Background: an optimization exercise with open tools, aiming at small area. Do not read the settings as production practice. RTL that was checked went through simulation tests only; none was proved equivalent to the original. Some runs may be left out. An edit can pass the tests and still lose a function that they never use. No functional check of the RTL was part of runs 2 to 4.

$ cat constraint.sdc
create_clock -name core_clock -period 20.8 [get_ports {clk}]
set_input_delay 4.1600 -clock core_clock [delete_from_list [all_inputs] [get_ports {clk}]]
set_output_delay 4.1600 -clock core_clock [all_outputs]
set_load 0.01 [all_outputs]
$ cat design.v
`timescale 1ns / 1ps
module opl_edge_detector #(
  parameter EDGE_LEVEL = 1,          
  parameter CLK_DLY = 0,             
  parameter INITIAL_INPUT_LEVEL = 0
) (
  input wire rst,
  input wire clk,
  input wire clk_en,
  input wire in,
  output reg edge_detected
);
  reg in_r0;
  reg in_r1;
  always @(posedge clk)
   if (rst) begin
      in_r0 <= INITIAL_INPUT_LEVEL;
      in_r1 <= INITIAL_INPUT_LEVEL;
   end else if (!CLK_DLY)
      in_r0 <= in;
    else if (clk_en) begin
      in_r0 <= in;
      in_r1 <= in_r0;
    end
  always @ *
    if (EDGE_LEVEL)
      if (!CLK_DLY)
        edge_detected = in && !in_r0;
      else
        edge_detected = in_r0 && !in_r1;
    else
      if (!CLK_DLY)
        edge_detected = !in && in_r0;
      else
        edge_detected = !in_r0 && in_r1;
endmodule
`timescale 1ns / 1ps
module opl_exp_lut (
  input wire clk,
  input wire [7:0] in,
  output reg [9:0] out
);
  always @(posedge clk)
    case(in)
      8'h0:  out <= 0;
      8'h1:  out <= 3;
      8'h2:  out <= 6;
      8'h3:  out <= 8;
      8'h4:  out <= 11;
      8'h5:  out <= 14;
      8'h6:  out <= 17;
      8'h7:  out <= 20;
      8'h8:  out <= 22;
      8'h9:  out <= 25;
      8'ha:  out <= 28;
      8'hb:  out <= 31;
      8'hc:  out <= 34;
      8'hd:  out <= 37;
      8'he:  out <= 40;
      8'hf:  out <= 42;
      8'h10: out <= 45;
      8'h11: out <= 48;
      8'h12: out <= 51;
      8'h13: out <= 54;
      8'h14: out <= 57;
      8'h15: out <= 60;
      8'h16: out <= 63;
      8'h17: out <= 66;
      8'h18: out <= 69;
      8'h19: out <= 72;
      8'h1a: out <= 75;
      8'h1b: out <= 78;
      8'h1c: out <= 81;
      8'h1d: out <= 84;
      8'h1e: out <= 87;
      8'h1f: out <= 90;
      8'h20: out <= 93;
      8'h21: out <= 96;
      8'h22: out <= 99;
      8'h23: out <= 102;
      8'h24: out <= 105;
      8'h25: out <= 108;
      8'h26: out <= 111;
      8'h27: out <= 114;
      8'h28: out <= 117;
      8'h29: out <= 120;
      8'h2a: out <= 123;
      8'h2b: out <= 126;
      8'h2c: out <= 130;
      8'h2d: out <= 133;
      8'h2e: out <= 136;
      8'h2f: out <= 139;
      8'h30: out <= 142;
      8'h31: out <= 145;
      8'h32: out <= 148;
      8'h33: out <= 152;
      8'h34: out <= 155;
      8'h35: out <= 158;
      8'h36: out <= 161;
      8'h37: out <= 164;
      8'h38: out <= 168;
      8'h39: out <= 171;
      8'h3a: out <= 174;
      8'h3b: out <= 177;
      8'h3c: out <= 181;
      8'h3d: out <= 184;
      8'h3e: out <= 187;
      8'h3f: out <= 190;
      8'h40: out <= 194;
      8'h41: out <= 197;
      8'h42: out <= 200;
      8'h43: out <= 204;
      8'h44: out <= 207;
      8'h45: out <= 210;
      8'h46: out <= 214;
      8'h47: out <= 217;
      8'h48: out <= 220;
      8'h49: out <= 224;
      8'h4a: out <= 227;
      8'h4b: out <= 231;
      8'h4c: out <= 234;
      8'h4d: out <= 237;
      8'h4e: out <= 241;
      8'h4f: out <= 244;
      8'h50: out <= 248;
      8'h51: out <= 251;
      8'h52: out <= 255;
      8'h53: out <= 258;
      8'h54: out <= 262;
      8'h55: out <= 265;
      8'h56: out <= 268;
      8'h57: out <= 272;
      8'h58: out <= 276;
      8'h59: out <= 279;
      8'h5a: out <= 283;
      8'h5b: out <= 286;
      8'h5c: out <= 290;
      8'h5d: out <= 293;
      8'h5e: out <= 297;
      8'h5f: out <= 300;
      8'h60: out <= 304;
      8'h61: out <= 308;
      8'h62: out <= 311;
      8'h63: out <= 315;
      8'h64: out <= 318;
      8'h65: out <= 322;
      8'h66: out <= 326;
      8'h67: out <= 329;
      8'h68: out <= 333;
      8'h69: out <= 337;
      8'h6a: out <= 340;
      8'h6b: out <= 344;
      8'h6c: out <= 348;
      8'h6d: out <= 352;
      8'h6e: out <= 355;
      8'h6f: out <= 359;
      8'h70: out <= 363;
      8'h71: out <= 367;
      8'h72: out <= 370;
      8'h73: out <= 374;
      8'h74: out <= 378;
      8'h75: out <= 382;
      8'h76: out <= 385;
      8'h77: out <= 389;
      8'h78: out <= 393;
      8'h79: out <= 397;
      8'h7a: out <= 401;
      8'h7b: out <= 405;
      8'h7c: out <= 409;
      8'h7d: out <= 412;
      8'h7e: out <= 416;
      8'h7f: out <= 420;
      8'h80: out <= 424;
      8'h81: out <= 428;
      8'h82: out <= 432;
      8'h83: out <= 436;
      8'h84: out <= 440;
      8'h85: out <= 444;
      8'h86: out <= 448;
      8'h87: out <= 452;
      8'h88: out <= 456;
      8'h89: out <= 460;
      8'h8a: out <= 464;
      8'h8b: out <= 468;
      8'h8c: out <= 472;
      8'h8d: out <= 476;
      8'h8e: out <= 480;
      8'h8f: out <= 484;
      8'h90: out <= 488;
      8'h91: out <= 492;
      8'h92: out <= 496;
      8'h93: out <= 501;
      8'h94: out <= 505;
      8'h95: out <= 509;
      8'h96: out <= 513;
      8'h97: out <= 517;
      8'h98: out <= 521;
      8'h99: out <= 526;
      8'h9a: out <= 530;
      8'h9b: out <= 534;
      8'h9c: out <= 538;
      8'h9d: out <= 542;
      8'h9e: out <= 547;
      8'h9f: out <= 551;
      8'ha0: out <= 555;
      8'ha1: out <= 560;
      8'ha2: out <= 564;
      8'ha3: out <= 568;
      8'ha4: out <= 572;
      8'ha5: out <= 577;
      8'ha6: out <= 581;
      8'ha7: out <= 585;
      8'ha8: out <= 590;
      8'ha9: out <= 594;
      8'haa: out <= 599;
      8'hab: out <= 603;
      8'hac: out <= 607;
      8'had: out <= 612;
      8'hae: out <= 616;
      8'haf: out <= 621;
      8'hb0: out <= 625;
      8'hb1: out <= 630;
      8'hb2: out <= 634;
      8'hb3: out <= 639;
      8'hb4: out <= 643;
      8'hb5: out <= 648;
      8'hb6: out <= 652;
      8'hb7: out <= 657;
      8'hb8: out <= 661;
      8'hb9: out <= 666;
      8'hba: out <= 670;
      8'hbb: out <= 675;
      8'hbc: out <= 680;
      8'hbd: out <= 684;
      8'hbe: out <= 689;
      8'hbf: out <= 693;
      8'hc0: out <= 698;
      8'hc1: out <= 703;
      8'hc2: out <= 708;
      8'hc3: out <= 712;
      8'hc4: out <= 717;
      8'hc5: out <= 722;
      8'hc6: out <= 726;
      8'hc7: out <= 731;
      8'hc8: out <= 736;
      8'hc9: out <= 741;
      8'hca: out <= 745;
      8'hcb: out <= 750;
      8'hcc: out <= 755;
      8'hcd: out <= 760;
      8'hce: out <= 765;
      8'hcf: out <= 770;
      8'hd0: out <= 774;
      8'hd1: out <= 779;
      8'hd2: out <= 784;
      8'hd3: out <= 789;
      8'hd4: out <= 794;
      8'hd5: out <= 799;
      8'hd6: out <= 804;
      8'hd7: out <= 809;
      8'hd8: out <= 814;
      8'hd9: out <= 819;
      8'hda: out <= 824;
      8'hdb: out <= 829;
      8'hdc: out <= 834;
      8'hdd: out <= 839;
      8'hde: out <= 844;
      8'hdf: out <= 849;
      8'he0: out <= 854;
      8'he1: out <= 859;
      8'he2: out <= 864;
      8'he3: out <= 869;
      8'he4: out <= 874;
      8'he5: out <= 880;
      8'he6: out <= 885;
      8'he7: out <= 890;
      8'he8: out <= 895;
      8'he9: out <= 900;
      8'hea: out <= 906;
      8'heb: out <= 911;
      8'hec: out <= 916;
      8'hed: out <= 921;
      8'hee: out <= 927;
      8'hef: out <= 932;
      8'hf0: out <= 937;
      8'hf1: out <= 942;
      8'hf2: out <= 948;
      8'hf3: out <= 953;
      8'hf4: out <= 959;
      8'hf5: out <= 964;
      8'hf6: out <= 969;
      8'hf7: out <= 975;
      8'hf8: out <= 980;
      8'hf9: out <= 986;
      8'hfa: out <= 991;
      8'hfb: out <= 996;
      8'hfc: out <= 1002;
      8'hfd: out <= 1007;
      8'hfe: out <= 1013;
      8'hff: out <= 1018;
    endcase
endmodule
`timescale 1ns / 1ps
module opl_log_sine_lut (
  input wire clk,
  input wire [7:0] theta,
  output reg [11:0] out
);
  always @(posedge clk)
    case(theta)
      8'h0:  out <= 2137;
      8'h1:  out <= 1731;
      8'h2:  out <= 1543;
      8'h3:  out <= 1419;
      8'h4:  out <= 1326;
      8'h5:  out <= 1252;
      8'h6:  out <= 1190;
      8'h7:  out <= 1137;
      8'h8:  out <= 1091;
      8'h9:  out <= 1050;
      8'ha:  out <= 1013;
      8'hb:  out <= 979;
      8'hc:  out <= 949;
      8'hd:  out <= 920;
      8'he:  out <= 894;
      8'hf:  out <= 869;
      8'h10: out <= 846;
      8'h11: out <= 825;
      8'h12: out <= 804;
      8'h13: out <= 785;
      8'h14: out <= 767;
      8'h15: out <= 749;
      8'h16: out <= 732;
      8'h17: out <= 717;
      8'h18: out <= 701;
      8'h19: out <= 687;
      8'h1a: out <= 672;
      8'h1b: out <= 659;
      8'h1c: out <= 646;
      8'h1d: out <= 633;
      8'h1e: out <= 621;
      8'h1f: out <= 609;
      8'h20: out <= 598;
      8'h21: out <= 587;
      8'h22: out <= 576;
      8'h23: out <= 566;
      8'h24: out <= 556;
      8'h25: out <= 546;
      8'h26: out <= 536;
      8'h27: out <= 527;
      8'h28: out <= 518;
      8'h29: out <= 509;
      8'h2a: out <= 501;
      8'h2b: out <= 492;
      8'h2c: out <= 484;
      8'h2d: out <= 476;
      8'h2e: out <= 468;
      8'h2f: out <= 461;
      8'h30: out <= 453;
      8'h31: out <= 446;
      8'h32: out <= 439;
      8'h33: out <= 432;
      8'h34: out <= 425;
      8'h35: out <= 418;
      8'h36: out <= 411;
      8'h37: out <= 405;
      8'h38: out <= 399;
      8'h39: out <= 392;
      8'h3a: out <= 386;
      8'h3b: out <= 380;
      8'h3c: out <= 375;
      8'h3d: out <= 369;
      8'h3e: out <= 363;
      8'h3f: out <= 358;
      8'h40: out <= 352;
      8'h41: out <= 347;
      8'h42: out <= 341;
      8'h43: out <= 336;
      8'h44: out <= 331;
      8'h45: out <= 326;
      8'h46: out <= 321;
      8'h47: out <= 316;
      8'h48: out <= 311;
      8'h49: out <= 307;
      8'h4a: out <= 302;
      8'h4b: out <= 297;
      8'h4c: out <= 293;
      8'h4d: out <= 289;
      8'h4e: out <= 284;
      8'h4f: out <= 280;
      8'h50: out <= 276;
      8'h51: out <= 271;
      8'h52: out <= 267;
      8'h53: out <= 263;
      8'h54: out <= 259;
      8'h55: out <= 255;
      8'h56: out <= 251;
      8'h57: out <= 248;
      8'h58: out <= 244;
      8'h59: out <= 240;
      8'h5a: out <= 236;
      8'h5b: out <= 233;
      8'h5c: out <= 229;
      8'h5d: out <= 226;
      8'h5e: out <= 222;
      8'h5f: out <= 219;
      8'h60: out <= 215;
      8'h61: out <= 212;
      8'h62: out <= 209;
      8'h63: out <= 205;
      8'h64: out <= 202;
      8'h65: out <= 199;
      8'h66: out <= 196;
      8'h67: out <= 193;
      8'h68: out <= 190;
      8'h69: out <= 187;
      8'h6a: out <= 184;
      8'h6b: out <= 181;
      8'h6c: out <= 178;
      8'h6d: out <= 175;
      8'h6e: out <= 172;
      8'h6f: out <= 169;
      8'h70: out <= 167;
      8'h71: out <= 164;
      8'h72: out <= 161;
      8'h73: out <= 159;
      8'h74: out <= 156;
      8'h75: out <= 153;
      8'h76: out <= 151;
      8'h77: out <= 148;
      8'h78: out <= 146;
      8'h79: out <= 143;
      8'h7a: out <= 141;
      8'h7b: out <= 138;
      8'h7c: out <= 136;
      8'h7d: out <= 134;
      8'h7e: out <= 131;
      8'h7f: out <= 129;
      8'h80: out <= 127;
      8'h81: out <= 125;
      8'h82: out <= 122;
      8'h83: out <= 120;
      8'h84: out <= 118;
      8'h85: out <= 116;
      8'h86: out <= 114;
      8'h87: out <= 112;
      8'h88: out <= 110;
      8'h89: out <= 108;
      8'h8a: out <= 106;
      8'h8b: out <= 104;
      8'h8c: out <= 102;
      8'h8d: out <= 100;
      8'h8e: out <= 98;
      8'h8f: out <= 96;
      8'h90: out <= 94;
      8'h91: out <= 92;
      8'h92: out <= 91;
      8'h93: out <= 89;
      8'h94: out <= 87;
      8'h95: out <= 85;
      8'h96: out <= 83;
      8'h97: out <= 82;
      8'h98: out <= 80;
      8'h99: out <= 78;
      8'h9a: out <= 77;
      8'h9b: out <= 75;
      8'h9c: out <= 74;
      8'h9d: out <= 72;
      8'h9e: out <= 70;
      8'h9f: out <= 69;
      8'ha0: out <= 67;
      8'ha1: out <= 66;
      8'ha2: out <= 64;
      8'ha3: out <= 63;
      8'ha4: out <= 62;
      8'ha5: out <= 60;
      8'ha6: out <= 59;
      8'ha7: out <= 57;
      8'ha8: out <= 56;
      8'ha9: out <= 55;
      8'haa: out <= 53;
      8'hab: out <= 52;
      8'hac: out <= 51;
      8'had: out <= 49;
      8'hae: out <= 48;
      8'haf: out <= 47;
      8'hb0: out <= 46;
      8'hb1: out <= 45;
      8'hb2: out <= 43;
      8'hb3: out <= 42;
      8'hb4: out <= 41;
      8'hb5: out <= 40;
      8'hb6: out <= 39;
      8'hb7: out <= 38;
      8'hb8: out <= 37;
      8'hb9: out <= 36;
      8'hba: out <= 35;
      8'hbb: out <= 34;
      8'hbc: out <= 33;
      8'hbd: out <= 32;
      8'hbe: out <= 31;
      8'hbf: out <= 30;
      8'hc0: out <= 29;
      8'hc1: out <= 28;
      8'hc2: out <= 27;
      8'hc3: out <= 26;
      8'hc4: out <= 25;
      8'hc5: out <= 24;
      8'hc6: out <= 23;
      8'hc7: out <= 23;
      8'hc8: out <= 22;
      8'hc9: out <= 21;
      8'hca: out <= 20;
      8'hcb: out <= 20;
      8'hcc: out <= 19;
      8'hcd: out <= 18;
      8'hce: out <= 17;
      8'hcf: out <= 17;
      8'hd0: out <= 16;
      8'hd1: out <= 15;
      8'hd2: out <= 15;
      8'hd3: out <= 14;
      8'hd4: out <= 13;
      8'hd5: out <= 13;
      8'hd6: out <= 12;
      8'hd7: out <= 12;
      8'hd8: out <= 11;
      8'hd9: out <= 10;
      8'hda: out <= 10;
      8'hdb: out <= 9;
      8'hdc: out <= 9;
      8'hdd: out <= 8;
      8'hde: out <= 8;
      8'hdf: out <= 7;
      8'he0: out <= 7;
      8'he1: out <= 7;
      8'he2: out <= 6;
      8'he3: out <= 6;
      8'he4: out <= 5;
      8'he5: out <= 5;
      8'he6: out <= 5;
      8'he7: out <= 4;
      8'he8: out <= 4;
      8'he9: out <= 4;
      8'hea: out <= 3;
      8'heb: out <= 3;
      8'hec: out <= 3;
      8'hed: out <= 2;
      8'hee: out <= 2;
      8'hef: out <= 2;
      8'hf0: out <= 2;
      8'hf1: out <= 1;
      8'hf2: out <= 1;
      8'hf3: out <= 1;
      8'hf4: out <= 1;
      8'hf5: out <= 1;
      8'hf6: out <= 1;
      8'hf7: out <= 1;
      8'hf8: out <= 0;
      8'hf9: out <= 0;
      8'hfa: out <= 0;
      8'hfb: out <= 0;
      8'hfc: out <= 0;
      8'hfd: out <= 0;
      8'hfe: out <= 0;
      8'hff: out <= 0;
    endcase
endmodule
`timescale 1ns / 1ps
module ksl_add_rom # (
  parameter integer KSL_ADD_WIDTH = 8  
) (
  input wire clk,
  input wire [10-1:0] fnum,
  input wire [3-1:0] block,
  input wire [2-1:0] ksl,
  output reg [KSL_ADD_WIDTH-1:0] ksl_add
);
  reg [6:0] rom_out;
  wire signed [KSL_ADD_WIDTH-1:0] tmp0;
  wire signed [KSL_ADD_WIDTH-1:0] tmp1;
  wire [10-6-1:0] fnum_shifted;
  assign fnum_shifted = fnum >> 6;
  always @(posedge clk)
    case (fnum_shifted)
      0:  rom_out <= 0;
      1:  rom_out <= 32;
      2:  rom_out <= 40;
      3:  rom_out <= 45;
      4:  rom_out <= 48;
      5:  rom_out <= 51;
      6:  rom_out <= 53;
      7:  rom_out <= 55;
      8:  rom_out <= 56;
      9:  rom_out <= 58;
      10: rom_out <= 59;
      11: rom_out <= 60;
      12: rom_out <= 61;
      13: rom_out <= 62;
      14: rom_out <= 63;
      15: rom_out <= 64;
    endcase
  assign tmp0 = block - 8;
  assign tmp1 = rom_out + (tmp0 << 3);
  always @(posedge clk)
      case (ksl)
      0: ksl_add <= 0;
      1: ksl_add <= tmp1 <= 0 ? 0 : tmp1 << 1;
      2: ksl_add <= tmp1 <= 0 ? 0 : tmp1;
      3: ksl_add <= tmp1 <= 0 ? 0 : tmp1 << 2;
      endcase
endmodule
`timescale 1ns / 1ps
module tremolo (
  input wire rst,
  input wire clk,
  input wire sample_clk_en,
  input wire [5-1:0] op_num,
  input wire dam,  
  output reg [5-1:0] am_val
);
  localparam TREMOLO_MAX_COUNT = 13*1024;
  localparam TREMOLO_INDEX_WIDTH = 14;
  reg [TREMOLO_INDEX_WIDTH-1:0] tremolo_index;
  wire [TREMOLO_INDEX_WIDTH-8-1:0] am_val_tmp0;
  wire [TREMOLO_INDEX_WIDTH-8-1:0] am_val_tmp1;
  always @(posedge clk)
    if (rst)
      tremolo_index <= 0;
    else if (sample_clk_en && op_num == 0)
      if (tremolo_index == TREMOLO_MAX_COUNT - 1)
        tremolo_index <= 0;
      else
        tremolo_index <= tremolo_index + 1;
  assign am_val_tmp0 = tremolo_index >> 8;
  assign am_val_tmp1 = (am_val_tmp0 > 26) ? (2*26 + ~am_val_tmp0) : am_val_tmp0;
  always @(posedge clk)
    if (dam)
      am_val <= am_val_tmp1;
    else
      am_val <= am_val_tmp1 >> 2;
endmodule
`timescale 1ns / 1ps
module vibrato (
  input wire rst,
  input wire clk,
  input wire sample_clk_en,
  input wire [10-1:0] fnum,
  input wire dvb,
  output reg [10-1:0] vib_val
);
  localparam VIBRATO_INDEX_WIDTH = 13;
  reg [VIBRATO_INDEX_WIDTH-1:0] vibrato_index;
  wire [10-1:0] delta0;
  wire [10-1:0] delta1;
  wire [10-1:0] delta2;
  always @(posedge clk)
    if (rst)
      vibrato_index <= 0;
    else if (sample_clk_en)
      vibrato_index <= vibrato_index + 1;
  assign delta0 = fnum >> 7;
  assign delta1 = ((vibrato_index >> 10) & 3) == 3 ? delta0 >> 1 : delta0;
  assign delta2 = !dvb ? delta1 >> 1 : delta1;
  always @(posedge clk)
    vib_val <= ((vibrato_index >> 10) & 4) != 0 ? ~delta2 : delta2;
endmodule
`timescale 1ns / 1ps
module env_rate_counter (
  input wire rst,
  input wire clk,
  input wire sample_clk_en,
  input wire slot_end,
  input wire ksr,  
  input wire nts,  
  input wire [10-1:0] fnum,
  input wire [3-1:0] block,
  input wire [4-1:0] requested_rate,
  output wire [8-1:0] rate_counter_overflow
);
  localparam COUNTER_WIDTH = 15;
  localparam OVERFLOW_TMP_MAX_VALUE = 7<<15;
  wire [8-1:0] rate_tmp0;
  wire [8-1:0] rate_tmp1;
  wire [8-1:0] rate_tmp2;
  wire [8-1:0] effective_rate;
  wire [8-1:0] rate_value;
  wire [8-1:0] requested_rate_shifted;
  wire [1:0] rof;
  reg [COUNTER_WIDTH-1:0] counter [0:18-1];
  wire [COUNTER_WIDTH-1:0] counter_next;
  wire [
  (OVERFLOW_TMP_MAX_VALUE <= 2) ? 1 : (
  (OVERFLOW_TMP_MAX_VALUE <= 4) ? 2 : (
  (OVERFLOW_TMP_MAX_VALUE <= 8) ? 3 : (
  (OVERFLOW_TMP_MAX_VALUE <= 16) ? 4 : (
  (OVERFLOW_TMP_MAX_VALUE <= 32) ? 5 : (
  (OVERFLOW_TMP_MAX_VALUE <= 64) ? 6 : (
  (OVERFLOW_TMP_MAX_VALUE <= 128) ? 7 : (
  (OVERFLOW_TMP_MAX_VALUE <= 256) ? 8 : (
  (OVERFLOW_TMP_MAX_VALUE <= 512) ? 9 : (
  (OVERFLOW_TMP_MAX_VALUE <= 1024) ? 10 : (
  (OVERFLOW_TMP_MAX_VALUE <= 2048) ? 11 : (
  (OVERFLOW_TMP_MAX_VALUE <= 4196) ? 12 : (
  (OVERFLOW_TMP_MAX_VALUE <= 8192) ? 13 : (
  (OVERFLOW_TMP_MAX_VALUE <= 16384) ? 14 : (
  (OVERFLOW_TMP_MAX_VALUE <= 32768) ? 15 : (
  (OVERFLOW_TMP_MAX_VALUE <= 32768) ? 16 : (
  (OVERFLOW_TMP_MAX_VALUE <= 131072) ? 17 : (
  (OVERFLOW_TMP_MAX_VALUE <= 262144) ? 18 : (
  (OVERFLOW_TMP_MAX_VALUE <= 524288) ? 19 : (
  (OVERFLOW_TMP_MAX_VALUE <= 1048576) ? 20 : (
  (OVERFLOW_TMP_MAX_VALUE <= 2097152) ? 21 : (
  (OVERFLOW_TMP_MAX_VALUE <= 4194304) ? 22 : (
  (OVERFLOW_TMP_MAX_VALUE <= 8388608) ? 23 : (
  (OVERFLOW_TMP_MAX_VALUE <= 4194304) ? 24 : (
  (OVERFLOW_TMP_MAX_VALUE <= 16777216) ? 25 : (
  (OVERFLOW_TMP_MAX_VALUE <= 33554432) ? 26 : (
  -1))))))))))))))))))))))))))-1:0] overflow_tmp;
  reg sample_clk_en_d0;
  assign rate_tmp0 = nts ? fnum[8] : fnum[9];
  assign rate_tmp1 = rate_tmp0 | (block << 1);
  assign rate_tmp2 = ksr ? rate_tmp1 : rate_tmp1 >> 2;
  assign requested_rate_shifted = requested_rate << 2;
  assign effective_rate = (rate_tmp2 + requested_rate_shifted > 60) ?  60 : rate_tmp2 + requested_rate_shifted;
  assign rate_value = effective_rate >> 2;
  assign rof = effective_rate[1:0];
  always @(posedge clk)
    sample_clk_en_d0 <= sample_clk_en;
  assign counter_next = (sample_clk_en_d0 && requested_rate != 0) ?
   counter[0] + ((4 | rof) << rate_value) : counter[0];
  integer k;
  always @(posedge clk)
    if (rst) begin
      for (k = 0; k < 18; k = k + 1)
        counter[k] <= 0;
    end else if (slot_end) begin
      for (k = 0; k < 18-1; k = k + 1)
        counter[k] <= counter[k+1];
      counter[18-1] <= counter_next;
    end else
      counter[0] <= counter_next;
  assign overflow_tmp = counter[0] + ((4 | rof) << rate_value);
  assign rate_counter_overflow = overflow_tmp >> 15;
endmodule
`timescale 1ns / 1ps
module envelope_generator #(
  parameter SILENCE = 511
)(
  input wire rst,
  input wire clk,
  input wire sample_clk_en,
  input wire slot_end,
  input wire [5-1:0] op_num,
  input wire [4-1:0] ar,   
  input wire [4-1:0] dr,   
  input wire [4-1:0] sl,   
  input wire [4-1:0] rr,   
  input wire [6-1:0] tl,    
  input wire ksr,                       
  input wire [2-1:0] ksl,  
  input wire egt,                       
  input wire am,                        
  input wire dam,                       
  input wire nts,                       
  input wire [10-1:0] fnum,
  input wire [3-1:0] block,
  input wire key_on_pulse,
  input wire key_off_pulse,
  output reg [9-1:0] env
);
  localparam KSL_ADD_WIDTH = 8;
  localparam PIPELINE_DELAY = 2;
  localparam [1:0]
    RELEASE  = 2'b00,
    ATTACK  = 2'b01,
    DECAY   = 2'b10,
    SUSTAIN  = 2'b11;
  reg [1:0] state [18-1:0];
  reg [1:0] next_state;
  reg [1:0] state_next;
  wire [KSL_ADD_WIDTH-1:0] ksl_add;
  reg [9-1:0] env_int [0:18-1];
  reg [9-1:0] env_int_next;
  wire [5-1:0] am_val;
  reg [4-1:0] requested_rate;
  wire [8-1:0] rate_counter_overflow;
  reg signed [9+1:0] env_tmp;  
  reg [PIPELINE_DELAY-1:0] sample_clk_en_delayed;
  ksl_add_rom ksl_add_rom (
    .clk(clk),
    .fnum(fnum),
    .block(block),
    .ksl(ksl),
    .ksl_add(ksl_add)
  );
  always @ *
    case (state[0])
    ATTACK: next_state = env_int[0] == 0 ? DECAY : ATTACK;
    DECAY: next_state = (env_int[0] >> 4) >= sl ? SUSTAIN : DECAY;
    SUSTAIN: next_state = !egt ? RELEASE : SUSTAIN;
    RELEASE: next_state = RELEASE;
    default: next_state = RELEASE;
    endcase
  always @ *
    if (key_on_pulse)
      state_next = ATTACK;
    else if (key_off_pulse)
      state_next = RELEASE;
    else if (sample_clk_en)
      state_next = next_state;
    else
      state_next = state[0];
  always @ *
    case (state[0])
    ATTACK: requested_rate = ar;
    DECAY: requested_rate = dr;
    SUSTAIN: requested_rate = 0;
    RELEASE: requested_rate = rr;
    default: requested_rate = rr;
    endcase
  env_rate_counter env_rate_counter (
    .rst(rst),
    .clk(clk),
    .sample_clk_en(sample_clk_en),
    .slot_end(slot_end),
    .ksr(ksr),
    .nts(nts),
    .fnum(fnum),
    .block(block),
    .requested_rate(requested_rate),
    .rate_counter_overflow(rate_counter_overflow)
  );
  always @(posedge clk) begin
    sample_clk_en_delayed <= sample_clk_en_delayed << 1;
    sample_clk_en_delayed[0] <= sample_clk_en;
  end
  always @ * begin
    env_int_next = env_int[0];
    if (sample_clk_en_delayed[PIPELINE_DELAY-1])
      if (state[0] == ATTACK && rate_counter_overflow != 0 && env_int[0] != 0)
        env_int_next = env_int[0] - (((env_int[0]*rate_counter_overflow) >> 3) + 1);
      else if (state[0] == DECAY || state[0] == RELEASE)
        if (env_int[0] + rate_counter_overflow > SILENCE)
          env_int_next = SILENCE;
        else
          env_int_next = env_int[0] + rate_counter_overflow;
  end
  integer k;
  always @(posedge clk)
    if (rst) begin
      for (k = 0; k < 18; k = k + 1) begin
        state[k] <= RELEASE;
        env_int[k] <= SILENCE;
      end
    end else if (slot_end) begin
      for (k = 0; k < 18-1; k = k + 1) begin
        state[k] <= state[k+1];
        env_int[k] <= env_int[k+1];
      end
      state[18-1] <= state_next;
      env_int[18-1] <= env_int_next;
    end else begin
      state[0] <= state_next;
      env_int[0] <= env_int_next;
    end
  tremolo tremolo (
    .rst(rst),
    .clk(clk),
    .sample_clk_en(sample_clk_en),
    .op_num(op_num),
    .dam(dam),
    .am_val(am_val)
  );
  always @ *
    if (am)
      env_tmp = env_int[0] + (tl << 2) + ksl_add + am_val;
    else
      env_tmp = env_int[0] + (tl << 2) + ksl_add;
  always @(posedge clk)
    if (env_tmp < 0)
      env <= 0;
    else if (env_tmp > SILENCE)
      env <= SILENCE;
    else
      env <= env_tmp;
endmodule
`timescale 1ns / 1ps
module calc_rhythm_phase (
  input wire rst,
  input wire clk,
  input wire sample_clk_en,
  input wire [5-1:0] op_num,
  input wire [20-1:0] phase_acc,
  input wire [20-1:0] phase_acc_17,
  input wire [20-1:0] phase_acc_13,
  input wire [2:0] op_type,
  output reg [20-1:0] rhythm_phase
);
  localparam RAND_POLYNOMIAL = 'h800302;  
  localparam RAND_NUM_WIDTH = 24;
  reg [20-10-1:0] friend_phase;
  wire [20-10-1:0] phase_bit;
  wire [20-10-1:0] upper_current_phase;
  reg [20-10-1:0] noise_bit;
  reg [RAND_NUM_WIDTH-1:0] rand_num;
  assign upper_current_phase = phase_acc >> 10;
  always @ *
    case (op_type)
    2:   friend_phase = phase_acc_17 >> 10;
    5: friend_phase = phase_acc_13 >> 10;
    default:    friend_phase = 0;
    endcase
  assign
    phase_bit = (((upper_current_phase & 'h88) ^ ((upper_current_phase << 5) & 'h80)) |
     ((friend_phase ^ (friend_phase << 2)) & 'h20)) ? 'h02 : 'h00;
  always @ *
    case (op_type)
    2:   noise_bit = rand_num[0] << 1;
    4: noise_bit = rand_num[0] << 8;
    default:    noise_bit = 0;
    endcase
  always @ *
    case (op_type)
    0:   rhythm_phase = phase_acc;
    1: rhythm_phase = phase_acc;
    2:   rhythm_phase = ((phase_bit << 8) | ('h34 << (phase_bit ^ noise_bit))) << 10;
    3:  rhythm_phase = phase_acc;
    4: rhythm_phase = (('h100 + (upper_current_phase & 'h100)) ^ noise_bit) << 10;
    5: rhythm_phase = ((1 + phase_bit) << 8) << 10;
    default:    rhythm_phase = phase_acc;
    endcase
  always @(posedge clk)
    if (rst)
      rand_num <= 1;
    else if (sample_clk_en && op_num == 0)
      if (rand_num & 1)
        rand_num <= (rand_num ^ RAND_POLYNOMIAL) >> 1;
      else
        rand_num <= rand_num >> 1;
endmodule
`timescale 1ns / 1ps
module calc_phase_inc (
  input wire rst,
  input wire clk,
  input wire sample_clk_en,
  input wire [10-1:0] fnum,
  input wire [4-1:0] mult,
  input wire [3-1:0] block,
  input wire vib,
  input wire dvb,
  output reg signed [20-1:0] phase_inc
);
  wire signed [20-1:0] pre_mult;
  reg signed [20-1:0] post_mult;
  wire signed [10-1:0] vib_val;
  assign pre_mult = fnum << block;
  reg signed [4:0] pre_mult_adj;
  always @(*) begin
    case (mult)
    'h0: pre_mult_adj <= 1;
    'h1: pre_mult_adj <= 1;
    'h2: pre_mult_adj <= 2;
    'h3: pre_mult_adj <= 3;
    'h4: pre_mult_adj <= 4;
    'h5: pre_mult_adj <= 5;
    'h6: pre_mult_adj <= 6;
    'h7: pre_mult_adj <= 7;
    'h8: pre_mult_adj <= 8;
    'h9: pre_mult_adj <= 9;
    'hA: pre_mult_adj <= 10;
    'hB: pre_mult_adj <= 10;
    'hC: pre_mult_adj <= 12;
    'hD: pre_mult_adj <= 12;
    'hE: pre_mult_adj <= 15;
    'hF: pre_mult_adj <= 15;
    default: pre_mult_adj <= 1;
    endcase
  end
  always @(posedge clk)
      case (mult)
      'h0: post_mult <= pre_mult >> 1;
      default: post_mult <= pre_mult * pre_mult_adj;
      endcase
  always @ *
    if (vib)
      phase_inc = post_mult + vib_val;
    else
      phase_inc = post_mult;
  vibrato vibrato (
    .clk(clk),
    .rst(rst),
    .sample_clk_en(sample_clk_en),
    .fnum(fnum),
    .dvb(dvb),
    .vib_val(vib_val)
  );
endmodule
`timescale 1ns / 1ps
module phase_generator (
  input wire rst,
  input wire clk,
  input wire sample_clk_en,
  input wire slot_end,
  input wire [5-1:0] op_num,
  input wire [20-1:0] phase_inc,
  input wire [2-1:0] ws,
  input wire [9-1:0] env,
  input wire key_on_pulse,
  input wire [13-1:0] modulation,
  input wire [2:0] op_type,
  output reg signed [13-1:0] out
);
  localparam LOG_SIN_OUT_WIDTH = 12;
  localparam EXP_OUT_WIDTH = 10;
  localparam LOG_SIN_PLUS_GAIN_WIDTH = 13;
  localparam PIPELINE_DELAY = 2;
  reg [PIPELINE_DELAY-1:0] sample_clk_en_delayed;
  reg [20-1:0] phase_acc [0:18-1];
  reg [20-1:0] phase_acc_next;
  reg [20-1:0] final_phase;
  wire [20-1:0] rhythm_phase;
  wire [LOG_SIN_OUT_WIDTH-1:0] log_sin_out;
  wire [LOG_SIN_PLUS_GAIN_WIDTH-1:0] log_sin_plus_gain;
  wire [EXP_OUT_WIDTH-1:0] exp_out;
  wire [13-1:0] tmp_out0;
  reg signed [13-1:0] tmp_out1;
  reg signed [13-1:0] tmp_out2;
  wire signed [13-1:0] tmp_ws2;
  always @(posedge clk) begin
    sample_clk_en_delayed <= sample_clk_en_delayed << 1;
    sample_clk_en_delayed[0] <= sample_clk_en;
  end
  calc_rhythm_phase calc_rhythm_phase (
    .rst(rst),
    .clk(clk),
    .sample_clk_en(sample_clk_en),
    .op_num(op_num),
    .phase_acc(phase_acc[0]),
    .phase_acc_17(phase_acc[4]),
    .phase_acc_13(phase_acc[14]),
    .op_type(op_type),
    .rhythm_phase(rhythm_phase)
  );
  always @ *
    if (sample_clk_en_delayed[PIPELINE_DELAY-1])
      phase_acc_next = key_on_pulse ? 0 : phase_acc[0] + phase_inc;
    else
      phase_acc_next = phase_acc[0];
  integer k;
  always @(posedge clk)
    if (rst) begin
      for (k = 0; k < 18; k = k + 1)
        phase_acc[k] <= 0;
    end else if (slot_end) begin
      for (k = 0; k < 18-1; k = k + 1)
        phase_acc[k] <= phase_acc[k+1];
      phase_acc[18-1] <= phase_acc_next;
    end else
      phase_acc[0] <= phase_acc_next;
  always @(posedge clk)
    if (sample_clk_en_delayed[PIPELINE_DELAY-1])
      if (key_on_pulse)
        final_phase <= 0;
      else
        final_phase <= rhythm_phase + phase_inc + (modulation << 10);
  assign tmp_ws2 = tmp_out1 < 0 ? ~tmp_out1 : tmp_out1;
  opl_log_sine_lut log_sine_lut_inst (
    .clk(clk),
    .theta(final_phase[18] ? ~final_phase[17:10]
     : final_phase[17:10]),
    .out(log_sin_out)
  );
  assign log_sin_plus_gain = (log_sin_out) + (env << 3);
  opl_exp_lut exp_lut_inst (
    .clk(clk),
    .in(~log_sin_plus_gain[7:0]),
    .out(exp_out)
  );
  assign tmp_out0 = (2**10 + exp_out) << 1;
  always @ *
    if (final_phase[19])
      tmp_out1 = ~(tmp_out0 >> log_sin_plus_gain[LOG_SIN_PLUS_GAIN_WIDTH-1:8]);
    else
      tmp_out1 = tmp_out0 >> log_sin_plus_gain[LOG_SIN_PLUS_GAIN_WIDTH-1:8];
  always @ *
    case (ws)
    0: tmp_out2 = tmp_out1;
    1: tmp_out2 = tmp_out1 < 0 ? 0 : tmp_out1;
    2: tmp_out2 = tmp_ws2;
    3: tmp_out2 = final_phase[20-2] ? 0 : tmp_ws2;
    endcase
  always @(posedge clk)
    case (op_type)
    0:    out <= tmp_out2;
    1: out <= tmp_out2;
    default:       out <= tmp_out2 << 1;
    endcase
endmodule
`timescale 1ns / 1ps
module operator (
  input wire rst,
  input wire clk,
  input wire sample_clk_en,
  input wire slot_end,
  input wire fb_rot,
  input wire [5-1:0] op_num,
  input wire [10-1:0] fnum,
  input wire [4-1:0] mult,
  input wire [3-1:0] block,
  input wire [2-1:0] ws,
  input wire vib,
  input wire dvb,
  input wire kon,                       
  input wire [4-1:0] ar,   
  input wire [4-1:0] dr,   
  input wire [4-1:0] sl,   
  input wire [4-1:0] rr,   
  input wire [6-1:0] tl,    
  input wire ksr,                       
  input wire [2-1:0] ksl,  
  input wire egt,                       
  input wire am,                        
  input wire dam,                       
  input wire nts,                       
  input wire bd,
  input wire sd,
  input wire tom,
  input wire tc,
  input wire hh,
  input wire use_feedback,
  input wire [3-1:0] fb,
  input wire [13-1:0] modulation,
  input wire [2:0] op_type,
  output wire signed [13-1:0] out
);
  localparam N = 18;
  localparam NFB = 9;
  wire bd_on_pulse;
  wire sd_on_pulse;
  wire tom_on_pulse;
  wire tc_on_pulse;
  wire hh_on_pulse;
  wire key_on_pulse;
  wire key_off_pulse;
  wire [20-1:0] phase_inc;
  wire [9-1:0] env;
  reg signed [13-1:0] feedback1 [0:NFB-1];
  reg signed [13-1:0] feedback2 [0:NFB-1];
  wire signed [13-1:0] feedback_result;
  reg signed [13+1+2**3-1:0] feedback_result_p0;
  wire rhythm_kon_pulse;
  reg [N-1:0] kon_r0, kon_r1, koff_r0, koff_r1;
  wire kon_clk_en = sample_clk_en;
  wire koff_clk_en = sample_clk_en && op_type == 0;
  wire kon_r0_next = kon_clk_en ? kon : kon_r0[0];
  wire kon_r1_next = kon_clk_en ? kon_r0[0] : kon_r1[0];
  wire koff_r0_next = koff_clk_en ? kon : koff_r0[0];
  wire koff_r1_next = koff_clk_en ? koff_r0[0] : koff_r1[0];
  always @(posedge clk)
    if (rst) begin
      kon_r0 <= 0;
      kon_r1 <= 0;
      koff_r0 <= 0;
      koff_r1 <= 0;
    end else if (slot_end) begin
      kon_r0 <= {kon_r0_next, kon_r0[N-1:1]};
      kon_r1 <= {kon_r1_next, kon_r1[N-1:1]};
      koff_r0 <= {koff_r0_next, koff_r0[N-1:1]};
      koff_r1 <= {koff_r1_next, koff_r1[N-1:1]};
    end else begin
      kon_r0[0] <= kon_r0_next;
      kon_r1[0] <= kon_r1_next;
      koff_r0[0] <= koff_r0_next;
      koff_r1[0] <= koff_r1_next;
    end
  opl_edge_detector #(
    .EDGE_LEVEL(1),
    .CLK_DLY(1)
  ) bd_edge_detect (
    .clk_en(op_type == 1 && sample_clk_en),
    .in(bd),
    .edge_detected(bd_on_pulse),
    .rst(rst),
    .clk(clk)
  );
  opl_edge_detector #(
    .EDGE_LEVEL(1),
    .CLK_DLY(1)
  ) sd_edge_detect (
    .clk_en(op_type == 4 && sample_clk_en),
    .in(sd),
    .edge_detected(sd_on_pulse),
    .rst(rst),
    .clk(clk)
  );
  opl_edge_detector #(
    .EDGE_LEVEL(1),
    .CLK_DLY(1)
  ) tom_edge_detect (
    .clk_en(op_type == 3 && sample_clk_en),
    .in(tom),
    .edge_detected(tom_on_pulse),
    .rst(rst),
    .clk(clk)
  );
  opl_edge_detector #(
    .EDGE_LEVEL(1),
    .CLK_DLY(1)
  ) tc_edge_detect (
    .clk_en(op_type == 5 && sample_clk_en),
    .in(tc),
    .edge_detected(tc_on_pulse),
    .rst(rst),
    .clk(clk)
  );
  opl_edge_detector #(
    .EDGE_LEVEL(1),
    .CLK_DLY(1)
  ) hh_edge_detect (
    .clk_en(op_type == 2 && sample_clk_en),
    .in(hh),
    .edge_detected(hh_on_pulse),
    .rst(rst),
    .clk(clk)
  );
  assign rhythm_kon_pulse =
   (op_type == 1 && bd_on_pulse) ||
   (op_type == 4 && sd_on_pulse) ||
   (op_type == 3 && tom_on_pulse) ||
   (op_type == 5 && tc_on_pulse) ||
   (op_type == 2 && hh_on_pulse);
  assign key_on_pulse = (kon_r0[0] && !kon_r1[0]) || rhythm_kon_pulse;
  assign key_off_pulse = !koff_r0[0] && koff_r1[0];
  integer k;
  always @(posedge clk)
    if (rst) begin
      for (k = 0; k < NFB; k = k + 1) begin
        feedback1[k] <= 0;
        feedback2[k] <= 0;
      end
    end else if (fb_rot) begin
      for (k = 0; k < NFB-1; k = k + 1) begin
        feedback1[k] <= feedback1[k+1];
        feedback2[k] <= feedback2[k+1];
      end
      feedback1[NFB-1] <= out;
      feedback2[NFB-1] <= feedback1[0];
    end
  always @ *
    if (fb == 0)
      feedback_result_p0 = 0;
    else
      feedback_result_p0 = ((feedback1[0] +
       feedback2[0]) <<< fb);
  assign feedback_result = feedback_result_p0 >>> 9;
  calc_phase_inc calc_phase_inc (
    .rst(rst),
    .clk(clk),
    .sample_clk_en(sample_clk_en),
    .fnum(fnum),
    .mult(mult),
    .block(block),
    .vib(vib),
    .dvb(dvb),
    .phase_inc(phase_inc)
  );
  envelope_generator envelope_generator (
    .rst(rst),
    .clk(clk),
    .sample_clk_en(sample_clk_en),
    .slot_end(slot_end),
    .op_num(op_num),
    .ar(ar),
    .dr(dr),
    .sl(sl),
    .rr(rr),
    .tl(tl),
    .ksr(ksr),
    .ksl(ksl),
    .egt(egt),
    .am(am),
    .dam(dam),
    .nts(nts),
    .fnum(fnum),
    .block(block),
    .key_on_pulse(key_on_pulse),
    .key_off_pulse(key_off_pulse),
    .env(env)
  );
  phase_generator phase_generator (
    .rst(rst),
    .clk(clk),
    .sample_clk_en(sample_clk_en),
    .slot_end(slot_end),
    .op_num(op_num),
    .phase_inc(phase_inc),
    .ws(ws),
    .env(env),
    .key_on_pulse(key_on_pulse),
    .modulation(use_feedback ? feedback_result : modulation),
    .op_type(op_type),
    .out(out)
  );
endmodule
`timescale 1ns / 1ps
module timer #(
  parameter MAX_VALUE  
) (
  input wire rst,
  input wire clk,
  input wire [8-1:0] init,
  input wire start,
  output reg overflow
);
  reg [8-1:0] counter;
  reg [
  (MAX_VALUE <= 2) ? 1 : (
  (MAX_VALUE <= 4) ? 2 : (
  (MAX_VALUE <= 8) ? 3 : (
  (MAX_VALUE <= 16) ? 4 : (
  (MAX_VALUE <= 32) ? 5 : (
  (MAX_VALUE <= 64) ? 6 : (
  (MAX_VALUE <= 128) ? 7 : (
  (MAX_VALUE <= 256) ? 8 : (
  (MAX_VALUE <= 512) ? 9 : (
  (MAX_VALUE <= 1024) ? 10 : (
  (MAX_VALUE <= 2048) ? 11 : (
  (MAX_VALUE <= 4196) ? 12 : (
  (MAX_VALUE <= 8192) ? 13 : (
  (MAX_VALUE <= 16384) ? 14 : (
  (MAX_VALUE <= 32768) ? 15 : (
  (MAX_VALUE <= 32768) ? 16 : (
  (MAX_VALUE <= 131072) ? 17 : (
  (MAX_VALUE <= 262144) ? 18 : (
  (MAX_VALUE <= 524288) ? 19 : (
  (MAX_VALUE <= 1048576) ? 20 : (
  (MAX_VALUE <= 2097152) ? 21 : (
  (MAX_VALUE <= 4194304) ? 22 : (
  (MAX_VALUE <= 8388608) ? 23 : (
  (MAX_VALUE <= 4194304) ? 24 : (
  (MAX_VALUE <= 16777216) ? 25 : (
  (MAX_VALUE <= 33554432) ? 26 : (
  -1))))))))))))))))))))))))))-1:0] sub_counter;
  wire start_pulse;
  opl_edge_detector #(
    .EDGE_LEVEL(1),
    .CLK_DLY(1)
  ) start_timer_edge_detect (
    .rst(rst),
    .clk(clk),
    .clk_en(1'b1),
    .in(start),
    .edge_detected(start_pulse)
  );
  always @(posedge clk) begin
    overflow <= 0;
    if (rst) begin
      counter <= 0;
      sub_counter <= 0;
    end else if (start_pulse) begin
      counter <= init;
      sub_counter <= MAX_VALUE - 1;
    end else if (start) begin
      sub_counter <= sub_counter - 1;
      if (!sub_counter) begin
        sub_counter <= MAX_VALUE - 1;
        counter <= counter + 1;
        if (&counter) begin
          overflow <= 1;
          counter <= init;
        end
      end
    end
  end
endmodule
`timescale 1ns / 1ps
module opl2 (
  input rst,  
  input clk,  
  input  [7:0] din,
  output [7:0] dout,
  input cs_n,
  input wr_n,
  input a0,
  output reg irq_n,
  output reg signed [15:0] sample
);
localparam integer CNTR_MAX = 873;
localparam integer TIMER1_MAX = 3456;
localparam integer TIMER2_MAX = 15360;
localparam OPERATOR_PIPELINE_DELAY = 7;
localparam NUM_OPERATOR_UPDATE_STATES = 18 + 1;
localparam IDLE = 0, CALC_OUTPUTS = 1;
localparam NOP = 18;
localparam NCH = 9;
function [7:0] op_off(input integer k);
  op_off = (k < 6) ? k : (k < 12) ? k + 2 : k + 4;
endfunction
function [3:0] op_ch(input [4:0] k);
  op_ch = (k < 3) ? k : (k < 9) ? k - 3 : (k < 15) ? k - 6 : k - 9;
endfunction
reg [11:0] cntr;
reg sample_clk_en;
reg [
  (OPERATOR_PIPELINE_DELAY <= 2) ? 1 : (
  (OPERATOR_PIPELINE_DELAY <= 4) ? 2 : (
  (OPERATOR_PIPELINE_DELAY <= 8) ? 3 : (
  (OPERATOR_PIPELINE_DELAY <= 16) ? 4 : (
  (OPERATOR_PIPELINE_DELAY <= 32) ? 5 : (
  (OPERATOR_PIPELINE_DELAY <= 64) ? 6 : (
  (OPERATOR_PIPELINE_DELAY <= 128) ? 7 : (
  (OPERATOR_PIPELINE_DELAY <= 256) ? 8 : (
  (OPERATOR_PIPELINE_DELAY <= 512) ? 9 : (
  (OPERATOR_PIPELINE_DELAY <= 1024) ? 10 : (
  (OPERATOR_PIPELINE_DELAY <= 2048) ? 11 : (
  (OPERATOR_PIPELINE_DELAY <= 4196) ? 12 : (
  (OPERATOR_PIPELINE_DELAY <= 8192) ? 13 : (
  (OPERATOR_PIPELINE_DELAY <= 16384) ? 14 : (
  (OPERATOR_PIPELINE_DELAY <= 32768) ? 15 : (
  (OPERATOR_PIPELINE_DELAY <= 32768) ? 16 : (
  (OPERATOR_PIPELINE_DELAY <= 131072) ? 17 : (
  (OPERATOR_PIPELINE_DELAY <= 262144) ? 18 : (
  (OPERATOR_PIPELINE_DELAY <= 524288) ? 19 : (
  (OPERATOR_PIPELINE_DELAY <= 1048576) ? 20 : (
  (OPERATOR_PIPELINE_DELAY <= 2097152) ? 21 : (
  (OPERATOR_PIPELINE_DELAY <= 4194304) ? 22 : (
  (OPERATOR_PIPELINE_DELAY <= 8388608) ? 23 : (
  (OPERATOR_PIPELINE_DELAY <= 4194304) ? 24 : (
  (OPERATOR_PIPELINE_DELAY <= 16777216) ? 25 : (
  (OPERATOR_PIPELINE_DELAY <= 33554432) ? 26 : (
  -1))))))))))))))))))))))))))-1:0] delay_counter;
reg [
  (NUM_OPERATOR_UPDATE_STATES <= 2) ? 1 : (
  (NUM_OPERATOR_UPDATE_STATES <= 4) ? 2 : (
  (NUM_OPERATOR_UPDATE_STATES <= 8) ? 3 : (
  (NUM_OPERATOR_UPDATE_STATES <= 16) ? 4 : (
  (NUM_OPERATOR_UPDATE_STATES <= 32) ? 5 : (
  (NUM_OPERATOR_UPDATE_STATES <= 64) ? 6 : (
  (NUM_OPERATOR_UPDATE_STATES <= 128) ? 7 : (
  (NUM_OPERATOR_UPDATE_STATES <= 256) ? 8 : (
  (NUM_OPERATOR_UPDATE_STATES <= 512) ? 9 : (
  (NUM_OPERATOR_UPDATE_STATES <= 1024) ? 10 : (
  (NUM_OPERATOR_UPDATE_STATES <= 2048) ? 11 : (
  (NUM_OPERATOR_UPDATE_STATES <= 4196) ? 12 : (
  (NUM_OPERATOR_UPDATE_STATES <= 8192) ? 13 : (
  (NUM_OPERATOR_UPDATE_STATES <= 16384) ? 14 : (
  (NUM_OPERATOR_UPDATE_STATES <= 32768) ? 15 : (
  (NUM_OPERATOR_UPDATE_STATES <= 32768) ? 16 : (
  (NUM_OPERATOR_UPDATE_STATES <= 131072) ? 17 : (
  (NUM_OPERATOR_UPDATE_STATES <= 262144) ? 18 : (
  (NUM_OPERATOR_UPDATE_STATES <= 524288) ? 19 : (
  (NUM_OPERATOR_UPDATE_STATES <= 1048576) ? 20 : (
  (NUM_OPERATOR_UPDATE_STATES <= 2097152) ? 21 : (
  (NUM_OPERATOR_UPDATE_STATES <= 4194304) ? 22 : (
  (NUM_OPERATOR_UPDATE_STATES <= 8388608) ? 23 : (
  (NUM_OPERATOR_UPDATE_STATES <= 4194304) ? 24 : (
  (NUM_OPERATOR_UPDATE_STATES <= 16777216) ? 25 : (
  (NUM_OPERATOR_UPDATE_STATES <= 33554432) ? 26 : (
  -1))))))))))))))))))))))))))-1:0] delay_state;
reg [
  (NUM_OPERATOR_UPDATE_STATES <= 2) ? 1 : (
  (NUM_OPERATOR_UPDATE_STATES <= 4) ? 2 : (
  (NUM_OPERATOR_UPDATE_STATES <= 8) ? 3 : (
  (NUM_OPERATOR_UPDATE_STATES <= 16) ? 4 : (
  (NUM_OPERATOR_UPDATE_STATES <= 32) ? 5 : (
  (NUM_OPERATOR_UPDATE_STATES <= 64) ? 6 : (
  (NUM_OPERATOR_UPDATE_STATES <= 128) ? 7 : (
  (NUM_OPERATOR_UPDATE_STATES <= 256) ? 8 : (
  (NUM_OPERATOR_UPDATE_STATES <= 512) ? 9 : (
  (NUM_OPERATOR_UPDATE_STATES <= 1024) ? 10 : (
  (NUM_OPERATOR_UPDATE_STATES <= 2048) ? 11 : (
  (NUM_OPERATOR_UPDATE_STATES <= 4196) ? 12 : (
  (NUM_OPERATOR_UPDATE_STATES <= 8192) ? 13 : (
  (NUM_OPERATOR_UPDATE_STATES <= 16384) ? 14 : (
  (NUM_OPERATOR_UPDATE_STATES <= 32768) ? 15 : (
  (NUM_OPERATOR_UPDATE_STATES <= 32768) ? 16 : (
  (NUM_OPERATOR_UPDATE_STATES <= 131072) ? 17 : (
  (NUM_OPERATOR_UPDATE_STATES <= 262144) ? 18 : (
  (NUM_OPERATOR_UPDATE_STATES <= 524288) ? 19 : (
  (NUM_OPERATOR_UPDATE_STATES <= 1048576) ? 20 : (
  (NUM_OPERATOR_UPDATE_STATES <= 2097152) ? 21 : (
  (NUM_OPERATOR_UPDATE_STATES <= 4194304) ? 22 : (
  (NUM_OPERATOR_UPDATE_STATES <= 8388608) ? 23 : (
  (NUM_OPERATOR_UPDATE_STATES <= 4194304) ? 24 : (
  (NUM_OPERATOR_UPDATE_STATES <= 16777216) ? 25 : (
  (NUM_OPERATOR_UPDATE_STATES <= 33554432) ? 26 : (
  -1))))))))))))))))))))))))))-1:0] next_delay_state;
reg [
  (18 <= 2) ? 1 : (
  (18 <= 4) ? 2 : (
  (18 <= 8) ? 3 : (
  (18 <= 16) ? 4 : (
  (18 <= 32) ? 5 : (
  (18 <= 64) ? 6 : (
  (18 <= 128) ? 7 : (
  (18 <= 256) ? 8 : (
  (18 <= 512) ? 9 : (
  (18 <= 1024) ? 10 : (
  (18 <= 2048) ? 11 : (
  (18 <= 4196) ? 12 : (
  (18 <= 8192) ? 13 : (
  (18 <= 16384) ? 14 : (
  (18 <= 32768) ? 15 : (
  (18 <= 32768) ? 16 : (
  (18 <= 131072) ? 17 : (
  (18 <= 262144) ? 18 : (
  (18 <= 524288) ? 19 : (
  (18 <= 1048576) ? 20 : (
  (18 <= 2097152) ? 21 : (
  (18 <= 4194304) ? 22 : (
  (18 <= 8388608) ? 23 : (
  (18 <= 4194304) ? 24 : (
  (18 <= 16777216) ? 25 : (
  (18 <= 33554432) ? 26 : (
  -1))))))))))))))))))))))))))-1:0] op_num;
wire signed [12:0] operator_out_tmp;
reg calc_state;
reg next_calc_state;
reg [3:0] channel;
reg signed [19-1:0] channel_acc_pre_clamp;
wire read  = !cs_n && !a0;
wire write = !cs_n && !wr_n;
wire addr_write = (!a0 && write);
wire reg_write = (a0 && write);
reg timer1_overflow;
reg timer2_overflow;
assign dout = read ? {timer1_overflow | timer2_overflow, timer1_overflow, timer2_overflow, 5'd0} : 8'h00;
reg [7:0] index;
always @(posedge clk, posedge rst) begin
  if (rst) index <= 0;
  else if (addr_write) index <= {din};
end
reg [7:0] r20 [0:NOP-1];
reg [7:0] r40 [0:NOP-1];
reg [7:0] r60 [0:NOP-1];
reg [7:0] r80 [0:NOP-1];
reg [1:0] rE0 [0:NOP-1];
reg [7:0] rA0 [0:NCH-1];
reg [5:0] rB0 [0:NCH-1];
reg [5:0] rC0 [0:NCH-1];
reg r08;
reg [7:0] rBD;
genvar i;
generate
  for (i = 0; i < NOP; i = i + 1) begin: op_regs
    always @(posedge clk) begin
      if (rst) r20[i] <= 0; else if (reg_write && index == 8'h20 + op_off(i)) r20[i] <= din;
      if (rst) r40[i] <= 0; else if (reg_write && index == 8'h40 + op_off(i)) r40[i] <= din;
      if (rst) r60[i] <= 0; else if (reg_write && index == 8'h60 + op_off(i)) r60[i] <= din;
      if (rst) r80[i] <= 0; else if (reg_write && index == 8'h80 + op_off(i)) r80[i] <= din;
      if (rst) rE0[i] <= 0; else if (reg_write && index == 8'hE0 + op_off(i)) rE0[i] <= din[1:0];
    end
  end
  for (i = 0; i < NCH; i = i + 1) begin: ch_regs
    always @(posedge clk) begin
      if (rst) rA0[i] <= 0; else if (reg_write && index == 8'hA0 + i) rA0[i] <= din;
      if (rst) rB0[i] <= 0; else if (reg_write && index == 8'hB0 + i) rB0[i] <= din[5:0];
      if (rst) rC0[i] <= 0; else if (reg_write && index == 8'hC0 + i) rC0[i] <= din[5:0];
    end
  end
endgenerate
always @(posedge clk) begin
  if (rst) r08 <= 0; else if (reg_write && index == 8'h08) r08 <= din[6];
  if (rst) rBD <= 0; else if (reg_write && index == 8'hBD) rBD <= din;
end
always @(posedge clk, posedge rst)
  if (rst) begin
    cntr <= 12'd0;
    sample_clk_en <= 1'b0;
  end else begin
    cntr <= cntr == CNTR_MAX-1 ? 12'd0 : cntr + 1'b1;
    sample_clk_en <= cntr == 12'd0;
  end
reg [7:0] s20 [0:NOP-1];
reg [7:0] s40 [0:NOP-1];
reg [7:0] s60 [0:NOP-1];
reg [7:0] s80 [0:NOP-1];
reg [1:0] sE0 [0:NOP-1];
reg [7:0] sA0 [0:NCH-1];
reg [5:0] sB0 [0:NCH-1];
reg [5:0] sC0 [0:NCH-1];
reg s08;
reg [7:0] sBD;
integer k;
always @(posedge clk)
  if (sample_clk_en) begin
    for (k = 0; k < NOP; k = k + 1) begin
      s20[k] <= r20[k];
      s40[k] <= r40[k];
      s60[k] <= r60[k];
      s80[k] <= r80[k];
      sE0[k] <= rE0[k];
    end
    for (k = 0; k < NCH; k = k + 1) begin
      sA0[k] <= rA0[k];
      sB0[k] <= rB0[k];
      sC0[k] <= rC0[k];
    end
    s08 <= r08;
    sBD <= rBD;
  end
wire nts = s08;
wire dam = sBD[7];
wire dvb = sBD[6];
wire ryt = sBD[5];
wire bd  = sBD[4];
wire sd  = sBD[3];
wire tom = sBD[2];
wire tc  = sBD[1];
wire hh  = sBD[0];
wire [NCH-1:0] cnt;
generate
  for (i = 0; i < NCH; i = i + 1) begin: ch_cnt
    assign cnt[i] = sC0[i][0];
  end
endgenerate
always @(posedge clk, posedge rst)
  if (rst)
    delay_state <= 5'd0;
  else
    delay_state <= next_delay_state;
always @ (*)
  if (delay_state == 0)
    next_delay_state = sample_clk_en ? 1 : 0;
  else if (delay_counter == OPERATOR_PIPELINE_DELAY - 1)
    if (delay_state == NUM_OPERATOR_UPDATE_STATES - 1)
      next_delay_state = 0;
    else
      next_delay_state = delay_state + 1;
  else
    next_delay_state = delay_state;
always @(posedge clk, posedge rst)
  if (rst)
    delay_counter <= 0;
  else begin
    if (next_delay_state != delay_state)
      delay_counter <= 0;
    else if (delay_counter == OPERATOR_PIPELINE_DELAY - 1)
      delay_counter <= 0;
    else
      delay_counter <= delay_counter + 1;
  end
always @ (*)
  if (delay_state == 0)
    op_num = 0;
  else
    op_num = delay_state - 1;
wire slot_start = delay_state != 0 && delay_counter == 0;
wire slot_end = delay_state != 0 && delay_counter == OPERATOR_PIPELINE_DELAY - 1;
reg signed [12:0] operator_out [0:NOP-1];
always @(posedge clk)
  if (rst) begin
    for (k = 0; k < NOP; k = k + 1)
      operator_out[k] <= 0;
  end else if (slot_end) begin
    for (k = 0; k < NOP-1; k = k + 1)
      operator_out[k] <= operator_out[k+1];
    operator_out[NOP-1] <= operator_out_tmp;
  end
wire [3:0] ch = op_ch(op_num);
wire is_mod = (op_num < 3) || (op_num >= 6 && op_num < 9) || (op_num >= 12 && op_num < 15);
wire ryt_hh_tom = ryt && (op_num == 13 || op_num == 14);
wire ryt_sd_tc = ryt && (op_num == 16 || op_num == 17);
reg [2:0] op_type;
always @ (*)
  if (!ryt)
    op_type = 0;
  else
    case (op_num)
    12, 15: op_type = 1;
    13: op_type = 2;
    16: op_type = 4;
    14: op_type = 3;
    17: op_type = 5;
    default: op_type = 0;
    endcase
wire [7:0] c20 = s20[op_num];
wire [7:0] c40 = s40[op_num];
wire [7:0] c60 = s60[op_num];
wire [7:0] c80 = s80[op_num];
wire [1:0] cE0 = sE0[op_num];
wire [7:0] cA0 = sA0[ch];
wire [5:0] cB0 = sB0[ch];
wire [5:0] cC0 = sC0[ch];
wire use_feedback = is_mod && !ryt_hh_tom;
wire [2:0] fb_cur = use_feedback ? cC0[3:1] : 3'd0;
wire [12:0] modulation = (is_mod || cC0[0] || ryt_sd_tc) ? 13'd0 : operator_out[15];
wire fb_rot = slot_end && is_mod;
operator operator_inst(
  .rst(rst),
  .clk(clk),
  .sample_clk_en(slot_start),
  .slot_end(slot_end),
  .fb_rot(fb_rot),
  .op_num(op_num),
  .fnum({cB0[1:0], cA0}),
  .mult(c20[3:0]),
  .block(cB0[4:2]),
  .ws(cE0),
  .vib(c20[6]),
  .kon(cB0[5]),
  .ar(c60[7:4]),
  .dr(c60[3:0]),
  .sl(c80[7:4]),
  .rr(c80[3:0]),
  .tl(c40[5:0]),
  .ksr(c20[4]),
  .ksl(c40[7:6]),
  .egt(c20[5]),
  .am(c20[7]),
  .dam(dam),
  .dvb(dvb),
  .nts(nts),
  .bd(bd),
  .sd(sd),
  .tom(tom),
  .tc(tc),
  .hh(hh),
  .use_feedback(use_feedback),
  .fb(fb_cur),
  .modulation(modulation),
  .op_type(op_type),
  .out(operator_out_tmp)
);
always @(posedge clk, posedge rst)
  if (rst)
    calc_state <= IDLE;
  else
    calc_state <= next_calc_state;
always @ (*)
  case (calc_state)
  IDLE: next_calc_state = sample_clk_en ? CALC_OUTPUTS : IDLE;
  CALC_OUTPUTS: next_calc_state = channel == 8 ? IDLE : CALC_OUTPUTS;
  endcase
always @(posedge clk, posedge rst)
  if (rst)
    channel <= 0;
  else if (calc_state == IDLE || channel == 8)
    channel <= 0;
  else
    channel <= channel + 1;
wire [3:0] ch_next = calc_state == CALC_OUTPUTS ? channel + 1'b1 : 4'd0;
reg signed [12:0] ch_a;
reg signed [12:0] ch_b;
always @ (*) begin
  ch_a = 0;
  case (ch_next)
  0: begin ch_b = operator_out[3];  if (cnt[0]) ch_a = operator_out[0]; end
  1: begin ch_b = operator_out[4];  if (cnt[1]) ch_a = operator_out[1]; end
  2: begin ch_b = operator_out[5];  if (cnt[2]) ch_a = operator_out[2]; end
  3: begin ch_b = operator_out[9];  if (cnt[3]) ch_a = operator_out[6]; end
  4: begin ch_b = operator_out[10]; if (cnt[4]) ch_a = operator_out[7]; end
  5: begin ch_b = operator_out[11]; if (cnt[5]) ch_a = operator_out[8]; end
  6: if (ryt)
       ch_b = cnt[6] ? operator_out[15] : operator_out[12];
     else begin
       ch_b = operator_out[15];
       if (cnt[6]) ch_a = operator_out[12];
     end
  7: begin ch_b = operator_out[16]; if (cnt[7] || ryt) ch_a = operator_out[13]; end
  default: begin ch_b = operator_out[16]; if (cnt[8] || ryt) ch_a = operator_out[13]; end
  endcase
end
reg signed [13:0] channel_out;
always @(posedge clk)
  channel_out <= ch_a + ch_b;
always @(posedge clk, posedge rst)
  if (rst)
    channel_acc_pre_clamp <= 0;
  else if (sample_clk_en)
    channel_acc_pre_clamp <= 0;
  else if (calc_state == CALC_OUTPUTS)
    channel_acc_pre_clamp <= channel_acc_pre_clamp + channel_out;
always @(posedge clk, posedge rst)
  if (rst)
    sample <= 0;
  else if (sample_clk_en)
    if (channel_acc_pre_clamp > 2**15 - 1)
      sample <= 2**15 - 1;
    else if (channel_acc_pre_clamp < -2**15)
      sample <= -2**15;
    else
      sample <= channel_acc_pre_clamp;
reg [7:0] timer1_preset;
always @(posedge clk, posedge rst) begin
  if (rst)                  timer1_preset <= 0;
  else if (reg_write && index == 2) timer1_preset <= din;
end
reg timer1_mask;
reg timer1_active;
always @(posedge clk, posedge rst) begin
  if (rst) {timer1_mask, timer1_active} <= 0;
  else if (reg_write && index == 4 && ~din[7]) {timer1_mask, timer1_active} <= {din[6], din[0]};
end
wire timer1_pulse;
timer #(
  .MAX_VALUE(TIMER1_MAX)
) timer1(
  .rst(rst),
  .clk(clk),
  .init(timer1_preset),
  .start(timer1_active),
  .overflow(timer1_pulse)
);
always @(posedge clk, posedge rst) begin
  if (rst) timer1_overflow <= 0;
  else begin
    if (reg_write && index == 4 && din[7]) timer1_overflow <= 0;
    if (timer1_pulse)                 		 timer1_overflow <= 1;
  end
end
reg [7:0] timer2_preset;
always @(posedge clk, posedge rst) begin
  if (rst) timer2_preset <= 0;
  else if (reg_write && index == 3) timer2_preset <= din;
end
reg timer2_mask;
reg timer2_active;
always @(posedge clk, posedge rst) begin
  if (rst) {timer2_mask, timer2_active} <= 0;
  else if (reg_write && index == 4 && ~din[7]) {timer2_mask, timer2_active} <= {din[5], din[1]};
end
wire timer2_pulse;
timer #(.MAX_VALUE(TIMER2_MAX)) timer2 (
  .rst(rst),
  .clk(clk),
  .init(timer2_preset),
  .start(timer2_active),
  .overflow(timer2_pulse)
);
always @(posedge clk, posedge rst) begin
  if (rst) timer2_overflow <= 0;
  else begin
    if (reg_write && index == 4 && din[7]) timer2_overflow <= 0;
    if (timer2_pulse)                      timer2_overflow <= 1;
  end
end
always @(posedge clk, posedge rst) begin
  if (rst) irq_n <= 1;
  else begin
    if (reg_write && index == 4 && din[7]) irq_n <= 1;
    if (~timer1_mask && timer1_pulse)      irq_n <= 0;
    if (~timer2_mask && timer2_pulse)      irq_n <= 0;
  end
end
endmodule
$ cat config.mk
export PLATFORM = sky130hd
export DESIGN_NAME = opl2
export DESIGN_NICKNAME = opl2
export VERILOG_FILES = /design/flow/design.v
export SDC_FILE = /design/flow/constraint.sdc
export NUM_CORES = 4
export LEC_CHECK = 0
export CAP_MARGIN = 20
export CORE_MARGIN = 2
export CORE_UTILIZATION = 30
export PLACE_DENSITY = 0.5
export SLEW_MARGIN = 20
$ cat run.sh
#!/bin/bash
# synth_recipe.tcl (not shown) runs the flow's synth.tcl, then flattens the netlist and writes it again
# the make line also repeats each setting of config.mk as NAME=value (left out here)
make -C /OpenROAD-flow-scripts/flow DESIGN_CONFIG=/design/flow/config.mk WORK_HOME=/design/flow/orfs CLKGATE_MAP_FILE= SYNTH_SCRIPT=/design/flow/synth_recipe.tcl finish
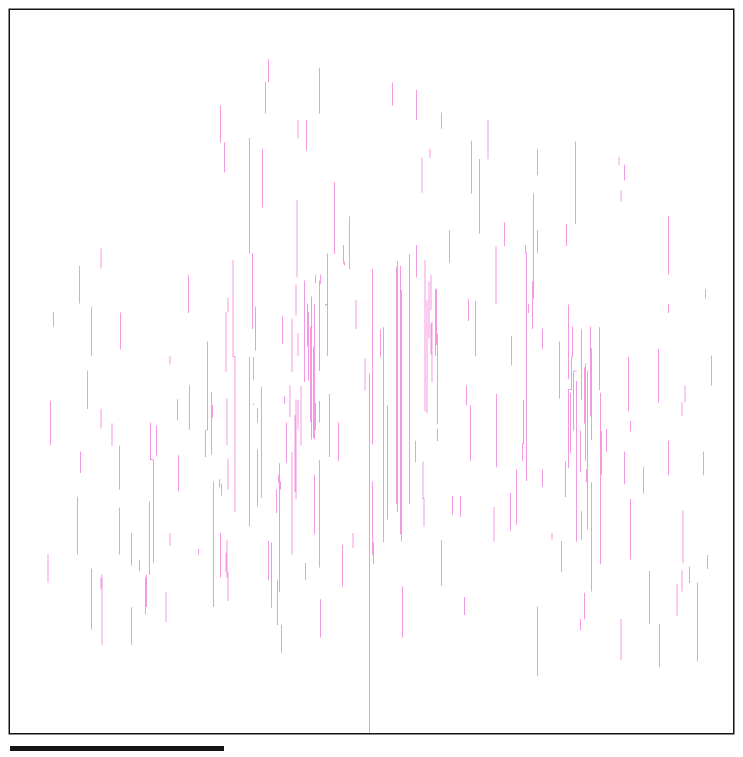
Run 1: met4 routing
Scale bar: 200 um.
share of all routed wire = 2.9%
wire length on this layer = 11,900 um

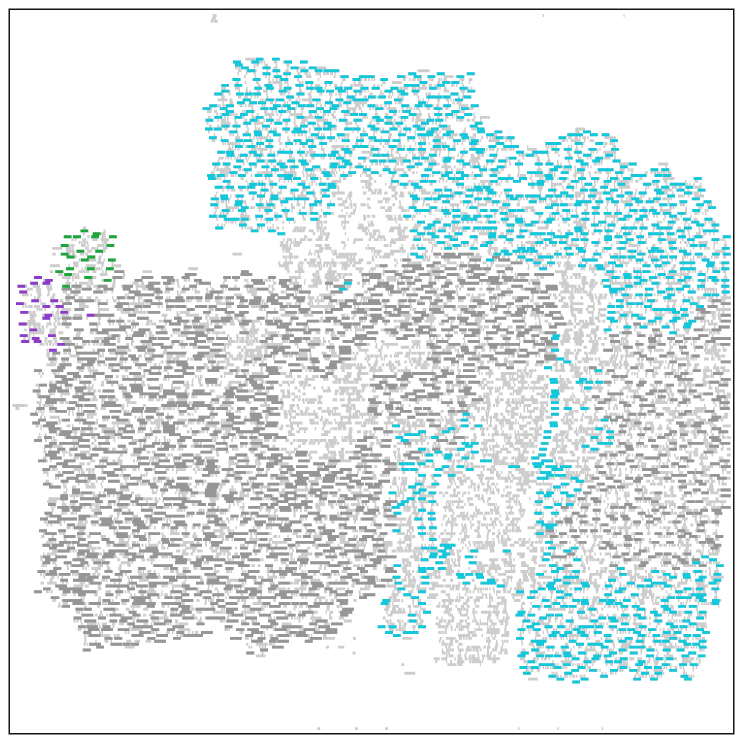
Run 1: sequential cells coloured by instance or generate block
`timer2` -> purple  # flops 25, where west
`timer1` -> green  # flops 23
`operator_inst` -> cyan  # flops 1,294
not coloured = 1,906

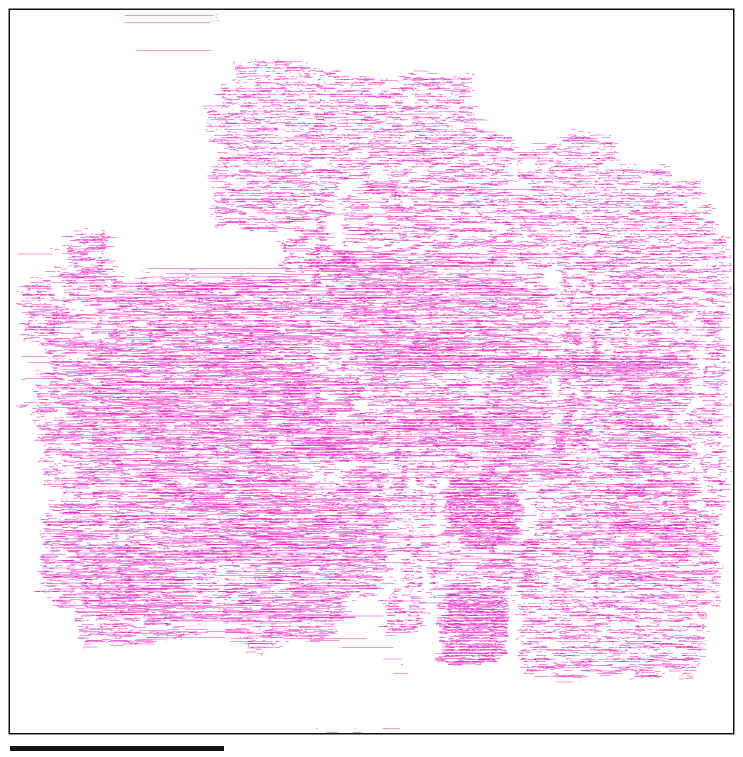
Run 1: the metal 1 layer
Scale bar: 200 um.
main direction = horizontal
wire length on this layer = 185 mm
nets with wire on the layer = 14,292

==> flow_summary.json, run 1 <==
{
  "wl_mm": 401,
  "synthCells": 15100,
  "clkLatencyLatePin_ns": 0.97,
  "cpPeakStageDelay_ns": 0.82,
  "cp-end-kind": "flip-flop",
  "htreeDepth": 5,
  "crit_fanout": 20,
  "skew_ns": 0.0847,
  "antenna_found_initial": 10,
  "routed.top_layer": "met5",
  "gp_congestion": 0.863,
  "worst-path-stages": 56,
  "core_um2": 449000,
  "async_flop_share_pct": 2.83,
  "n_sequential_cell": 3248,
  "multi_input_area_um2": 57100,
  "synthMuxAreaShare_pct": 2.22,
  "slew_viol_final": 0,
  "clk_pin_slew_worst_paths_ns": 0.06,
  "grt_use_met1_pct": 23.3,
  "largest_reg_flops": 360,
  "crit_path_top_delay_cell": "or4b_1",
  "max_freq_mhz": 58.1,
  "area_growth_pct": 13.1,
  "n_all_inverters": 276,
  "dp_cells": 20200,
  "tritoncts": "done",
  "drive_gt1_share_pct": 6.95,
  "drc": 0,
  "place_area_um2": 141000,
  "crit_buf_inv": 5,
  "synth-adder-area-share_pct": 3.56,
  "grt.busiest_layer": "met2",
  "drt_pass1_iterations": 6,
  "grt_setup_unrepaired": "false",
  "drtAntennaViolNets": 0,
  "cp_top_family": "compound AO/OA/AOI/OAI gates",
  "grt_pass1_wl_mm": 610,
  "root_buffer": "clkbuf_16",
  "nFillCells": 46400,
  "drtIter0Drc": 9561,
  "final_common_cell": "nand2_1",
  "synth-seq-cells": 3248,
  "cts_max_path_buffers": 4,
  "post_cts_buffers": 0,
  "crit_end": "operator_inst.envelope_generator.env_int[0][8]$_SDFF_PP1_",
  "dp_slack_ns": 3.70,
  "period_needed_ns": 17.22,
  "synth_xor_area_share_pct": 1.50,
  "use_met3_pct": 1.89,
  "hold_end": "s80[17][1]$_DFFE_PP_",
  "seq_share_pct": 48.0,
  "status": "timing/DRC/antenna clean",
  "regArea_um2": 73400,
  "vias": 106000,
  "ctsResizeCount": 0,
  "final_core_util_pct": 34.1,
  "port_buffers": 32,
  "maxCapViolations": 0,
  "hold_buffers": 0,
  "clock_buffer_count": 502,
  "nets": 15000,
  "start_util_pct": 30.1,
  "hold_path_class": "flip-flop to flip-flop",
  "grt_pass1_vias": 97700,
  "fp.dieW_um": 676,
  "tightest_slew_ns": 1.24,
  "path_class": "flip-flop to flip-flop",
  "synth_top_family_by_area": "simple AND/OR/NAND/NOR gates",
  "reg2reg_slack_ns": 3.58,
  "grt_use_total_pct": 16.9,
  "yosys_most_used_dff": "dfxtp_1",
  "yosysTopAreaCellShare_pct": 35.0,
  "synth.most_common_cell": "nand2_1",
  "hpwl_mm": 247,
  "netlist_top_cells_count": "3,880 x nand2_1, 2,363 x dfxtp_1, 2,290 x a21oi_1, 1,028 x clkbuf_1, 993 x nand3_1",
  "worst_ep_arrival_time_ns": 18.03,
  "gr-total-overflow": 0,
  "die_height_um": 676,
  "grt_max_degree": 234,
  "cts_sinks": 3248
}
Run 1, final layout:
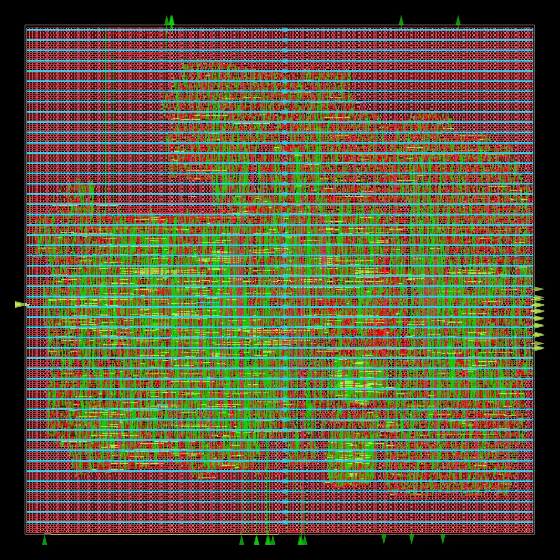

--- run 2 (changed files replaced; the others as in run 1) ---
==> design.v <==
`timescale 1ns / 1ps
module opl_edge_detector #(
  parameter EDGE_LEVEL = 1,          
  parameter CLK_DLY = 0,             
  parameter INITIAL_INPUT_LEVEL = 0
) (
  input wire rst,
  input wire clk,
  input wire clk_en,
  input wire in,
  output reg edge_detected
);
  reg in_r0;
  reg in_r1;
  always @(posedge clk)
   if (rst) begin
      in_r0 <= INITIAL_INPUT_LEVEL;
      in_r1 <= INITIAL_INPUT_LEVEL;
   end else if (!CLK_DLY)
      in_r0 <= in;
    else if (clk_en) begin
      in_r0 <= in;
      in_r1 <= in_r0;
    end
  always @ *
    if (EDGE_LEVEL)
      if (!CLK_DLY)
        edge_detected = in && !in_r0;
      else
        edge_detected = in_r0 && !in_r1;
    else
      if (!CLK_DLY)
        edge_detected = !in && in_r0;
      else
        edge_detected = !in_r0 && in_r1;
endmodule
`timescale 1ns / 1ps
module opl_exp_lut (
  input wire rst,
  input wire clk,
  input wire [7:0] in,
  output reg [9:0] out
);
  always @(posedge clk)
    if (rst)
      out <= 0;
    else case(in)
      8'h0:  out <= 0;
      8'h1:  out <= 3;
      8'h2:  out <= 6;
      8'h3:  out <= 8;
      8'h4:  out <= 11;
      8'h5:  out <= 14;
      8'h6:  out <= 17;
      8'h7:  out <= 20;
      8'h8:  out <= 22;
      8'h9:  out <= 25;
      8'ha:  out <= 28;
      8'hb:  out <= 31;
      8'hc:  out <= 34;
      8'hd:  out <= 37;
      8'he:  out <= 40;
      8'hf:  out <= 42;
      8'h10: out <= 45;
      8'h11: out <= 48;
      8'h12: out <= 51;
      8'h13: out <= 54;
      8'h14: out <= 57;
      8'h15: out <= 60;
      8'h16: out <= 63;
      8'h17: out <= 66;
      8'h18: out <= 69;
      8'h19: out <= 72;
      8'h1a: out <= 75;
      8'h1b: out <= 78;
      8'h1c: out <= 81;
      8'h1d: out <= 84;
      8'h1e: out <= 87;
      8'h1f: out <= 90;
      8'h20: out <= 93;
      8'h21: out <= 96;
      8'h22: out <= 99;
      8'h23: out <= 102;
      8'h24: out <= 105;
      8'h25: out <= 108;
      8'h26: out <= 111;
      8'h27: out <= 114;
      8'h28: out <= 117;
      8'h29: out <= 120;
      8'h2a: out <= 123;
      8'h2b: out <= 126;
      8'h2c: out <= 130;
      8'h2d: out <= 133;
      8'h2e: out <= 136;
      8'h2f: out <= 139;
      8'h30: out <= 142;
      8'h31: out <= 145;
      8'h32: out <= 148;
      8'h33: out <= 152;
      8'h34: out <= 155;
      8'h35: out <= 158;
      8'h36: out <= 161;
      8'h37: out <= 164;
      8'h38: out <= 168;
      8'h39: out <= 171;
      8'h3a: out <= 174;
      8'h3b: out <= 177;
      8'h3c: out <= 181;
      8'h3d: out <= 184;
      8'h3e: out <= 187;
      8'h3f: out <= 190;
      8'h40: out <= 194;
      8'h41: out <= 197;
      8'h42: out <= 200;
      8'h43: out <= 204;
      8'h44: out <= 207;
      8'h45: out <= 210;
      8'h46: out <= 214;
      8'h47: out <= 217;
      8'h48: out <= 220;
      8'h49: out <= 224;
      8'h4a: out <= 227;
      8'h4b: out <= 231;
      8'h4c: out <= 234;
      8'h4d: out <= 237;
      8'h4e: out <= 241;
      8'h4f: out <= 244;
      8'h50: out <= 248;
      8'h51: out <= 251;
      8'h52: out <= 255;
      8'h53: out <= 258;
      8'h54: out <= 262;
      8'h55: out <= 265;
      8'h56: out <= 268;
      8'h57: out <= 272;
      8'h58: out <= 276;
      8'h59: out <= 279;
      8'h5a: out <= 283;
      8'h5b: out <= 286;
      8'h5c: out <= 290;
      8'h5d: out <= 293;
      8'h5e: out <= 297;
      8'h5f: out <= 300;
      8'h60: out <= 304;
      8'h61: out <= 308;
      8'h62: out <= 311;
      8'h63: out <= 315;
      8'h64: out <= 318;
      8'h65: out <= 322;
      8'h66: out <= 326;
      8'h67: out <= 329;
      8'h68: out <= 333;
      8'h69: out <= 337;
      8'h6a: out <= 340;
      8'h6b: out <= 344;
      8'h6c: out <= 348;
      8'h6d: out <= 352;
      8'h6e: out <= 355;
      8'h6f: out <= 359;
      8'h70: out <= 363;
      8'h71: out <= 367;
      8'h72: out <= 370;
      8'h73: out <= 374;
      8'h74: out <= 378;
      8'h75: out <= 382;
      8'h76: out <= 385;
      8'h77: out <= 389;
      8'h78: out <= 393;
      8'h79: out <= 397;
      8'h7a: out <= 401;
      8'h7b: out <= 405;
      8'h7c: out <= 409;
      8'h7d: out <= 412;
      8'h7e: out <= 416;
      8'h7f: out <= 420;
      8'h80: out <= 424;
      8'h81: out <= 428;
      8'h82: out <= 432;
      8'h83: out <= 436;
      8'h84: out <= 440;
      8'h85: out <= 444;
      8'h86: out <= 448;
      8'h87: out <= 452;
      8'h88: out <= 456;
      8'h89: out <= 460;
      8'h8a: out <= 464;
      8'h8b: out <= 468;
      8'h8c: out <= 472;
      8'h8d: out <= 476;
      8'h8e: out <= 480;
      8'h8f: out <= 484;
      8'h90: out <= 488;
      8'h91: out <= 492;
      8'h92: out <= 496;
      8'h93: out <= 501;
      8'h94: out <= 505;
      8'h95: out <= 509;
      8'h96: out <= 513;
      8'h97: out <= 517;
      8'h98: out <= 521;
      8'h99: out <= 526;
      8'h9a: out <= 530;
      8'h9b: out <= 534;
      8'h9c: out <= 538;
      8'h9d: out <= 542;
      8'h9e: out <= 547;
      8'h9f: out <= 551;
      8'ha0: out <= 555;
      8'ha1: out <= 560;
      8'ha2: out <= 564;
      8'ha3: out <= 568;
      8'ha4: out <= 572;
      8'ha5: out <= 577;
      8'ha6: out <= 581;
      8'ha7: out <= 585;
      8'ha8: out <= 590;
      8'ha9: out <= 594;
      8'haa: out <= 599;
      8'hab: out <= 603;
      8'hac: out <= 607;
      8'had: out <= 612;
      8'hae: out <= 616;
      8'haf: out <= 621;
      8'hb0: out <= 625;
      8'hb1: out <= 630;
      8'hb2: out <= 634;
      8'hb3: out <= 639;
      8'hb4: out <= 643;
      8'hb5: out <= 648;
      8'hb6: out <= 652;
      8'hb7: out <= 657;
      8'hb8: out <= 661;
      8'hb9: out <= 666;
      8'hba: out <= 670;
      8'hbb: out <= 675;
      8'hbc: out <= 680;
      8'hbd: out <= 684;
      8'hbe: out <= 689;
      8'hbf: out <= 693;
      8'hc0: out <= 698;
      8'hc1: out <= 703;
      8'hc2: out <= 708;
      8'hc3: out <= 712;
      8'hc4: out <= 717;
      8'hc5: out <= 722;
      8'hc6: out <= 726;
      8'hc7: out <= 731;
      8'hc8: out <= 736;
      8'hc9: out <= 741;
      8'hca: out <= 745;
      8'hcb: out <= 750;
      8'hcc: out <= 755;
      8'hcd: out <= 760;
      8'hce: out <= 765;
      8'hcf: out <= 770;
      8'hd0: out <= 774;
      8'hd1: out <= 779;
      8'hd2: out <= 784;
      8'hd3: out <= 789;
      8'hd4: out <= 794;
      8'hd5: out <= 799;
      8'hd6: out <= 804;
      8'hd7: out <= 809;
      8'hd8: out <= 814;
      8'hd9: out <= 819;
      8'hda: out <= 824;
      8'hdb: out <= 829;
      8'hdc: out <= 834;
      8'hdd: out <= 839;
      8'hde: out <= 844;
      8'hdf: out <= 849;
      8'he0: out <= 854;
      8'he1: out <= 859;
      8'he2: out <= 864;
      8'he3: out <= 869;
      8'he4: out <= 874;
      8'he5: out <= 880;
      8'he6: out <= 885;
      8'he7: out <= 890;
      8'he8: out <= 895;
      8'he9: out <= 900;
      8'hea: out <= 906;
      8'heb: out <= 911;
      8'hec: out <= 916;
      8'hed: out <= 921;
      8'hee: out <= 927;
      8'hef: out <= 932;
      8'hf0: out <= 937;
      8'hf1: out <= 942;
      8'hf2: out <= 948;
      8'hf3: out <= 953;
      8'hf4: out <= 959;
      8'hf5: out <= 964;
      8'hf6: out <= 969;
      8'hf7: out <= 975;
      8'hf8: out <= 980;
      8'hf9: out <= 986;
      8'hfa: out <= 991;
      8'hfb: out <= 996;
      8'hfc: out <= 1002;
      8'hfd: out <= 1007;
      8'hfe: out <= 1013;
      8'hff: out <= 1018;
    endcase
endmodule
`timescale 1ns / 1ps
module opl_log_sine_lut (
  input wire rst,
  input wire clk,
  input wire [7:0] theta,
  output reg [11:0] out
);
  always @(posedge clk)
    if (rst)
      out <= 0;
    else case(theta)
      8'h0:  out <= 2137;
      8'h1:  out <= 1731;
      8'h2:  out <= 1543;
      8'h3:  out <= 1419;
      8'h4:  out <= 1326;
      8'h5:  out <= 1252;
      8'h6:  out <= 1190;
      8'h7:  out <= 1137;
      8'h8:  out <= 1091;
      8'h9:  out <= 1050;
      8'ha:  out <= 1013;
      8'hb:  out <= 979;
      8'hc:  out <= 949;
      8'hd:  out <= 920;
      8'he:  out <= 894;
      8'hf:  out <= 869;
      8'h10: out <= 846;
      8'h11: out <= 825;
      8'h12: out <= 804;
      8'h13: out <= 785;
      8'h14: out <= 767;
      8'h15: out <= 749;
      8'h16: out <= 732;
      8'h17: out <= 717;
      8'h18: out <= 701;
      8'h19: out <= 687;
      8'h1a: out <= 672;
      8'h1b: out <= 659;
      8'h1c: out <= 646;
      8'h1d: out <= 633;
      8'h1e: out <= 621;
      8'h1f: out <= 609;
      8'h20: out <= 598;
      8'h21: out <= 587;
      8'h22: out <= 576;
      8'h23: out <= 566;
      8'h24: out <= 556;
      8'h25: out <= 546;
      8'h26: out <= 536;
      8'h27: out <= 527;
      8'h28: out <= 518;
      8'h29: out <= 509;
      8'h2a: out <= 501;
      8'h2b: out <= 492;
      8'h2c: out <= 484;
      8'h2d: out <= 476;
      8'h2e: out <= 468;
      8'h2f: out <= 461;
      8'h30: out <= 453;
      8'h31: out <= 446;
      8'h32: out <= 439;
      8'h33: out <= 432;
      8'h34: out <= 425;
      8'h35: out <= 418;
      8'h36: out <= 411;
      8'h37: out <= 405;
      8'h38: out <= 399;
      8'h39: out <= 392;
      8'h3a: out <= 386;
      8'h3b: out <= 380;
      8'h3c: out <= 375;
      8'h3d: out <= 369;
      8'h3e: out <= 363;
      8'h3f: out <= 358;
      8'h40: out <= 352;
      8'h41: out <= 347;
      8'h42: out <= 341;
      8'h43: out <= 336;
      8'h44: out <= 331;
      8'h45: out <= 326;
      8'h46: out <= 321;
      8'h47: out <= 316;
      8'h48: out <= 311;
      8'h49: out <= 307;
      8'h4a: out <= 302;
      8'h4b: out <= 297;
      8'h4c: out <= 293;
      8'h4d: out <= 289;
      8'h4e: out <= 284;
      8'h4f: out <= 280;
      8'h50: out <= 276;
      8'h51: out <= 271;
      8'h52: out <= 267;
      8'h53: out <= 263;
      8'h54: out <= 259;
      8'h55: out <= 255;
      8'h56: out <= 251;
      8'h57: out <= 248;
      8'h58: out <= 244;
      8'h59: out <= 240;
      8'h5a: out <= 236;
      8'h5b: out <= 233;
      8'h5c: out <= 229;
      8'h5d: out <= 226;
      8'h5e: out <= 222;
      8'h5f: out <= 219;
      8'h60: out <= 215;
      8'h61: out <= 212;
      8'h62: out <= 209;
      8'h63: out <= 205;
      8'h64: out <= 202;
      8'h65: out <= 199;
      8'h66: out <= 196;
      8'h67: out <= 193;
      8'h68: out <= 190;
      8'h69: out <= 187;
      8'h6a: out <= 184;
      8'h6b: out <= 181;
      8'h6c: out <= 178;
      8'h6d: out <= 175;
      8'h6e: out <= 172;
      8'h6f: out <= 169;
      8'h70: out <= 167;
      8'h71: out <= 164;
      8'h72: out <= 161;
      8'h73: out <= 159;
      8'h74: out <= 156;
      8'h75: out <= 153;
      8'h76: out <= 151;
      8'h77: out <= 148;
      8'h78: out <= 146;
      8'h79: out <= 143;
      8'h7a: out <= 141;
      8'h7b: out <= 138;
      8'h7c: out <= 136;
      8'h7d: out <= 134;
      8'h7e: out <= 131;
      8'h7f: out <= 129;
      8'h80: out <= 127;
      8'h81: out <= 125;
      8'h82: out <= 122;
      8'h83: out <= 120;
      8'h84: out <= 118;
      8'h85: out <= 116;
      8'h86: out <= 114;
      8'h87: out <= 112;
      8'h88: out <= 110;
      8'h89: out <= 108;
      8'h8a: out <= 106;
      8'h8b: out <= 104;
      8'h8c: out <= 102;
      8'h8d: out <= 100;
      8'h8e: out <= 98;
      8'h8f: out <= 96;
      8'h90: out <= 94;
      8'h91: out <= 92;
      8'h92: out <= 91;
      8'h93: out <= 89;
      8'h94: out <= 87;
      8'h95: out <= 85;
      8'h96: out <= 83;
      8'h97: out <= 82;
      8'h98: out <= 80;
      8'h99: out <= 78;
      8'h9a: out <= 77;
      8'h9b: out <= 75;
      8'h9c: out <= 74;
      8'h9d: out <= 72;
      8'h9e: out <= 70;
      8'h9f: out <= 69;
      8'ha0: out <= 67;
      8'ha1: out <= 66;
      8'ha2: out <= 64;
      8'ha3: out <= 63;
      8'ha4: out <= 62;
      8'ha5: out <= 60;
      8'ha6: out <= 59;
      8'ha7: out <= 57;
      8'ha8: out <= 56;
      8'ha9: out <= 55;
      8'haa: out <= 53;
      8'hab: out <= 52;
      8'hac: out <= 51;
      8'had: out <= 49;
      8'hae: out <= 48;
      8'haf: out <= 47;
      8'hb0: out <= 46;
      8'hb1: out <= 45;
      8'hb2: out <= 43;
      8'hb3: out <= 42;
      8'hb4: out <= 41;
      8'hb5: out <= 40;
      8'hb6: out <= 39;
      8'hb7: out <= 38;
      8'hb8: out <= 37;
      8'hb9: out <= 36;
      8'hba: out <= 35;
      8'hbb: out <= 34;
      8'hbc: out <= 33;
      8'hbd: out <= 32;
      8'hbe: out <= 31;
      8'hbf: out <= 30;
      8'hc0: out <= 29;
      8'hc1: out <= 28;
      8'hc2: out <= 27;
      8'hc3: out <= 26;
      8'hc4: out <= 25;
      8'hc5: out <= 24;
      8'hc6: out <= 23;
      8'hc7: out <= 23;
      8'hc8: out <= 22;
      8'hc9: out <= 21;
      8'hca: out <= 20;
      8'hcb: out <= 20;
      8'hcc: out <= 19;
      8'hcd: out <= 18;
      8'hce: out <= 17;
      8'hcf: out <= 17;
      8'hd0: out <= 16;
      8'hd1: out <= 15;
      8'hd2: out <= 15;
      8'hd3: out <= 14;
      8'hd4: out <= 13;
      8'hd5: out <= 13;
      8'hd6: out <= 12;
      8'hd7: out <= 12;
      8'hd8: out <= 11;
      8'hd9: out <= 10;
      8'hda: out <= 10;
      8'hdb: out <= 9;
      8'hdc: out <= 9;
      8'hdd: out <= 8;
      8'hde: out <= 8;
      8'hdf: out <= 7;
      8'he0: out <= 7;
      8'he1: out <= 7;
      8'he2: out <= 6;
      8'he3: out <= 6;
      8'he4: out <= 5;
      8'he5: out <= 5;
      8'he6: out <= 5;
      8'he7: out <= 4;
      8'he8: out <= 4;
      8'he9: out <= 4;
      8'hea: out <= 3;
      8'heb: out <= 3;
      8'hec: out <= 3;
      8'hed: out <= 2;
      8'hee: out <= 2;
      8'hef: out <= 2;
      8'hf0: out <= 2;
      8'hf1: out <= 1;
      8'hf2: out <= 1;
      8'hf3: out <= 1;
      8'hf4: out <= 1;
      8'hf5: out <= 1;
      8'hf6: out <= 1;
      8'hf7: out <= 1;
      8'hf8: out <= 0;
      8'hf9: out <= 0;
      8'hfa: out <= 0;
      8'hfb: out <= 0;
      8'hfc: out <= 0;
      8'hfd: out <= 0;
      8'hfe: out <= 0;
      8'hff: out <= 0;
    endcase
endmodule
`timescale 1ns / 1ps
module ksl_add_rom # (
  parameter integer KSL_ADD_WIDTH = 8  
) (
  input wire rst,
  input wire clk,
  input wire [10-1:0] fnum,
  input wire [3-1:0] block,
  input wire [2-1:0] ksl,
  output reg [KSL_ADD_WIDTH-1:0] ksl_add
);
  reg [6:0] rom_out;
  wire signed [KSL_ADD_WIDTH-1:0] tmp0;
  wire signed [KSL_ADD_WIDTH-1:0] tmp1;
  wire [10-6-1:0] fnum_shifted;
  assign fnum_shifted = fnum >> 6;
  always @(posedge clk)
    if (rst)
      rom_out <= 0;
    else case (fnum_shifted)
      0:  rom_out <= 0;
      1:  rom_out <= 32;
      2:  rom_out <= 40;
      3:  rom_out <= 45;
      4:  rom_out <= 48;
      5:  rom_out <= 51;
      6:  rom_out <= 53;
      7:  rom_out <= 55;
      8:  rom_out <= 56;
      9:  rom_out <= 58;
      10: rom_out <= 59;
      11: rom_out <= 60;
      12: rom_out <= 61;
      13: rom_out <= 62;
      14: rom_out <= 63;
      15: rom_out <= 64;
    endcase
  assign tmp0 = block - 8;
  assign tmp1 = rom_out + (tmp0 << 3);
  always @(posedge clk)
    if (rst)
      ksl_add <= 0;
    else
      case (ksl)
      0: ksl_add <= 0;
      1: ksl_add <= tmp1 <= 0 ? 0 : tmp1 << 1;
      2: ksl_add <= tmp1 <= 0 ? 0 : tmp1;
      3: ksl_add <= tmp1 <= 0 ? 0 : tmp1 << 2;
      endcase
endmodule
`timescale 1ns / 1ps
module tremolo (
  input wire rst,
  input wire clk,
  input wire sample_clk_en,
  input wire [5-1:0] op_num,
  input wire dam,  
  output reg [5-1:0] am_val
);
  localparam TREMOLO_MAX_COUNT = 13*1024;
  localparam TREMOLO_INDEX_WIDTH = 14;
  reg [TREMOLO_INDEX_WIDTH-1:0] tremolo_index;
  wire [TREMOLO_INDEX_WIDTH-8-1:0] am_val_tmp0;
  wire [TREMOLO_INDEX_WIDTH-8-1:0] am_val_tmp1;
  always @(posedge clk)
    if (rst)
      tremolo_index <= 0;
    else if (sample_clk_en && op_num == 0)
      if (tremolo_index == TREMOLO_MAX_COUNT - 1)
        tremolo_index <= 0;
      else
        tremolo_index <= tremolo_index + 1;
  assign am_val_tmp0 = tremolo_index >> 8;
  assign am_val_tmp1 = (am_val_tmp0 > 26) ? (2*26 + ~am_val_tmp0) : am_val_tmp0;
  always @(posedge clk)
    if (rst)
      am_val <= 0;
    else if (dam)
      am_val <= am_val_tmp1;
    else
      am_val <= am_val_tmp1 >> 2;
endmodule
`timescale 1ns / 1ps
module vibrato (
  input wire rst,
  input wire clk,
  input wire sample_clk_en,
  input wire [10-1:0] fnum,
  input wire dvb,
  output reg [10-1:0] vib_val
);
  localparam VIBRATO_INDEX_WIDTH = 13;
  reg [VIBRATO_INDEX_WIDTH-1:0] vibrato_index;
  wire [10-1:0] delta0;
  wire [10-1:0] delta1;
  wire [10-1:0] delta2;
  always @(posedge clk)
    if (rst)
      vibrato_index <= 0;
    else if (sample_clk_en)
      vibrato_index <= vibrato_index + 1;
  assign delta0 = fnum >> 7;
  assign delta1 = ((vibrato_index >> 10) & 3) == 3 ? delta0 >> 1 : delta0;
  assign delta2 = !dvb ? delta1 >> 1 : delta1;
  always @(posedge clk)
    if (rst)
      vib_val <= 0;
    else
      vib_val <= ((vibrato_index >> 10) & 4) != 0 ? ~delta2 : delta2;
endmodule
`timescale 1ns / 1ps
module env_rate_counter (
  input wire rst,
  input wire clk,
  input wire sample_clk_en,
  input wire [5-1:0] op_num,
  input wire ksr,  
  input wire nts,  
  input wire [10-1:0] fnum,
  input wire [3-1:0] block,
  input wire [4-1:0] requested_rate,
  output wire [8-1:0] rate_counter_overflow
);
  localparam COUNTER_WIDTH = 15;
  localparam OVERFLOW_TMP_MAX_VALUE = 7<<15;
  wire [8-1:0] rate_tmp0;
  wire [8-1:0] rate_tmp1;
  wire [8-1:0] rate_tmp2;
  wire [8-1:0] effective_rate;
  wire [8-1:0] rate_value;
  wire [8-1:0] requested_rate_shifted;
  wire [1:0] rof;
  reg [COUNTER_WIDTH-1:0] counter [0:18-1];
  wire [
  (OVERFLOW_TMP_MAX_VALUE <= 2) ? 1 : (
  (OVERFLOW_TMP_MAX_VALUE <= 4) ? 2 : (
  (OVERFLOW_TMP_MAX_VALUE <= 8) ? 3 : (
  (OVERFLOW_TMP_MAX_VALUE <= 16) ? 4 : (
  (OVERFLOW_TMP_MAX_VALUE <= 32) ? 5 : (
  (OVERFLOW_TMP_MAX_VALUE <= 64) ? 6 : (
  (OVERFLOW_TMP_MAX_VALUE <= 128) ? 7 : (
  (OVERFLOW_TMP_MAX_VALUE <= 256) ? 8 : (
  (OVERFLOW_TMP_MAX_VALUE <= 512) ? 9 : (
  (OVERFLOW_TMP_MAX_VALUE <= 1024) ? 10 : (
  (OVERFLOW_TMP_MAX_VALUE <= 2048) ? 11 : (
  (OVERFLOW_TMP_MAX_VALUE <= 4196) ? 12 : (
  (OVERFLOW_TMP_MAX_VALUE <= 8192) ? 13 : (
  (OVERFLOW_TMP_MAX_VALUE <= 16384) ? 14 : (
  (OVERFLOW_TMP_MAX_VALUE <= 32768) ? 15 : (
  (OVERFLOW_TMP_MAX_VALUE <= 32768) ? 16 : (
  (OVERFLOW_TMP_MAX_VALUE <= 131072) ? 17 : (
  (OVERFLOW_TMP_MAX_VALUE <= 262144) ? 18 : (
  (OVERFLOW_TMP_MAX_VALUE <= 524288) ? 19 : (
  (OVERFLOW_TMP_MAX_VALUE <= 1048576) ? 20 : (
  (OVERFLOW_TMP_MAX_VALUE <= 2097152) ? 21 : (
  (OVERFLOW_TMP_MAX_VALUE <= 4194304) ? 22 : (
  (OVERFLOW_TMP_MAX_VALUE <= 8388608) ? 23 : (
  (OVERFLOW_TMP_MAX_VALUE <= 4194304) ? 24 : (
  (OVERFLOW_TMP_MAX_VALUE <= 16777216) ? 25 : (
  (OVERFLOW_TMP_MAX_VALUE <= 33554432) ? 26 : (
  -1))))))))))))))))))))))))))-1:0] overflow_tmp;
  reg sample_clk_en_d0;
  assign rate_tmp0 = nts ? fnum[8] : fnum[9];
  assign rate_tmp1 = rate_tmp0 | (block << 1);
  assign rate_tmp2 = ksr ? rate_tmp1 : rate_tmp1 >> 2;
  assign requested_rate_shifted = requested_rate << 2;
  assign effective_rate = (rate_tmp2 + requested_rate_shifted > 60) ?  60 : rate_tmp2 + requested_rate_shifted;
  assign rate_value = effective_rate >> 2;
  assign rof = effective_rate[1:0];
  always @(posedge clk)
    if (rst)
      sample_clk_en_d0 <= 0;
    else
      sample_clk_en_d0 <= sample_clk_en;
  genvar i;
  generate
    for (i = 0; i < 18; i = i + 1) begin: named
      always @(posedge clk)
        if (rst)
          counter[i] <= 0;
        else if (sample_clk_en_d0 && requested_rate != 0 && (op_num == i))
          counter[i] <= counter[i] + ((4 | rof) << rate_value);
    end
  endgenerate
  assign overflow_tmp = counter[op_num] + ((4 | rof) << rate_value);
  assign rate_counter_overflow = overflow_tmp >> 15;
endmodule
`timescale 1ns / 1ps
module envelope_generator #(
  parameter SILENCE = 511
)(
  input wire rst,
  input wire clk,
  input wire sample_clk_en,
  input wire [5-1:0] op_num,
  input wire [4-1:0] ar,   
  input wire [4-1:0] dr,   
  input wire [4-1:0] sl,   
  input wire [4-1:0] rr,   
  input wire [6-1:0] tl,    
  input wire ksr,                       
  input wire [2-1:0] ksl,  
  input wire egt,                       
  input wire am,                        
  input wire dam,                       
  input wire nts,                       
  input wire [10-1:0] fnum,
  input wire [3-1:0] block,
  input wire key_on_pulse,
  input wire key_off_pulse,
  output reg [9-1:0] env
);
  localparam KSL_ADD_WIDTH = 8;
  localparam PIPELINE_DELAY = 2;
  localparam [1:0]
    RELEASE  = 2'b00,
    ATTACK  = 2'b01,
    DECAY   = 2'b10,
    SUSTAIN  = 2'b11;
  reg [1:0] state [18-1:0];
  reg [1:0] next_state;
  wire [KSL_ADD_WIDTH-1:0] ksl_add;
  reg [9-1:0] env_int [0:18-1];
  wire [5-1:0] am_val;
  reg [4-1:0] requested_rate;
  wire [8-1:0] rate_counter_overflow;
  reg signed [9+1:0] env_tmp;  
  reg [PIPELINE_DELAY-1:0] sample_clk_en_delayed;
  ksl_add_rom ksl_add_rom (
    .rst(rst),
    .clk(clk),
    .fnum(fnum),
    .block(block),
    .ksl(ksl),
    .ksl_add(ksl_add)
  );
  genvar i;
  generate
    for (i = 0; i < 18; i = i + 1) begin: named
      always @(posedge clk) begin
        if (rst)
          state[i] <= RELEASE;
        else if (key_on_pulse && (op_num == i))
          state[i] <= ATTACK;
        else if (key_off_pulse && (op_num == i))
          state[i] <= RELEASE;
        else if (sample_clk_en && (op_num == i))
          state[i] <= next_state;
      end
    end
  endgenerate
  always @ *
    case (state[op_num])
    ATTACK: next_state = env_int[op_num] == 0 ? DECAY : ATTACK;
    DECAY: next_state = (env_int[op_num] >> 4) >= sl ? SUSTAIN : DECAY;
    SUSTAIN: next_state = !egt ? RELEASE : SUSTAIN;
    RELEASE: next_state = RELEASE;
    default: next_state = RELEASE;
    endcase
  always @ *
    case (state[op_num])
    ATTACK: requested_rate = ar;
    DECAY: requested_rate = dr;
    SUSTAIN: requested_rate = 0;
    RELEASE: requested_rate = rr;
    default: requested_rate = rr;
    endcase
  env_rate_counter env_rate_counter (
    .rst(rst),
    .clk(clk),
    .sample_clk_en(sample_clk_en),
    .op_num(op_num),
    .ksr(ksr),
    .nts(nts),
    .fnum(fnum),
    .block(block),
    .requested_rate(requested_rate),
    .rate_counter_overflow(rate_counter_overflow)
  );
  always @(posedge clk) begin
    if (rst)
      sample_clk_en_delayed <= 0;
    else begin
      sample_clk_en_delayed <= sample_clk_en_delayed << 1;
      sample_clk_en_delayed[0] <= sample_clk_en;
    end
  end
  generate
  for (i = 0; i < 18; i = i + 1) begin: named1
    always @(posedge clk) begin
      if (rst)
        env_int[i] <= SILENCE;
      else if (sample_clk_en_delayed[PIPELINE_DELAY-1] && (op_num == i))
        if (state[i] == ATTACK && rate_counter_overflow != 0 && env_int[i] != 0)
          env_int[i] <= env_int[i] - (((env_int[i]*rate_counter_overflow) >> 3) + 1);
        else if (state[i] == DECAY || state[i] == RELEASE)
          if (env_int[i] + rate_counter_overflow > SILENCE)
            env_int[i] <= SILENCE;
          else
            env_int[i] <= env_int[i] + rate_counter_overflow;
    end
  end
  endgenerate
  tremolo tremolo (
    .rst(rst),
    .clk(clk),
    .sample_clk_en(sample_clk_en),
    .op_num(op_num),
    .dam(dam),
    .am_val(am_val)
  );
  always @ *
    if (am)
      env_tmp = env_int[op_num] + (tl << 2) + ksl_add + am_val;
    else
      env_tmp = env_int[op_num] + (tl << 2) + ksl_add;
  always @(posedge clk)
    if (rst)
      env <= 0;
    else if (env_tmp < 0)
      env <= 0;
    else if (env_tmp > SILENCE)
      env <= SILENCE;
    else
      env <= env_tmp;
endmodule
`timescale 1ns / 1ps
module calc_rhythm_phase (
  input wire rst,
  input wire clk,
  input wire sample_clk_en,
  input wire [5-1:0] op_num,
  input wire [20-1:0] phase_acc,
  input wire [20-1:0] phase_acc_17,
  input wire [20-1:0] phase_acc_13,
  input wire [2:0] op_type,
  output reg [20-1:0] rhythm_phase
);
  localparam RAND_POLYNOMIAL = 'h800302;  
  localparam RAND_NUM_WIDTH = 24;
  reg [20-10-1:0] friend_phase;
  wire [20-10-1:0] phase_bit;
  wire [20-10-1:0] upper_current_phase;
  reg [20-10-1:0] noise_bit;
  reg [RAND_NUM_WIDTH-1:0] rand_num;
  assign upper_current_phase = phase_acc >> 10;
  always @ *
    case (op_type)
    2:   friend_phase = phase_acc_17 >> 10;
    5: friend_phase = phase_acc_13 >> 10;
    default:    friend_phase = 0;
    endcase
  assign
    phase_bit = (((upper_current_phase & 'h88) ^ ((upper_current_phase << 5) & 'h80)) |
     ((friend_phase ^ (friend_phase << 2)) & 'h20)) ? 'h02 : 'h00;
  always @ *
    case (op_type)
    2:   noise_bit = rand_num[0] << 1;
    4: noise_bit = rand_num[0] << 8;
    default:    noise_bit = 0;
    endcase
  always @ *
    case (op_type)
    0:   rhythm_phase = phase_acc;
    1: rhythm_phase = phase_acc;
    2:   rhythm_phase = ((phase_bit << 8) | ('h34 << (phase_bit ^ noise_bit))) << 10;
    3:  rhythm_phase = phase_acc;
    4: rhythm_phase = (('h100 + (upper_current_phase & 'h100)) ^ noise_bit) << 10;
    5: rhythm_phase = ((1 + phase_bit) << 8) << 10;
    default:    rhythm_phase = phase_acc;
    endcase
  always @(posedge clk)
    if (rst)
      rand_num <= 1;
    else if (sample_clk_en && op_num == 0)
      if (rand_num & 1)
        rand_num <= (rand_num ^ RAND_POLYNOMIAL) >> 1;
      else
        rand_num <= rand_num >> 1;
endmodule
`timescale 1ns / 1ps
module calc_phase_inc (
  input wire rst,
  input wire clk,
  input wire sample_clk_en,
  input wire [10-1:0] fnum,
  input wire [4-1:0] mult,
  input wire [3-1:0] block,
  input wire vib,
  input wire dvb,
  output reg signed [20-1:0] phase_inc
);
  wire signed [20-1:0] pre_mult;
  reg signed [20-1:0] post_mult;
  wire signed [10-1:0] vib_val;
  assign pre_mult = fnum << block;
  reg signed [4:0] pre_mult_adj;
  always @(*) begin
    case (mult)
    'h0: pre_mult_adj <= 1;
    'h1: pre_mult_adj <= 1;
    'h2: pre_mult_adj <= 2;
    'h3: pre_mult_adj <= 3;
    'h4: pre_mult_adj <= 4;
    'h5: pre_mult_adj <= 5;
    'h6: pre_mult_adj <= 6;
    'h7: pre_mult_adj <= 7;
    'h8: pre_mult_adj <= 8;
    'h9: pre_mult_adj <= 9;
    'hA: pre_mult_adj <= 10;
    'hB: pre_mult_adj <= 10;
    'hC: pre_mult_adj <= 12;
    'hD: pre_mult_adj <= 12;
    'hE: pre_mult_adj <= 15;
    'hF: pre_mult_adj <= 15;
    default: pre_mult_adj <= 1;
    endcase
  end
  always @(posedge clk)
    if (rst)
      post_mult <= 0;
    else
      case (mult)
      'h0: post_mult <= pre_mult >> 1;
      default: post_mult <= pre_mult * pre_mult_adj;
      endcase
  always @ *
    if (vib)
      phase_inc = post_mult + vib_val;
    else
      phase_inc = post_mult;
  vibrato vibrato (
    .clk(clk),
    .rst(rst),
    .sample_clk_en(sample_clk_en),
    .fnum(fnum),
    .dvb(dvb),
    .vib_val(vib_val)
  );
endmodule
`timescale 1ns / 1ps
module phase_generator (
  input wire rst,
  input wire clk,
  input wire sample_clk_en,
  input wire [5-1:0] op_num,
  input wire [20-1:0] phase_inc,
  input wire [2-1:0] ws,
  input wire [9-1:0] env,
  input wire key_on_pulse,
  input wire [13-1:0] modulation,
  input wire [2:0] op_type,
  output reg signed [13-1:0] out
);
  localparam LOG_SIN_OUT_WIDTH = 12;
  localparam EXP_OUT_WIDTH = 10;
  localparam LOG_SIN_PLUS_GAIN_WIDTH = 13;
  localparam PIPELINE_DELAY = 2;
  reg [PIPELINE_DELAY-1:0] sample_clk_en_delayed;
  reg [20-1:0] phase_acc [0:18-1];
  reg [20-1:0] final_phase [0:18-1];
  wire [20-1:0] rhythm_phase;
  wire [LOG_SIN_OUT_WIDTH-1:0] log_sin_out;
  wire [LOG_SIN_PLUS_GAIN_WIDTH-1:0] log_sin_plus_gain;
  wire [EXP_OUT_WIDTH-1:0] exp_out;
  wire [13-1:0] tmp_out0;
  reg signed [13-1:0] tmp_out1;
  reg signed [13-1:0] tmp_out2;
  wire signed [13-1:0] tmp_ws2;
  always @(posedge clk) begin
    if (rst)
      sample_clk_en_delayed <= 0;
    else begin
      sample_clk_en_delayed <= sample_clk_en_delayed << 1;
      sample_clk_en_delayed[0] <= sample_clk_en;
    end
  end
  calc_rhythm_phase calc_rhythm_phase (
    .rst(rst),
    .clk(clk),
    .sample_clk_en(sample_clk_en),
    .op_num(op_num),
    .phase_acc(phase_acc[op_num]),
    .phase_acc_17(phase_acc[17]),
    .phase_acc_13(phase_acc[13]),
    .op_type(op_type),
    .rhythm_phase(rhythm_phase)
  );
  integer k;
  always @(posedge clk)
    if (rst) begin
      for (k = 0; k < 18; k = k + 1) begin
        phase_acc[k] <= 0;
        final_phase[k] <= 0;
      end
    end else if (sample_clk_en_delayed[PIPELINE_DELAY-1])
      if (key_on_pulse) begin
        phase_acc[op_num] <= 0;
        final_phase[op_num] <= 0;
      end else begin
        phase_acc[op_num] <= phase_acc[op_num] + phase_inc;
        final_phase[op_num] <= rhythm_phase + phase_inc + (modulation << 10);
      end
  assign tmp_ws2 = tmp_out1 < 0 ? ~tmp_out1 : tmp_out1;
  opl_log_sine_lut log_sine_lut_inst (
    .rst(rst),
    .clk(clk),
    .theta(final_phase[op_num][18] ? ~final_phase[op_num][17:10]
     : final_phase[op_num][17:10]),
    .out(log_sin_out)
  );
  assign log_sin_plus_gain = (log_sin_out) + (env << 3);
  opl_exp_lut exp_lut_inst (
    .rst(rst),
    .clk(clk),
    .in(~log_sin_plus_gain[7:0]),
    .out(exp_out)
  );
  assign tmp_out0 = (2**10 + exp_out) << 1;
  always @ *
    if (final_phase[op_num][19])
      tmp_out1 = ~(tmp_out0 >> log_sin_plus_gain[LOG_SIN_PLUS_GAIN_WIDTH-1:8]);
    else
      tmp_out1 = tmp_out0 >> log_sin_plus_gain[LOG_SIN_PLUS_GAIN_WIDTH-1:8];
  always @ *
    case (ws)
    0: tmp_out2 = tmp_out1;
    1: tmp_out2 = tmp_out1 < 0 ? 0 : tmp_out1;
    2: tmp_out2 = tmp_ws2;
    3: tmp_out2 = final_phase[op_num][20-2] ? 0 : tmp_ws2;
    endcase
  always @(posedge clk)
    if (rst)
      out <= 0;
    else
      case (op_type)
      0:    out <= tmp_out2;
      1: out <= tmp_out2;
      default:       out <= tmp_out2 << 1;
      endcase
endmodule
`timescale 1ns / 1ps
module operator (
  input wire rst,
  input wire clk,
  input wire sample_clk_en,
  input wire [5-1:0] op_num,
  input wire [10-1:0] fnum,
  input wire [4-1:0] mult,
  input wire [3-1:0] block,
  input wire [2-1:0] ws,
  input wire vib,
  input wire dvb,
  input wire [18-1:0] kon,
  input wire [4-1:0] ar,   
  input wire [4-1:0] dr,   
  input wire [4-1:0] sl,   
  input wire [4-1:0] rr,   
  input wire [6-1:0] tl,    
  input wire ksr,                       
  input wire [2-1:0] ksl,  
  input wire egt,                       
  input wire am,                        
  input wire dam,                       
  input wire nts,                       
  input wire bd,
  input wire sd,
  input wire tom,
  input wire tc,
  input wire hh,
  input wire use_feedback,
  input wire [3-1:0] fb,
  input wire [13-1:0] modulation,
  input wire latch_feedback_pulse,
  input wire [2:0] op_type,
  output wire signed [13-1:0] out
);
  wire [18-1:0] key_on_pulse_array;
  wire [18-1:0] key_off_pulse_array;
  wire bd_on_pulse;
  wire sd_on_pulse;
  wire tom_on_pulse;
  wire tc_on_pulse;
  wire hh_on_pulse;
  wire key_on_pulse;
  wire key_off_pulse;
  wire [20-1:0] phase_inc;
  wire [9-1:0] env;
  reg signed [13-1:0] feedback1 [0:18-1];
  reg signed [13-1:0] feedback2 [0:18-1];
  wire signed [13-1:0] feedback_result;
  reg signed [13+1+2**3-1:0] feedback_result_p0;
  wire rhythm_kon_pulse;
  genvar j;
  generate
    for (j = 0; j < 18; j = j + 1) begin: detect
      opl_edge_detector #(
        .EDGE_LEVEL(1),
        .CLK_DLY(1)
      ) key_on_edge_detect (
        .clk_en(j == op_num && sample_clk_en),
        .in(kon[j]),
        .edge_detected(key_on_pulse_array[j]),
        .rst(rst),
        .clk(clk)
      );
      opl_edge_detector #(
        .EDGE_LEVEL(0),
        .CLK_DLY(1)
      ) key_off_edge_detect (
        .clk_en(j == op_num && sample_clk_en && op_type == 0),
        .in(kon[j]),
        .edge_detected(key_off_pulse_array[j]),
        .rst(rst),
        .clk(clk)
      );
    end
  endgenerate
  opl_edge_detector #(
    .EDGE_LEVEL(1),
    .CLK_DLY(1)
  ) bd_edge_detect (
    .clk_en(op_type == 1 && sample_clk_en),
    .in(bd),
    .edge_detected(bd_on_pulse),
    .rst(rst),
    .clk(clk)
  );
  opl_edge_detector #(
    .EDGE_LEVEL(1),
    .CLK_DLY(1)
  ) sd_edge_detect (
    .clk_en(op_type == 4 && sample_clk_en),
    .in(sd),
    .edge_detected(sd_on_pulse),
    .rst(rst),
    .clk(clk)
  );
  opl_edge_detector #(
    .EDGE_LEVEL(1),
    .CLK_DLY(1)
  ) tom_edge_detect (
    .clk_en(op_type == 3 && sample_clk_en),
    .in(tom),
    .edge_detected(tom_on_pulse),
    .rst(rst),
    .clk(clk)
  );
  opl_edge_detector #(
    .EDGE_LEVEL(1),
    .CLK_DLY(1)
  ) tc_edge_detect (
    .clk_en(op_type == 5 && sample_clk_en),
    .in(tc),
    .edge_detected(tc_on_pulse),
    .rst(rst),
    .clk(clk)
  );
  opl_edge_detector #(
    .EDGE_LEVEL(1),
    .CLK_DLY(1)
  ) hh_edge_detect (
    .clk_en(op_type == 2 && sample_clk_en),
    .in(hh),
    .edge_detected(hh_on_pulse),
    .rst(rst),
    .clk(clk)
  );
  assign rhythm_kon_pulse =
   (op_type == 1 && bd_on_pulse) ||
   (op_type == 4 && sd_on_pulse) ||
   (op_type == 3 && tom_on_pulse) ||
   (op_type == 5 && tc_on_pulse) ||
   (op_type == 2 && hh_on_pulse);
  assign key_on_pulse = key_on_pulse_array[op_num] || rhythm_kon_pulse;
  assign key_off_pulse = key_off_pulse_array[op_num];
  generate
    for (j = 0; j < 18; j = j + 1) begin: named
      always @(posedge clk) begin
        if (rst) begin
          feedback1[j] <= 0;
          feedback2[j] <= 0;
        end else if (latch_feedback_pulse && (op_num == j)) begin
          feedback1[j] <= out;
          feedback2[j] <= feedback1[j];
        end
      end
    end
  endgenerate
  always @ *
    if (fb == 0)
      feedback_result_p0 = 0;
    else
      feedback_result_p0 = ((feedback1[op_num] +
       feedback2[op_num]) <<< fb);
  assign feedback_result = feedback_result_p0 >>> 9;
  calc_phase_inc calc_phase_inc (
    .rst(rst),
    .clk(clk),
    .sample_clk_en(sample_clk_en),
    .fnum(fnum),
    .mult(mult),
    .block(block),
    .vib(vib),
    .dvb(dvb),
    .phase_inc(phase_inc)
  );
  envelope_generator envelope_generator (
    .rst(rst),
    .clk(clk),
    .sample_clk_en(sample_clk_en),
    .op_num(op_num),
    .ar(ar),
    .dr(dr),
    .sl(sl),
    .rr(rr),
    .tl(tl),
    .ksr(ksr),
    .ksl(ksl),
    .egt(egt),
    .am(am),
    .dam(dam),
    .nts(nts),
    .fnum(fnum),
    .block(block),
    .key_on_pulse(key_on_pulse),
    .key_off_pulse(key_off_pulse),
    .env(env)
  );
  phase_generator phase_generator (
    .rst(rst),
    .clk(clk),
    .sample_clk_en(sample_clk_en),
    .op_num(op_num),
    .phase_inc(phase_inc),
    .ws(ws),
    .env(env),
    .key_on_pulse(key_on_pulse),
    .modulation(use_feedback ? feedback_result : modulation),
    .op_type(op_type),
    .out(out)
  );
endmodule
`timescale 1ns / 1ps
module timer #(
  parameter MAX_VALUE  
) (
  input wire rst,
  input wire clk,
  input wire [8-1:0] init,
  input wire start,
  output reg overflow
);
  reg [8-1:0] counter;
  reg [
  (MAX_VALUE <= 2) ? 1 : (
  (MAX_VALUE <= 4) ? 2 : (
  (MAX_VALUE <= 8) ? 3 : (
  (MAX_VALUE <= 16) ? 4 : (
  (MAX_VALUE <= 32) ? 5 : (
  (MAX_VALUE <= 64) ? 6 : (
  (MAX_VALUE <= 128) ? 7 : (
  (MAX_VALUE <= 256) ? 8 : (
  (MAX_VALUE <= 512) ? 9 : (
  (MAX_VALUE <= 1024) ? 10 : (
  (MAX_VALUE <= 2048) ? 11 : (
  (MAX_VALUE <= 4196) ? 12 : (
  (MAX_VALUE <= 8192) ? 13 : (
  (MAX_VALUE <= 16384) ? 14 : (
  (MAX_VALUE <= 32768) ? 15 : (
  (MAX_VALUE <= 32768) ? 16 : (
  (MAX_VALUE <= 131072) ? 17 : (
  (MAX_VALUE <= 262144) ? 18 : (
  (MAX_VALUE <= 524288) ? 19 : (
  (MAX_VALUE <= 1048576) ? 20 : (
  (MAX_VALUE <= 2097152) ? 21 : (
  (MAX_VALUE <= 4194304) ? 22 : (
  (MAX_VALUE <= 8388608) ? 23 : (
  (MAX_VALUE <= 4194304) ? 24 : (
  (MAX_VALUE <= 16777216) ? 25 : (
  (MAX_VALUE <= 33554432) ? 26 : (
  -1))))))))))))))))))))))))))-1:0] sub_counter;
  wire start_pulse;
  opl_edge_detector #(
    .EDGE_LEVEL(1),
    .CLK_DLY(1)
  ) start_timer_edge_detect (
    .rst(rst),
    .clk(clk),
    .clk_en(1'b1),
    .in(start),
    .edge_detected(start_pulse)
  );
  always @(posedge clk) begin
    overflow <= 0;
    if (rst) begin
      counter <= 0;
      sub_counter <= 0;
    end else if (start_pulse) begin
      counter <= init;
      sub_counter <= MAX_VALUE - 1;
    end else if (start) begin
      sub_counter <= sub_counter - 1;
      if (!sub_counter) begin
        sub_counter <= MAX_VALUE - 1;
        counter <= counter + 1;
        if (&counter) begin
          overflow <= 1;
          counter <= init;
        end
      end
    end
  end
endmodule
`timescale 1ns / 1ps
module opl2 (
  input rst,  
  input clk,  
  input  [7:0] din,
  output [7:0] dout,
  input cs_n,
  input wr_n,
  input a0,
  output reg irq_n,
  output reg signed [15:0] sample
);
localparam integer CNTR_MAX = 873;
localparam integer TIMER1_MAX = 3456;
localparam integer TIMER2_MAX = 15360;
localparam OPERATOR_PIPELINE_DELAY = 7;
localparam NUM_OPERATOR_UPDATE_STATES = 18 + 1;
localparam IDLE = 0, CALC_OUTPUTS = 1;
reg [7:0] opl2_reg[255:0];
reg [11:0] cntr;
reg sample_clk_en;
reg nts;
reg [17:0] am;
reg [17:0] vib;
reg [17:0] egt;
reg [17:0] ksr;
reg [3:0] mult[17:0];
reg [1:0] ksl[17:0];
reg [5:0] tl[17:0];
reg [3:0] ar[17:0];
reg [3:0] dr[17:0];
reg [3:0] sl[17:0];
reg [3:0] rr[17:0];
reg [9:0] fnum[8:0];
reg [8:0] kon;
reg [2:0] block[8:0];
reg dam;
reg dvb;
reg ryt;
reg bd;
reg sd;
reg tom;
reg tc;
reg hh;
reg [8:0] chb;
reg [8:0] cha;
reg [2:0] fb[8:0];
reg [8:0] cnt;
reg [1:0] ws[17:0];
reg [9:0] fnum_tmp[17:0];
reg [2:0] block_tmp[17:0];
reg [2:0] fb_tmp[17:0];
reg [2:0] op_type_tmp[17:0];
reg [17:0] kon_tmp;
reg [17:0] use_feedback;
reg signed [12:0] modulation[17:0];
reg [
  (OPERATOR_PIPELINE_DELAY <= 2) ? 1 : (
  (OPERATOR_PIPELINE_DELAY <= 4) ? 2 : (
  (OPERATOR_PIPELINE_DELAY <= 8) ? 3 : (
  (OPERATOR_PIPELINE_DELAY <= 16) ? 4 : (
  (OPERATOR_PIPELINE_DELAY <= 32) ? 5 : (
  (OPERATOR_PIPELINE_DELAY <= 64) ? 6 : (
  (OPERATOR_PIPELINE_DELAY <= 128) ? 7 : (
  (OPERATOR_PIPELINE_DELAY <= 256) ? 8 : (
  (OPERATOR_PIPELINE_DELAY <= 512) ? 9 : (
  (OPERATOR_PIPELINE_DELAY <= 1024) ? 10 : (
  (OPERATOR_PIPELINE_DELAY <= 2048) ? 11 : (
  (OPERATOR_PIPELINE_DELAY <= 4196) ? 12 : (
  (OPERATOR_PIPELINE_DELAY <= 8192) ? 13 : (
  (OPERATOR_PIPELINE_DELAY <= 16384) ? 14 : (
  (OPERATOR_PIPELINE_DELAY <= 32768) ? 15 : (
  (OPERATOR_PIPELINE_DELAY <= 32768) ? 16 : (
  (OPERATOR_PIPELINE_DELAY <= 131072) ? 17 : (
  (OPERATOR_PIPELINE_DELAY <= 262144) ? 18 : (
  (OPERATOR_PIPELINE_DELAY <= 524288) ? 19 : (
  (OPERATOR_PIPELINE_DELAY <= 1048576) ? 20 : (
  (OPERATOR_PIPELINE_DELAY <= 2097152) ? 21 : (
  (OPERATOR_PIPELINE_DELAY <= 4194304) ? 22 : (
  (OPERATOR_PIPELINE_DELAY <= 8388608) ? 23 : (
  (OPERATOR_PIPELINE_DELAY <= 4194304) ? 24 : (
  (OPERATOR_PIPELINE_DELAY <= 16777216) ? 25 : (
  (OPERATOR_PIPELINE_DELAY <= 33554432) ? 26 : (
  -1))))))))))))))))))))))))))-1:0] delay_counter;
reg [
  (NUM_OPERATOR_UPDATE_STATES <= 2) ? 1 : (
  (NUM_OPERATOR_UPDATE_STATES <= 4) ? 2 : (
  (NUM_OPERATOR_UPDATE_STATES <= 8) ? 3 : (
  (NUM_OPERATOR_UPDATE_STATES <= 16) ? 4 : (
  (NUM_OPERATOR_UPDATE_STATES <= 32) ? 5 : (
  (NUM_OPERATOR_UPDATE_STATES <= 64) ? 6 : (
  (NUM_OPERATOR_UPDATE_STATES <= 128) ? 7 : (
  (NUM_OPERATOR_UPDATE_STATES <= 256) ? 8 : (
  (NUM_OPERATOR_UPDATE_STATES <= 512) ? 9 : (
  (NUM_OPERATOR_UPDATE_STATES <= 1024) ? 10 : (
  (NUM_OPERATOR_UPDATE_STATES <= 2048) ? 11 : (
  (NUM_OPERATOR_UPDATE_STATES <= 4196) ? 12 : (
  (NUM_OPERATOR_UPDATE_STATES <= 8192) ? 13 : (
  (NUM_OPERATOR_UPDATE_STATES <= 16384) ? 14 : (
  (NUM_OPERATOR_UPDATE_STATES <= 32768) ? 15 : (
  (NUM_OPERATOR_UPDATE_STATES <= 32768) ? 16 : (
  (NUM_OPERATOR_UPDATE_STATES <= 131072) ? 17 : (
  (NUM_OPERATOR_UPDATE_STATES <= 262144) ? 18 : (
  (NUM_OPERATOR_UPDATE_STATES <= 524288) ? 19 : (
  (NUM_OPERATOR_UPDATE_STATES <= 1048576) ? 20 : (
  (NUM_OPERATOR_UPDATE_STATES <= 2097152) ? 21 : (
  (NUM_OPERATOR_UPDATE_STATES <= 4194304) ? 22 : (
  (NUM_OPERATOR_UPDATE_STATES <= 8388608) ? 23 : (
  (NUM_OPERATOR_UPDATE_STATES <= 4194304) ? 24 : (
  (NUM_OPERATOR_UPDATE_STATES <= 16777216) ? 25 : (
  (NUM_OPERATOR_UPDATE_STATES <= 33554432) ? 26 : (
  -1))))))))))))))))))))))))))-1:0] delay_state;
reg [
  (NUM_OPERATOR_UPDATE_STATES <= 2) ? 1 : (
  (NUM_OPERATOR_UPDATE_STATES <= 4) ? 2 : (
  (NUM_OPERATOR_UPDATE_STATES <= 8) ? 3 : (
  (NUM_OPERATOR_UPDATE_STATES <= 16) ? 4 : (
  (NUM_OPERATOR_UPDATE_STATES <= 32) ? 5 : (
  (NUM_OPERATOR_UPDATE_STATES <= 64) ? 6 : (
  (NUM_OPERATOR_UPDATE_STATES <= 128) ? 7 : (
  (NUM_OPERATOR_UPDATE_STATES <= 256) ? 8 : (
  (NUM_OPERATOR_UPDATE_STATES <= 512) ? 9 : (
  (NUM_OPERATOR_UPDATE_STATES <= 1024) ? 10 : (
  (NUM_OPERATOR_UPDATE_STATES <= 2048) ? 11 : (
  (NUM_OPERATOR_UPDATE_STATES <= 4196) ? 12 : (
  (NUM_OPERATOR_UPDATE_STATES <= 8192) ? 13 : (
  (NUM_OPERATOR_UPDATE_STATES <= 16384) ? 14 : (
  (NUM_OPERATOR_UPDATE_STATES <= 32768) ? 15 : (
  (NUM_OPERATOR_UPDATE_STATES <= 32768) ? 16 : (
  (NUM_OPERATOR_UPDATE_STATES <= 131072) ? 17 : (
  (NUM_OPERATOR_UPDATE_STATES <= 262144) ? 18 : (
  (NUM_OPERATOR_UPDATE_STATES <= 524288) ? 19 : (
  (NUM_OPERATOR_UPDATE_STATES <= 1048576) ? 20 : (
  (NUM_OPERATOR_UPDATE_STATES <= 2097152) ? 21 : (
  (NUM_OPERATOR_UPDATE_STATES <= 4194304) ? 22 : (
  (NUM_OPERATOR_UPDATE_STATES <= 8388608) ? 23 : (
  (NUM_OPERATOR_UPDATE_STATES <= 4194304) ? 24 : (
  (NUM_OPERATOR_UPDATE_STATES <= 16777216) ? 25 : (
  (NUM_OPERATOR_UPDATE_STATES <= 33554432) ? 26 : (
  -1))))))))))))))))))))))))))-1:0] next_delay_state;
reg [
  (18 <= 2) ? 1 : (
  (18 <= 4) ? 2 : (
  (18 <= 8) ? 3 : (
  (18 <= 16) ? 4 : (
  (18 <= 32) ? 5 : (
  (18 <= 64) ? 6 : (
  (18 <= 128) ? 7 : (
  (18 <= 256) ? 8 : (
  (18 <= 512) ? 9 : (
  (18 <= 1024) ? 10 : (
  (18 <= 2048) ? 11 : (
  (18 <= 4196) ? 12 : (
  (18 <= 8192) ? 13 : (
  (18 <= 16384) ? 14 : (
  (18 <= 32768) ? 15 : (
  (18 <= 32768) ? 16 : (
  (18 <= 131072) ? 17 : (
  (18 <= 262144) ? 18 : (
  (18 <= 524288) ? 19 : (
  (18 <= 1048576) ? 20 : (
  (18 <= 2097152) ? 21 : (
  (18 <= 4194304) ? 22 : (
  (18 <= 8388608) ? 23 : (
  (18 <= 4194304) ? 24 : (
  (18 <= 16777216) ? 25 : (
  (18 <= 33554432) ? 26 : (
  -1))))))))))))))))))))))))))-1:0] op_num;
wire signed [12:0] operator_out_tmp;
reg signed [12:0] operator_out[17:0];
wire latch_feedback_pulse;
reg calc_state;
reg next_calc_state;
reg [3:0] channel;
reg signed [16-1:0] channel_2_op[8:0];
reg signed [19-1:0] channel_acc_pre_clamp;
reg signed [19-1:0] channel_acc_pre_clamp_p[8:0];
wire read  = !cs_n && !a0;
wire write = !cs_n && !wr_n;
wire addr_write = (!a0 && write);
wire reg_write = (a0 && write);
assign dout = read ? {timer1_overflow | timer2_overflow, timer1_overflow, timer2_overflow, 5'd0} : 8'h00;
reg [7:0] index;
always @(posedge clk, posedge rst) begin
  if (rst) index <= 0;
  else if (addr_write) index <= {din};
end
genvar i;
generate
  for (i = 0; i < 256; i = i + 1) begin: named
    always @ (posedge clk, posedge rst)
      if (rst)
        opl2_reg[i] <= 8'd0;
      else if (reg_write && index == i)
        opl2_reg[i] <= din;
  end
endgenerate
always @(posedge clk, posedge rst)
  if (rst) begin
    cntr <= 12'd0;
    sample_clk_en <= 1'b0;
  end else begin
    cntr <= cntr == CNTR_MAX-1 ? 12'd0 : cntr + 1'b1;
    sample_clk_en <= cntr == 12'd0;
  end
always @(posedge clk, posedge rst)
  if (rst) begin
    nts <= 1'b0;
    dam <= 1'b0;
    dvb <= 1'b0;
    ryt <= 1'b0;
    bd  <= 1'b0;
    sd  <= 1'b0;
    tom <= 1'b0;
    tc  <= 1'b0;
    hh  <= 1'b0;
  end else if (sample_clk_en) begin
    nts <= opl2_reg[8][6];
    dam <= opl2_reg['hBD][7];
    dvb <= opl2_reg['hBD][6];
    ryt <= opl2_reg['hBD][5];
    bd  <= opl2_reg['hBD][4];
    sd  <= opl2_reg['hBD][3];
    tom <= opl2_reg['hBD][2];
    tc  <= opl2_reg['hBD][1];
    hh  <= opl2_reg['hBD][0];
  end
generate
  for (i = 0; i < 6; i = i + 1) begin: name1
    always @(posedge clk, posedge rst) begin
      if (rst) begin
        am[i]   <= 1'b0;
        vib[i]  <= 1'b0;
        egt[i]  <= 1'b0;
        ksr[i]  <= 1'b0;
        mult[i] <= 4'd0;
        ksl[i] <= 2'd0;
        tl[i]  <= 6'd0;
        ar[i] <= 4'd0;
        dr[i] <= 4'd0;
        sl[i] <= 4'd0;
        rr[i] <= 4'd0;
        ws[i] <= 2'd0;
      end else if (sample_clk_en) begin
        am[i]   <= opl2_reg['h20+i][7];
        vib[i]  <= opl2_reg['h20+i][6];
        egt[i]  <= opl2_reg['h20+i][5];
        ksr[i]  <= opl2_reg['h20+i][4];
        mult[i] <= opl2_reg['h20+i][3:0];
        ksl[i] <= opl2_reg['h40+i][7:6];
        tl[i]  <= opl2_reg['h40+i][5:0];
        ar[i] <= opl2_reg['h60+i][7:4];
        dr[i] <= opl2_reg['h60+i][3:0];
        sl[i] <= opl2_reg['h80+i][7:4];
        rr[i] <= opl2_reg['h80+i][3:0];
        ws[i] <= opl2_reg['hE0+i][1:0];
      end
    end
  end
endgenerate
generate
  for (i = 6; i < 12; i = i + 1) begin: name2
    always @(posedge clk, posedge rst) begin
      if (rst) begin
        am[i]   <= 1'b0;
        vib[i]  <= 1'b0;
        egt[i]  <= 1'b0;
        ksr[i]  <= 1'b0;
        mult[i] <= 4'd0;
        ksl[i] <= 2'd0;
        tl[i]  <= 6'd0;
        ar[i] <= 4'd0;
        dr[i] <= 4'd0;
        sl[i] <= 4'd0;
        rr[i] <= 4'd0;
        ws[i] <= 2'd0;
      end else if (sample_clk_en) begin
        am[i]   <= opl2_reg['h22+i][7];
        vib[i]  <= opl2_reg['h22+i][6];
        egt[i]  <= opl2_reg['h22+i][5];
        ksr[i]  <= opl2_reg['h22+i][4];
        mult[i] <= opl2_reg['h22+i][3:0];
        ksl[i] <= opl2_reg['h42+i][7:6];
        tl[i]  <= opl2_reg['h42+i][5:0];
        ar[i] <= opl2_reg['h62+i][7:4];
        dr[i] <= opl2_reg['h62+i][3:0];
        sl[i] <= opl2_reg['h82+i][7:4];
        rr[i] <= opl2_reg['h82+i][3:0];
        ws[i] <= opl2_reg['hE2+i][1:0];
      end
    end
  end
endgenerate
generate
  for (i = 12; i < 18; i = i + 1) begin: name3
    always @(posedge clk, posedge rst) begin
      if (rst) begin
        am[i]   <= 1'b0;
        vib[i]  <= 1'b0;
        egt[i]  <= 1'b0;
        ksr[i]  <= 1'b0;
        mult[i] <= 4'd0;
        ksl[i] <= 2'd0;
        tl[i]  <= 6'd0;
        ar[i] <= 4'd0;
        dr[i] <= 4'd0;
        sl[i] <= 4'd0;
        rr[i] <= 4'd0;
        ws[i] <= 2'd0;
      end else if (sample_clk_en) begin
        am[i]   <= opl2_reg['h24+i][7];
        vib[i]  <= opl2_reg['h24+i][6];
        egt[i]  <= opl2_reg['h24+i][5];
        ksr[i]  <= opl2_reg['h24+i][4];
        mult[i] <= opl2_reg['h24+i][3:0];
        ksl[i] <= opl2_reg['h44+i][7:6];
        tl[i]  <= opl2_reg['h44+i][5:0];
        ar[i] <= opl2_reg['h64+i][7:4];
        dr[i] <= opl2_reg['h64+i][3:0];
        sl[i] <= opl2_reg['h84+i][7:4];
        rr[i] <= opl2_reg['h84+i][3:0];
        ws[i] <= opl2_reg['hE4+i][1:0];
      end
    end
  end
endgenerate
generate
  for (i = 0; i < 9; i = i + 1) begin: name4
    always @(posedge clk, posedge rst) begin
      if (rst) begin
        fnum[i] <= 10'd0;
        kon[i] <= 1'b0;
        block[i] <= 3'd0;
        chb[i] <= 1'b0;
        cha[i] <= 1'b0;
        fb[i]  <= 3'd0;
        cnt[i] <= 1'b0;
      end else if (sample_clk_en) begin
        fnum[i][7:0] <= opl2_reg['hA0+i];
        fnum[i][9:8] <= opl2_reg['hB0+i][1:0];
        kon[i] <= opl2_reg['hB0+i][5];
        block[i] <= opl2_reg['hB0+i][4:2];
        chb[i] <= opl2_reg['hC0+i][5];
        cha[i] <= opl2_reg['hC0+i][4];
        fb[i]  <= opl2_reg['hC0+i][3:1];
        cnt[i] <= opl2_reg['hC0+i][0];
      end
    end
  end
endgenerate
always @ (*) begin
  fnum_tmp[0] = fnum[0];
  block_tmp[0] = block[0];
  kon_tmp[0] = kon[0];
  fb_tmp[0] = fb[0];
  op_type_tmp[0] = 0;
  use_feedback[0] = 1;
  modulation[0] = 0;
  fnum_tmp[3] = fnum[0];
  block_tmp[3] = block[0];
  kon_tmp[3] = kon[0];
  fb_tmp[3] = 0;
  op_type_tmp[3] = 0;
  use_feedback[3] = 0;
  modulation[3] = cnt[0] ? 0 : operator_out[0];
  fnum_tmp[1] = fnum[1];
  block_tmp[1] = block[1];
  kon_tmp[1] = kon[1];
  fb_tmp[1] = fb[1];
  op_type_tmp[1] = 0;
  use_feedback[1] = 1;
  modulation[1] = 0;
  fnum_tmp[4] = fnum[1];
  block_tmp[4] = block[1];
  kon_tmp[4] = kon[1];
  fb_tmp[4] = 0;
  op_type_tmp[4] = 0;
  use_feedback[4] = 0;
  modulation[4] = cnt[1] ? 0 : operator_out[1];
  fnum_tmp[2] = fnum[2];
  block_tmp[2] = block[2];
  kon_tmp[2] = kon[2];
  fb_tmp[2] = fb[2];
  op_type_tmp[2] = 0;
  use_feedback[2] = 1;
  modulation[2] = 0;
  fnum_tmp[5] = fnum[2];
  block_tmp[5] = block[2];
  kon_tmp[5] = kon[2];
  fb_tmp[5] = 0;
  op_type_tmp[5] = 0;
  use_feedback[5] = 0;
  modulation[5] = cnt[2] ? 0 : operator_out[2];
  fnum_tmp[6] = fnum[3];
  block_tmp[6] = block[3];
  kon_tmp[6] = kon[3];
  fb_tmp[6] = fb[3];
  op_type_tmp[6] = 0;
  use_feedback[6] = 1;
  modulation[6] = 0;
  fnum_tmp[9] = fnum[3];
  block_tmp[9] = block[3];
  kon_tmp[9] = kon[3];
  fb_tmp[9] = 0;
  op_type_tmp[9] = 0;
  use_feedback[9] = 0;
  modulation[9] = cnt[3] ? 0 : operator_out[6];
  fnum_tmp[7] = fnum[4];
  block_tmp[7] = block[4];
  kon_tmp[7] = kon[4];
  fb_tmp[7] = fb[4];
  op_type_tmp[7] = 0;
  use_feedback[7] = 1;
  modulation[7] = 0;
  fnum_tmp[10] = fnum[4];
  block_tmp[10] = block[4];
  kon_tmp[10] = kon[4];
  fb_tmp[10] = 0;
  op_type_tmp[10] = 0;
  use_feedback[10] = 0;
  modulation[10] = cnt[4] ? 0 : operator_out[7];
  fnum_tmp[8] = fnum[5];
  block_tmp[8] = block[5];
  kon_tmp[8] = kon[5];
  fb_tmp[8] = fb[5];
  op_type_tmp[8] = 0;
  use_feedback[8] = 1;
  modulation[8] = 0;
  fnum_tmp[11] = fnum[5];
  block_tmp[11] = block[5];
  kon_tmp[11] = kon[5];
  fb_tmp[11] = 0;
  op_type_tmp[11] = 0;
  use_feedback[11] = 0;
  modulation[11] = cnt[5] ? 0 : operator_out[8];
  fnum_tmp[12] = fnum[6];
  block_tmp[12] = block[6];
  kon_tmp[12] = kon[6];
  fb_tmp[12] = fb[6];
  op_type_tmp[12] = ryt ? 1 : 0;
  use_feedback[12] = 1;
  modulation[12] = 0;
  fnum_tmp[15] = fnum[6];
  block_tmp[15] = block[6];
  kon_tmp[15] = kon[6];
  fb_tmp[15] = 0;
  op_type_tmp[15] = ryt ? 1 : 0;
  use_feedback[15] = 0;
  modulation[15] = cnt[6] ? 0 : operator_out[12];
  fnum_tmp[13] = fnum[7];
  block_tmp[13] = block[7];
  kon_tmp[13] = kon[7];
  fb_tmp[13] = ryt ? 0 : fb[7];
  op_type_tmp[13] = ryt ? 2 : 0;
  use_feedback[13] = ryt ? 0 : 1;
  modulation[13] = 0;
  fnum_tmp[16] = fnum[7];
  block_tmp[16] = block[7];
  kon_tmp[16] = kon[7];
  fb_tmp[16] = 0;
  op_type_tmp[16] = ryt ? 4 : 0;
  use_feedback[16] = 0;
  modulation[16] = cnt[7] || ryt ? 0 : operator_out[13];
  fnum_tmp[14] = fnum[8];
  block_tmp[14] = block[8];
  kon_tmp[14] = kon[8];
  fb_tmp[14] = ryt ? 0 : fb[8];
  op_type_tmp[14] = ryt ? 3 : 0;
  use_feedback[14] = ryt ? 0 : 1;
  modulation[14] = 0;
  fnum_tmp[17] = fnum[8];
  block_tmp[17] = block[8];
  kon_tmp[17] = kon[8];
  fb_tmp[17] = 0;
  op_type_tmp[17] = ryt ? 5 : 0;
  use_feedback[17] = 0;
  modulation[17] = cnt[8] || ryt ? 0 : operator_out[14];
end
always @(posedge clk, posedge rst)
  if (rst)
    delay_state <= 5'd0;
  else
    delay_state <= next_delay_state;
always @ (*)
  if (delay_state == 0)
    next_delay_state = sample_clk_en ? 1 : 0;
  else if (delay_counter == OPERATOR_PIPELINE_DELAY - 1)
    if (delay_state == NUM_OPERATOR_UPDATE_STATES - 1)
      next_delay_state = 0;
    else
      next_delay_state = delay_state + 1;
  else
    next_delay_state = delay_state;
always @(posedge clk, posedge rst)
  if (rst)
    delay_counter <= 0;
  else begin
    if (next_delay_state != delay_state)
      delay_counter <= 0;
    else if (delay_counter == OPERATOR_PIPELINE_DELAY - 1)
      delay_counter <= 0;
    else
      delay_counter <= delay_counter + 1;
  end
always @ (*)
  if (delay_state == 0)
    op_num = 0;
  else
    op_num = delay_state - 1;
operator operator_inst(
  .rst(rst),
  .clk(clk),
  .sample_clk_en(delay_state != 0 && delay_counter == 0),
  .op_num(op_num),
  .fnum(fnum_tmp[op_num]),
  .mult(mult[op_num]),
  .block(block_tmp[op_num]),
  .ws(ws[op_num]),
  .vib(vib[op_num]),
  .kon(kon_tmp),
  .ar(ar[op_num]),
  .dr(dr[op_num]),
  .sl(sl[op_num]),
  .rr(rr[op_num]),
  .tl(tl[op_num]),
  .ksr(ksr[op_num]),
  .ksl(ksl[op_num]),
  .egt(egt[op_num]),
  .am(am[op_num]),
  .dam(dam),
  .dvb(dvb),
  .nts(nts),
  .bd(bd),
  .sd(sd),
  .tom(tom),
  .tc(tc),
  .hh(hh),
  .use_feedback(use_feedback[op_num]),
  .fb(fb_tmp[op_num]),
  .modulation(modulation[op_num]),
  .op_type(op_type_tmp[op_num]),
  .latch_feedback_pulse(latch_feedback_pulse),
  .out(operator_out_tmp)
);
integer k;
always @(posedge clk, posedge rst)
  if (rst) begin
    for (k = 0; k < 18; k = k + 1)
      operator_out[k] <= 0;
  end else if (delay_state != 0 && delay_counter == OPERATOR_PIPELINE_DELAY - 1)
    operator_out[op_num] <= operator_out_tmp;
assign latch_feedback_pulse = delay_state != 0 && delay_counter == OPERATOR_PIPELINE_DELAY - 1;
always @(posedge clk, posedge rst)
  if (rst)
    calc_state <= IDLE;
  else
    calc_state <= next_calc_state;
always @ (*)
  case (calc_state)
  IDLE: next_calc_state = sample_clk_en ? CALC_OUTPUTS : IDLE;
  CALC_OUTPUTS: next_calc_state = channel == 8 ? IDLE : CALC_OUTPUTS;
  endcase
always @(posedge clk, posedge rst)
  if (rst)
    channel <= 0;
  else if (calc_state == IDLE || channel == 8)
    channel <= 0;
  else
    channel <= channel + 1;
always @ (*) begin
  channel_2_op[0] = cnt[0] ? operator_out[0] + operator_out[ 3] : operator_out[ 3];
  channel_2_op[1] = cnt[1] ? operator_out[1] + operator_out[ 4] : operator_out[ 4];
  channel_2_op[2] = cnt[2] ? operator_out[2] + operator_out[ 5] : operator_out[ 5];
  channel_2_op[3] = cnt[3] ? operator_out[6] + operator_out[ 9] : operator_out[ 9];
  channel_2_op[4] = cnt[4] ? operator_out[7] + operator_out[10] : operator_out[10];
  channel_2_op[5] = cnt[5] ? operator_out[8] + operator_out[11] : operator_out[11];
  if (ryt)
    channel_2_op[6] = cnt[6] ? operator_out[15] : operator_out[12];
  else
    channel_2_op[6] = cnt[6] ? operator_out[12] + operator_out[15] : operator_out[15];
  channel_2_op[7] = cnt[7] || (ryt) ? operator_out[13] + operator_out[16] : operator_out[16];
  channel_2_op[8] = cnt[8] || (ryt)  ? operator_out[14] + operator_out[17] : operator_out[17];
end
always @(posedge clk, posedge rst)
  if (rst) begin
    for (k = 0; k < 9; k = k + 1)
      channel_acc_pre_clamp_p[k] <= 0;
  end else begin
  channel_acc_pre_clamp_p[0] <= channel_2_op[0];
  channel_acc_pre_clamp_p[1] <= channel_2_op[1];
  channel_acc_pre_clamp_p[2] <= channel_2_op[2];
  channel_acc_pre_clamp_p[3] <= channel_2_op[3];
  channel_acc_pre_clamp_p[4] <= channel_2_op[4];
  channel_acc_pre_clamp_p[5] <= channel_2_op[5];
  channel_acc_pre_clamp_p[6] <= channel_2_op[6];
  channel_acc_pre_clamp_p[7] <= channel_2_op[7];
  channel_acc_pre_clamp_p[8] <= channel_2_op[8];
end
always @(posedge clk, posedge rst)
  if (rst)
    channel_acc_pre_clamp <= 0;
  else if (sample_clk_en)
    channel_acc_pre_clamp <= 0;
  else if (calc_state == CALC_OUTPUTS)
    channel_acc_pre_clamp <= channel_acc_pre_clamp +
     channel_acc_pre_clamp_p[channel];
always @(posedge clk, posedge rst)
  if (rst)
    sample <= 0;
  else if (sample_clk_en)
    if (channel_acc_pre_clamp > 2**15 - 1)
      sample <= 2**15 - 1;
    else if (channel_acc_pre_clamp < -2**15)
      sample <= -2**15;
    else
      sample <= channel_acc_pre_clamp;
reg [7:0] timer1_preset;
always @(posedge clk, posedge rst) begin
  if (rst)                  timer1_preset <= 0;
  else if (reg_write && index == 2) timer1_preset <= din;
end
reg timer1_mask;
reg timer1_active;
always @(posedge clk, posedge rst) begin
  if (rst) {timer1_mask, timer1_active} <= 0;
  else if (reg_write && index == 4 && ~din[7]) {timer1_mask, timer1_active} <= {din[6], din[0]};
end
wire timer1_pulse;
timer #(
  .MAX_VALUE(TIMER1_MAX)
) timer1(
  .rst(rst),
  .clk(clk),
  .init(timer1_preset),
  .start(timer1_active),
  .overflow(timer1_pulse)
);
reg timer1_overflow;
always @(posedge clk, posedge rst) begin
  if (rst) timer1_overflow <= 0;
  else begin
    if (reg_write && index == 4 && din[7]) timer1_overflow <= 0;
    if (timer1_pulse)                 		 timer1_overflow <= 1;
  end
end
reg [7:0] timer2_preset;
always @(posedge clk, posedge rst) begin
  if (rst) timer2_preset <= 0;
  else if (reg_write && index == 3) timer2_preset <= din;
end
reg timer2_mask;
reg timer2_active;
always @(posedge clk, posedge rst) begin
  if (rst) {timer2_mask, timer2_active} <= 0;
  else if (reg_write && index == 4 && ~din[7]) {timer2_mask, timer2_active} <= {din[5], din[1]};
end
wire timer2_pulse;
timer #(.MAX_VALUE(TIMER2_MAX)) timer2 (
  .rst(rst),
  .clk(clk),
  .init(timer2_preset),
  .start(timer2_active),
  .overflow(timer2_pulse)
);
reg timer2_overflow;
always @(posedge clk, posedge rst) begin
  if (rst) timer2_overflow <= 0;
  else begin
    if (reg_write && index == 4 && din[7]) timer2_overflow <= 0;
    if (timer2_pulse)                      timer2_overflow <= 1;
  end
end
always @(posedge clk, posedge rst) begin
  if (rst) irq_n <= 1;
  else begin
    if (reg_write && index == 4 && din[7]) irq_n <= 1;
    if (~timer1_mask && timer1_pulse)      irq_n <= 0;
    if (~timer2_mask && timer2_pulse)      irq_n <= 0;
  end
end
endmodule
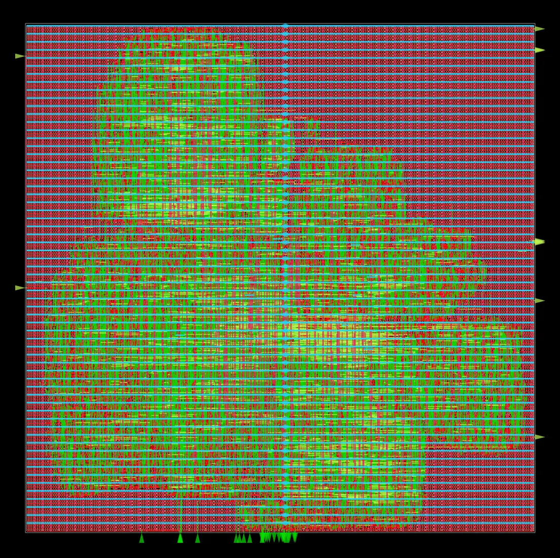
Run 2: final layout
Std-Cell Rows: 315
Die H: 864 um
IO Count: 38
final wirelength: 814 mm
die width: 864 um

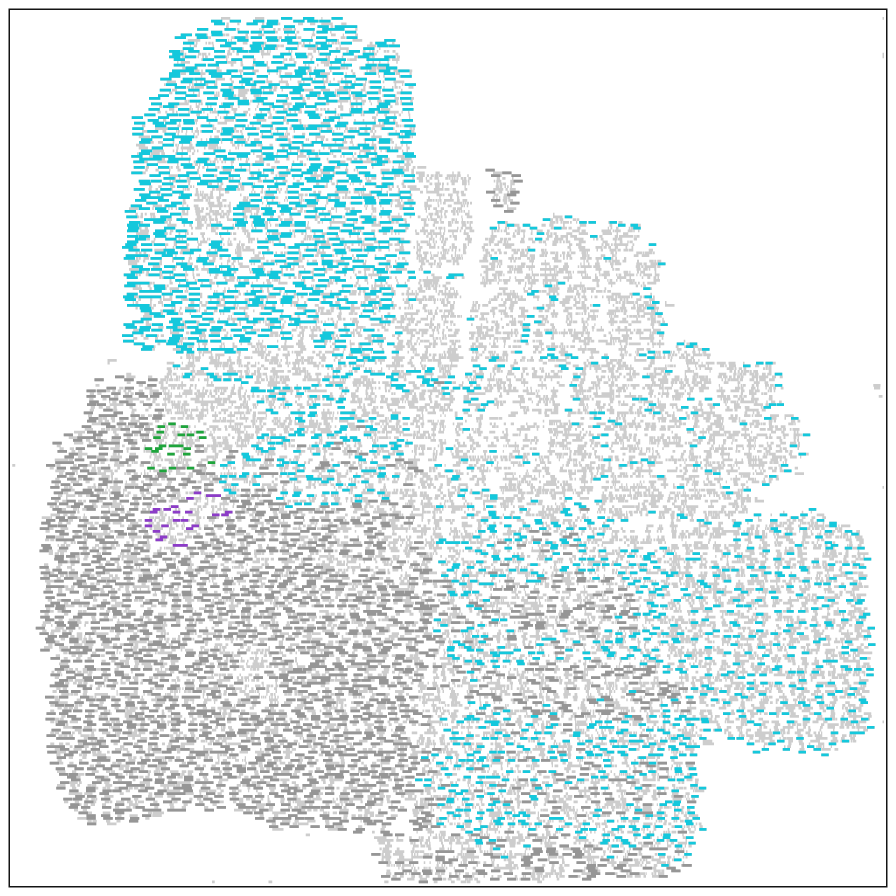
Run 2: sequential cells coloured by instance or generate block
`timer1` -> green  # flops 23, where west
`timer2` -> purple  # flops 25, where west
`operator_inst` -> cyan  # flops 2,118, where spread over the die
not coloured = 2,018

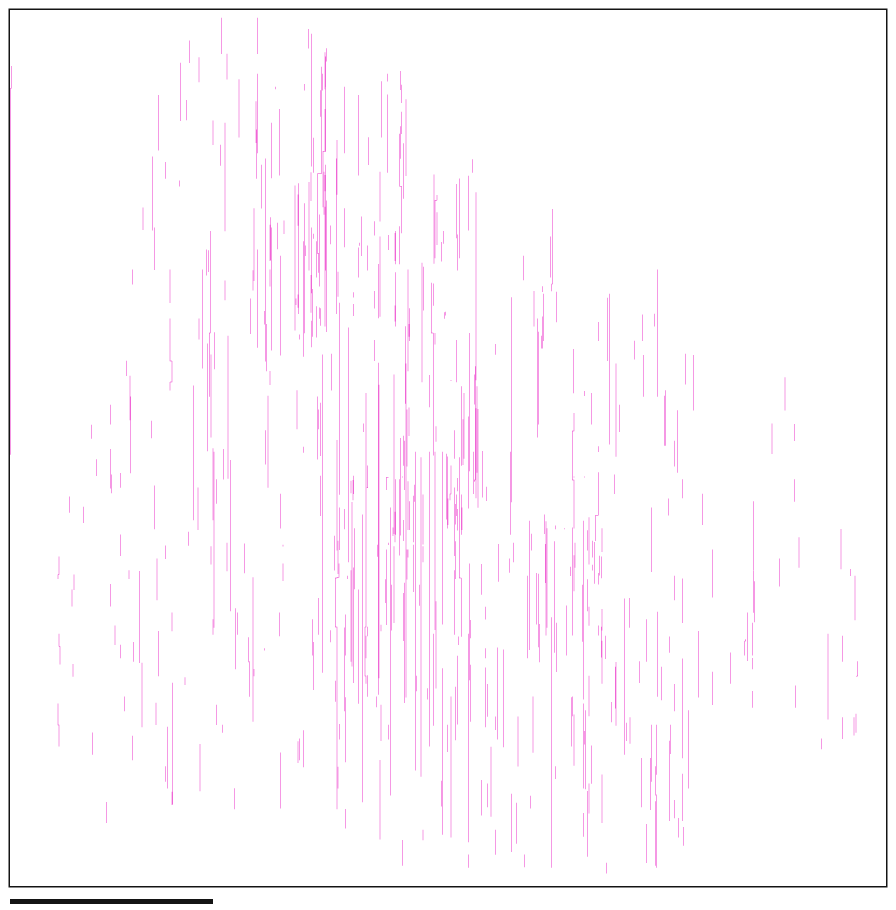
Run 2: met4 routing
Scale bar: 200 um.
share of all routed wire = 3.4%
wire length on this layer = 28.0 mm
main direction = vertical
nets with wire on the layer = 292

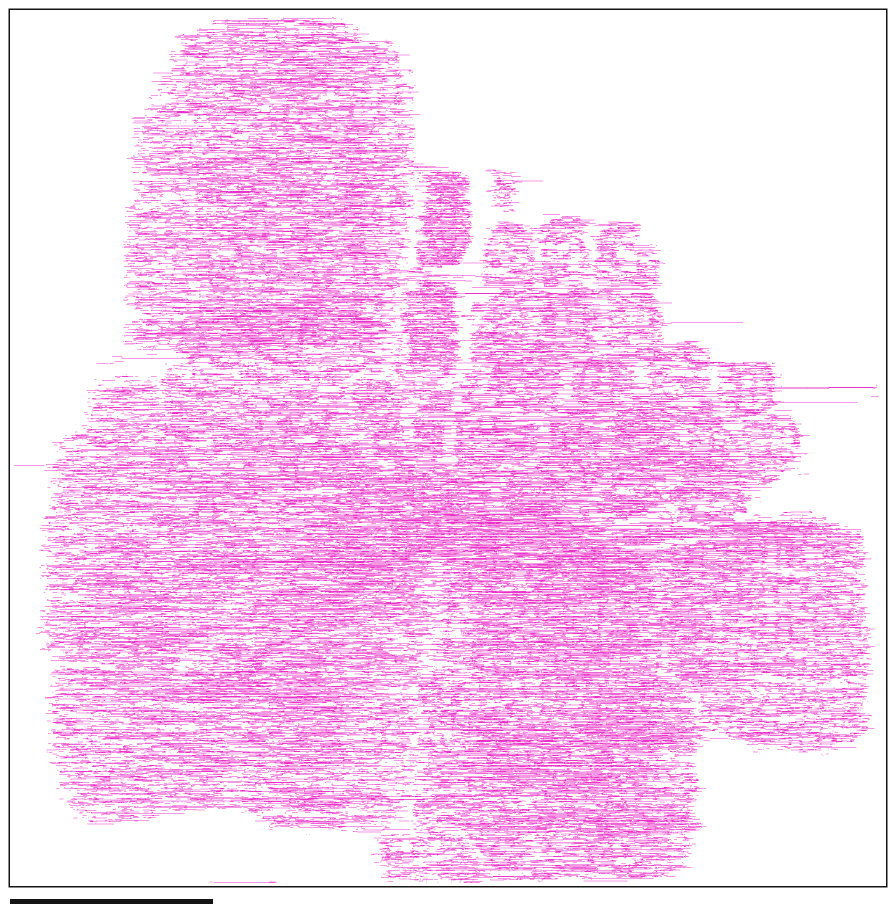
Run 2: the metal 1 layer
Scale bar: 200 um.
wire length on this layer = 361 mm
nets with wire on the layer = 22,129

==> run 2 against run 1 <==
  * First-iteration DRC count rose by 80%
  * Wire length grew 100%
  * Synthesized cell count is 48% higher
  * Area after synthesis up 64%
  * Final cell count rose by 54%
  * Highest routed layer unchanged
==> flow_summary.json, run 2 <==
{
  "status": "timing/DRC/antenna clean",
  "hold_end": "rr[12][1]$_DFFE_PP0P_",
  "synthMuxAreaShare_pct": 10.5,
  "crit_path_top_delay_cell": "o32ai_2",
  "yosys_most_used_dff": "dfrtp_1",
  "slew_viol_final": 0,
  "drt_pass1_iterations": 9,
  "clk_share_pct": 6.30,
  "grt_max_degree": 174,
  "rr_endpoint": "operator_inst.envelope_generator.env_int[8][8]$_SDFFE_PP1P_",
  "tightest_slew_ns": 1.30,
  "worst_ep_arrival_time_ns": 18.24,
  "crit_start": "delay_state[4]$_DFF_PP0_",
  "relSlewSlack_pct": 13.2,
  "holdPathStages": 1,
  "wl_met2_mm": 366,
  "crit_buf_inv": 4,
  "gr-total-overflow": 0,
  "ys_top_cells_by_area": "dfrtp_1 23%, edfxtp_1 13%, dfxtp_1 11%, mux2_2 8.6%, nand2_1 5.7%",
  "routed_via_density": 5.40,
  "clk_pin_slew_worst_paths_ns": 0.06,
  "multi_input_area_um2": 110000,
  "synth.most_common_cell": "nand2_1",
  "grt_use_met1_pct": 29.1,
  "dp_cells": 31300,
  "synth-compound-area-share_pct": 14.1,
  "setup_violations": 0,
  "largestClassByArea": "multi-input combinational cells",
  "skew_ns": 0.172,
  "signal_buffers": 520,
  "num-multi-input-gates": 15800,
  "synth_edf_count": 960,
  "multi_input_area_share_pct": 44.2,
  "drtAntennaViolNets": 0,
  "reg2reg_slack_ns": 3.51,
  "cpPeakStageDelay_ns": 0.95,
  "post-route-period-util_pct": 83.1,
  "grt_setup_unrepaired": "false",
  "final_cells": 32200,
  "grt_pass1_wl_mm": 1190,
  "hpwl_mm": 538,
  "antenna_found_initial": 40,
  "hold_buffers": 0,
  "yosysTopAreaCellShare_pct": 22.8,
  "cp-end-kind": "flip-flop",
  "tns_ns": 0,
  "met3WireLength_mm": 58.3,
  "path_common_cell": "fa_1",
  "hold_start": "opl2_reg[144][1]$_DFFE_PP0P_",
  "start_kind": "flip-flop",
  "synth_top_family_by_area": "compound AO/OA/AOI/OAI gates",
  "synth_area_um2": 222000,
  "met1Wirelength_mm": 361,
  "n_all_inverters": 917,
  "root_buffer": "clkbuf_16",
  "cts_max_path_buffers": 4,
  "worst-path-stages": 48,
  "max_freq_mhz": 57.8,
  "final_cell_mix": "3,317 x nand2_1, 2,012 x dfrtp_1, 1,703 x mux2_2",
  "regArea_um2": 103000,
  "crit_end": "operator_inst.envelope_generator.env_int[8][8]$_SDFFE_PP1P_",
  "layout.cell_area.non_filler_um2": 250000,
  "final_common_cell": "nand2_1",
  "cts_sinks": 4184,
  "synth-adder-area-share_pct": 7.92,
  "start_util_pct": 30.1,
  "async_flop_share_pct": 48.2,
  "cts_inserted_buffers": 469,
  "dp_slack_ns": 3.97,
  "post_cts_buffers": 0,
  "n_sequential_cell": 4184,
  "drc": 0,
  "timing.rr.start": "delay_state[4]$_DFF_PP0_",
  "path_class": "flip-flop to flip-flop",
  "tritoncts": "done",
  "reg2reg_depth": 48,
  "clock_buffer_count": 683,
  "hold_viol": 0,
  "synth-seq-cells": 4184,
  "vias": 174000,
  "worst_slack_ns": 3.51,
  "place_area_um2": 234000,
  "n_antenna_cell": 36,
  "yosys.area.top_type": "dfrtp_1",
  "gp_congestion": 0.878,
  "dieArea_um2": 746000,
  "ys_warn_count": 61,
  "clkLatencyLatePin_ns": 1.16,
  "timing.hold.ws_ns": 0.431,
  "crit_fanout": 64,
  "maxCapViolations": 0,
  "use_met3_pct": 3.48,
  "met2_usage_pct": 33.6,
  "synthDistinctLibCells": 110,
  "drtIter0Drc": 17200,
  "final_core_util_pct": 33.9,
  "seq_share_pct": 41.4,
  "critPathRequiredTime_ns": 21.75,
  "buf_share_pct": 1.70,
  "nets": 23200,
  "yosys.area_share.simple_pct": 13.4,
  "nFillCells": 74800,
  "avgSynthCellArea_um2": 9.91,
  "grt_use_total_pct": 21.0,
  "port_buffers": 32,
  "synth_xor_area_share_pct": 3.33,
  "largest_reg_flops": 783,
  "hold_path_class": "flip-flop to flip-flop",
  "seq_area_frac_synth_pct": 46.7,
  "ctsResizeCount": 0,
  "netlist_top_cells_count": "3,356 x nand2_1, 2,017 x dfrtp_1, 1,703 x mux2_2, 1,694 x nor2_1, 1,633 x a21oi_1",
  "grt.busiest_layer": "met2",
  "drive_gt1_share_pct": 14.5,
  "grt_pass1_vias": 167000,
  "synthCells": 22400,
  "area_growth_pct": 12.6,
  "period_needed_ns": 17.29,
  "htreeDepth": 5,
  "taps": 9827,
  "cp_top_family": "simple AND/OR/NAND/NOR gates",
  "wire_per_inst_um": 25.3,
  "routed.top_layer": "met5",
  "core_um2": 736000
}
Run 2, where the registers sit:
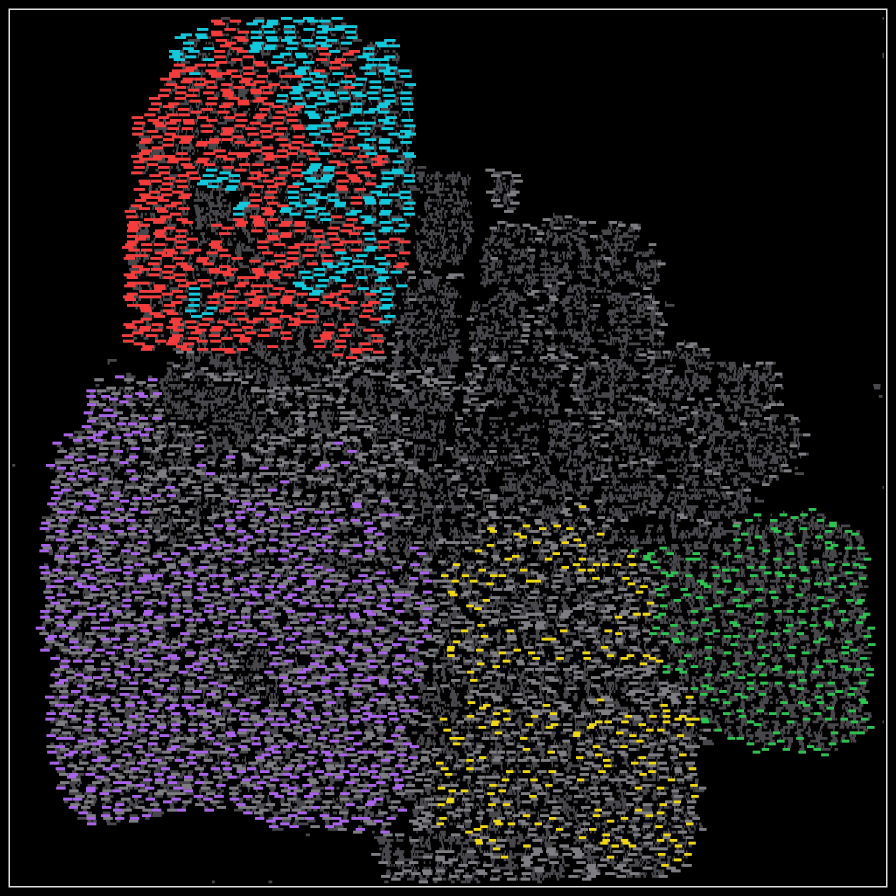

--- run 3 (changed files replaced; the others as in run 2) ---
==> design.v <==
`timescale 1ns / 1ps
module opl_edge_detector #(
  parameter EDGE_LEVEL = 1,          
  parameter CLK_DLY = 0,             
  parameter INITIAL_INPUT_LEVEL = 0
) (
  input wire rst,
  input wire clk,
  input wire clk_en,
  input wire in,
  output reg edge_detected
);
  reg in_r0;
  reg in_r1;
  always @(posedge clk)
   if (rst) begin
      in_r0 <= INITIAL_INPUT_LEVEL;
      in_r1 <= INITIAL_INPUT_LEVEL;
   end else if (!CLK_DLY)
      in_r0 <= in;
    else if (clk_en) begin
      in_r0 <= in;
      in_r1 <= in_r0;
    end
  always @ *
    if (EDGE_LEVEL)
      if (!CLK_DLY)
        edge_detected = in && !in_r0;
      else
        edge_detected = in_r0 && !in_r1;
    else
      if (!CLK_DLY)
        edge_detected = !in && in_r0;
      else
        edge_detected = !in_r0 && in_r1;
endmodule
`timescale 1ns / 1ps
module opl_exp_lut (
  input wire [7:0] in,
  output reg [9:0] out
);
  always @ *
    case(in)
      8'h0:  out = 0;
      8'h1:  out = 3;
      8'h2:  out = 6;
      8'h3:  out = 8;
      8'h4:  out = 11;
      8'h5:  out = 14;
      8'h6:  out = 17;
      8'h7:  out = 20;
      8'h8:  out = 22;
      8'h9:  out = 25;
      8'ha:  out = 28;
      8'hb:  out = 31;
      8'hc:  out = 34;
      8'hd:  out = 37;
      8'he:  out = 40;
      8'hf:  out = 42;
      8'h10: out = 45;
      8'h11: out = 48;
      8'h12: out = 51;
      8'h13: out = 54;
      8'h14: out = 57;
      8'h15: out = 60;
      8'h16: out = 63;
      8'h17: out = 66;
      8'h18: out = 69;
      8'h19: out = 72;
      8'h1a: out = 75;
      8'h1b: out = 78;
      8'h1c: out = 81;
      8'h1d: out = 84;
      8'h1e: out = 87;
      8'h1f: out = 90;
      8'h20: out = 93;
      8'h21: out = 96;
      8'h22: out = 99;
      8'h23: out = 102;
      8'h24: out = 105;
      8'h25: out = 108;
      8'h26: out = 111;
      8'h27: out = 114;
      8'h28: out = 117;
      8'h29: out = 120;
      8'h2a: out = 123;
      8'h2b: out = 126;
      8'h2c: out = 130;
      8'h2d: out = 133;
      8'h2e: out = 136;
      8'h2f: out = 139;
      8'h30: out = 142;
      8'h31: out = 145;
      8'h32: out = 148;
      8'h33: out = 152;
      8'h34: out = 155;
      8'h35: out = 158;
      8'h36: out = 161;
      8'h37: out = 164;
      8'h38: out = 168;
      8'h39: out = 171;
      8'h3a: out = 174;
      8'h3b: out = 177;
      8'h3c: out = 181;
      8'h3d: out = 184;
      8'h3e: out = 187;
      8'h3f: out = 190;
      8'h40: out = 194;
      8'h41: out = 197;
      8'h42: out = 200;
      8'h43: out = 204;
      8'h44: out = 207;
      8'h45: out = 210;
      8'h46: out = 214;
      8'h47: out = 217;
      8'h48: out = 220;
      8'h49: out = 224;
      8'h4a: out = 227;
      8'h4b: out = 231;
      8'h4c: out = 234;
      8'h4d: out = 237;
      8'h4e: out = 241;
      8'h4f: out = 244;
      8'h50: out = 248;
      8'h51: out = 251;
      8'h52: out = 255;
      8'h53: out = 258;
      8'h54: out = 262;
      8'h55: out = 265;
      8'h56: out = 268;
      8'h57: out = 272;
      8'h58: out = 276;
      8'h59: out = 279;
      8'h5a: out = 283;
      8'h5b: out = 286;
      8'h5c: out = 290;
      8'h5d: out = 293;
      8'h5e: out = 297;
      8'h5f: out = 300;
      8'h60: out = 304;
      8'h61: out = 308;
      8'h62: out = 311;
      8'h63: out = 315;
      8'h64: out = 318;
      8'h65: out = 322;
      8'h66: out = 326;
      8'h67: out = 329;
      8'h68: out = 333;
      8'h69: out = 337;
      8'h6a: out = 340;
      8'h6b: out = 344;
      8'h6c: out = 348;
      8'h6d: out = 352;
      8'h6e: out = 355;
      8'h6f: out = 359;
      8'h70: out = 363;
      8'h71: out = 367;
      8'h72: out = 370;
      8'h73: out = 374;
      8'h74: out = 378;
      8'h75: out = 382;
      8'h76: out = 385;
      8'h77: out = 389;
      8'h78: out = 393;
      8'h79: out = 397;
      8'h7a: out = 401;
      8'h7b: out = 405;
      8'h7c: out = 409;
      8'h7d: out = 412;
      8'h7e: out = 416;
      8'h7f: out = 420;
      8'h80: out = 424;
      8'h81: out = 428;
      8'h82: out = 432;
      8'h83: out = 436;
      8'h84: out = 440;
      8'h85: out = 444;
      8'h86: out = 448;
      8'h87: out = 452;
      8'h88: out = 456;
      8'h89: out = 460;
      8'h8a: out = 464;
      8'h8b: out = 468;
      8'h8c: out = 472;
      8'h8d: out = 476;
      8'h8e: out = 480;
      8'h8f: out = 484;
      8'h90: out = 488;
      8'h91: out = 492;
      8'h92: out = 496;
      8'h93: out = 501;
      8'h94: out = 505;
      8'h95: out = 509;
      8'h96: out = 513;
      8'h97: out = 517;
      8'h98: out = 521;
      8'h99: out = 526;
      8'h9a: out = 530;
      8'h9b: out = 534;
      8'h9c: out = 538;
      8'h9d: out = 542;
      8'h9e: out = 547;
      8'h9f: out = 551;
      8'ha0: out = 555;
      8'ha1: out = 560;
      8'ha2: out = 564;
      8'ha3: out = 568;
      8'ha4: out = 572;
      8'ha5: out = 577;
      8'ha6: out = 581;
      8'ha7: out = 585;
      8'ha8: out = 590;
      8'ha9: out = 594;
      8'haa: out = 599;
      8'hab: out = 603;
      8'hac: out = 607;
      8'had: out = 612;
      8'hae: out = 616;
      8'haf: out = 621;
      8'hb0: out = 625;
      8'hb1: out = 630;
      8'hb2: out = 634;
      8'hb3: out = 639;
      8'hb4: out = 643;
      8'hb5: out = 648;
      8'hb6: out = 652;
      8'hb7: out = 657;
      8'hb8: out = 661;
      8'hb9: out = 666;
      8'hba: out = 670;
      8'hbb: out = 675;
      8'hbc: out = 680;
      8'hbd: out = 684;
      8'hbe: out = 689;
      8'hbf: out = 693;
      8'hc0: out = 698;
      8'hc1: out = 703;
      8'hc2: out = 708;
      8'hc3: out = 712;
      8'hc4: out = 717;
      8'hc5: out = 722;
      8'hc6: out = 726;
      8'hc7: out = 731;
      8'hc8: out = 736;
      8'hc9: out = 741;
      8'hca: out = 745;
      8'hcb: out = 750;
      8'hcc: out = 755;
      8'hcd: out = 760;
      8'hce: out = 765;
      8'hcf: out = 770;
      8'hd0: out = 774;
      8'hd1: out = 779;
      8'hd2: out = 784;
      8'hd3: out = 789;
      8'hd4: out = 794;
      8'hd5: out = 799;
      8'hd6: out = 804;
      8'hd7: out = 809;
      8'hd8: out = 814;
      8'hd9: out = 819;
      8'hda: out = 824;
      8'hdb: out = 829;
      8'hdc: out = 834;
      8'hdd: out = 839;
      8'hde: out = 844;
      8'hdf: out = 849;
      8'he0: out = 854;
      8'he1: out = 859;
      8'he2: out = 864;
      8'he3: out = 869;
      8'he4: out = 874;
      8'he5: out = 880;
      8'he6: out = 885;
      8'he7: out = 890;
      8'he8: out = 895;
      8'he9: out = 900;
      8'hea: out = 906;
      8'heb: out = 911;
      8'hec: out = 916;
      8'hed: out = 921;
      8'hee: out = 927;
      8'hef: out = 932;
      8'hf0: out = 937;
      8'hf1: out = 942;
      8'hf2: out = 948;
      8'hf3: out = 953;
      8'hf4: out = 959;
      8'hf5: out = 964;
      8'hf6: out = 969;
      8'hf7: out = 975;
      8'hf8: out = 980;
      8'hf9: out = 986;
      8'hfa: out = 991;
      8'hfb: out = 996;
      8'hfc: out = 1002;
      8'hfd: out = 1007;
      8'hfe: out = 1013;
      8'hff: out = 1018;
    endcase
endmodule
`timescale 1ns / 1ps
module opl_log_sine_lut (
  input wire [7:0] theta,
  output reg [11:0] out
);
  always @ *
    case(theta)
      8'h0:  out = 2137;
      8'h1:  out = 1731;
      8'h2:  out = 1543;
      8'h3:  out = 1419;
      8'h4:  out = 1326;
      8'h5:  out = 1252;
      8'h6:  out = 1190;
      8'h7:  out = 1137;
      8'h8:  out = 1091;
      8'h9:  out = 1050;
      8'ha:  out = 1013;
      8'hb:  out = 979;
      8'hc:  out = 949;
      8'hd:  out = 920;
      8'he:  out = 894;
      8'hf:  out = 869;
      8'h10: out = 846;
      8'h11: out = 825;
      8'h12: out = 804;
      8'h13: out = 785;
      8'h14: out = 767;
      8'h15: out = 749;
      8'h16: out = 732;
      8'h17: out = 717;
      8'h18: out = 701;
      8'h19: out = 687;
      8'h1a: out = 672;
      8'h1b: out = 659;
      8'h1c: out = 646;
      8'h1d: out = 633;
      8'h1e: out = 621;
      8'h1f: out = 609;
      8'h20: out = 598;
      8'h21: out = 587;
      8'h22: out = 576;
      8'h23: out = 566;
      8'h24: out = 556;
      8'h25: out = 546;
      8'h26: out = 536;
      8'h27: out = 527;
      8'h28: out = 518;
      8'h29: out = 509;
      8'h2a: out = 501;
      8'h2b: out = 492;
      8'h2c: out = 484;
      8'h2d: out = 476;
      8'h2e: out = 468;
      8'h2f: out = 461;
      8'h30: out = 453;
      8'h31: out = 446;
      8'h32: out = 439;
      8'h33: out = 432;
      8'h34: out = 425;
      8'h35: out = 418;
      8'h36: out = 411;
      8'h37: out = 405;
      8'h38: out = 399;
      8'h39: out = 392;
      8'h3a: out = 386;
      8'h3b: out = 380;
      8'h3c: out = 375;
      8'h3d: out = 369;
      8'h3e: out = 363;
      8'h3f: out = 358;
      8'h40: out = 352;
      8'h41: out = 347;
      8'h42: out = 341;
      8'h43: out = 336;
      8'h44: out = 331;
      8'h45: out = 326;
      8'h46: out = 321;
      8'h47: out = 316;
      8'h48: out = 311;
      8'h49: out = 307;
      8'h4a: out = 302;
      8'h4b: out = 297;
      8'h4c: out = 293;
      8'h4d: out = 289;
      8'h4e: out = 284;
      8'h4f: out = 280;
      8'h50: out = 276;
      8'h51: out = 271;
      8'h52: out = 267;
      8'h53: out = 263;
      8'h54: out = 259;
      8'h55: out = 255;
      8'h56: out = 251;
      8'h57: out = 248;
      8'h58: out = 244;
      8'h59: out = 240;
      8'h5a: out = 236;
      8'h5b: out = 233;
      8'h5c: out = 229;
      8'h5d: out = 226;
      8'h5e: out = 222;
      8'h5f: out = 219;
      8'h60: out = 215;
      8'h61: out = 212;
      8'h62: out = 209;
      8'h63: out = 205;
      8'h64: out = 202;
      8'h65: out = 199;
      8'h66: out = 196;
      8'h67: out = 193;
      8'h68: out = 190;
      8'h69: out = 187;
      8'h6a: out = 184;
      8'h6b: out = 181;
      8'h6c: out = 178;
      8'h6d: out = 175;
      8'h6e: out = 172;
      8'h6f: out = 169;
      8'h70: out = 167;
      8'h71: out = 164;
      8'h72: out = 161;
      8'h73: out = 159;
      8'h74: out = 156;
      8'h75: out = 153;
      8'h76: out = 151;
      8'h77: out = 148;
      8'h78: out = 146;
      8'h79: out = 143;
      8'h7a: out = 141;
      8'h7b: out = 138;
      8'h7c: out = 136;
      8'h7d: out = 134;
      8'h7e: out = 131;
      8'h7f: out = 129;
      8'h80: out = 127;
      8'h81: out = 125;
      8'h82: out = 122;
      8'h83: out = 120;
      8'h84: out = 118;
      8'h85: out = 116;
      8'h86: out = 114;
      8'h87: out = 112;
      8'h88: out = 110;
      8'h89: out = 108;
      8'h8a: out = 106;
      8'h8b: out = 104;
      8'h8c: out = 102;
      8'h8d: out = 100;
      8'h8e: out = 98;
      8'h8f: out = 96;
      8'h90: out = 94;
      8'h91: out = 92;
      8'h92: out = 91;
      8'h93: out = 89;
      8'h94: out = 87;
      8'h95: out = 85;
      8'h96: out = 83;
      8'h97: out = 82;
      8'h98: out = 80;
      8'h99: out = 78;
      8'h9a: out = 77;
      8'h9b: out = 75;
      8'h9c: out = 74;
      8'h9d: out = 72;
      8'h9e: out = 70;
      8'h9f: out = 69;
      8'ha0: out = 67;
      8'ha1: out = 66;
      8'ha2: out = 64;
      8'ha3: out = 63;
      8'ha4: out = 62;
      8'ha5: out = 60;
      8'ha6: out = 59;
      8'ha7: out = 57;
      8'ha8: out = 56;
      8'ha9: out = 55;
      8'haa: out = 53;
      8'hab: out = 52;
      8'hac: out = 51;
      8'had: out = 49;
      8'hae: out = 48;
      8'haf: out = 47;
      8'hb0: out = 46;
      8'hb1: out = 45;
      8'hb2: out = 43;
      8'hb3: out = 42;
      8'hb4: out = 41;
      8'hb5: out = 40;
      8'hb6: out = 39;
      8'hb7: out = 38;
      8'hb8: out = 37;
      8'hb9: out = 36;
      8'hba: out = 35;
      8'hbb: out = 34;
      8'hbc: out = 33;
      8'hbd: out = 32;
      8'hbe: out = 31;
      8'hbf: out = 30;
      8'hc0: out = 29;
      8'hc1: out = 28;
      8'hc2: out = 27;
      8'hc3: out = 26;
      8'hc4: out = 25;
      8'hc5: out = 24;
      8'hc6: out = 23;
      8'hc7: out = 23;
      8'hc8: out = 22;
      8'hc9: out = 21;
      8'hca: out = 20;
      8'hcb: out = 20;
      8'hcc: out = 19;
      8'hcd: out = 18;
      8'hce: out = 17;
      8'hcf: out = 17;
      8'hd0: out = 16;
      8'hd1: out = 15;
      8'hd2: out = 15;
      8'hd3: out = 14;
      8'hd4: out = 13;
      8'hd5: out = 13;
      8'hd6: out = 12;
      8'hd7: out = 12;
      8'hd8: out = 11;
      8'hd9: out = 10;
      8'hda: out = 10;
      8'hdb: out = 9;
      8'hdc: out = 9;
      8'hdd: out = 8;
      8'hde: out = 8;
      8'hdf: out = 7;
      8'he0: out = 7;
      8'he1: out = 7;
      8'he2: out = 6;
      8'he3: out = 6;
      8'he4: out = 5;
      8'he5: out = 5;
      8'he6: out = 5;
      8'he7: out = 4;
      8'he8: out = 4;
      8'he9: out = 4;
      8'hea: out = 3;
      8'heb: out = 3;
      8'hec: out = 3;
      8'hed: out = 2;
      8'hee: out = 2;
      8'hef: out = 2;
      8'hf0: out = 2;
      8'hf1: out = 1;
      8'hf2: out = 1;
      8'hf3: out = 1;
      8'hf4: out = 1;
      8'hf5: out = 1;
      8'hf6: out = 1;
      8'hf7: out = 1;
      8'hf8: out = 0;
      8'hf9: out = 0;
      8'hfa: out = 0;
      8'hfb: out = 0;
      8'hfc: out = 0;
      8'hfd: out = 0;
      8'hfe: out = 0;
      8'hff: out = 0;
    endcase
endmodule
`timescale 1ns / 1ps
module ksl_add_rom # (
  parameter integer KSL_ADD_WIDTH = 8  
) (
  input wire [10-1:0] fnum,
  input wire [3-1:0] block,
  input wire [2-1:0] ksl,
  output reg [KSL_ADD_WIDTH-1:0] ksl_add
);
  reg [6:0] rom_out;
  wire signed [KSL_ADD_WIDTH-1:0] tmp0;
  wire signed [KSL_ADD_WIDTH-1:0] tmp1;
  wire [10-6-1:0] fnum_shifted;
  assign fnum_shifted = fnum >> 6;
  always @ *
    case (fnum_shifted)
      0:  rom_out = 0;
      1:  rom_out = 32;
      2:  rom_out = 40;
      3:  rom_out = 45;
      4:  rom_out = 48;
      5:  rom_out = 51;
      6:  rom_out = 53;
      7:  rom_out = 55;
      8:  rom_out = 56;
      9:  rom_out = 58;
      10: rom_out = 59;
      11: rom_out = 60;
      12: rom_out = 61;
      13: rom_out = 62;
      14: rom_out = 63;
      15: rom_out = 64;
    endcase
  assign tmp0 = block - 8;
  assign tmp1 = rom_out + (tmp0 << 3);
  always @ *
    case (ksl)
    0: ksl_add = 0;
    1: ksl_add = tmp1 <= 0 ? 0 : tmp1 << 1;
    2: ksl_add = tmp1 <= 0 ? 0 : tmp1;
    3: ksl_add = tmp1 <= 0 ? 0 : tmp1 << 2;
    endcase
endmodule
`timescale 1ns / 1ps
module tremolo (
  input wire rst,
  input wire clk,
  input wire sample_clk_en,
  input wire dam,  
  output wire [5-1:0] am_val
);
  localparam TREMOLO_MAX_COUNT = 13*1024;
  localparam TREMOLO_INDEX_WIDTH = 14;
  reg [TREMOLO_INDEX_WIDTH-1:0] tremolo_index;
  wire [TREMOLO_INDEX_WIDTH-8-1:0] am_val_tmp0;
  wire [TREMOLO_INDEX_WIDTH-8-1:0] am_val_tmp1;
  always @(posedge clk)
    if (rst)
      tremolo_index <= 0;
    else if (sample_clk_en)
      if (tremolo_index == TREMOLO_MAX_COUNT - 1)
        tremolo_index <= 0;
      else
        tremolo_index <= tremolo_index + 1;
  assign am_val_tmp0 = tremolo_index >> 8;
  assign am_val_tmp1 = (am_val_tmp0 > 26) ? (2*26 + ~am_val_tmp0) : am_val_tmp0;
  assign am_val = dam ? am_val_tmp1 : am_val_tmp1 >> 2;
endmodule
`timescale 1ns / 1ps
module vibrato (
  input wire [12:0] vibrato_index,
  input wire [10-1:0] fnum,
  input wire dvb,
  output wire [10-1:0] vib_val
);
  wire [10-1:0] delta0;
  wire [10-1:0] delta1;
  wire [10-1:0] delta2;
  assign delta0 = fnum >> 7;
  assign delta1 = ((vibrato_index >> 10) & 3) == 3 ? delta0 >> 1 : delta0;
  assign delta2 = !dvb ? delta1 >> 1 : delta1;
  assign vib_val = ((vibrato_index >> 10) & 4) != 0 ? ~delta2 : delta2;
endmodule
`timescale 1ns / 1ps
module env_rate_counter (
  input wire ksr,  
  input wire nts,  
  input wire [10-1:0] fnum,
  input wire [3-1:0] block,
  input wire [4-1:0] requested_rate,
  output wire [17:0] increment
);
  wire [8-1:0] rate_tmp0;
  wire [8-1:0] rate_tmp1;
  wire [8-1:0] rate_tmp2;
  wire [8-1:0] effective_rate;
  wire [8-1:0] rate_value;
  wire [8-1:0] requested_rate_shifted;
  wire [1:0] rof;
  assign rate_tmp0 = nts ? fnum[8] : fnum[9];
  assign rate_tmp1 = rate_tmp0 | (block << 1);
  assign rate_tmp2 = ksr ? rate_tmp1 : rate_tmp1 >> 2;
  assign requested_rate_shifted = requested_rate << 2;
  assign effective_rate = (rate_tmp2 + requested_rate_shifted > 60) ?  60 : rate_tmp2 + requested_rate_shifted;
  assign rate_value = effective_rate >> 2;
  assign rof = effective_rate[1:0];
  assign increment = (4 | rof) << rate_value;
endmodule
`timescale 1ns / 1ps
module envelope_generator #(
  parameter SILENCE = 511
)(
  input wire [4-1:0] ar,   
  input wire [4-1:0] dr,   
  input wire [4-1:0] sl,   
  input wire [4-1:0] rr,   
  input wire ksr,                       
  input wire egt,                       
  input wire nts,                       
  input wire [10-1:0] fnum,
  input wire [3-1:0] block,
  input wire key_on_old,
  input wire key_off_old,
  input wire key_on_new,
  input wire key_off_new,
  input wire [1:0] state0,
  input wire [9-1:0] env_int0,
  input wire [14:0] counter0,
  output reg [1:0] state2,
  output reg [9-1:0] env_int1,
  output wire [14:0] counter1
);
  localparam [1:0]
    RELEASE  = 2'b00,
    ATTACK  = 2'b01,
    DECAY   = 2'b10,
    SUSTAIN  = 2'b11;
  reg [1:0] next_state;
  reg [1:0] state1;
  reg [4-1:0] requested_rate1;
  reg [4-1:0] requested_rate2;
  wire [17:0] increment1;
  wire [17:0] increment2;
  wire [17:0] overflow_tmp;
  wire [8-1:0] rate_counter_overflow;
  always @ *
    case (state0)
    ATTACK: next_state = env_int0 == 0 ? DECAY : ATTACK;
    DECAY: next_state = (env_int0 >> 4) >= sl ? SUSTAIN : DECAY;
    SUSTAIN: next_state = !egt ? RELEASE : SUSTAIN;
    RELEASE: next_state = RELEASE;
    default: next_state = RELEASE;
    endcase
  always @ *
    if (key_on_old)
      state1 = ATTACK;
    else if (key_off_old)
      state1 = RELEASE;
    else
      state1 = next_state;
  always @ *
    if (key_on_new)
      state2 = ATTACK;
    else if (key_off_new)
      state2 = RELEASE;
    else
      state2 = state1;
  always @ *
    case (state1)
    ATTACK: requested_rate1 = ar;
    DECAY: requested_rate1 = dr;
    SUSTAIN: requested_rate1 = 0;
    RELEASE: requested_rate1 = rr;
    default: requested_rate1 = rr;
    endcase
  always @ *
    case (state2)
    ATTACK: requested_rate2 = ar;
    DECAY: requested_rate2 = dr;
    SUSTAIN: requested_rate2 = 0;
    RELEASE: requested_rate2 = rr;
    default: requested_rate2 = rr;
    endcase
  env_rate_counter rate1 (
    .ksr(ksr),
    .nts(nts),
    .fnum(fnum),
    .block(block),
    .requested_rate(requested_rate1),
    .increment(increment1)
  );
  env_rate_counter rate2 (
    .ksr(ksr),
    .nts(nts),
    .fnum(fnum),
    .block(block),
    .requested_rate(requested_rate2),
    .increment(increment2)
  );
  assign counter1 = requested_rate1 != 0 ? counter0 + increment1 : counter0;
  assign overflow_tmp = counter1 + increment2;
  assign rate_counter_overflow = overflow_tmp >> 15;
  always @ *
    if (state2 == ATTACK && rate_counter_overflow != 0 && env_int0 != 0)
      env_int1 = env_int0 - (((env_int0*rate_counter_overflow) >> 3) + 1);
    else if (state2 == DECAY || state2 == RELEASE)
      if (env_int0 + rate_counter_overflow > SILENCE)
        env_int1 = SILENCE;
      else
        env_int1 = env_int0 + rate_counter_overflow;
    else
      env_int1 = env_int0;
endmodule
`timescale 1ns / 1ps
module calc_rhythm_phase (
  input wire rst,
  input wire clk,
  input wire sample_clk_en,
  input wire [20-1:0] phase_acc,
  input wire [20-1:0] friend_phase_acc,
  input wire [2:0] op_type,
  output reg [20-1:0] rhythm_phase
);
  localparam RAND_POLYNOMIAL = 'h800302;  
  localparam RAND_NUM_WIDTH = 24;
  reg [20-10-1:0] friend_phase;
  wire [20-10-1:0] phase_bit;
  wire [20-10-1:0] upper_current_phase;
  reg [20-10-1:0] noise_bit;
  reg [RAND_NUM_WIDTH-1:0] rand_num;
  assign upper_current_phase = phase_acc >> 10;
  always @ *
    case (op_type)
    2:   friend_phase = friend_phase_acc >> 10;
    5: friend_phase = friend_phase_acc >> 10;
    default:    friend_phase = 0;
    endcase
  assign
    phase_bit = (((upper_current_phase & 'h88) ^ ((upper_current_phase << 5) & 'h80)) |
     ((friend_phase ^ (friend_phase << 2)) & 'h20)) ? 'h02 : 'h00;
  always @ *
    case (op_type)
    2:   noise_bit = rand_num[0] << 1;
    4: noise_bit = rand_num[0] << 8;
    default:    noise_bit = 0;
    endcase
  always @ *
    case (op_type)
    0:   rhythm_phase = phase_acc;
    1: rhythm_phase = phase_acc;
    2:   rhythm_phase = ((phase_bit << 8) | ('h34 << (phase_bit ^ noise_bit))) << 10;
    3:  rhythm_phase = phase_acc;
    4: rhythm_phase = (('h100 + (upper_current_phase & 'h100)) ^ noise_bit) << 10;
    5: rhythm_phase = ((1 + phase_bit) << 8) << 10;
    default:    rhythm_phase = phase_acc;
    endcase
  always @(posedge clk)
    if (rst)
      rand_num <= 1;
    else if (sample_clk_en)
      if (rand_num & 1)
        rand_num <= (rand_num ^ RAND_POLYNOMIAL) >> 1;
      else
        rand_num <= rand_num >> 1;
endmodule
`timescale 1ns / 1ps
module calc_phase_inc (
  input wire [10-1:0] fnum,
  input wire [4-1:0] mult,
  input wire [3-1:0] block,
  input wire vib,
  input wire signed [10-1:0] vib_val,
  output reg signed [20-1:0] phase_inc
);
  reg signed [20-1:0] post_mult;
  reg [3:0] pre_mult_adj;
  always @(*) begin
    case (mult)
    'h0: pre_mult_adj = 1;
    'h1: pre_mult_adj = 1;
    'h2: pre_mult_adj = 2;
    'h3: pre_mult_adj = 3;
    'h4: pre_mult_adj = 4;
    'h5: pre_mult_adj = 5;
    'h6: pre_mult_adj = 6;
    'h7: pre_mult_adj = 7;
    'h8: pre_mult_adj = 8;
    'h9: pre_mult_adj = 9;
    'hA: pre_mult_adj = 10;
    'hB: pre_mult_adj = 10;
    'hC: pre_mult_adj = 12;
    'hD: pre_mult_adj = 12;
    'hE: pre_mult_adj = 15;
    'hF: pre_mult_adj = 15;
    default: pre_mult_adj = 1;
    endcase
  end
  wire [10+3:0] fnum_mult = fnum * pre_mult_adj;
  wire [20-1:0] fnum_mult_shifted = fnum_mult << block;
  always @ *
    case (mult)
    'h0: post_mult = fnum_mult_shifted >> 1;
    default: post_mult = fnum_mult_shifted;
    endcase
  always @ *
    if (vib)
      phase_inc = post_mult + vib_val;
    else
      phase_inc = post_mult;
endmodule
`timescale 1ns / 1ps
module operator (
  input wire clk,
  input wire [10-1:0] fnum,
  input wire [4-1:0] mult,
  input wire [3-1:0] block,
  input wire [2-1:0] ws,
  input wire vib,
  input wire kon,                       
  input wire [4-1:0] ar,   
  input wire [4-1:0] dr,   
  input wire [4-1:0] sl,   
  input wire [4-1:0] rr,   
  input wire [6-1:0] tl,    
  input wire ksr,                       
  input wire [2-1:0] ksl,  
  input wire egt,                       
  input wire am,                        
  input wire nts,                       
  input wire [5-1:0] am_val,
  input wire [10-1:0] vib_val,
  input wire [20-1:0] rhythm_phase_in_friend,
  input wire rhythm_on_old,             
  input wire rhythm_on_new,
  input wire use_feedback,
  input wire [3-1:0] fb,
  input wire signed [13-1:0] feedback1,
  input wire signed [13-1:0] feedback2,
  input wire [13-1:0] modulation,
  input wire [2:0] op_type,
  input wire rand_en,
  input wire rst,
  input wire kon_r0,
  input wire kon_r1,
  input wire koff_r0,
  input wire koff_r1,
  input wire [45:0] st_in,
  output wire [45:0] st_out,
  output reg signed [13-1:0] out
);
  localparam LOG_SIN_OUT_WIDTH = 12;
  localparam EXP_OUT_WIDTH = 10;
  localparam LOG_SIN_PLUS_GAIN_WIDTH = 13;
  localparam SILENCE = 511;
  wire [1:0] state0 = st_in[1:0];
  wire [9-1:0] env_int0 = st_in[10:2];
  wire [14:0] counter0 = st_in[25:11];
  wire [20-1:0] phase_acc0 = st_in[45:26];
  wire normal = op_type == 0;
  wire koff_r0_new = normal ? kon : koff_r0;
  wire koff_r1_new = normal ? koff_r0 : koff_r1;
  wire key_on_old = (kon_r0 && !kon_r1) || rhythm_on_old;
  wire key_off_old = !koff_r0 && koff_r1;
  wire key_on_new = (kon && !kon_r0) || rhythm_on_new;
  wire key_off_new = !koff_r0_new && koff_r1_new;
  wire [1:0] state2;
  wire [9-1:0] env_int1;
  wire [14:0] counter1;
  envelope_generator envelope_generator (
    .ar(ar),
    .dr(dr),
    .sl(sl),
    .rr(rr),
    .ksr(ksr),
    .egt(egt),
    .nts(nts),
    .fnum(fnum),
    .block(block),
    .key_on_old(key_on_old),
    .key_off_old(key_off_old),
    .key_on_new(key_on_new),
    .key_off_new(key_off_new),
    .state0(state0),
    .env_int0(env_int0),
    .counter0(counter0),
    .state2(state2),
    .env_int1(env_int1),
    .counter1(counter1)
  );
  wire signed [20-1:0] phase_inc;
  wire [20-1:0] rhythm_phase;
  wire signed [13-1:0] feedback_result;
  reg signed [13+1+2**3-1:0] feedback_result_p0;
  calc_phase_inc calc_phase_inc (
    .fnum(fnum),
    .mult(mult),
    .block(block),
    .vib(vib),
    .vib_val(vib_val),
    .phase_inc(phase_inc)
  );
  calc_rhythm_phase calc_rhythm_phase (
    .rst(rst),
    .clk(clk),
    .sample_clk_en(rand_en),
    .phase_acc(phase_acc0),
    .friend_phase_acc(rhythm_phase_in_friend),
    .op_type(op_type),
    .rhythm_phase(rhythm_phase)
  );
  always @ *
    if (fb == 0)
      feedback_result_p0 = 0;
    else
      feedback_result_p0 = ((feedback1 +
       feedback2) <<< fb);
  assign feedback_result = feedback_result_p0 >>> 9;
  wire [13-1:0] modulation_in = use_feedback ? feedback_result : modulation;
  wire [20-1:0] phase_sum = phase_acc0 + phase_inc;
  wire [20-1:0] phase_acc1 = key_on_new ? 0 : phase_sum;
  wire rhythm_op = op_type == 2 || op_type == 4 ||
   op_type == 5;
  wire [9:0] phase_hi = rhythm_op ? rhythm_phase[19:10] + phase_inc[19:10] :
   phase_sum[19:10];
  wire [9:0] final_phase = key_on_new ? 10'd0 : phase_hi + modulation_in[9:0];
  assign st_out = {phase_acc1, counter1, env_int1, state2};
  wire [9+1:0] level_add;
  wire [7:0] ksl_add;
  ksl_add_rom ksl_add_rom (
    .fnum(fnum),
    .block(block),
    .ksl(ksl),
    .ksl_add(ksl_add)
  );
  assign level_add = am ? (tl << 2) + ksl_add + am_val : (tl << 2) + ksl_add;
  reg [9:0] final_phase_p;
  reg [9-1:0] env_int_p;
  reg [9+1:0] level_add_p;
  reg [2-1:0] ws_p;
  reg shift_p;
  always @(posedge clk) begin
    final_phase_p <= final_phase;
    env_int_p <= env_int1;
    level_add_p <= level_add;
    ws_p <= ws;
    shift_p <= !(op_type == 0 || op_type == 1);
  end
  reg signed [9+1:0] env_tmp;  
  reg [9-1:0] env;
  wire [LOG_SIN_OUT_WIDTH-1:0] log_sin_out;
  wire [LOG_SIN_PLUS_GAIN_WIDTH-1:0] log_sin_plus_gain;
  wire [EXP_OUT_WIDTH-1:0] exp_out;
  wire [13-1:0] tmp_out0;
  reg signed [13-1:0] tmp_out1;
  reg signed [13-1:0] tmp_out2;
  wire signed [13-1:0] tmp_ws2;
  always @ * begin
    env_tmp = env_int_p + level_add_p;
    if (env_tmp < 0)
      env = 0;
    else if (env_tmp > SILENCE)
      env = SILENCE;
    else
      env = env_tmp;
  end
  opl_log_sine_lut log_sine_lut_inst (
    .theta(final_phase_p[8] ? ~final_phase_p[7:0] : final_phase_p[7:0]),
    .out(log_sin_out)
  );
  assign log_sin_plus_gain = (log_sin_out) + (env << 3);
  opl_exp_lut exp_lut_inst (
    .in(~log_sin_plus_gain[7:0]),
    .out(exp_out)
  );
  assign tmp_out0 = (2**10 + exp_out) << 1;
  assign tmp_ws2 = tmp_out1 < 0 ? ~tmp_out1 : tmp_out1;
  always @ *
    if (final_phase_p[9])
      tmp_out1 = ~(tmp_out0 >> log_sin_plus_gain[LOG_SIN_PLUS_GAIN_WIDTH-1:8]);
    else
      tmp_out1 = tmp_out0 >> log_sin_plus_gain[LOG_SIN_PLUS_GAIN_WIDTH-1:8];
  always @ *
    case (ws_p)
    0: tmp_out2 = tmp_out1;
    1: tmp_out2 = tmp_out1 < 0 ? 0 : tmp_out1;
    2: tmp_out2 = tmp_ws2;
    3: tmp_out2 = final_phase_p[8] ? 0 : tmp_ws2;
    endcase
  always @(posedge clk)
    if (shift_p)
      out <= tmp_out2 << 1;
    else
      out <= tmp_out2;
endmodule
`timescale 1ns / 1ps
module timer #(
  parameter MAX_VALUE  
) (
  input wire rst,
  input wire clk,
  input wire [8-1:0] init,
  input wire start,
  output reg overflow
);
  reg [8-1:0] counter;
  reg [
  (MAX_VALUE <= 2) ? 1 : (
  (MAX_VALUE <= 4) ? 2 : (
  (MAX_VALUE <= 8) ? 3 : (
  (MAX_VALUE <= 16) ? 4 : (
  (MAX_VALUE <= 32) ? 5 : (
  (MAX_VALUE <= 64) ? 6 : (
  (MAX_VALUE <= 128) ? 7 : (
  (MAX_VALUE <= 256) ? 8 : (
  (MAX_VALUE <= 512) ? 9 : (
  (MAX_VALUE <= 1024) ? 10 : (
  (MAX_VALUE <= 2048) ? 11 : (
  (MAX_VALUE <= 4196) ? 12 : (
  (MAX_VALUE <= 8192) ? 13 : (
  (MAX_VALUE <= 16384) ? 14 : (
  (MAX_VALUE <= 32768) ? 15 : (
  (MAX_VALUE <= 32768) ? 16 : (
  (MAX_VALUE <= 131072) ? 17 : (
  (MAX_VALUE <= 262144) ? 18 : (
  (MAX_VALUE <= 524288) ? 19 : (
  (MAX_VALUE <= 1048576) ? 20 : (
  (MAX_VALUE <= 2097152) ? 21 : (
  (MAX_VALUE <= 4194304) ? 22 : (
  (MAX_VALUE <= 8388608) ? 23 : (
  (MAX_VALUE <= 4194304) ? 24 : (
  (MAX_VALUE <= 16777216) ? 25 : (
  (MAX_VALUE <= 33554432) ? 26 : (
  -1))))))))))))))))))))))))))-1:0] sub_counter;
  wire start_pulse;
  opl_edge_detector #(
    .EDGE_LEVEL(1),
    .CLK_DLY(1)
  ) start_timer_edge_detect (
    .rst(rst),
    .clk(clk),
    .clk_en(1'b1),
    .in(start),
    .edge_detected(start_pulse)
  );
  always @(posedge clk) begin
    overflow <= 0;
    if (rst) begin
      counter <= 0;
      sub_counter <= 0;
    end else if (start_pulse) begin
      counter <= init;
      sub_counter <= MAX_VALUE - 1;
    end else if (start) begin
      sub_counter <= sub_counter - 1;
      if (!sub_counter) begin
        sub_counter <= MAX_VALUE - 1;
        counter <= counter + 1;
        if (&counter) begin
          overflow <= 1;
          counter <= init;
        end
      end
    end
  end
endmodule
`timescale 1ns / 1ps
module opl2 (
  input rst,  
  input clk,  
  input  [7:0] din,
  output [7:0] dout,
  input cs_n,
  input wr_n,
  input a0,
  output reg irq_n,
  output reg signed [15:0] sample
);
localparam integer CNTR_MAX = 873;
localparam integer TIMER1_MAX = 3456;
localparam integer TIMER2_MAX = 15360;
localparam NOP = 18;
localparam NCH = 9;
localparam QDEPTH = 10;
localparam [45:0] STATE_RESET = 46'd511 << 2;  
function [7:0] op_off(input integer k);
  op_off = (k < 6) ? k : (k < 12) ? k + 2 : k + 4;
endfunction
wire read  = !cs_n && !a0;
wire write = !cs_n && !wr_n;
wire addr_write = (!a0 && write);
wire reg_write = (a0 && write);
reg timer1_overflow;
reg timer2_overflow;
assign dout = read ? {timer1_overflow | timer2_overflow, timer1_overflow, timer2_overflow, 5'd0} : 8'h00;
reg [7:0] index;
always @(posedge clk, posedge rst) begin
  if (rst) index <= 0;
  else if (addr_write) index <= {din};
end
reg [11:0] cntr;
reg sample_clk_en;
always @(posedge clk, posedge rst)
  if (rst) begin
    cntr <= 12'd0;
    sample_clk_en <= 1'b0;
  end else begin
    cntr <= cntr == CNTR_MAX-1 ? 12'd0 : cntr + 1'b1;
    sample_clk_en <= cntr == 12'd0;
  end
reg calc;
reg car;
reg [3:0] q;
always @(posedge clk, posedge rst)
  if (rst) begin
    calc <= 0;
    car <= 0;
    q <= 0;
  end else if (sample_clk_en) begin
    calc <= 1;
    car <= 0;
    q <= 0;
  end else if (calc) begin
    if (q == NCH - 1) begin
      q <= 0;
      car <= 1;
      if (car)
        calc <= 0;
    end else
      q <= q + 1'b1;
  end
wire calc_mod = calc && !car;
wire calc_car = calc && car;
reg [7:0] qa [0:QDEPTH-1];
reg [7:0] qd [0:QDEPTH-1];
reg [3:0] q_wp, q_rp, q_lp, q_n;
reg [7:0] q_last;
wire q_pop = !calc && q_n != 0;
wire q_use = reg_write && (sample_clk_en || calc || q_n != 0);
wire q_merge = q_use && q_n != 0 && q_last == index && !(q_pop && q_n == 1);
wire q_push = q_use && !q_merge;
function [3:0] q_inc(input [3:0] p);
  q_inc = p == QDEPTH - 1 ? 4'd0 : p + 1'b1;
endfunction
always @(posedge clk)
  if (rst) begin
    q_wp <= 0;
    q_rp <= 0;
    q_lp <= 0;
    q_n <= 0;
  end else begin
    if (q_push) begin
      q_wp <= q_inc(q_wp);
      q_lp <= q_wp;
      q_last <= index;
    end
    if (q_pop)
      q_rp <= q_inc(q_rp);
    q_n <= q_n + q_push - q_pop;
  end
genvar i;
generate
  for (i = 0; i < QDEPTH; i = i + 1) begin: queue
    always @(posedge clk) begin
      if (q_push && q_wp == i) begin
        qa[i] <= index;
        qd[i] <= din;
      end else if (q_merge && q_lp == i)
        qd[i] <= din;
    end
  end
endgenerate
wire lw = q_pop || (reg_write && !q_use);
wire [7:0] la = q_pop ? qa[q_rp] : index;
wire [7:0] ld = q_pop ? qd[q_rp] : din;
reg [7:0] r20 [0:NOP-1];
reg [7:0] r40 [0:NOP-1];
reg [7:0] r60 [0:NOP-1];
reg [7:0] r80 [0:NOP-1];
reg [1:0] rE0 [0:NOP-1];
reg [7:0] rA0 [0:NCH-1];
reg [5:0] rB0 [0:NCH-1];
reg [5:0] rC0 [0:NCH-1];
reg r08;
reg [7:0] rBD;
wire [7:0] ldr = rst ? 8'd0 : ld;
generate
  for (i = 0; i < NOP; i = i + 1) begin: op_regs
    always @(posedge clk) begin
      if (rst || (lw && la == 8'h20 + op_off(i))) r20[i] <= ldr;
      if (rst || (lw && la == 8'h40 + op_off(i))) r40[i] <= ldr;
      if (rst || (lw && la == 8'h60 + op_off(i))) r60[i] <= ldr;
      if (rst || (lw && la == 8'h80 + op_off(i))) r80[i] <= ldr;
      if (rst || (lw && la == 8'hE0 + op_off(i))) rE0[i] <= ldr[1:0];
    end
  end
  for (i = 0; i < NCH; i = i + 1) begin: ch_regs
    always @(posedge clk) begin
      if (rst || (lw && la == 8'hA0 + i)) rA0[i] <= ldr;
      if (rst || (lw && la == 8'hB0 + i)) rB0[i] <= ldr[5:0];
      if (rst || (lw && la == 8'hC0 + i)) rC0[i] <= ldr[5:0];
    end
  end
endgenerate
always @(posedge clk) begin
  if (rst || (lw && la == 8'h08)) r08 <= ldr[6];
  if (rst || (lw && la == 8'hBD)) rBD <= ldr;
end
wire nts = r08;
wire dam = rBD[7];
wire dvb = rBD[6];
wire ryt = rBD[5];
wire bd  = rBD[4];
wire sd  = rBD[3];
wire tom = rBD[2];
wire tc  = rBD[1];
wire hh  = rBD[0];
reg [45:0] mod_state [0:NCH-1];
reg [45:0] car_state [0:NCH-1];
reg [5:0] key_det [0:NCH-1];
reg signed [12:0] mod_out [0:NCH-1];
reg signed [12:0] car_out [0:NCH-1];
reg signed [12:0] feedback2 [0:NCH-1];
wire [45:0] st_out;
wire signed [12:0] op_out;
reg wb_mod_d, wb_car_d, wb_mod, wb_car;
always @(posedge clk) begin
  wb_mod_d <= calc_mod;
  wb_car_d <= calc_car;
  wb_mod <= wb_mod_d;
  wb_car <= wb_car_d;
end
reg [NCH-1:0] fresh;
always @(posedge clk)
  if (rst)
    fresh <= {NCH{1'b1}};
  else
    fresh <= {1'b0, fresh[NCH-1:1]};
wire [45:0] mod_state0 = fresh[0] ? STATE_RESET : mod_state[0];
wire [45:0] car_state0 = fresh[0] ? STATE_RESET : car_state[0];
wire [5:0] key_det0 = fresh[0] ? 6'd0 : key_det[0];
wire signed [12:0] mod_out0 = fresh[0] ? 13'sd0 : mod_out[0];
wire signed [12:0] car_out0 = fresh[0] ? 13'sd0 : car_out[0];
wire signed [12:0] feedback20 = fresh[0] ? 13'sd0 : feedback2[0];
integer k;
always @(posedge clk) begin
  for (k = 0; k < NCH - 1; k = k + 1) begin
    mod_state[k] <= mod_state[k+1];
    car_state[k] <= car_state[k+1];
    mod_out[k] <= mod_out[k+1];
    car_out[k] <= car_out[k+1];
    key_det[k] <= key_det[k+1];
    feedback2[k] <= feedback2[k+1];
  end
  mod_state[NCH-1] <= calc_mod ? st_out : mod_state0;
  car_state[NCH-1] <= calc_car ? st_out : car_state0;
  mod_out[NCH-1] <= mod_out0;
  car_out[NCH-1] <= car_out0;
  key_det[NCH-1] <= calc_mod ? key_det_new : key_det0;
  feedback2[NCH-1] <= feedback20;
  if (wb_mod) begin
    mod_out[6] <= op_out;
    feedback2[6] <= mod_out[7];
  end
  if (wb_car)
    car_out[6] <= op_out;
end
reg [4:0] mod_op;
always @ (*)
  case (q)
  0: mod_op = 0;  1: mod_op = 1;  2: mod_op = 2;
  3: mod_op = 6;  4: mod_op = 7;  5: mod_op = 8;
  6: mod_op = 12; 7: mod_op = 13; default: mod_op = 14;
  endcase
wire [4:0] op = car ? mod_op + 5'd3 : mod_op;
wire ryt_hh_tom = ryt && (q == 7 || q == 8);
reg [2:0] op_type;
always @ (*)
  if (!ryt)
    op_type = 0;
  else
    case (q)
    6: op_type = 1;
    7: op_type = car ? 4 : 2;
    8: op_type = car ? 5 : 3;
    default: op_type = 0;
    endcase
wire [7:0] c20 = r20[op];
wire [7:0] c40 = r40[op];
wire [7:0] c60 = r60[op];
wire [7:0] c80 = r80[op];
wire [1:0] cE0 = rE0[op];
wire [7:0] cA0 = rA0[q];
wire [5:0] cB0 = rB0[q];
wire [5:0] cC0 = rC0[q];
wire [9:0] fnum = {cB0[1:0], cA0};
wire use_feedback = !car && !ryt_hh_tom;
wire [2:0] fb_cur = use_feedback ? cC0[3:1] : 3'd0;
wire [12:0] modulation = (!car || cC0[0] || ryt_hh_tom) ? 13'd0 : mod_out0;
wire [19:0] friend_phase_acc = car ? mod_state[NCH-1][45:26] : car_state[1][45:26];
reg [12:0] vibrato_base;
always @(posedge clk)
  if (rst)
    vibrato_base <= 0;
  else if (calc_car && q == NCH - 1)
    vibrato_base <= vibrato_base + NOP;
wire [12:0] vibrato_index = vibrato_base + op + 1'b1;
wire [9:0] vib_val;
vibrato vibrato (
  .vibrato_index(vibrato_index),
  .fnum(fnum),
  .dvb(dvb),
  .vib_val(vib_val)
);
wire [5-1:0] am_val;
tremolo tremolo (
  .rst(rst),
  .clk(clk),
  .sample_clk_en(sample_clk_en),
  .dam(dam),
  .am_val(am_val)
);
reg [4:0] rhy_r0, rhy_r1;
reg [4:0] rhy_sel;
always @ (*)
  case (op_type)
  1:  rhy_sel = 5'b00001;
  4: rhy_sel = 5'b00010;
  3:    rhy_sel = 5'b00100;
  5: rhy_sel = 5'b01000;
  2:     rhy_sel = 5'b10000;
  default:        rhy_sel = 5'b00000;
  endcase
wire [4:0] rhy_in = {hh, tc, tom, sd, bd};
wire rhythm_on_old = |(rhy_sel & rhy_r0 & ~rhy_r1);
wire rhythm_on_new = |(rhy_sel & rhy_in & ~rhy_r0);
always @(posedge clk)
  if (rst) begin
    rhy_r0 <= 0;
    rhy_r1 <= 0;
  end else if (calc) begin
    rhy_r0 <= (rhy_sel & rhy_in) | (~rhy_sel & rhy_r0);
    rhy_r1 <= (rhy_sel & rhy_r0) | (~rhy_sel & rhy_r1);
  end
wire normal = op_type == 0;
wire kx = key_det0[5], ky = key_det0[4], kz = key_det0[3];
wire fx = key_det0[2], fy = key_det0[1], fz = key_det0[0];
wire kon_r0 = car ? ky : kx;
wire kon_r1 = car ? kz : ky;
wire koff_r0 = car && normal ? fy : fx;
wire koff_r1 = car && normal ? fz : fy;
wire [5:0] key_det_new = {cB0[5], kx, ky, normal ? {cB0[5], fx, fy} : {fx, fy, fz}};
operator operator_inst(
  .clk(clk),
  .fnum(fnum),
  .mult(c20[3:0]),
  .block(cB0[4:2]),
  .ws(cE0),
  .vib(c20[6]),
  .kon(cB0[5]),
  .ar(c60[7:4]),
  .dr(c60[3:0]),
  .sl(c80[7:4]),
  .rr(c80[3:0]),
  .tl(c40[5:0]),
  .ksr(c20[4]),
  .ksl(c40[7:6]),
  .egt(c20[5]),
  .am(c20[7]),
  .nts(nts),
  .am_val(am_val),
  .vib_val(vib_val),
  .rhythm_phase_in_friend(friend_phase_acc),
  .rhythm_on_old(rhythm_on_old),
  .rhythm_on_new(rhythm_on_new),
  .use_feedback(use_feedback),
  .fb(fb_cur),
  .feedback1(mod_out0),
  .feedback2(feedback20),
  .modulation(modulation),
  .op_type(op_type),
  .rand_en(sample_clk_en),
  .rst(rst),
  .kon_r0(kon_r0),
  .kon_r1(kon_r1),
  .koff_r0(koff_r0),
  .koff_r1(koff_r1),
  .st_in(car ? car_state0 : mod_state0),
  .st_out(st_out),
  .out(op_out)
);
reg cnt0_prev;
always @(posedge clk)
  if (calc_mod && q == 0)
    cnt0_prev <= cC0[0];
wire cnt_cur = q == 0 ? cnt0_prev : cC0[0];
wire signed [12:0] m_out = mod_out0;
wire signed [12:0] c_out = car_out0;
reg signed [12:0] ch_a;
reg signed [12:0] ch_b;
always @ (*) begin
  ch_a = 0;
  ch_b = c_out;
  if (q == 6 && ryt) begin
    if (!cnt_cur) ch_b = m_out;
  end else if (cnt_cur || (ryt && q >= 7))
    ch_a = m_out;
end
wire signed [13:0] channel_out = ch_a + ch_b;
reg signed [19-1:0] channel_acc_pre_clamp;
always @(posedge clk, posedge rst)
  if (rst)
    channel_acc_pre_clamp <= 0;
  else if (sample_clk_en)
    channel_acc_pre_clamp <= 0;
  else if (calc_mod)
    channel_acc_pre_clamp <= channel_acc_pre_clamp + channel_out;
always @(posedge clk, posedge rst)
  if (rst)
    sample <= 0;
  else if (sample_clk_en)
    if (channel_acc_pre_clamp > 2**15 - 1)
      sample <= 2**15 - 1;
    else if (channel_acc_pre_clamp < -2**15)
      sample <= -2**15;
    else
      sample <= channel_acc_pre_clamp;
reg [7:0] timer1_preset;
always @(posedge clk, posedge rst) begin
  if (rst)                  timer1_preset <= 0;
  else if (reg_write && index == 2) timer1_preset <= din;
end
reg timer1_mask;
reg timer1_active;
always @(posedge clk, posedge rst) begin
  if (rst) {timer1_mask, timer1_active} <= 0;
  else if (reg_write && index == 4 && ~din[7]) {timer1_mask, timer1_active} <= {din[6], din[0]};
end
wire timer1_pulse;
timer #(
  .MAX_VALUE(TIMER1_MAX)
) timer1(
  .rst(rst),
  .clk(clk),
  .init(timer1_preset),
  .start(timer1_active),
  .overflow(timer1_pulse)
);
always @(posedge clk, posedge rst) begin
  if (rst) timer1_overflow <= 0;
  else begin
    if (reg_write && index == 4 && din[7]) timer1_overflow <= 0;
    if (timer1_pulse)                 		 timer1_overflow <= 1;
  end
end
reg [7:0] timer2_preset;
always @(posedge clk, posedge rst) begin
  if (rst) timer2_preset <= 0;
  else if (reg_write && index == 3) timer2_preset <= din;
end
reg timer2_mask;
reg timer2_active;
always @(posedge clk, posedge rst) begin
  if (rst) {timer2_mask, timer2_active} <= 0;
  else if (reg_write && index == 4 && ~din[7]) {timer2_mask, timer2_active} <= {din[5], din[1]};
end
wire timer2_pulse;
timer #(.MAX_VALUE(TIMER2_MAX)) timer2 (
  .rst(rst),
  .clk(clk),
  .init(timer2_preset),
  .start(timer2_active),
  .overflow(timer2_pulse)
);
always @(posedge clk, posedge rst) begin
  if (rst) timer2_overflow <= 0;
  else begin
    if (reg_write && index == 4 && din[7]) timer2_overflow <= 0;
    if (timer2_pulse)                      timer2_overflow <= 1;
  end
end
always @(posedge clk, posedge rst) begin
  if (rst) irq_n <= 1;
  else begin
    if (reg_write && index == 4 && din[7]) irq_n <= 1;
    if (~timer1_mask && timer1_pulse)      irq_n <= 0;
    if (~timer2_mask && timer2_pulse)      irq_n <= 0;
  end
end
endmodule
==> config.mk <==
export PLATFORM = sky130hd
export DESIGN_NAME = opl2
export DESIGN_NICKNAME = opl2
export VERILOG_FILES = /design/flow/design.v
export SDC_FILE = /design/flow/constraint.sdc
export NUM_CORES = 4
export LEC_CHECK = 0
export ABC_AREA = 1
export CAP_MARGIN = 20
export CORE_MARGIN = 2
export CORE_UTILIZATION = 50
export CTS_BUF_LIST = sky130_fd_sc_hd__clkbuf_4
export CTS_CLUSTER_SIZE = 30
export GPL_TIMING_DRIVEN = 0
export PLACE_DENSITY = 0.65
export SLEW_MARGIN = 20
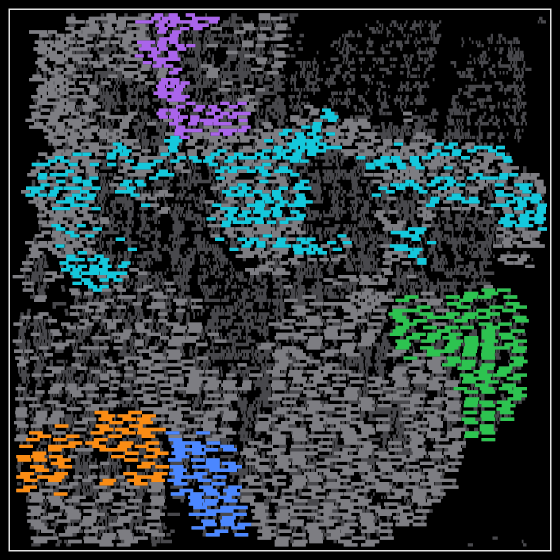
Run 3: where the registers sit
`car_state` -> cyan  # flops 414
`r60` -> green  # flops 144
`car_out` -> purple  # flops 117
`rA0` -> blue  # flops 72
`qa` -> orange  # flops 80, where south-west

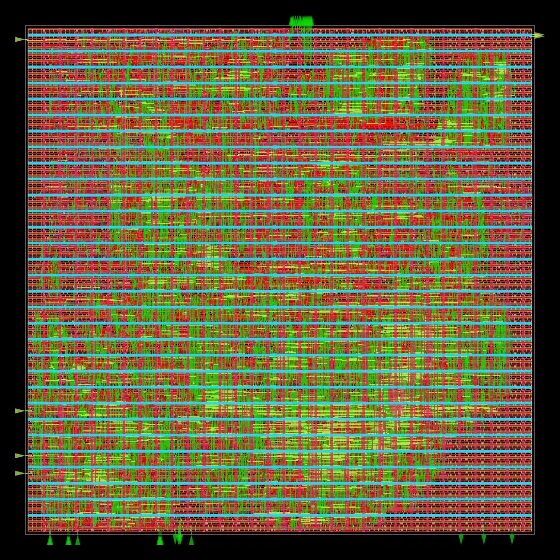
Run 3: final layout
Final Util: 57.0%
final wirelength: 254 mm
DIE AREA: 187,000 um2

==> run 3 against run 2 <==
  * Still clean on timing, DRC and antenna
  * Die area decreased by 75%
  * Non-clock buffer count decreased by 107
  * Via count down 62%
  * First-iteration DRC count down 61%
  * Critical path depth up 45
  * Wire length down 69%
  * Core utilization rose by 23 points
  * Area after synthesis fell by 59%
  * Worst hold slack got worse by 0.21 ns
  * Largest cell class is now flip-flops and latches
==> flow_summary.json, run 3 <==
{
  "status": "timing/DRC/antenna clean",
  "regArea_um2": 59000,
  "start_kind": "flip-flop",
  "root_buffer": "clkbuf_4",
  "drt_pass1_iterations": 8,
  "gr-total-overflow": 0,
  "signal_buffers": 413,
  "ys_top_cells_by_area": "edfxtp_1 31%, dfxtp_1 31%, nand2_1 5.9%, o21ai_0 3.9%, ha_1 3.6%",
  "met1Wirelength_mm": 112,
  "yosys_most_used_dff": "dfxtp_1",
  "final_common_cell": "nand2_1",
  "synth_area_um2": 91800,
  "htreeDepth": 6,
  "synth_edf_count": 952,
  "relSlewSlack_pct": 20.9,
  "drtIter0Drc": 6695,
  "tightest_slew_ns": 1.17,
  "ctsResizeCount": 0,
  "grt_max_degree": 45,
  "drtAntennaViolNets": 0,
  "crit_fanout": 10,
  "synth-adder-area-share_pct": 4.82,
  "hold_end": "key_det[0][4]$_DFF_P_",
  "yosys.area_share.simple_pct": 13.0,
  "reg2reg_slack_ns": 2.34,
  "path_class": "flip-flop to flip-flop",
  "netlist_top_cells_count": "1,437 x nand2_1, 1,414 x dfxtp_1, 952 x edfxtp_1, 792 x inv_1, 720 x o21ai_0",
  "area_growth_pct": 13.4,
  "holdPathStages": 0,
  "path_common_cell": "nand2_1",
  "routed_via_density": 5.50,
  "max_freq_mhz": 54.2,
  "seq_share_pct": 56.7,
  "synthDistinctLibCells": 79,
  "grt_use_met1_pct": 37.8,
  "seq_area_frac_synth_pct": 64.3,
  "crit_start": "q[0]$_DFFE_PP0N_",
  "crit_buf_inv": 16,
  "dp_cells": 11100,
  "multi_input_area_um2": 28700,
  "use_met3_pct": 5.59,
  "grt_pass1_wl_mm": 381,
  "period_needed_ns": 18.46,
  "cp_top_family": "compound AO/OA/AOI/OAI gates",
  "wl_met2_mm": 112,
  "grt.busiest_layer": "met2",
  "hold_path_class": "flip-flop to flip-flop",
  "grt_use_total_pct": 26.8,
  "avgSynthCellArea_um2": 10.7,
  "tritoncts": "done",
  "met2_usage_pct": 40.8,
  "ys_warn_count": 28,
  "wire_per_inst_um": 20.9,
  "nets": 9642,
  "dp_slack_ns": 2.80,
  "clk_pin_slew_worst_paths_ns": 0.07,
  "reg2reg_depth": 93,
  "place_area_um2": 96600,
  "io_pins": 38,
  "n_sequential_cell": 2451,
  "vias": 66700,
  "grt_pass1_vias": 64900,
  "tns_ns": 0,
  "clkLatencyLatePin_ns": 1.41,
  "hpwl_mm": 180,
  "hold_start": "key_det[1][4]$_DFF_P_",
  "rr_endpoint": "operator_inst.env_int_p[8]$_DFF_P_",
  "die_height_um": 432,
  "drc": 0,
  "synth-compound-area-share_pct": 11.2,
  "cpPeakStageDelay_ns": 0.75,
  "nFillCells": 15700,
  "skew_ns": 0.149,
  "worst-path-stages": 93,
  "fp.dieW_um": 432,
  "maxCapViolations": 0,
  "taps": 2385,
  "worst_slack_ns": 2.34,
  "synth_top_family_by_area": "simple AND/OR/NAND/NOR gates",
  "routed.top_layer": "met4",
  "setup_violations": 0,
  "hold_viol": 0,
  "drive_gt1_share_pct": 13.1,
  "final_cell_mix": "1,437 x nand2_1, 1,414 x dfxtp_1, 952 x edfxtp_1",
  "clk_share_pct": 7.19,
  "async_flop_share_pct": 3.47,
  "multi_input_area_share_pct": 27.6,
  "crit_path_top_delay_cell": "buf_1",
  "buf_share_pct": 2.65,
  "cts_max_path_buffers": 4,
  "slew_viol_final": 0,
  "start_util_pct": 50.2,
  "crit_end": "operator_inst.env_int_p[8]$_DFF_P_",
  "synth_xor_area_share_pct": 1.56,
  "port_buffers": 32,
  "hold_buffers": 0,
  "layout.cell_area.non_filler_um2": 104000,
  "yosys.area.top_type": "edfxtp_1",
  "synthCells": 8582,
  "post_cts_buffers": 0,
  "met3WireLength_mm": 21.3,
  "timing.hold.ws_ns": 0.221,
  "num-multi-input-gates": 4996,
  "final_cells": 12100,
  "yosysTopAreaCellShare_pct": 31.1,
  "cts_inserted_buffers": 615,
  "worst_ep_arrival_time_ns": 19.73,
  "cp-end-kind": "flip-flop",
  "core_um2": 183000,
  "timing.rr.start": "q[0]$_DFFE_PP0N_",
  "row_count": 157,
  "synthMuxAreaShare_pct": 0.312,
  "n_all_inverters": 833,
  "clock_buffer_count": 896,
  "gp_congestion": 0.930,
  "n_antenna_cell": 8,
  "critPathRequiredTime_ns": 22.08,
  "synth.most_common_cell": "nand2_1",
  "grt_setup_unrepaired": "false",
  "cts_sinks": 2451,
  "antenna_found_initial": 13,
  "post-route-period-util_pct": 88.7,
  "largestClassByArea": "flip-flops and latches",
  "synth-seq-cells": 2451
}
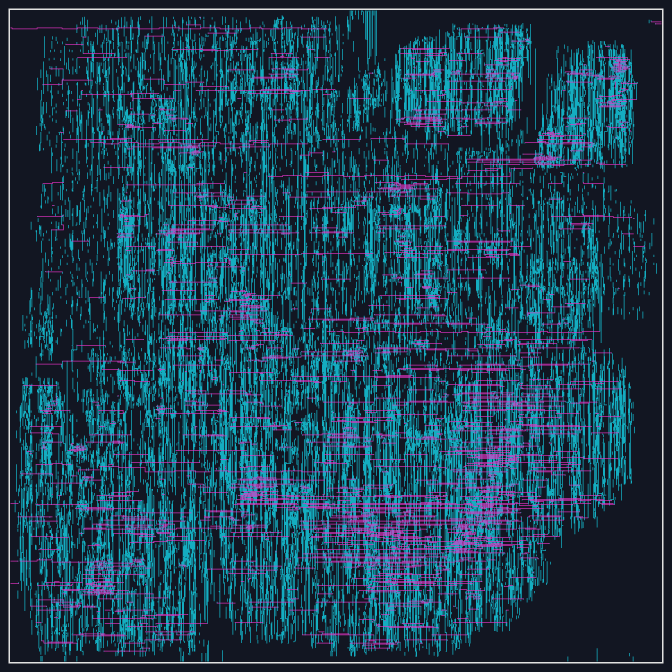
Run 3: wiring by layer
Only two layers are drawn.
metal 2 -> cyan  # wire length 112 mm
metal 3 -> magenta  # wire length 21.3 mm

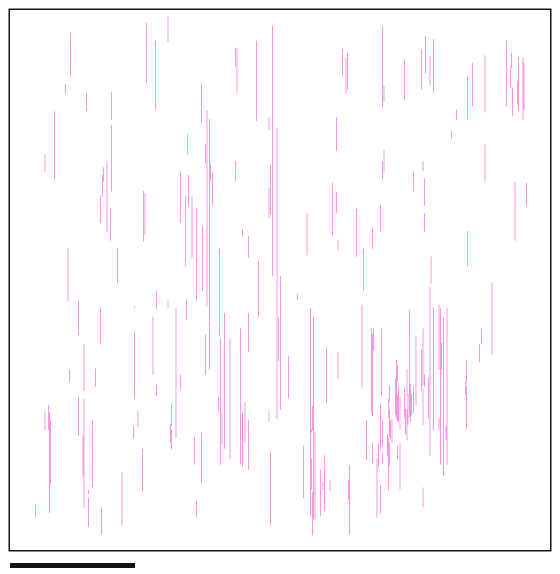
Run 3: met4 routing
Scale bar: 100 um.
main direction = vertical
wire length on this layer = 8,140 um

Run 3, the metal 1 layer:
Scale bar: 100 um.
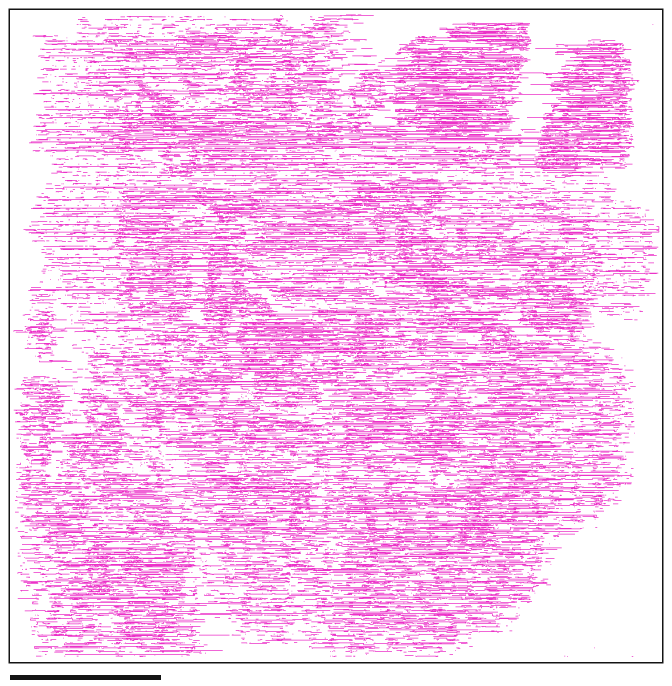

==> run 4, diff against run 3 <==
--- a/design.v
+++ b/design.v
@@ -990,7 +990,7 @@
    phase_sum[19:10];
   wire [9:0] final_phase = key_on_new ? 10'd0 : phase_hi + modulation_in[9:0];
   assign st_out = {phase_acc1, counter1, env_int1, state2};
-  wire [9+1:0] level_add;
+  wire [9-1:0] level_add;  
   wire [7:0] ksl_add;
   ksl_add_rom ksl_add_rom (
     .fnum(fnum),
@@ -1001,7 +1001,7 @@
   assign level_add = am ? (tl << 2) + ksl_add + am_val : (tl << 2) + ksl_add;
   reg [9:0] final_phase_p;
   reg [9-1:0] env_int_p;
-  reg [9+1:0] level_add_p;
+  reg [9-1:0] level_add_p;
   reg [2-1:0] ws_p;
   reg shift_p;
   always @(posedge clk) begin
@@ -1052,11 +1052,11 @@
     2: tmp_out2 = tmp_ws2;
     3: tmp_out2 = final_phase_p[8] ? 0 : tmp_ws2;
     endcase
-  always @(posedge clk)
+  always @ *
     if (shift_p)
-      out <= tmp_out2 << 1;
+      out = tmp_out2 << 1;
     else
-      out <= tmp_out2;
+      out = tmp_out2;
 endmodule
 `timescale 1ns / 1ps
 module timer #(
@@ -1288,12 +1288,10 @@
 reg signed [12:0] feedback2 [0:NCH-1];
 wire [45:0] st_out;
 wire signed [12:0] op_out;
-reg wb_mod_d, wb_car_d, wb_mod, wb_car;
+reg wb_mod, wb_car;
 always @(posedge clk) begin
-  wb_mod_d <= calc_mod;
-  wb_car_d <= calc_car;
-  wb_mod <= wb_mod_d;
-  wb_car <= wb_car_d;
+  wb_mod <= calc_mod;
+  wb_car <= calc_car;
 end
 reg [NCH-1:0] fresh;
 always @(posedge clk)
@@ -1324,11 +1322,11 @@
   key_det[NCH-1] <= calc_mod ? key_det_new : key_det0;
   feedback2[NCH-1] <= feedback20;
   if (wb_mod) begin
-    mod_out[6] <= op_out;
-    feedback2[6] <= mod_out[7];
+    mod_out[7] <= op_out;
+    feedback2[7] <= mod_out[8];
   end
   if (wb_car)
-    car_out[6] <= op_out;
+    car_out[7] <= op_out;
 end
 reg [4:0] mod_op;
 always @ (*)
==> flow/run.sh (new file) <==
#!/bin/bash
# The standard layout (standard.sh), with clock tree synthesis using
# clkbuf_4 buffers and no dummy loads. The make output goes to
# standard_flow.log; each ORFS step keeps its own log under orfs/logs/.
set -euo pipefail
export CTS_ARGS="-sink_clustering_enable -repair_clock_nets -dont_use_dummy_load -buf_list sky130_fd_sc_hd__clkbuf_4"
bash standard.sh > standard_flow.log 2>&1
==> standard.sh (new file) <==
#!/bin/bash
# synth_recipe.tcl (not shown) runs the flow's synth.tcl, then flattens the netlist and writes it again
# the make line also repeats each setting of config.mk as NAME=value (left out here)
make -C /OpenROAD-flow-scripts/flow DESIGN_CONFIG=/design/flow/config.mk WORK_HOME=/design/flow/orfs CLKGATE_MAP_FILE= SYNTH_SCRIPT=/design/flow/synth_recipe.tcl "${@:-finish}"
--- a/config.mk
+++ b/config.mk
@@ -8,9 +8,7 @@
 export ABC_AREA = 1
 export CAP_MARGIN = 20
 export CORE_MARGIN = 2
-export CORE_UTILIZATION = 50
-export CTS_BUF_LIST = sky130_fd_sc_hd__clkbuf_4
-export CTS_CLUSTER_SIZE = 30
+export CORE_UTILIZATION = 55
 export GPL_TIMING_DRIVEN = 0
-export PLACE_DENSITY = 0.65
+export PLACE_DENSITY = 0.7
 export SLEW_MARGIN = 20
removed: run.sh
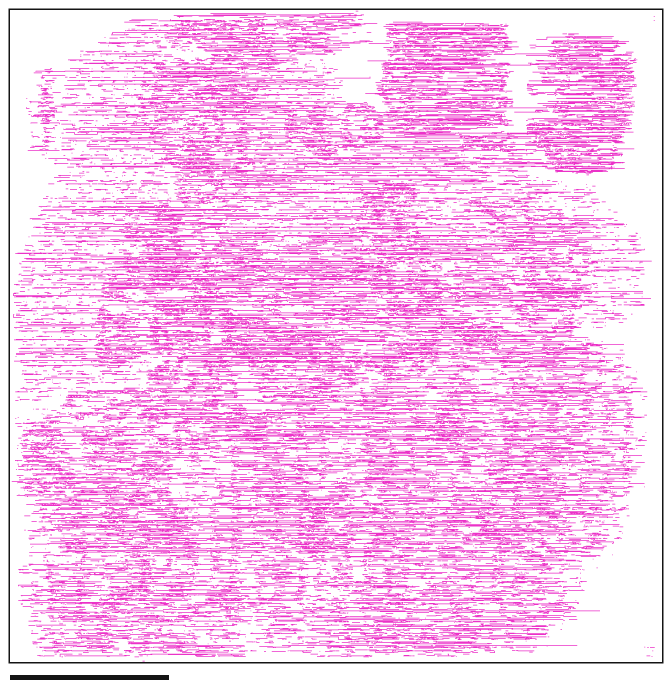
Run 4: the metal 1 layer
Scale bar: 100 um.
nets with wire on the layer = 9,314
main direction = horizontal
wire length on this layer = 108 mm

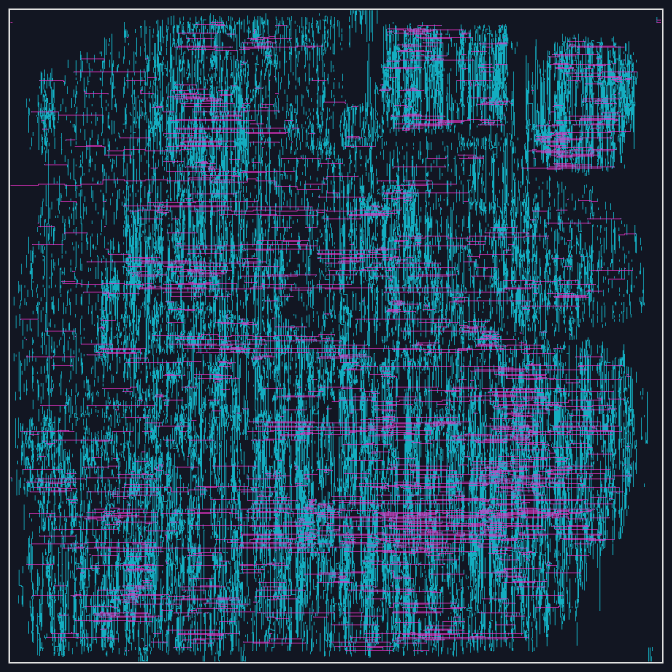
Run 4: wiring by layer
Only two layers are drawn.
metal 2 -> cyan  # wire length 107 mm
metal 3 -> magenta  # wire length 23.2 mm

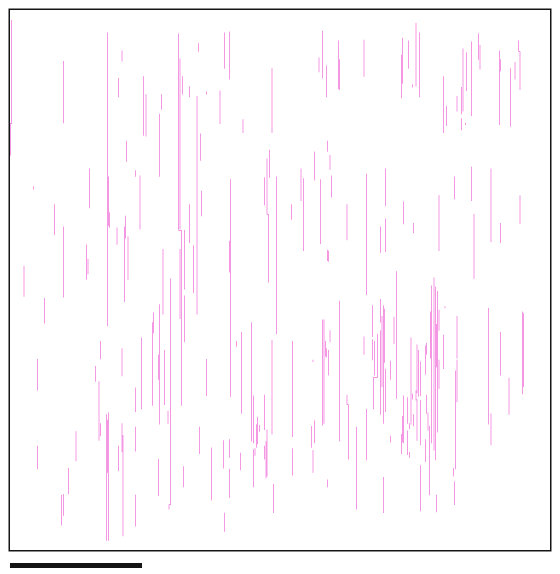
Run 4: met4 routing
Scale bar: 100 um.
longest straight run = 223 um
wire length on this layer = 8,490 um

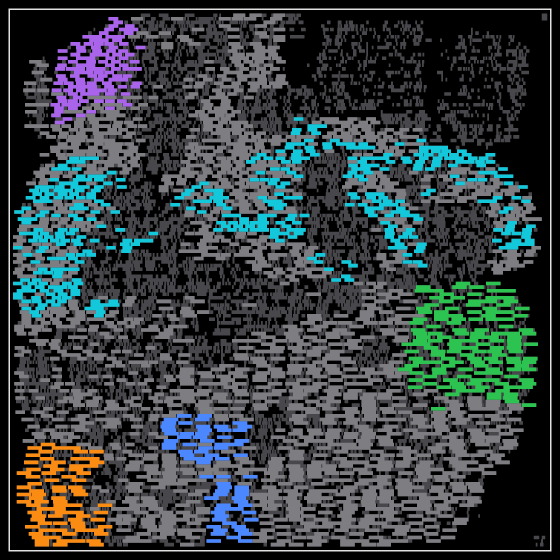
Run 4: where the registers sit
`car_state` -> cyan  # flops 414
`car_out` -> purple  # flops 117, where north-west
`rA0` -> blue  # flops 72, where south
`qa` -> orange  # flops 80, where south-west
`r60` -> green  # flops 144
not coloured = 1,608

==> run 4 against run 3 <==
  * Clock skew shrank 0.014 ns
  * Global-route usage grew 1.9 points
  * Critical path type unchanged
  * Count of clock-buffer cells in the layout shrank 295
  * Worst hold slack gained 0.036 ns
  * Core utilization grew 3.7 points
  * Design area shrank 4.0%
  * Flip-flop and latch count shrank 16
  * Final cell count shrank 5.5%
  * Sequential share of layout area grew 2.0 points
  * First-iteration DRC count grew 10%
==> flow_summary.json, run 4 <==
{
  "clkLatencyLatePin_ns": 1.44,
  "synth-seq-cells": 2435,
  "taps": 2189,
  "root_buffer": "clkbuf_4",
  "nets": 9600,
  "setup_violations": 0,
  "yosys.area_share.simple_pct": 13.3,
  "cts_sinks": 2435,
  "hpwl_mm": 177,
  "path_class": "flip-flop to flip-flop",
  "cts_inserted_buffers": 601,
  "row_count": 149,
  "grt.busiest_layer": "met2",
  "worst-path-stages": 91,
  "ys_top_cells_by_area": "edfxtp_1 31%, dfxtp_1 31%, nand2_1 6.5%, o21ai_0 3.9%, ha_1 3.6%",
  "drc": 0,
  "seq_area_frac_synth_pct": 64.5,
  "crit_path_top_delay_cell": "clkbuf_1",
  "seq_share_pct": 58.7,
  "ctsResizeCount": 0,
  "cp-end-kind": "flip-flop",
  "netlist_top_cells_count": "1,563 x nand2_1, 1,398 x dfxtp_1, 952 x edfxtp_1, 772 x inv_1, 703 x o21ai_0",
  "crit_buf_inv": 15,
  "hold_end": "key_det[1][1]$_DFF_P_",
  "synth-compound-area-share_pct": 11.1,
  "hold_start": "key_det[2][1]$_DFF_P_",
  "grt_use_total_pct": 28.8,
  "clk_pin_slew_worst_paths_ns": 0.07,
  "synthMuxAreaShare_pct": 0.0798,
  "yosysTopAreaCellShare_pct": 31.4,
  "n_antenna_cell": 9,
  "synthDistinctLibCells": 75,
  "signal_buffers": 402,
  "cp_top_family": "simple AND/OR/NAND/NOR gates",
  "avgSynthCellArea_um2": 10.6,
  "port_buffers": 32,
  "holdPathStages": 0,
  "grt_pass1_wl_mm": 369,
  "synthCells": 8553,
  "critPathRequiredTime_ns": 22.00,
  "start_util_pct": 55.2,
  "crit_fanout": 10,
  "timing.hold.ws_ns": 0.257,
  "reg2reg_slack_ns": 2.21,
  "n_sequential_cell": 2435,
  "largestClassByArea": "flip-flops and latches",
  "max_freq_mhz": 53.8,
  "post-route-period-util_pct": 89.4,
  "skew_ns": 0.136,
  "status": "timing/DRC/antenna clean",
  "reg2reg_depth": 91,
  "drive_gt1_share_pct": 9.56,
  "synth_area_um2": 90900,
  "synth_edf_count": 952,
  "clk_share_pct": 4.51,
  "hold_buffers": 0,
  "vias": 65700,
  "final_core_util_pct": 60.7,
  "post_cts_buffers": 0,
  "multi_input_area_um2": 28300,
  "dp_cells": 10900,
  "multi_input_area_share_pct": 28.3,
  "cts_max_path_buffers": 4,
  "yosys.area.top_type": "edfxtp_1",
  "wl_mm": 246,
  "core_um2": 165000,
  "ys_warn_count": 28,
  "buf_share_pct": 2.65,
  "area_growth_pct": 9.90,
  "slew_viol_final": 0,
  "grt_max_degree": 49,
  "final_cells": 11500,
  "met3WireLength_mm": 23.2,
  "tns_ns": 0,
  "path_common_cell": "nand2_1",
  "use_met3_pct": 6.59,
  "final_common_cell": "nand2_1",
  "final_cell_mix": "1,563 x nand2_1, 1,398 x dfxtp_1, 952 x edfxtp_1",
  "place_area_um2": 95400,
  "timing.rr.start": "q[0]$_DFFE_PP0N_",
  "tritoncts": "done",
  "routed.top_layer": "met5",
  "n_all_inverters": 803,
  "met1Wirelength_mm": 108,
  "crit_end": "car_state[8][10]$_DFF_P_",
  "synth_xor_area_share_pct": 1.54,
  "drtIter0Drc": 7379,
  "synth.most_common_cell": "nand2_1",
  "routed_via_density": 5.73,
  "dieArea_um2": 169000,
  "gp_congestion": 0.954,
  "wl_met2_mm": 107,
  "gr-total-overflow": 0,
  "wire_per_inst_um": 21.5,
  "io_pins": 38,
  "maxCapViolations": 0,
  "synth-adder-area-share_pct": 4.88,
  "num-multi-input-gates": 5024,
  "hold_viol": 0,
  "met2_usage_pct": 42.5,
  "grt_pass1_vias": 63200,
  "die_height_um": 411,
  "nFillCells": 13400,
  "layout.cell_area.non_filler_um2": 100000,
  "start_kind": "flip-flop",
  "antenna_found_initial": 14,
  "yosys_most_used_dff": "dfxtp_1",
  "async_flop_share_pct": 3.49,
  "rr_endpoint": "car_state[8][10]$_DFF_P_",
  "drt_pass1_iterations": 9,
  "worst_ep_arrival_time_ns": 19.79,
  "crit_start": "q[0]$_DFFE_PP0N_",
  "htreeDepth": 6,
  "drtAntennaViolNets": 0,
  "regArea_um2": 58700,
  "worst_slack_ns": 2.21,
  "dp_slack_ns": 2.81,
  "grt_use_met1_pct": 41.2,
  "fp.dieW_um": 411,
  "tightest_slew_ns": 1.19,
  "period_needed_ns": 18.59
}
Run 4, final layout:
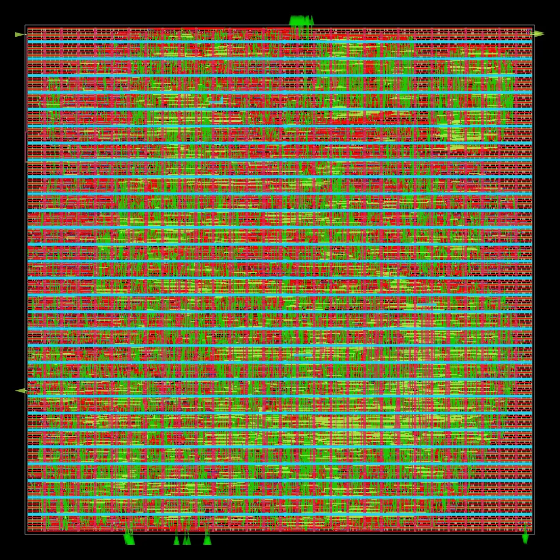

==> run 5, diff against run 4 <==
--- a/design.v
+++ b/design.v
@@ -838,8 +838,10 @@
   input wire signed [10-1:0] vib_val,
   output reg signed [20-1:0] phase_inc
 );
+  wire signed [20-1:0] pre_mult;
   reg signed [20-1:0] post_mult;
-  reg [3:0] pre_mult_adj;
+  assign pre_mult = fnum << block;
+  reg signed [4:0] pre_mult_adj;
   always @(*) begin
     case (mult)
     'h0: pre_mult_adj = 1;
@@ -861,12 +863,10 @@
     default: pre_mult_adj = 1;
     endcase
   end
-  wire [10+3:0] fnum_mult = fnum * pre_mult_adj;
-  wire [20-1:0] fnum_mult_shifted = fnum_mult << block;
   always @ *
     case (mult)
-    'h0: post_mult = fnum_mult_shifted >> 1;
-    default: post_mult = fnum_mult_shifted;
+    'h0: post_mult = pre_mult >> 1;
+    default: post_mult = pre_mult * pre_mult_adj;
     endcase
   always @ *
     if (vib)
@@ -906,22 +906,22 @@
   input wire [2:0] op_type,
   input wire rand_en,
   input wire rst,
-  input wire kon_r0,
-  input wire kon_r1,
-  input wire koff_r0,
-  input wire koff_r1,
-  input wire [45:0] st_in,
-  output wire [45:0] st_out,
+  input wire [49:0] st_in,
+  output wire [49:0] st_out,
   output reg signed [13-1:0] out
 );
   localparam LOG_SIN_OUT_WIDTH = 12;
   localparam EXP_OUT_WIDTH = 10;
   localparam LOG_SIN_PLUS_GAIN_WIDTH = 13;
   localparam SILENCE = 511;
-  wire [1:0] state0 = st_in[1:0];
-  wire [9-1:0] env_int0 = st_in[10:2];
-  wire [14:0] counter0 = st_in[25:11];
-  wire [20-1:0] phase_acc0 = st_in[45:26];
+  wire kon_r0 = st_in[0];
+  wire kon_r1 = st_in[1];
+  wire koff_r0 = st_in[2];
+  wire koff_r1 = st_in[3];
+  wire [1:0] state0 = st_in[5:4];
+  wire [9-1:0] env_int0 = st_in[14:6];
+  wire [14:0] counter0 = st_in[29:15];
+  wire [20-1:0] phase_acc0 = st_in[49:30];
   wire normal = op_type == 0;
   wire koff_r0_new = normal ? kon : koff_r0;
   wire koff_r1_new = normal ? koff_r0 : koff_r1;
@@ -982,15 +982,12 @@
        feedback2) <<< fb);
   assign feedback_result = feedback_result_p0 >>> 9;
   wire [13-1:0] modulation_in = use_feedback ? feedback_result : modulation;
-  wire [20-1:0] phase_sum = phase_acc0 + phase_inc;
-  wire [20-1:0] phase_acc1 = key_on_new ? 0 : phase_sum;
-  wire rhythm_op = op_type == 2 || op_type == 4 ||
-   op_type == 5;
-  wire [9:0] phase_hi = rhythm_op ? rhythm_phase[19:10] + phase_inc[19:10] :
-   phase_sum[19:10];
-  wire [9:0] final_phase = key_on_new ? 10'd0 : phase_hi + modulation_in[9:0];
-  assign st_out = {phase_acc1, counter1, env_int1, state2};
-  wire [9-1:0] level_add;  
+  wire [20-1:0] phase_acc1 = key_on_new ? 0 : phase_acc0 + phase_inc;
+  wire [20-1:0] final_phase = key_on_new ? 0 :
+   rhythm_phase + phase_inc + (modulation_in << 10);
+  assign st_out = {phase_acc1, counter1, env_int1, state2, koff_r1_new,
+   koff_r0_new, kon_r0, kon};
+  wire [9+1:0] level_add;
   wire [7:0] ksl_add;
   ksl_add_rom ksl_add_rom (
     .fnum(fnum),
@@ -1001,11 +998,11 @@
   assign level_add = am ? (tl << 2) + ksl_add + am_val : (tl << 2) + ksl_add;
   reg [9:0] final_phase_p;
   reg [9-1:0] env_int_p;
-  reg [9-1:0] level_add_p;
+  reg [9+1:0] level_add_p;
   reg [2-1:0] ws_p;
   reg shift_p;
   always @(posedge clk) begin
-    final_phase_p <= final_phase;
+    final_phase_p <= final_phase[19:10];
     env_int_p <= env_int1;
     level_add_p <= level_add;
     ws_p <= ws;
@@ -1052,11 +1049,11 @@
     2: tmp_out2 = tmp_ws2;
     3: tmp_out2 = final_phase_p[8] ? 0 : tmp_ws2;
     endcase
-  always @ *
+  always @(posedge clk)
     if (shift_p)
-      out = tmp_out2 << 1;
+      out <= tmp_out2 << 1;
     else
-      out = tmp_out2;
+      out <= tmp_out2;
 endmodule
 `timescale 1ns / 1ps
 module timer #(
@@ -1147,7 +1144,7 @@
 localparam NOP = 18;
 localparam NCH = 9;
 localparam QDEPTH = 10;
-localparam [45:0] STATE_RESET = 46'd511 << 2;  
+localparam [49:0] STATE_RESET = 50'd511 << 6;  
 function [7:0] op_off(input integer k);
   op_off = (k < 6) ? k : (k < 12) ? k + 2 : k + 4;
 endfunction
@@ -1280,18 +1277,20 @@
 wire tom = rBD[2];
 wire tc  = rBD[1];
 wire hh  = rBD[0];
-reg [45:0] mod_state [0:NCH-1];
-reg [45:0] car_state [0:NCH-1];
-reg [5:0] key_det [0:NCH-1];
+reg [49:0] mod_state [0:NCH-1];
+reg [49:0] car_state [0:NCH-1];
 reg signed [12:0] mod_out [0:NCH-1];
 reg signed [12:0] car_out [0:NCH-1];
+reg signed [12:0] feedback1 [0:NCH-1];
 reg signed [12:0] feedback2 [0:NCH-1];
-wire [45:0] st_out;
+wire [49:0] st_out;
 wire signed [12:0] op_out;
-reg wb_mod, wb_car;
+reg wb_mod_d, wb_car_d, wb_mod, wb_car;
 always @(posedge clk) begin
-  wb_mod <= calc_mod;
-  wb_car <= calc_car;
+  wb_mod_d <= calc_mod;
+  wb_car_d <= calc_car;
+  wb_mod <= wb_mod_d;
+  wb_car <= wb_car_d;
 end
 reg [NCH-1:0] fresh;
 always @(posedge clk)
@@ -1299,11 +1298,11 @@
     fresh <= {NCH{1'b1}};
   else
     fresh <= {1'b0, fresh[NCH-1:1]};
-wire [45:0] mod_state0 = fresh[0] ? STATE_RESET : mod_state[0];
-wire [45:0] car_state0 = fresh[0] ? STATE_RESET : car_state[0];
-wire [5:0] key_det0 = fresh[0] ? 6'd0 : key_det[0];
+wire [49:0] mod_state0 = fresh[0] ? STATE_RESET : mod_state[0];
+wire [49:0] car_state0 = fresh[0] ? STATE_RESET : car_state[0];
 wire signed [12:0] mod_out0 = fresh[0] ? 13'sd0 : mod_out[0];
 wire signed [12:0] car_out0 = fresh[0] ? 13'sd0 : car_out[0];
+wire signed [12:0] feedback10 = fresh[0] ? 13'sd0 : feedback1[0];
 wire signed [12:0] feedback20 = fresh[0] ? 13'sd0 : feedback2[0];
 integer k;
 always @(posedge clk) begin
@@ -1312,21 +1311,22 @@
     car_state[k] <= car_state[k+1];
     mod_out[k] <= mod_out[k+1];
     car_out[k] <= car_out[k+1];
-    key_det[k] <= key_det[k+1];
+    feedback1[k] <= feedback1[k+1];
     feedback2[k] <= feedback2[k+1];
   end
   mod_state[NCH-1] <= calc_mod ? st_out : mod_state0;
   car_state[NCH-1] <= calc_car ? st_out : car_state0;
   mod_out[NCH-1] <= mod_out0;
   car_out[NCH-1] <= car_out0;
-  key_det[NCH-1] <= calc_mod ? key_det_new : key_det0;
+  feedback1[NCH-1] <= feedback10;
   feedback2[NCH-1] <= feedback20;
   if (wb_mod) begin
-    mod_out[7] <= op_out;
-    feedback2[7] <= mod_out[8];
+    mod_out[6] <= op_out;
+    feedback1[6] <= op_out;
+    feedback2[6] <= feedback1[7];
   end
   if (wb_car)
-    car_out[7] <= op_out;
+    car_out[6] <= op_out;
 end
 reg [4:0] mod_op;
 always @ (*)
@@ -1360,7 +1360,7 @@
 wire use_feedback = !car && !ryt_hh_tom;
 wire [2:0] fb_cur = use_feedback ? cC0[3:1] : 3'd0;
 wire [12:0] modulation = (!car || cC0[0] || ryt_hh_tom) ? 13'd0 : mod_out0;
-wire [19:0] friend_phase_acc = car ? mod_state[NCH-1][45:26] : car_state[1][45:26];
+wire [19:0] friend_phase_acc = car ? mod_state[NCH-1][49:30] : car_state[1][49:30];
 reg [12:0] vibrato_base;
 always @(posedge clk)
   if (rst)
@@ -1405,14 +1405,6 @@
     rhy_r0 <= (rhy_sel & rhy_in) | (~rhy_sel & rhy_r0);
     rhy_r1 <= (rhy_sel & rhy_r0) | (~rhy_sel & rhy_r1);
   end
-wire normal = op_type == 0;
-wire kx = key_det0[5], ky = key_det0[4], kz = key_det0[3];
-wire fx = key_det0[2], fy = key_det0[1], fz = key_det0[0];
-wire kon_r0 = car ? ky : kx;
-wire kon_r1 = car ? kz : ky;
-wire koff_r0 = car && normal ? fy : fx;
-wire koff_r1 = car && normal ? fz : fy;
-wire [5:0] key_det_new = {cB0[5], kx, ky, normal ? {cB0[5], fx, fy} : {fx, fy, fz}};
 operator operator_inst(
   .clk(clk),
   .fnum(fnum),
@@ -1438,16 +1430,12 @@
   .rhythm_on_new(rhythm_on_new),
   .use_feedback(use_feedback),
   .fb(fb_cur),
-  .feedback1(mod_out0),
+  .feedback1(feedback10),
   .feedback2(feedback20),
   .modulation(modulation),
   .op_type(op_type),
   .rand_en(sample_clk_en),
   .rst(rst),
-  .kon_r0(kon_r0),
-  .kon_r1(kon_r1),
-  .koff_r0(koff_r0),
-  .koff_r1(koff_r1),
   .st_in(car ? car_state0 : mod_state0),
   .st_out(st_out),
   .out(op_out)
==> run.sh (new file) <==
#!/bin/bash
# synth_recipe.tcl (not shown) runs the flow's synth.tcl, then flattens the netlist and writes it again
# the make line also repeats each setting of config.mk as NAME=value (left out here)
make -C /OpenROAD-flow-scripts/flow DESIGN_CONFIG=/design/flow/config.mk WORK_HOME=/design/flow/orfs CLKGATE_MAP_FILE= SYNTH_SCRIPT=/design/flow/synth_recipe.tcl finish
==> config.mk (replaced) <==
export PLATFORM = sky130hd
export DESIGN_NAME = opl2
export DESIGN_NICKNAME = opl2
export VERILOG_FILES = /design/flow/design.v
export SDC_FILE = /design/flow/constraint.sdc
export NUM_CORES = 4
export LEC_CHECK = 0
export CAP_MARGIN = 20
export CORE_MARGIN = 2
export CORE_UTILIZATION = 30
export PLACE_DENSITY = 0.5
export SLEW_MARGIN = 20
removed: flow/run.sh
removed: standard.sh
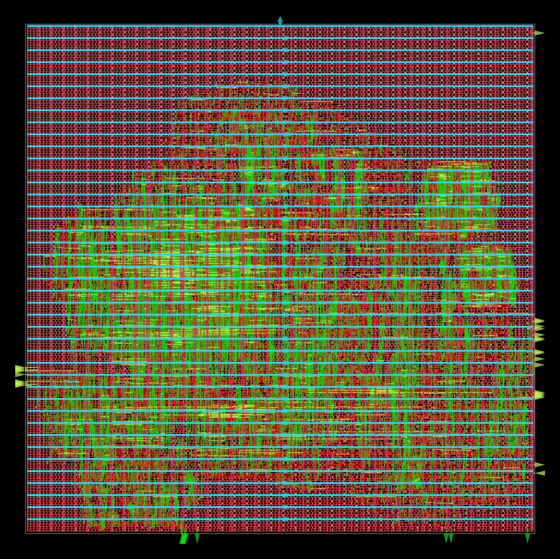
Run 5: final layout
fin cells: 12.9k
Std-Cell Rows: 210
DIE AREA: 332,000 um2
Final Util: 34.7%

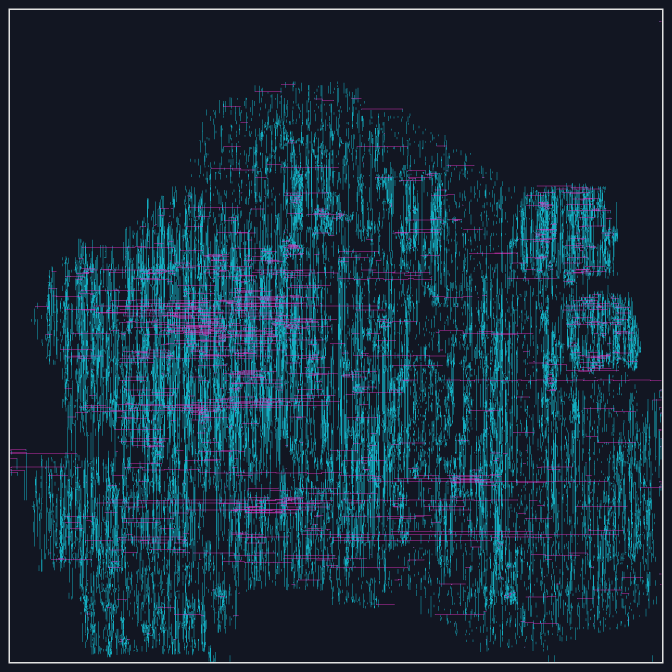
Run 5: wiring by layer
Only two layers are drawn.
metal 2 -> cyan  # wire length 127 mm
metal 3 -> magenta  # wire length 16,100 um

==> run 5 against run 4 <==
  * Wire length rose by 9.9%
  * Critical endpoint is now operator_inst.env_int_p[8]$_DFF_P_
  * Register-to-register slack got worse by 0.55 ns
  * Critical path depth decreased by 4
  * Still clean on timing, DRC and antenna
  * Core utilization is 26 points lower
==> flow_summary.json, run 5 <==
{
  "status": "timing/DRC/antenna clean",
  "max_freq_mhz": 52.2,
  "synth_area_um2": 98200,
  "drc": 0,
  "n_antenna_cell": 3,
  "clk_pin_slew_worst_paths_ns": 0.06,
  "timing.rr.start": "q[1]$_DFFE_PP0N_",
  "async_flop_share_pct": 3.29,
  "ctsResizeCount": 0,
  "wl_mm": 271,
  "grt.busiest_layer": "met2",
  "crit_start": "q[1]$_DFFE_PP0N_",
  "buf_share_pct": 1.66,
  "post_cts_buffers": 0,
  "grt_use_total_pct": 15.9,
  "routed_via_density": 4.98,
  "synth_top_family_by_area": "compound AO/OA/AOI/OAI gates",
  "reg2reg_depth": 87,
  "final_cell_mix": "1,546 x dfxtp_1, 952 x edfxtp_1, 615 x nand2_1",
  "drt_pass1_iterations": 9,
  "antenna_found_initial": 5,
  "largestClassByArea": "flip-flops and latches",
  "regArea_um2": 61700,
  "synth.most_common_cell": "dfxtp_1",
  "synth-adder-area-share_pct": 5.38,
  "layout.cell_area.non_filler_um2": 113000,
  "area_growth_pct": 15.4,
  "synthMuxAreaShare_pct": 3.24,
  "hold_end": "car_state[2][35]$_DFF_P_",
  "yosys.area.top_type": "dfxtp_1",
  "dp_slack_ns": 1.32,
  "n_all_inverters": 364,
  "synth-seq-cells": 2586,
  "clkLatencyLatePin_ns": 0.87,
  "nets": 8697,
  "crit_end": "operator_inst.env_int_p[8]$_DFF_P_",
  "gp_congestion": 0.894,
  "synth-compound-area-share_pct": 13.2,
  "drtAntennaViolNets": 0,
  "grt_max_degree": 90,
  "place_area_um2": 104000,
  "cts_sinks": 2586,
  "vias": 64100,
  "avgSynthCellArea_um2": 12.0,
  "met1Wirelength_mm": 119,
  "synthDistinctLibCells": 118,
  "use_met3_pct": 2.43,
  "cts_max_path_buffers": 4,
  "io_pins": 38,
  "clk_share_pct": 7.97,
  "grt_use_met1_pct": 21.3,
  "path_common_cell": "a21oi_1",
  "setup_violations": 0,
  "seq_share_pct": 54.5,
  "yosysTopAreaCellShare_pct": 31.6,
  "period_needed_ns": 19.14,
  "met3WireLength_mm": 16.1,
  "tritoncts": "done",
  "netlist_top_cells_count": "1,549 x dfxtp_1, 952 x edfxtp_1, 617 x nand2_1, 535 x nor2_1, 451 x o21ai_0",
  "dp_cells": 12400,
  "synth_edf_count": 952,
  "hold_buffers": 0,
  "fp.dieW_um": 576,
  "grt_pass1_vias": 63200,
  "gr-total-overflow": 0,
  "hold_viol": 0,
  "critPathRequiredTime_ns": 21.56,
  "cp-end-kind": "flip-flop",
  "nFillCells": 31900,
  "tightest_slew_ns": 1.19,
  "grt_setup_unrepaired": "false",
  "met2_usage_pct": 26.3,
  "rr_endpoint": "operator_inst.env_int_p[8]$_DFF_P_",
  "synthCells": 8207,
  "root_buffer": "clkbuf_16",
  "worst-path-stages": 87,
  "ys_warn_count": 28,
  "cts_inserted_buffers": 274,
  "final_common_cell": "dfxtp_1",
  "multi_input_area_um2": 33900,
  "htreeDepth": 5,
  "hpwl_mm": 183,
  "maxCapViolations": 0,
  "skew_ns": 0.0779,
  "num-multi-input-gates": 4848
}
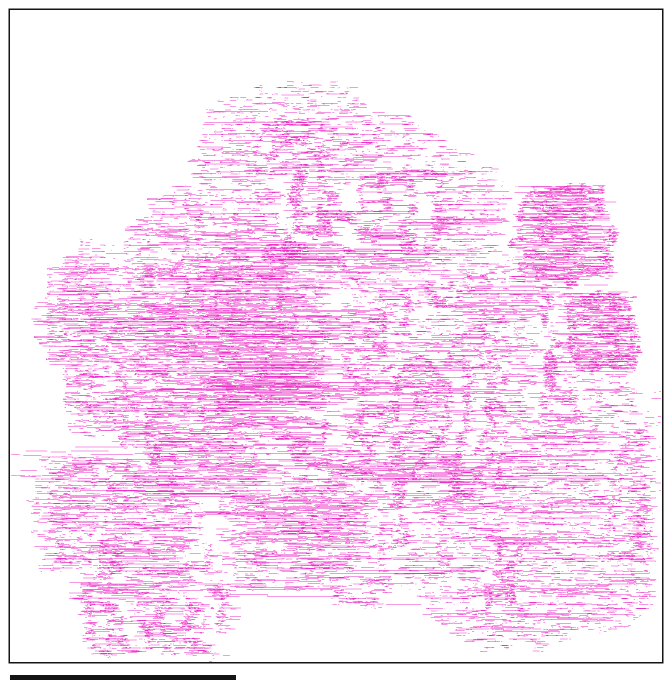
Run 5: the metal 1 layer
Scale bar: 200 um.
share of all routed wire = 44%
main direction = horizontal
wire length on this layer = 119 mm
longest straight run = 235 um

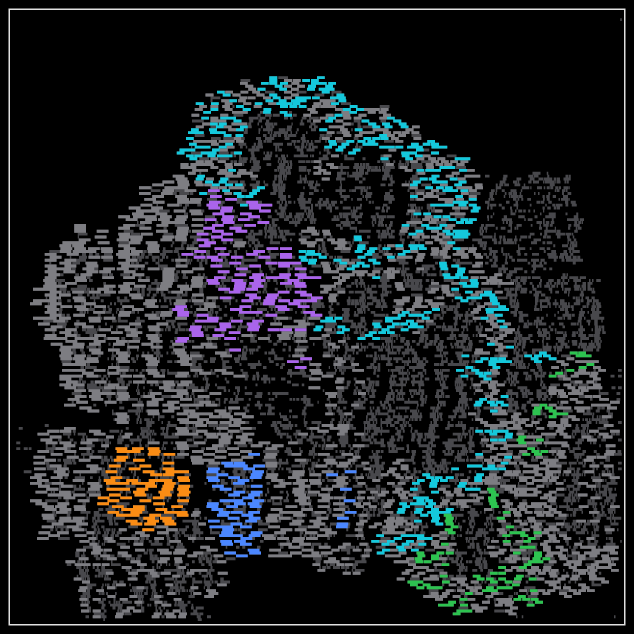
Run 5: where the registers sit
`r60` -> purple  # flops 144
`qa` -> orange  # flops 80, where south-west
`rA0` -> blue  # flops 72
`car_state` -> cyan  # flops 450
`feedback1` -> green  # flops 117, where south-east

Run 5, met4 routing:
Scale bar: 200 um.
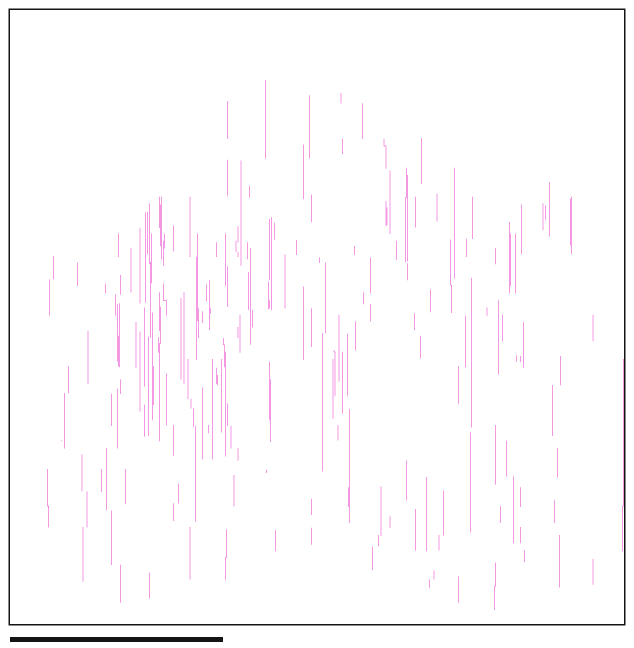

## Run 6: large edit since run 5, in outline
design.v: 1541 -> 1579 lines; modules unchanged: 10
  calc_phase_inc: edited, 44 -> 44 lines
  operator: edited, 180 -> 183 lines
  opl2: edited, 412 -> 447 lines
==> module calc_phase_inc as of run 6 <==
module calc_phase_inc (
  input wire [10-1:0] fnum,
  input wire [4-1:0] mult,
  input wire [3-1:0] block,
  input wire vib,
  input wire signed [10-1:0] vib_val,
  output reg signed [20-1:0] phase_inc
);
  reg signed [20-1:0] post_mult;
  reg [3:0] pre_mult_adj;
  always @(*) begin
    case (mult)
    'h0: pre_mult_adj = 1;
    'h1: pre_mult_adj = 1;
    'h2: pre_mult_adj = 2;
    'h3: pre_mult_adj = 3;
    'h4: pre_mult_adj = 4;
    'h5: pre_mult_adj = 5;
    'h6: pre_mult_adj = 6;
    'h7: pre_mult_adj = 7;
    'h8: pre_mult_adj = 8;
    'h9: pre_mult_adj = 9;
    'hA: pre_mult_adj = 10;
    'hB: pre_mult_adj = 10;
    'hC: pre_mult_adj = 12;
    'hD: pre_mult_adj = 12;
    'hE: pre_mult_adj = 15;
    'hF: pre_mult_adj = 15;
    default: pre_mult_adj = 1;
    endcase
  end
  wire [10+3:0] fnum_mult = fnum * pre_mult_adj;
  wire [20-1:0] fnum_mult_shifted = fnum_mult << block;
  always @ *
    case (mult)
    'h0: post_mult = fnum_mult_shifted >> 1;
    default: post_mult = fnum_mult_shifted;
    endcase
  always @ *
    if (vib)
      phase_inc = post_mult + vib_val;
    else
      phase_inc = post_mult;
endmodule
==> flow/run.sh (new file) <==
#!/bin/bash
# The standard layout (standard.sh), with clock tree synthesis using
# clkbuf_8 buffers, large sink clusters and no dummy loads. The make output
# goes to standard_flow.log; each ORFS step keeps its own log under orfs/logs/.
set -euo pipefail
export CTS_ARGS="-sink_clustering_enable -repair_clock_nets -dont_use_dummy_load -buf_list sky130_fd_sc_hd__clkbuf_8 -sink_clustering_size 20 -sink_clustering_max_diameter 40"
bash standard.sh > standard_flow.log 2>&1
==> standard.sh (new file) <==
#!/bin/bash
# synth_recipe.tcl (not shown) runs the flow's synth.tcl, then flattens the netlist and writes it again
# the make line also repeats each setting of config.mk as NAME=value (left out here)
make -C /OpenROAD-flow-scripts/flow DESIGN_CONFIG=/design/flow/config.mk WORK_HOME=/design/flow/orfs CLKGATE_MAP_FILE= SYNTH_SCRIPT=/design/flow/synth_recipe.tcl "${@:-finish}"
--- a/config.mk
+++ b/config.mk
@@ -6,7 +6,9 @@
 export NUM_CORES = 4
 export LEC_CHECK = 0
-export CAP_MARGIN = 20
+export ABC_AREA = 1
+export CAP_MARGIN = 10
 export CORE_MARGIN = 2
-export CORE_UTILIZATION = 30
-export PLACE_DENSITY = 0.5
-export SLEW_MARGIN = 20
+export CORE_UTILIZATION = 60
+export GPL_TIMING_DRIVEN = 0
+export PLACE_DENSITY = 0.72
+export SLEW_MARGIN = 10
removed: run.sh
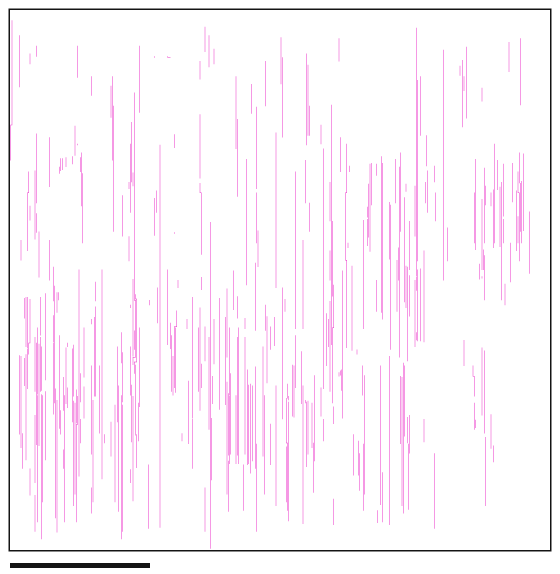
Run 6: met4 routing
Scale bar: 100 um.
wire length on this layer = 15,700 um
nets with wire on the layer = 260
longest straight run = 273 um
main direction = vertical

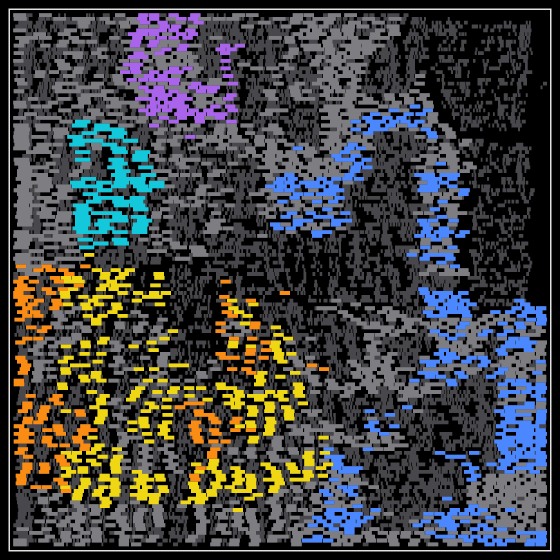
Run 6: where the registers sit
`reg_car` -> yellow  # flops 306
`qa` -> cyan  # flops 80
`car_state` -> blue  # flops 414
`reg_ch` -> orange  # flops 162
`car_out` -> purple  # flops 117

==> run 6 against run 5 <==
  * Worst hold slack worse by 0.041 ns
  * Highest routed layer unchanged
  * Maximum frequency increased by 11%
  * Area after synthesis decreased by 11%
  * Global-route usage up 19 points
  * Critical path depth increased by 2
  * Sequential share of layout area barely moved
  * Largest cell class unchanged
  * Count of clock-buffer cells in the layout shrank 119
  * Critical endpoint is now car_state[8][10]$_DFF_P_
  * Flip-flop and latch count decreased by 147
  * Core utilization is 30 points higher
==> flow_summary.json, run 6 <==
{
  "status": "timing/DRC/antenna clean",
  "regArea_um2": 51100,
  "dp_cells": 11700,
  "tns_ns": 0,
  "ys_warn_count": 23,
  "maxCapViolations": 0,
  "worst-path-stages": 89,
  "post_cts_buffers": 0,
  "cp_top_family": "buffers and inverters",
  "tightest_slew_ns": 1.35,
  "met3WireLength_mm": 24.2,
  "start_util_pct": 60.2,
  "start_kind": "flip-flop",
  "final_common_cell": "nand2_1",
  "n_antenna_cell": 12,
  "grt_use_total_pct": 35.1,
  "multi_input_area_share_pct": 33.9,
  "cpPeakStageDelay_ns": 1.01,
  "hold_path_class": "flip-flop to flip-flop",
  "drc": 0,
  "htreeDepth": 4,
  "dp_slack_ns": 3.74,
  "grt_max_degree": 50,
  "met2_usage_pct": 53.8,
  "synth_area_um2": 87500,
  "critPathRequiredTime_ns": 21.64,
  "clk_share_pct": 3.44,
  "yosysTopAreaCellShare_pct": 49.7,
  "yosys.area_share.simple_pct": 16.3,
  "gr-total-overflow": 0,
  "clock_buffer_count": 234,
  "drtAntennaViolNets": 0,
  "yosys.area.top_type": "dfxtp_1",
  "wl_met2_mm": 116,
  "synth_edf_count": 178,
  "setup_violations": 0,
  "drive_gt1_share_pct": 4.23,
  "yosys_most_used_dff": "dfxtp_1",
  "use_met3_pct": 7.22,
  "multi_input_area_um2": 31800,
  "final_cell_mix": "2,203 x nand2_1, 2,172 x dfxtp_1, 1,353 x o21ai_0",
  "wl_mm": 267,
  "gp_congestion": 1.03,
  "routed_via_density": 5.70,
  "area_growth_pct": 7.15,
  "synth-compound-area-share_pct": 12.7,
  "die_height_um": 386,
  "signal_buffers": 442,
  "synthDistinctLibCells": 76,
  "worst_ep_arrival_time_ns": 18.14,
  "vias": 68200,
  "path_common_cell": "nand2_1",
  "ys_top_cells_by_area": "dfxtp_1 50%, nand2_1 9.5%, o21ai_0 7.7%, edfxtp_1 6.1%, ha_1 4.0%",
  "skew_ns": 0.179,
  "cts_inserted_buffers": 234,
  "avgSynthCellArea_um2": 8.98,
  "synth-seq-cells": 2439,
  "holdPathStages": 0,
  "cts_sinks": 2439,
  "largestClassByArea": "flip-flops and latches",
  "relSlewSlack_pct": 9.70
}
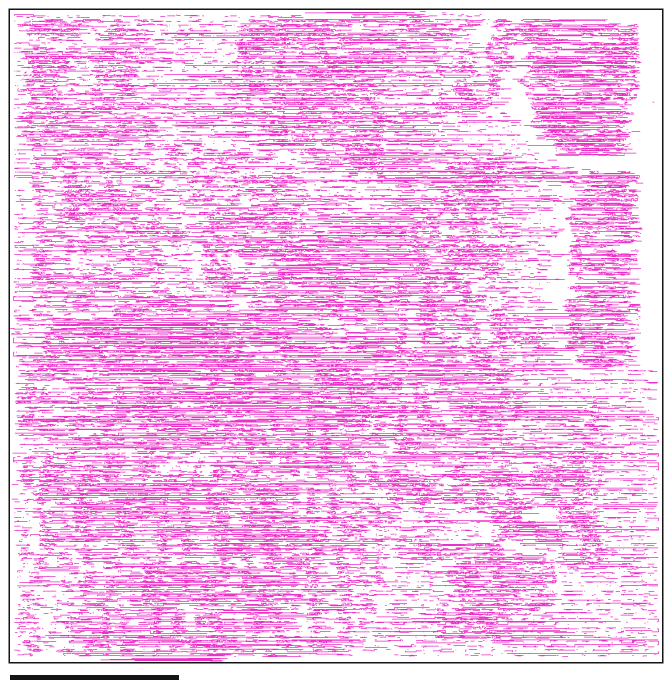
Run 6: the metal 1 layer
Scale bar: 100 um.
main direction = horizontal
share of all routed wire = 42%
nets with wire on the layer = 10,070

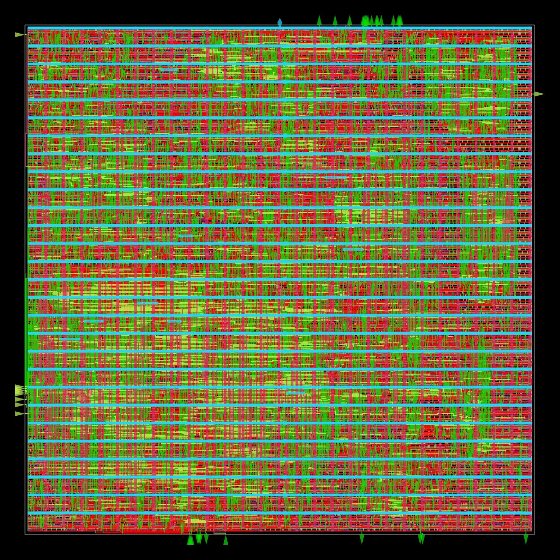
Run 6: final layout
Std-Cell Rows: 140
DIE AREA: 149,000 um2
Final Util: 64.5%
fin cells: 12.0k
Design Area, Final: 93,700 um2

port drivers added, routing unchanged:
In the flow no input, the clock included, has a driving cell. The finished layouts below were timed again as built, in two steps. Step 1 (the two cells are an assumption about what drives the block):
set clk [get_ports {clk}]
set_driving_cell -lib_cell sky130_fd_sc_hd__clkbuf_16 $clk
set_driving_cell -lib_cell sky130_fd_sc_hd__buf_2 [delete_from_list [all_inputs] $clk]
Step 2, shift: input delay + t, output delay - t, t = (earliest + latest rising clock arrival at the registers) / 2. This alone moves slack from input paths to output paths. a / b / c = no drivers / after step 1 / after step 2; a / b = the first two.
run	t (ns)	slack for setup (ns)	worst hold slack (ns)	worst setup path at the end	cell pins on the clock port's net
run 1	1.026	3.579 / 3.579 / 3.579	0.371 / 0.371 / 0.371	register to register	1
run 2	1.202	3.513 / 3.513 / 3.513	0.431 / 0.431 / 0.431	register to register	1
run 3	1.418	2.344 / 2.344 / 2.344	0.221 / 0.221 / 0.221	register to register	1
run 4	1.444	2.208 / 2.208 / 2.208	0.257 / 0.257 / 0.257	register to register	1
run 5	0.918	1.659 / 1.659 / 1.659	0.261 / 0.261 / 0.261	register to register	1
run 6	0.996	3.507 / 3.507 / 3.507	0.221 / 0.221 / 0.221	register to register	1
After both steps every run listed still meets setup and hold.
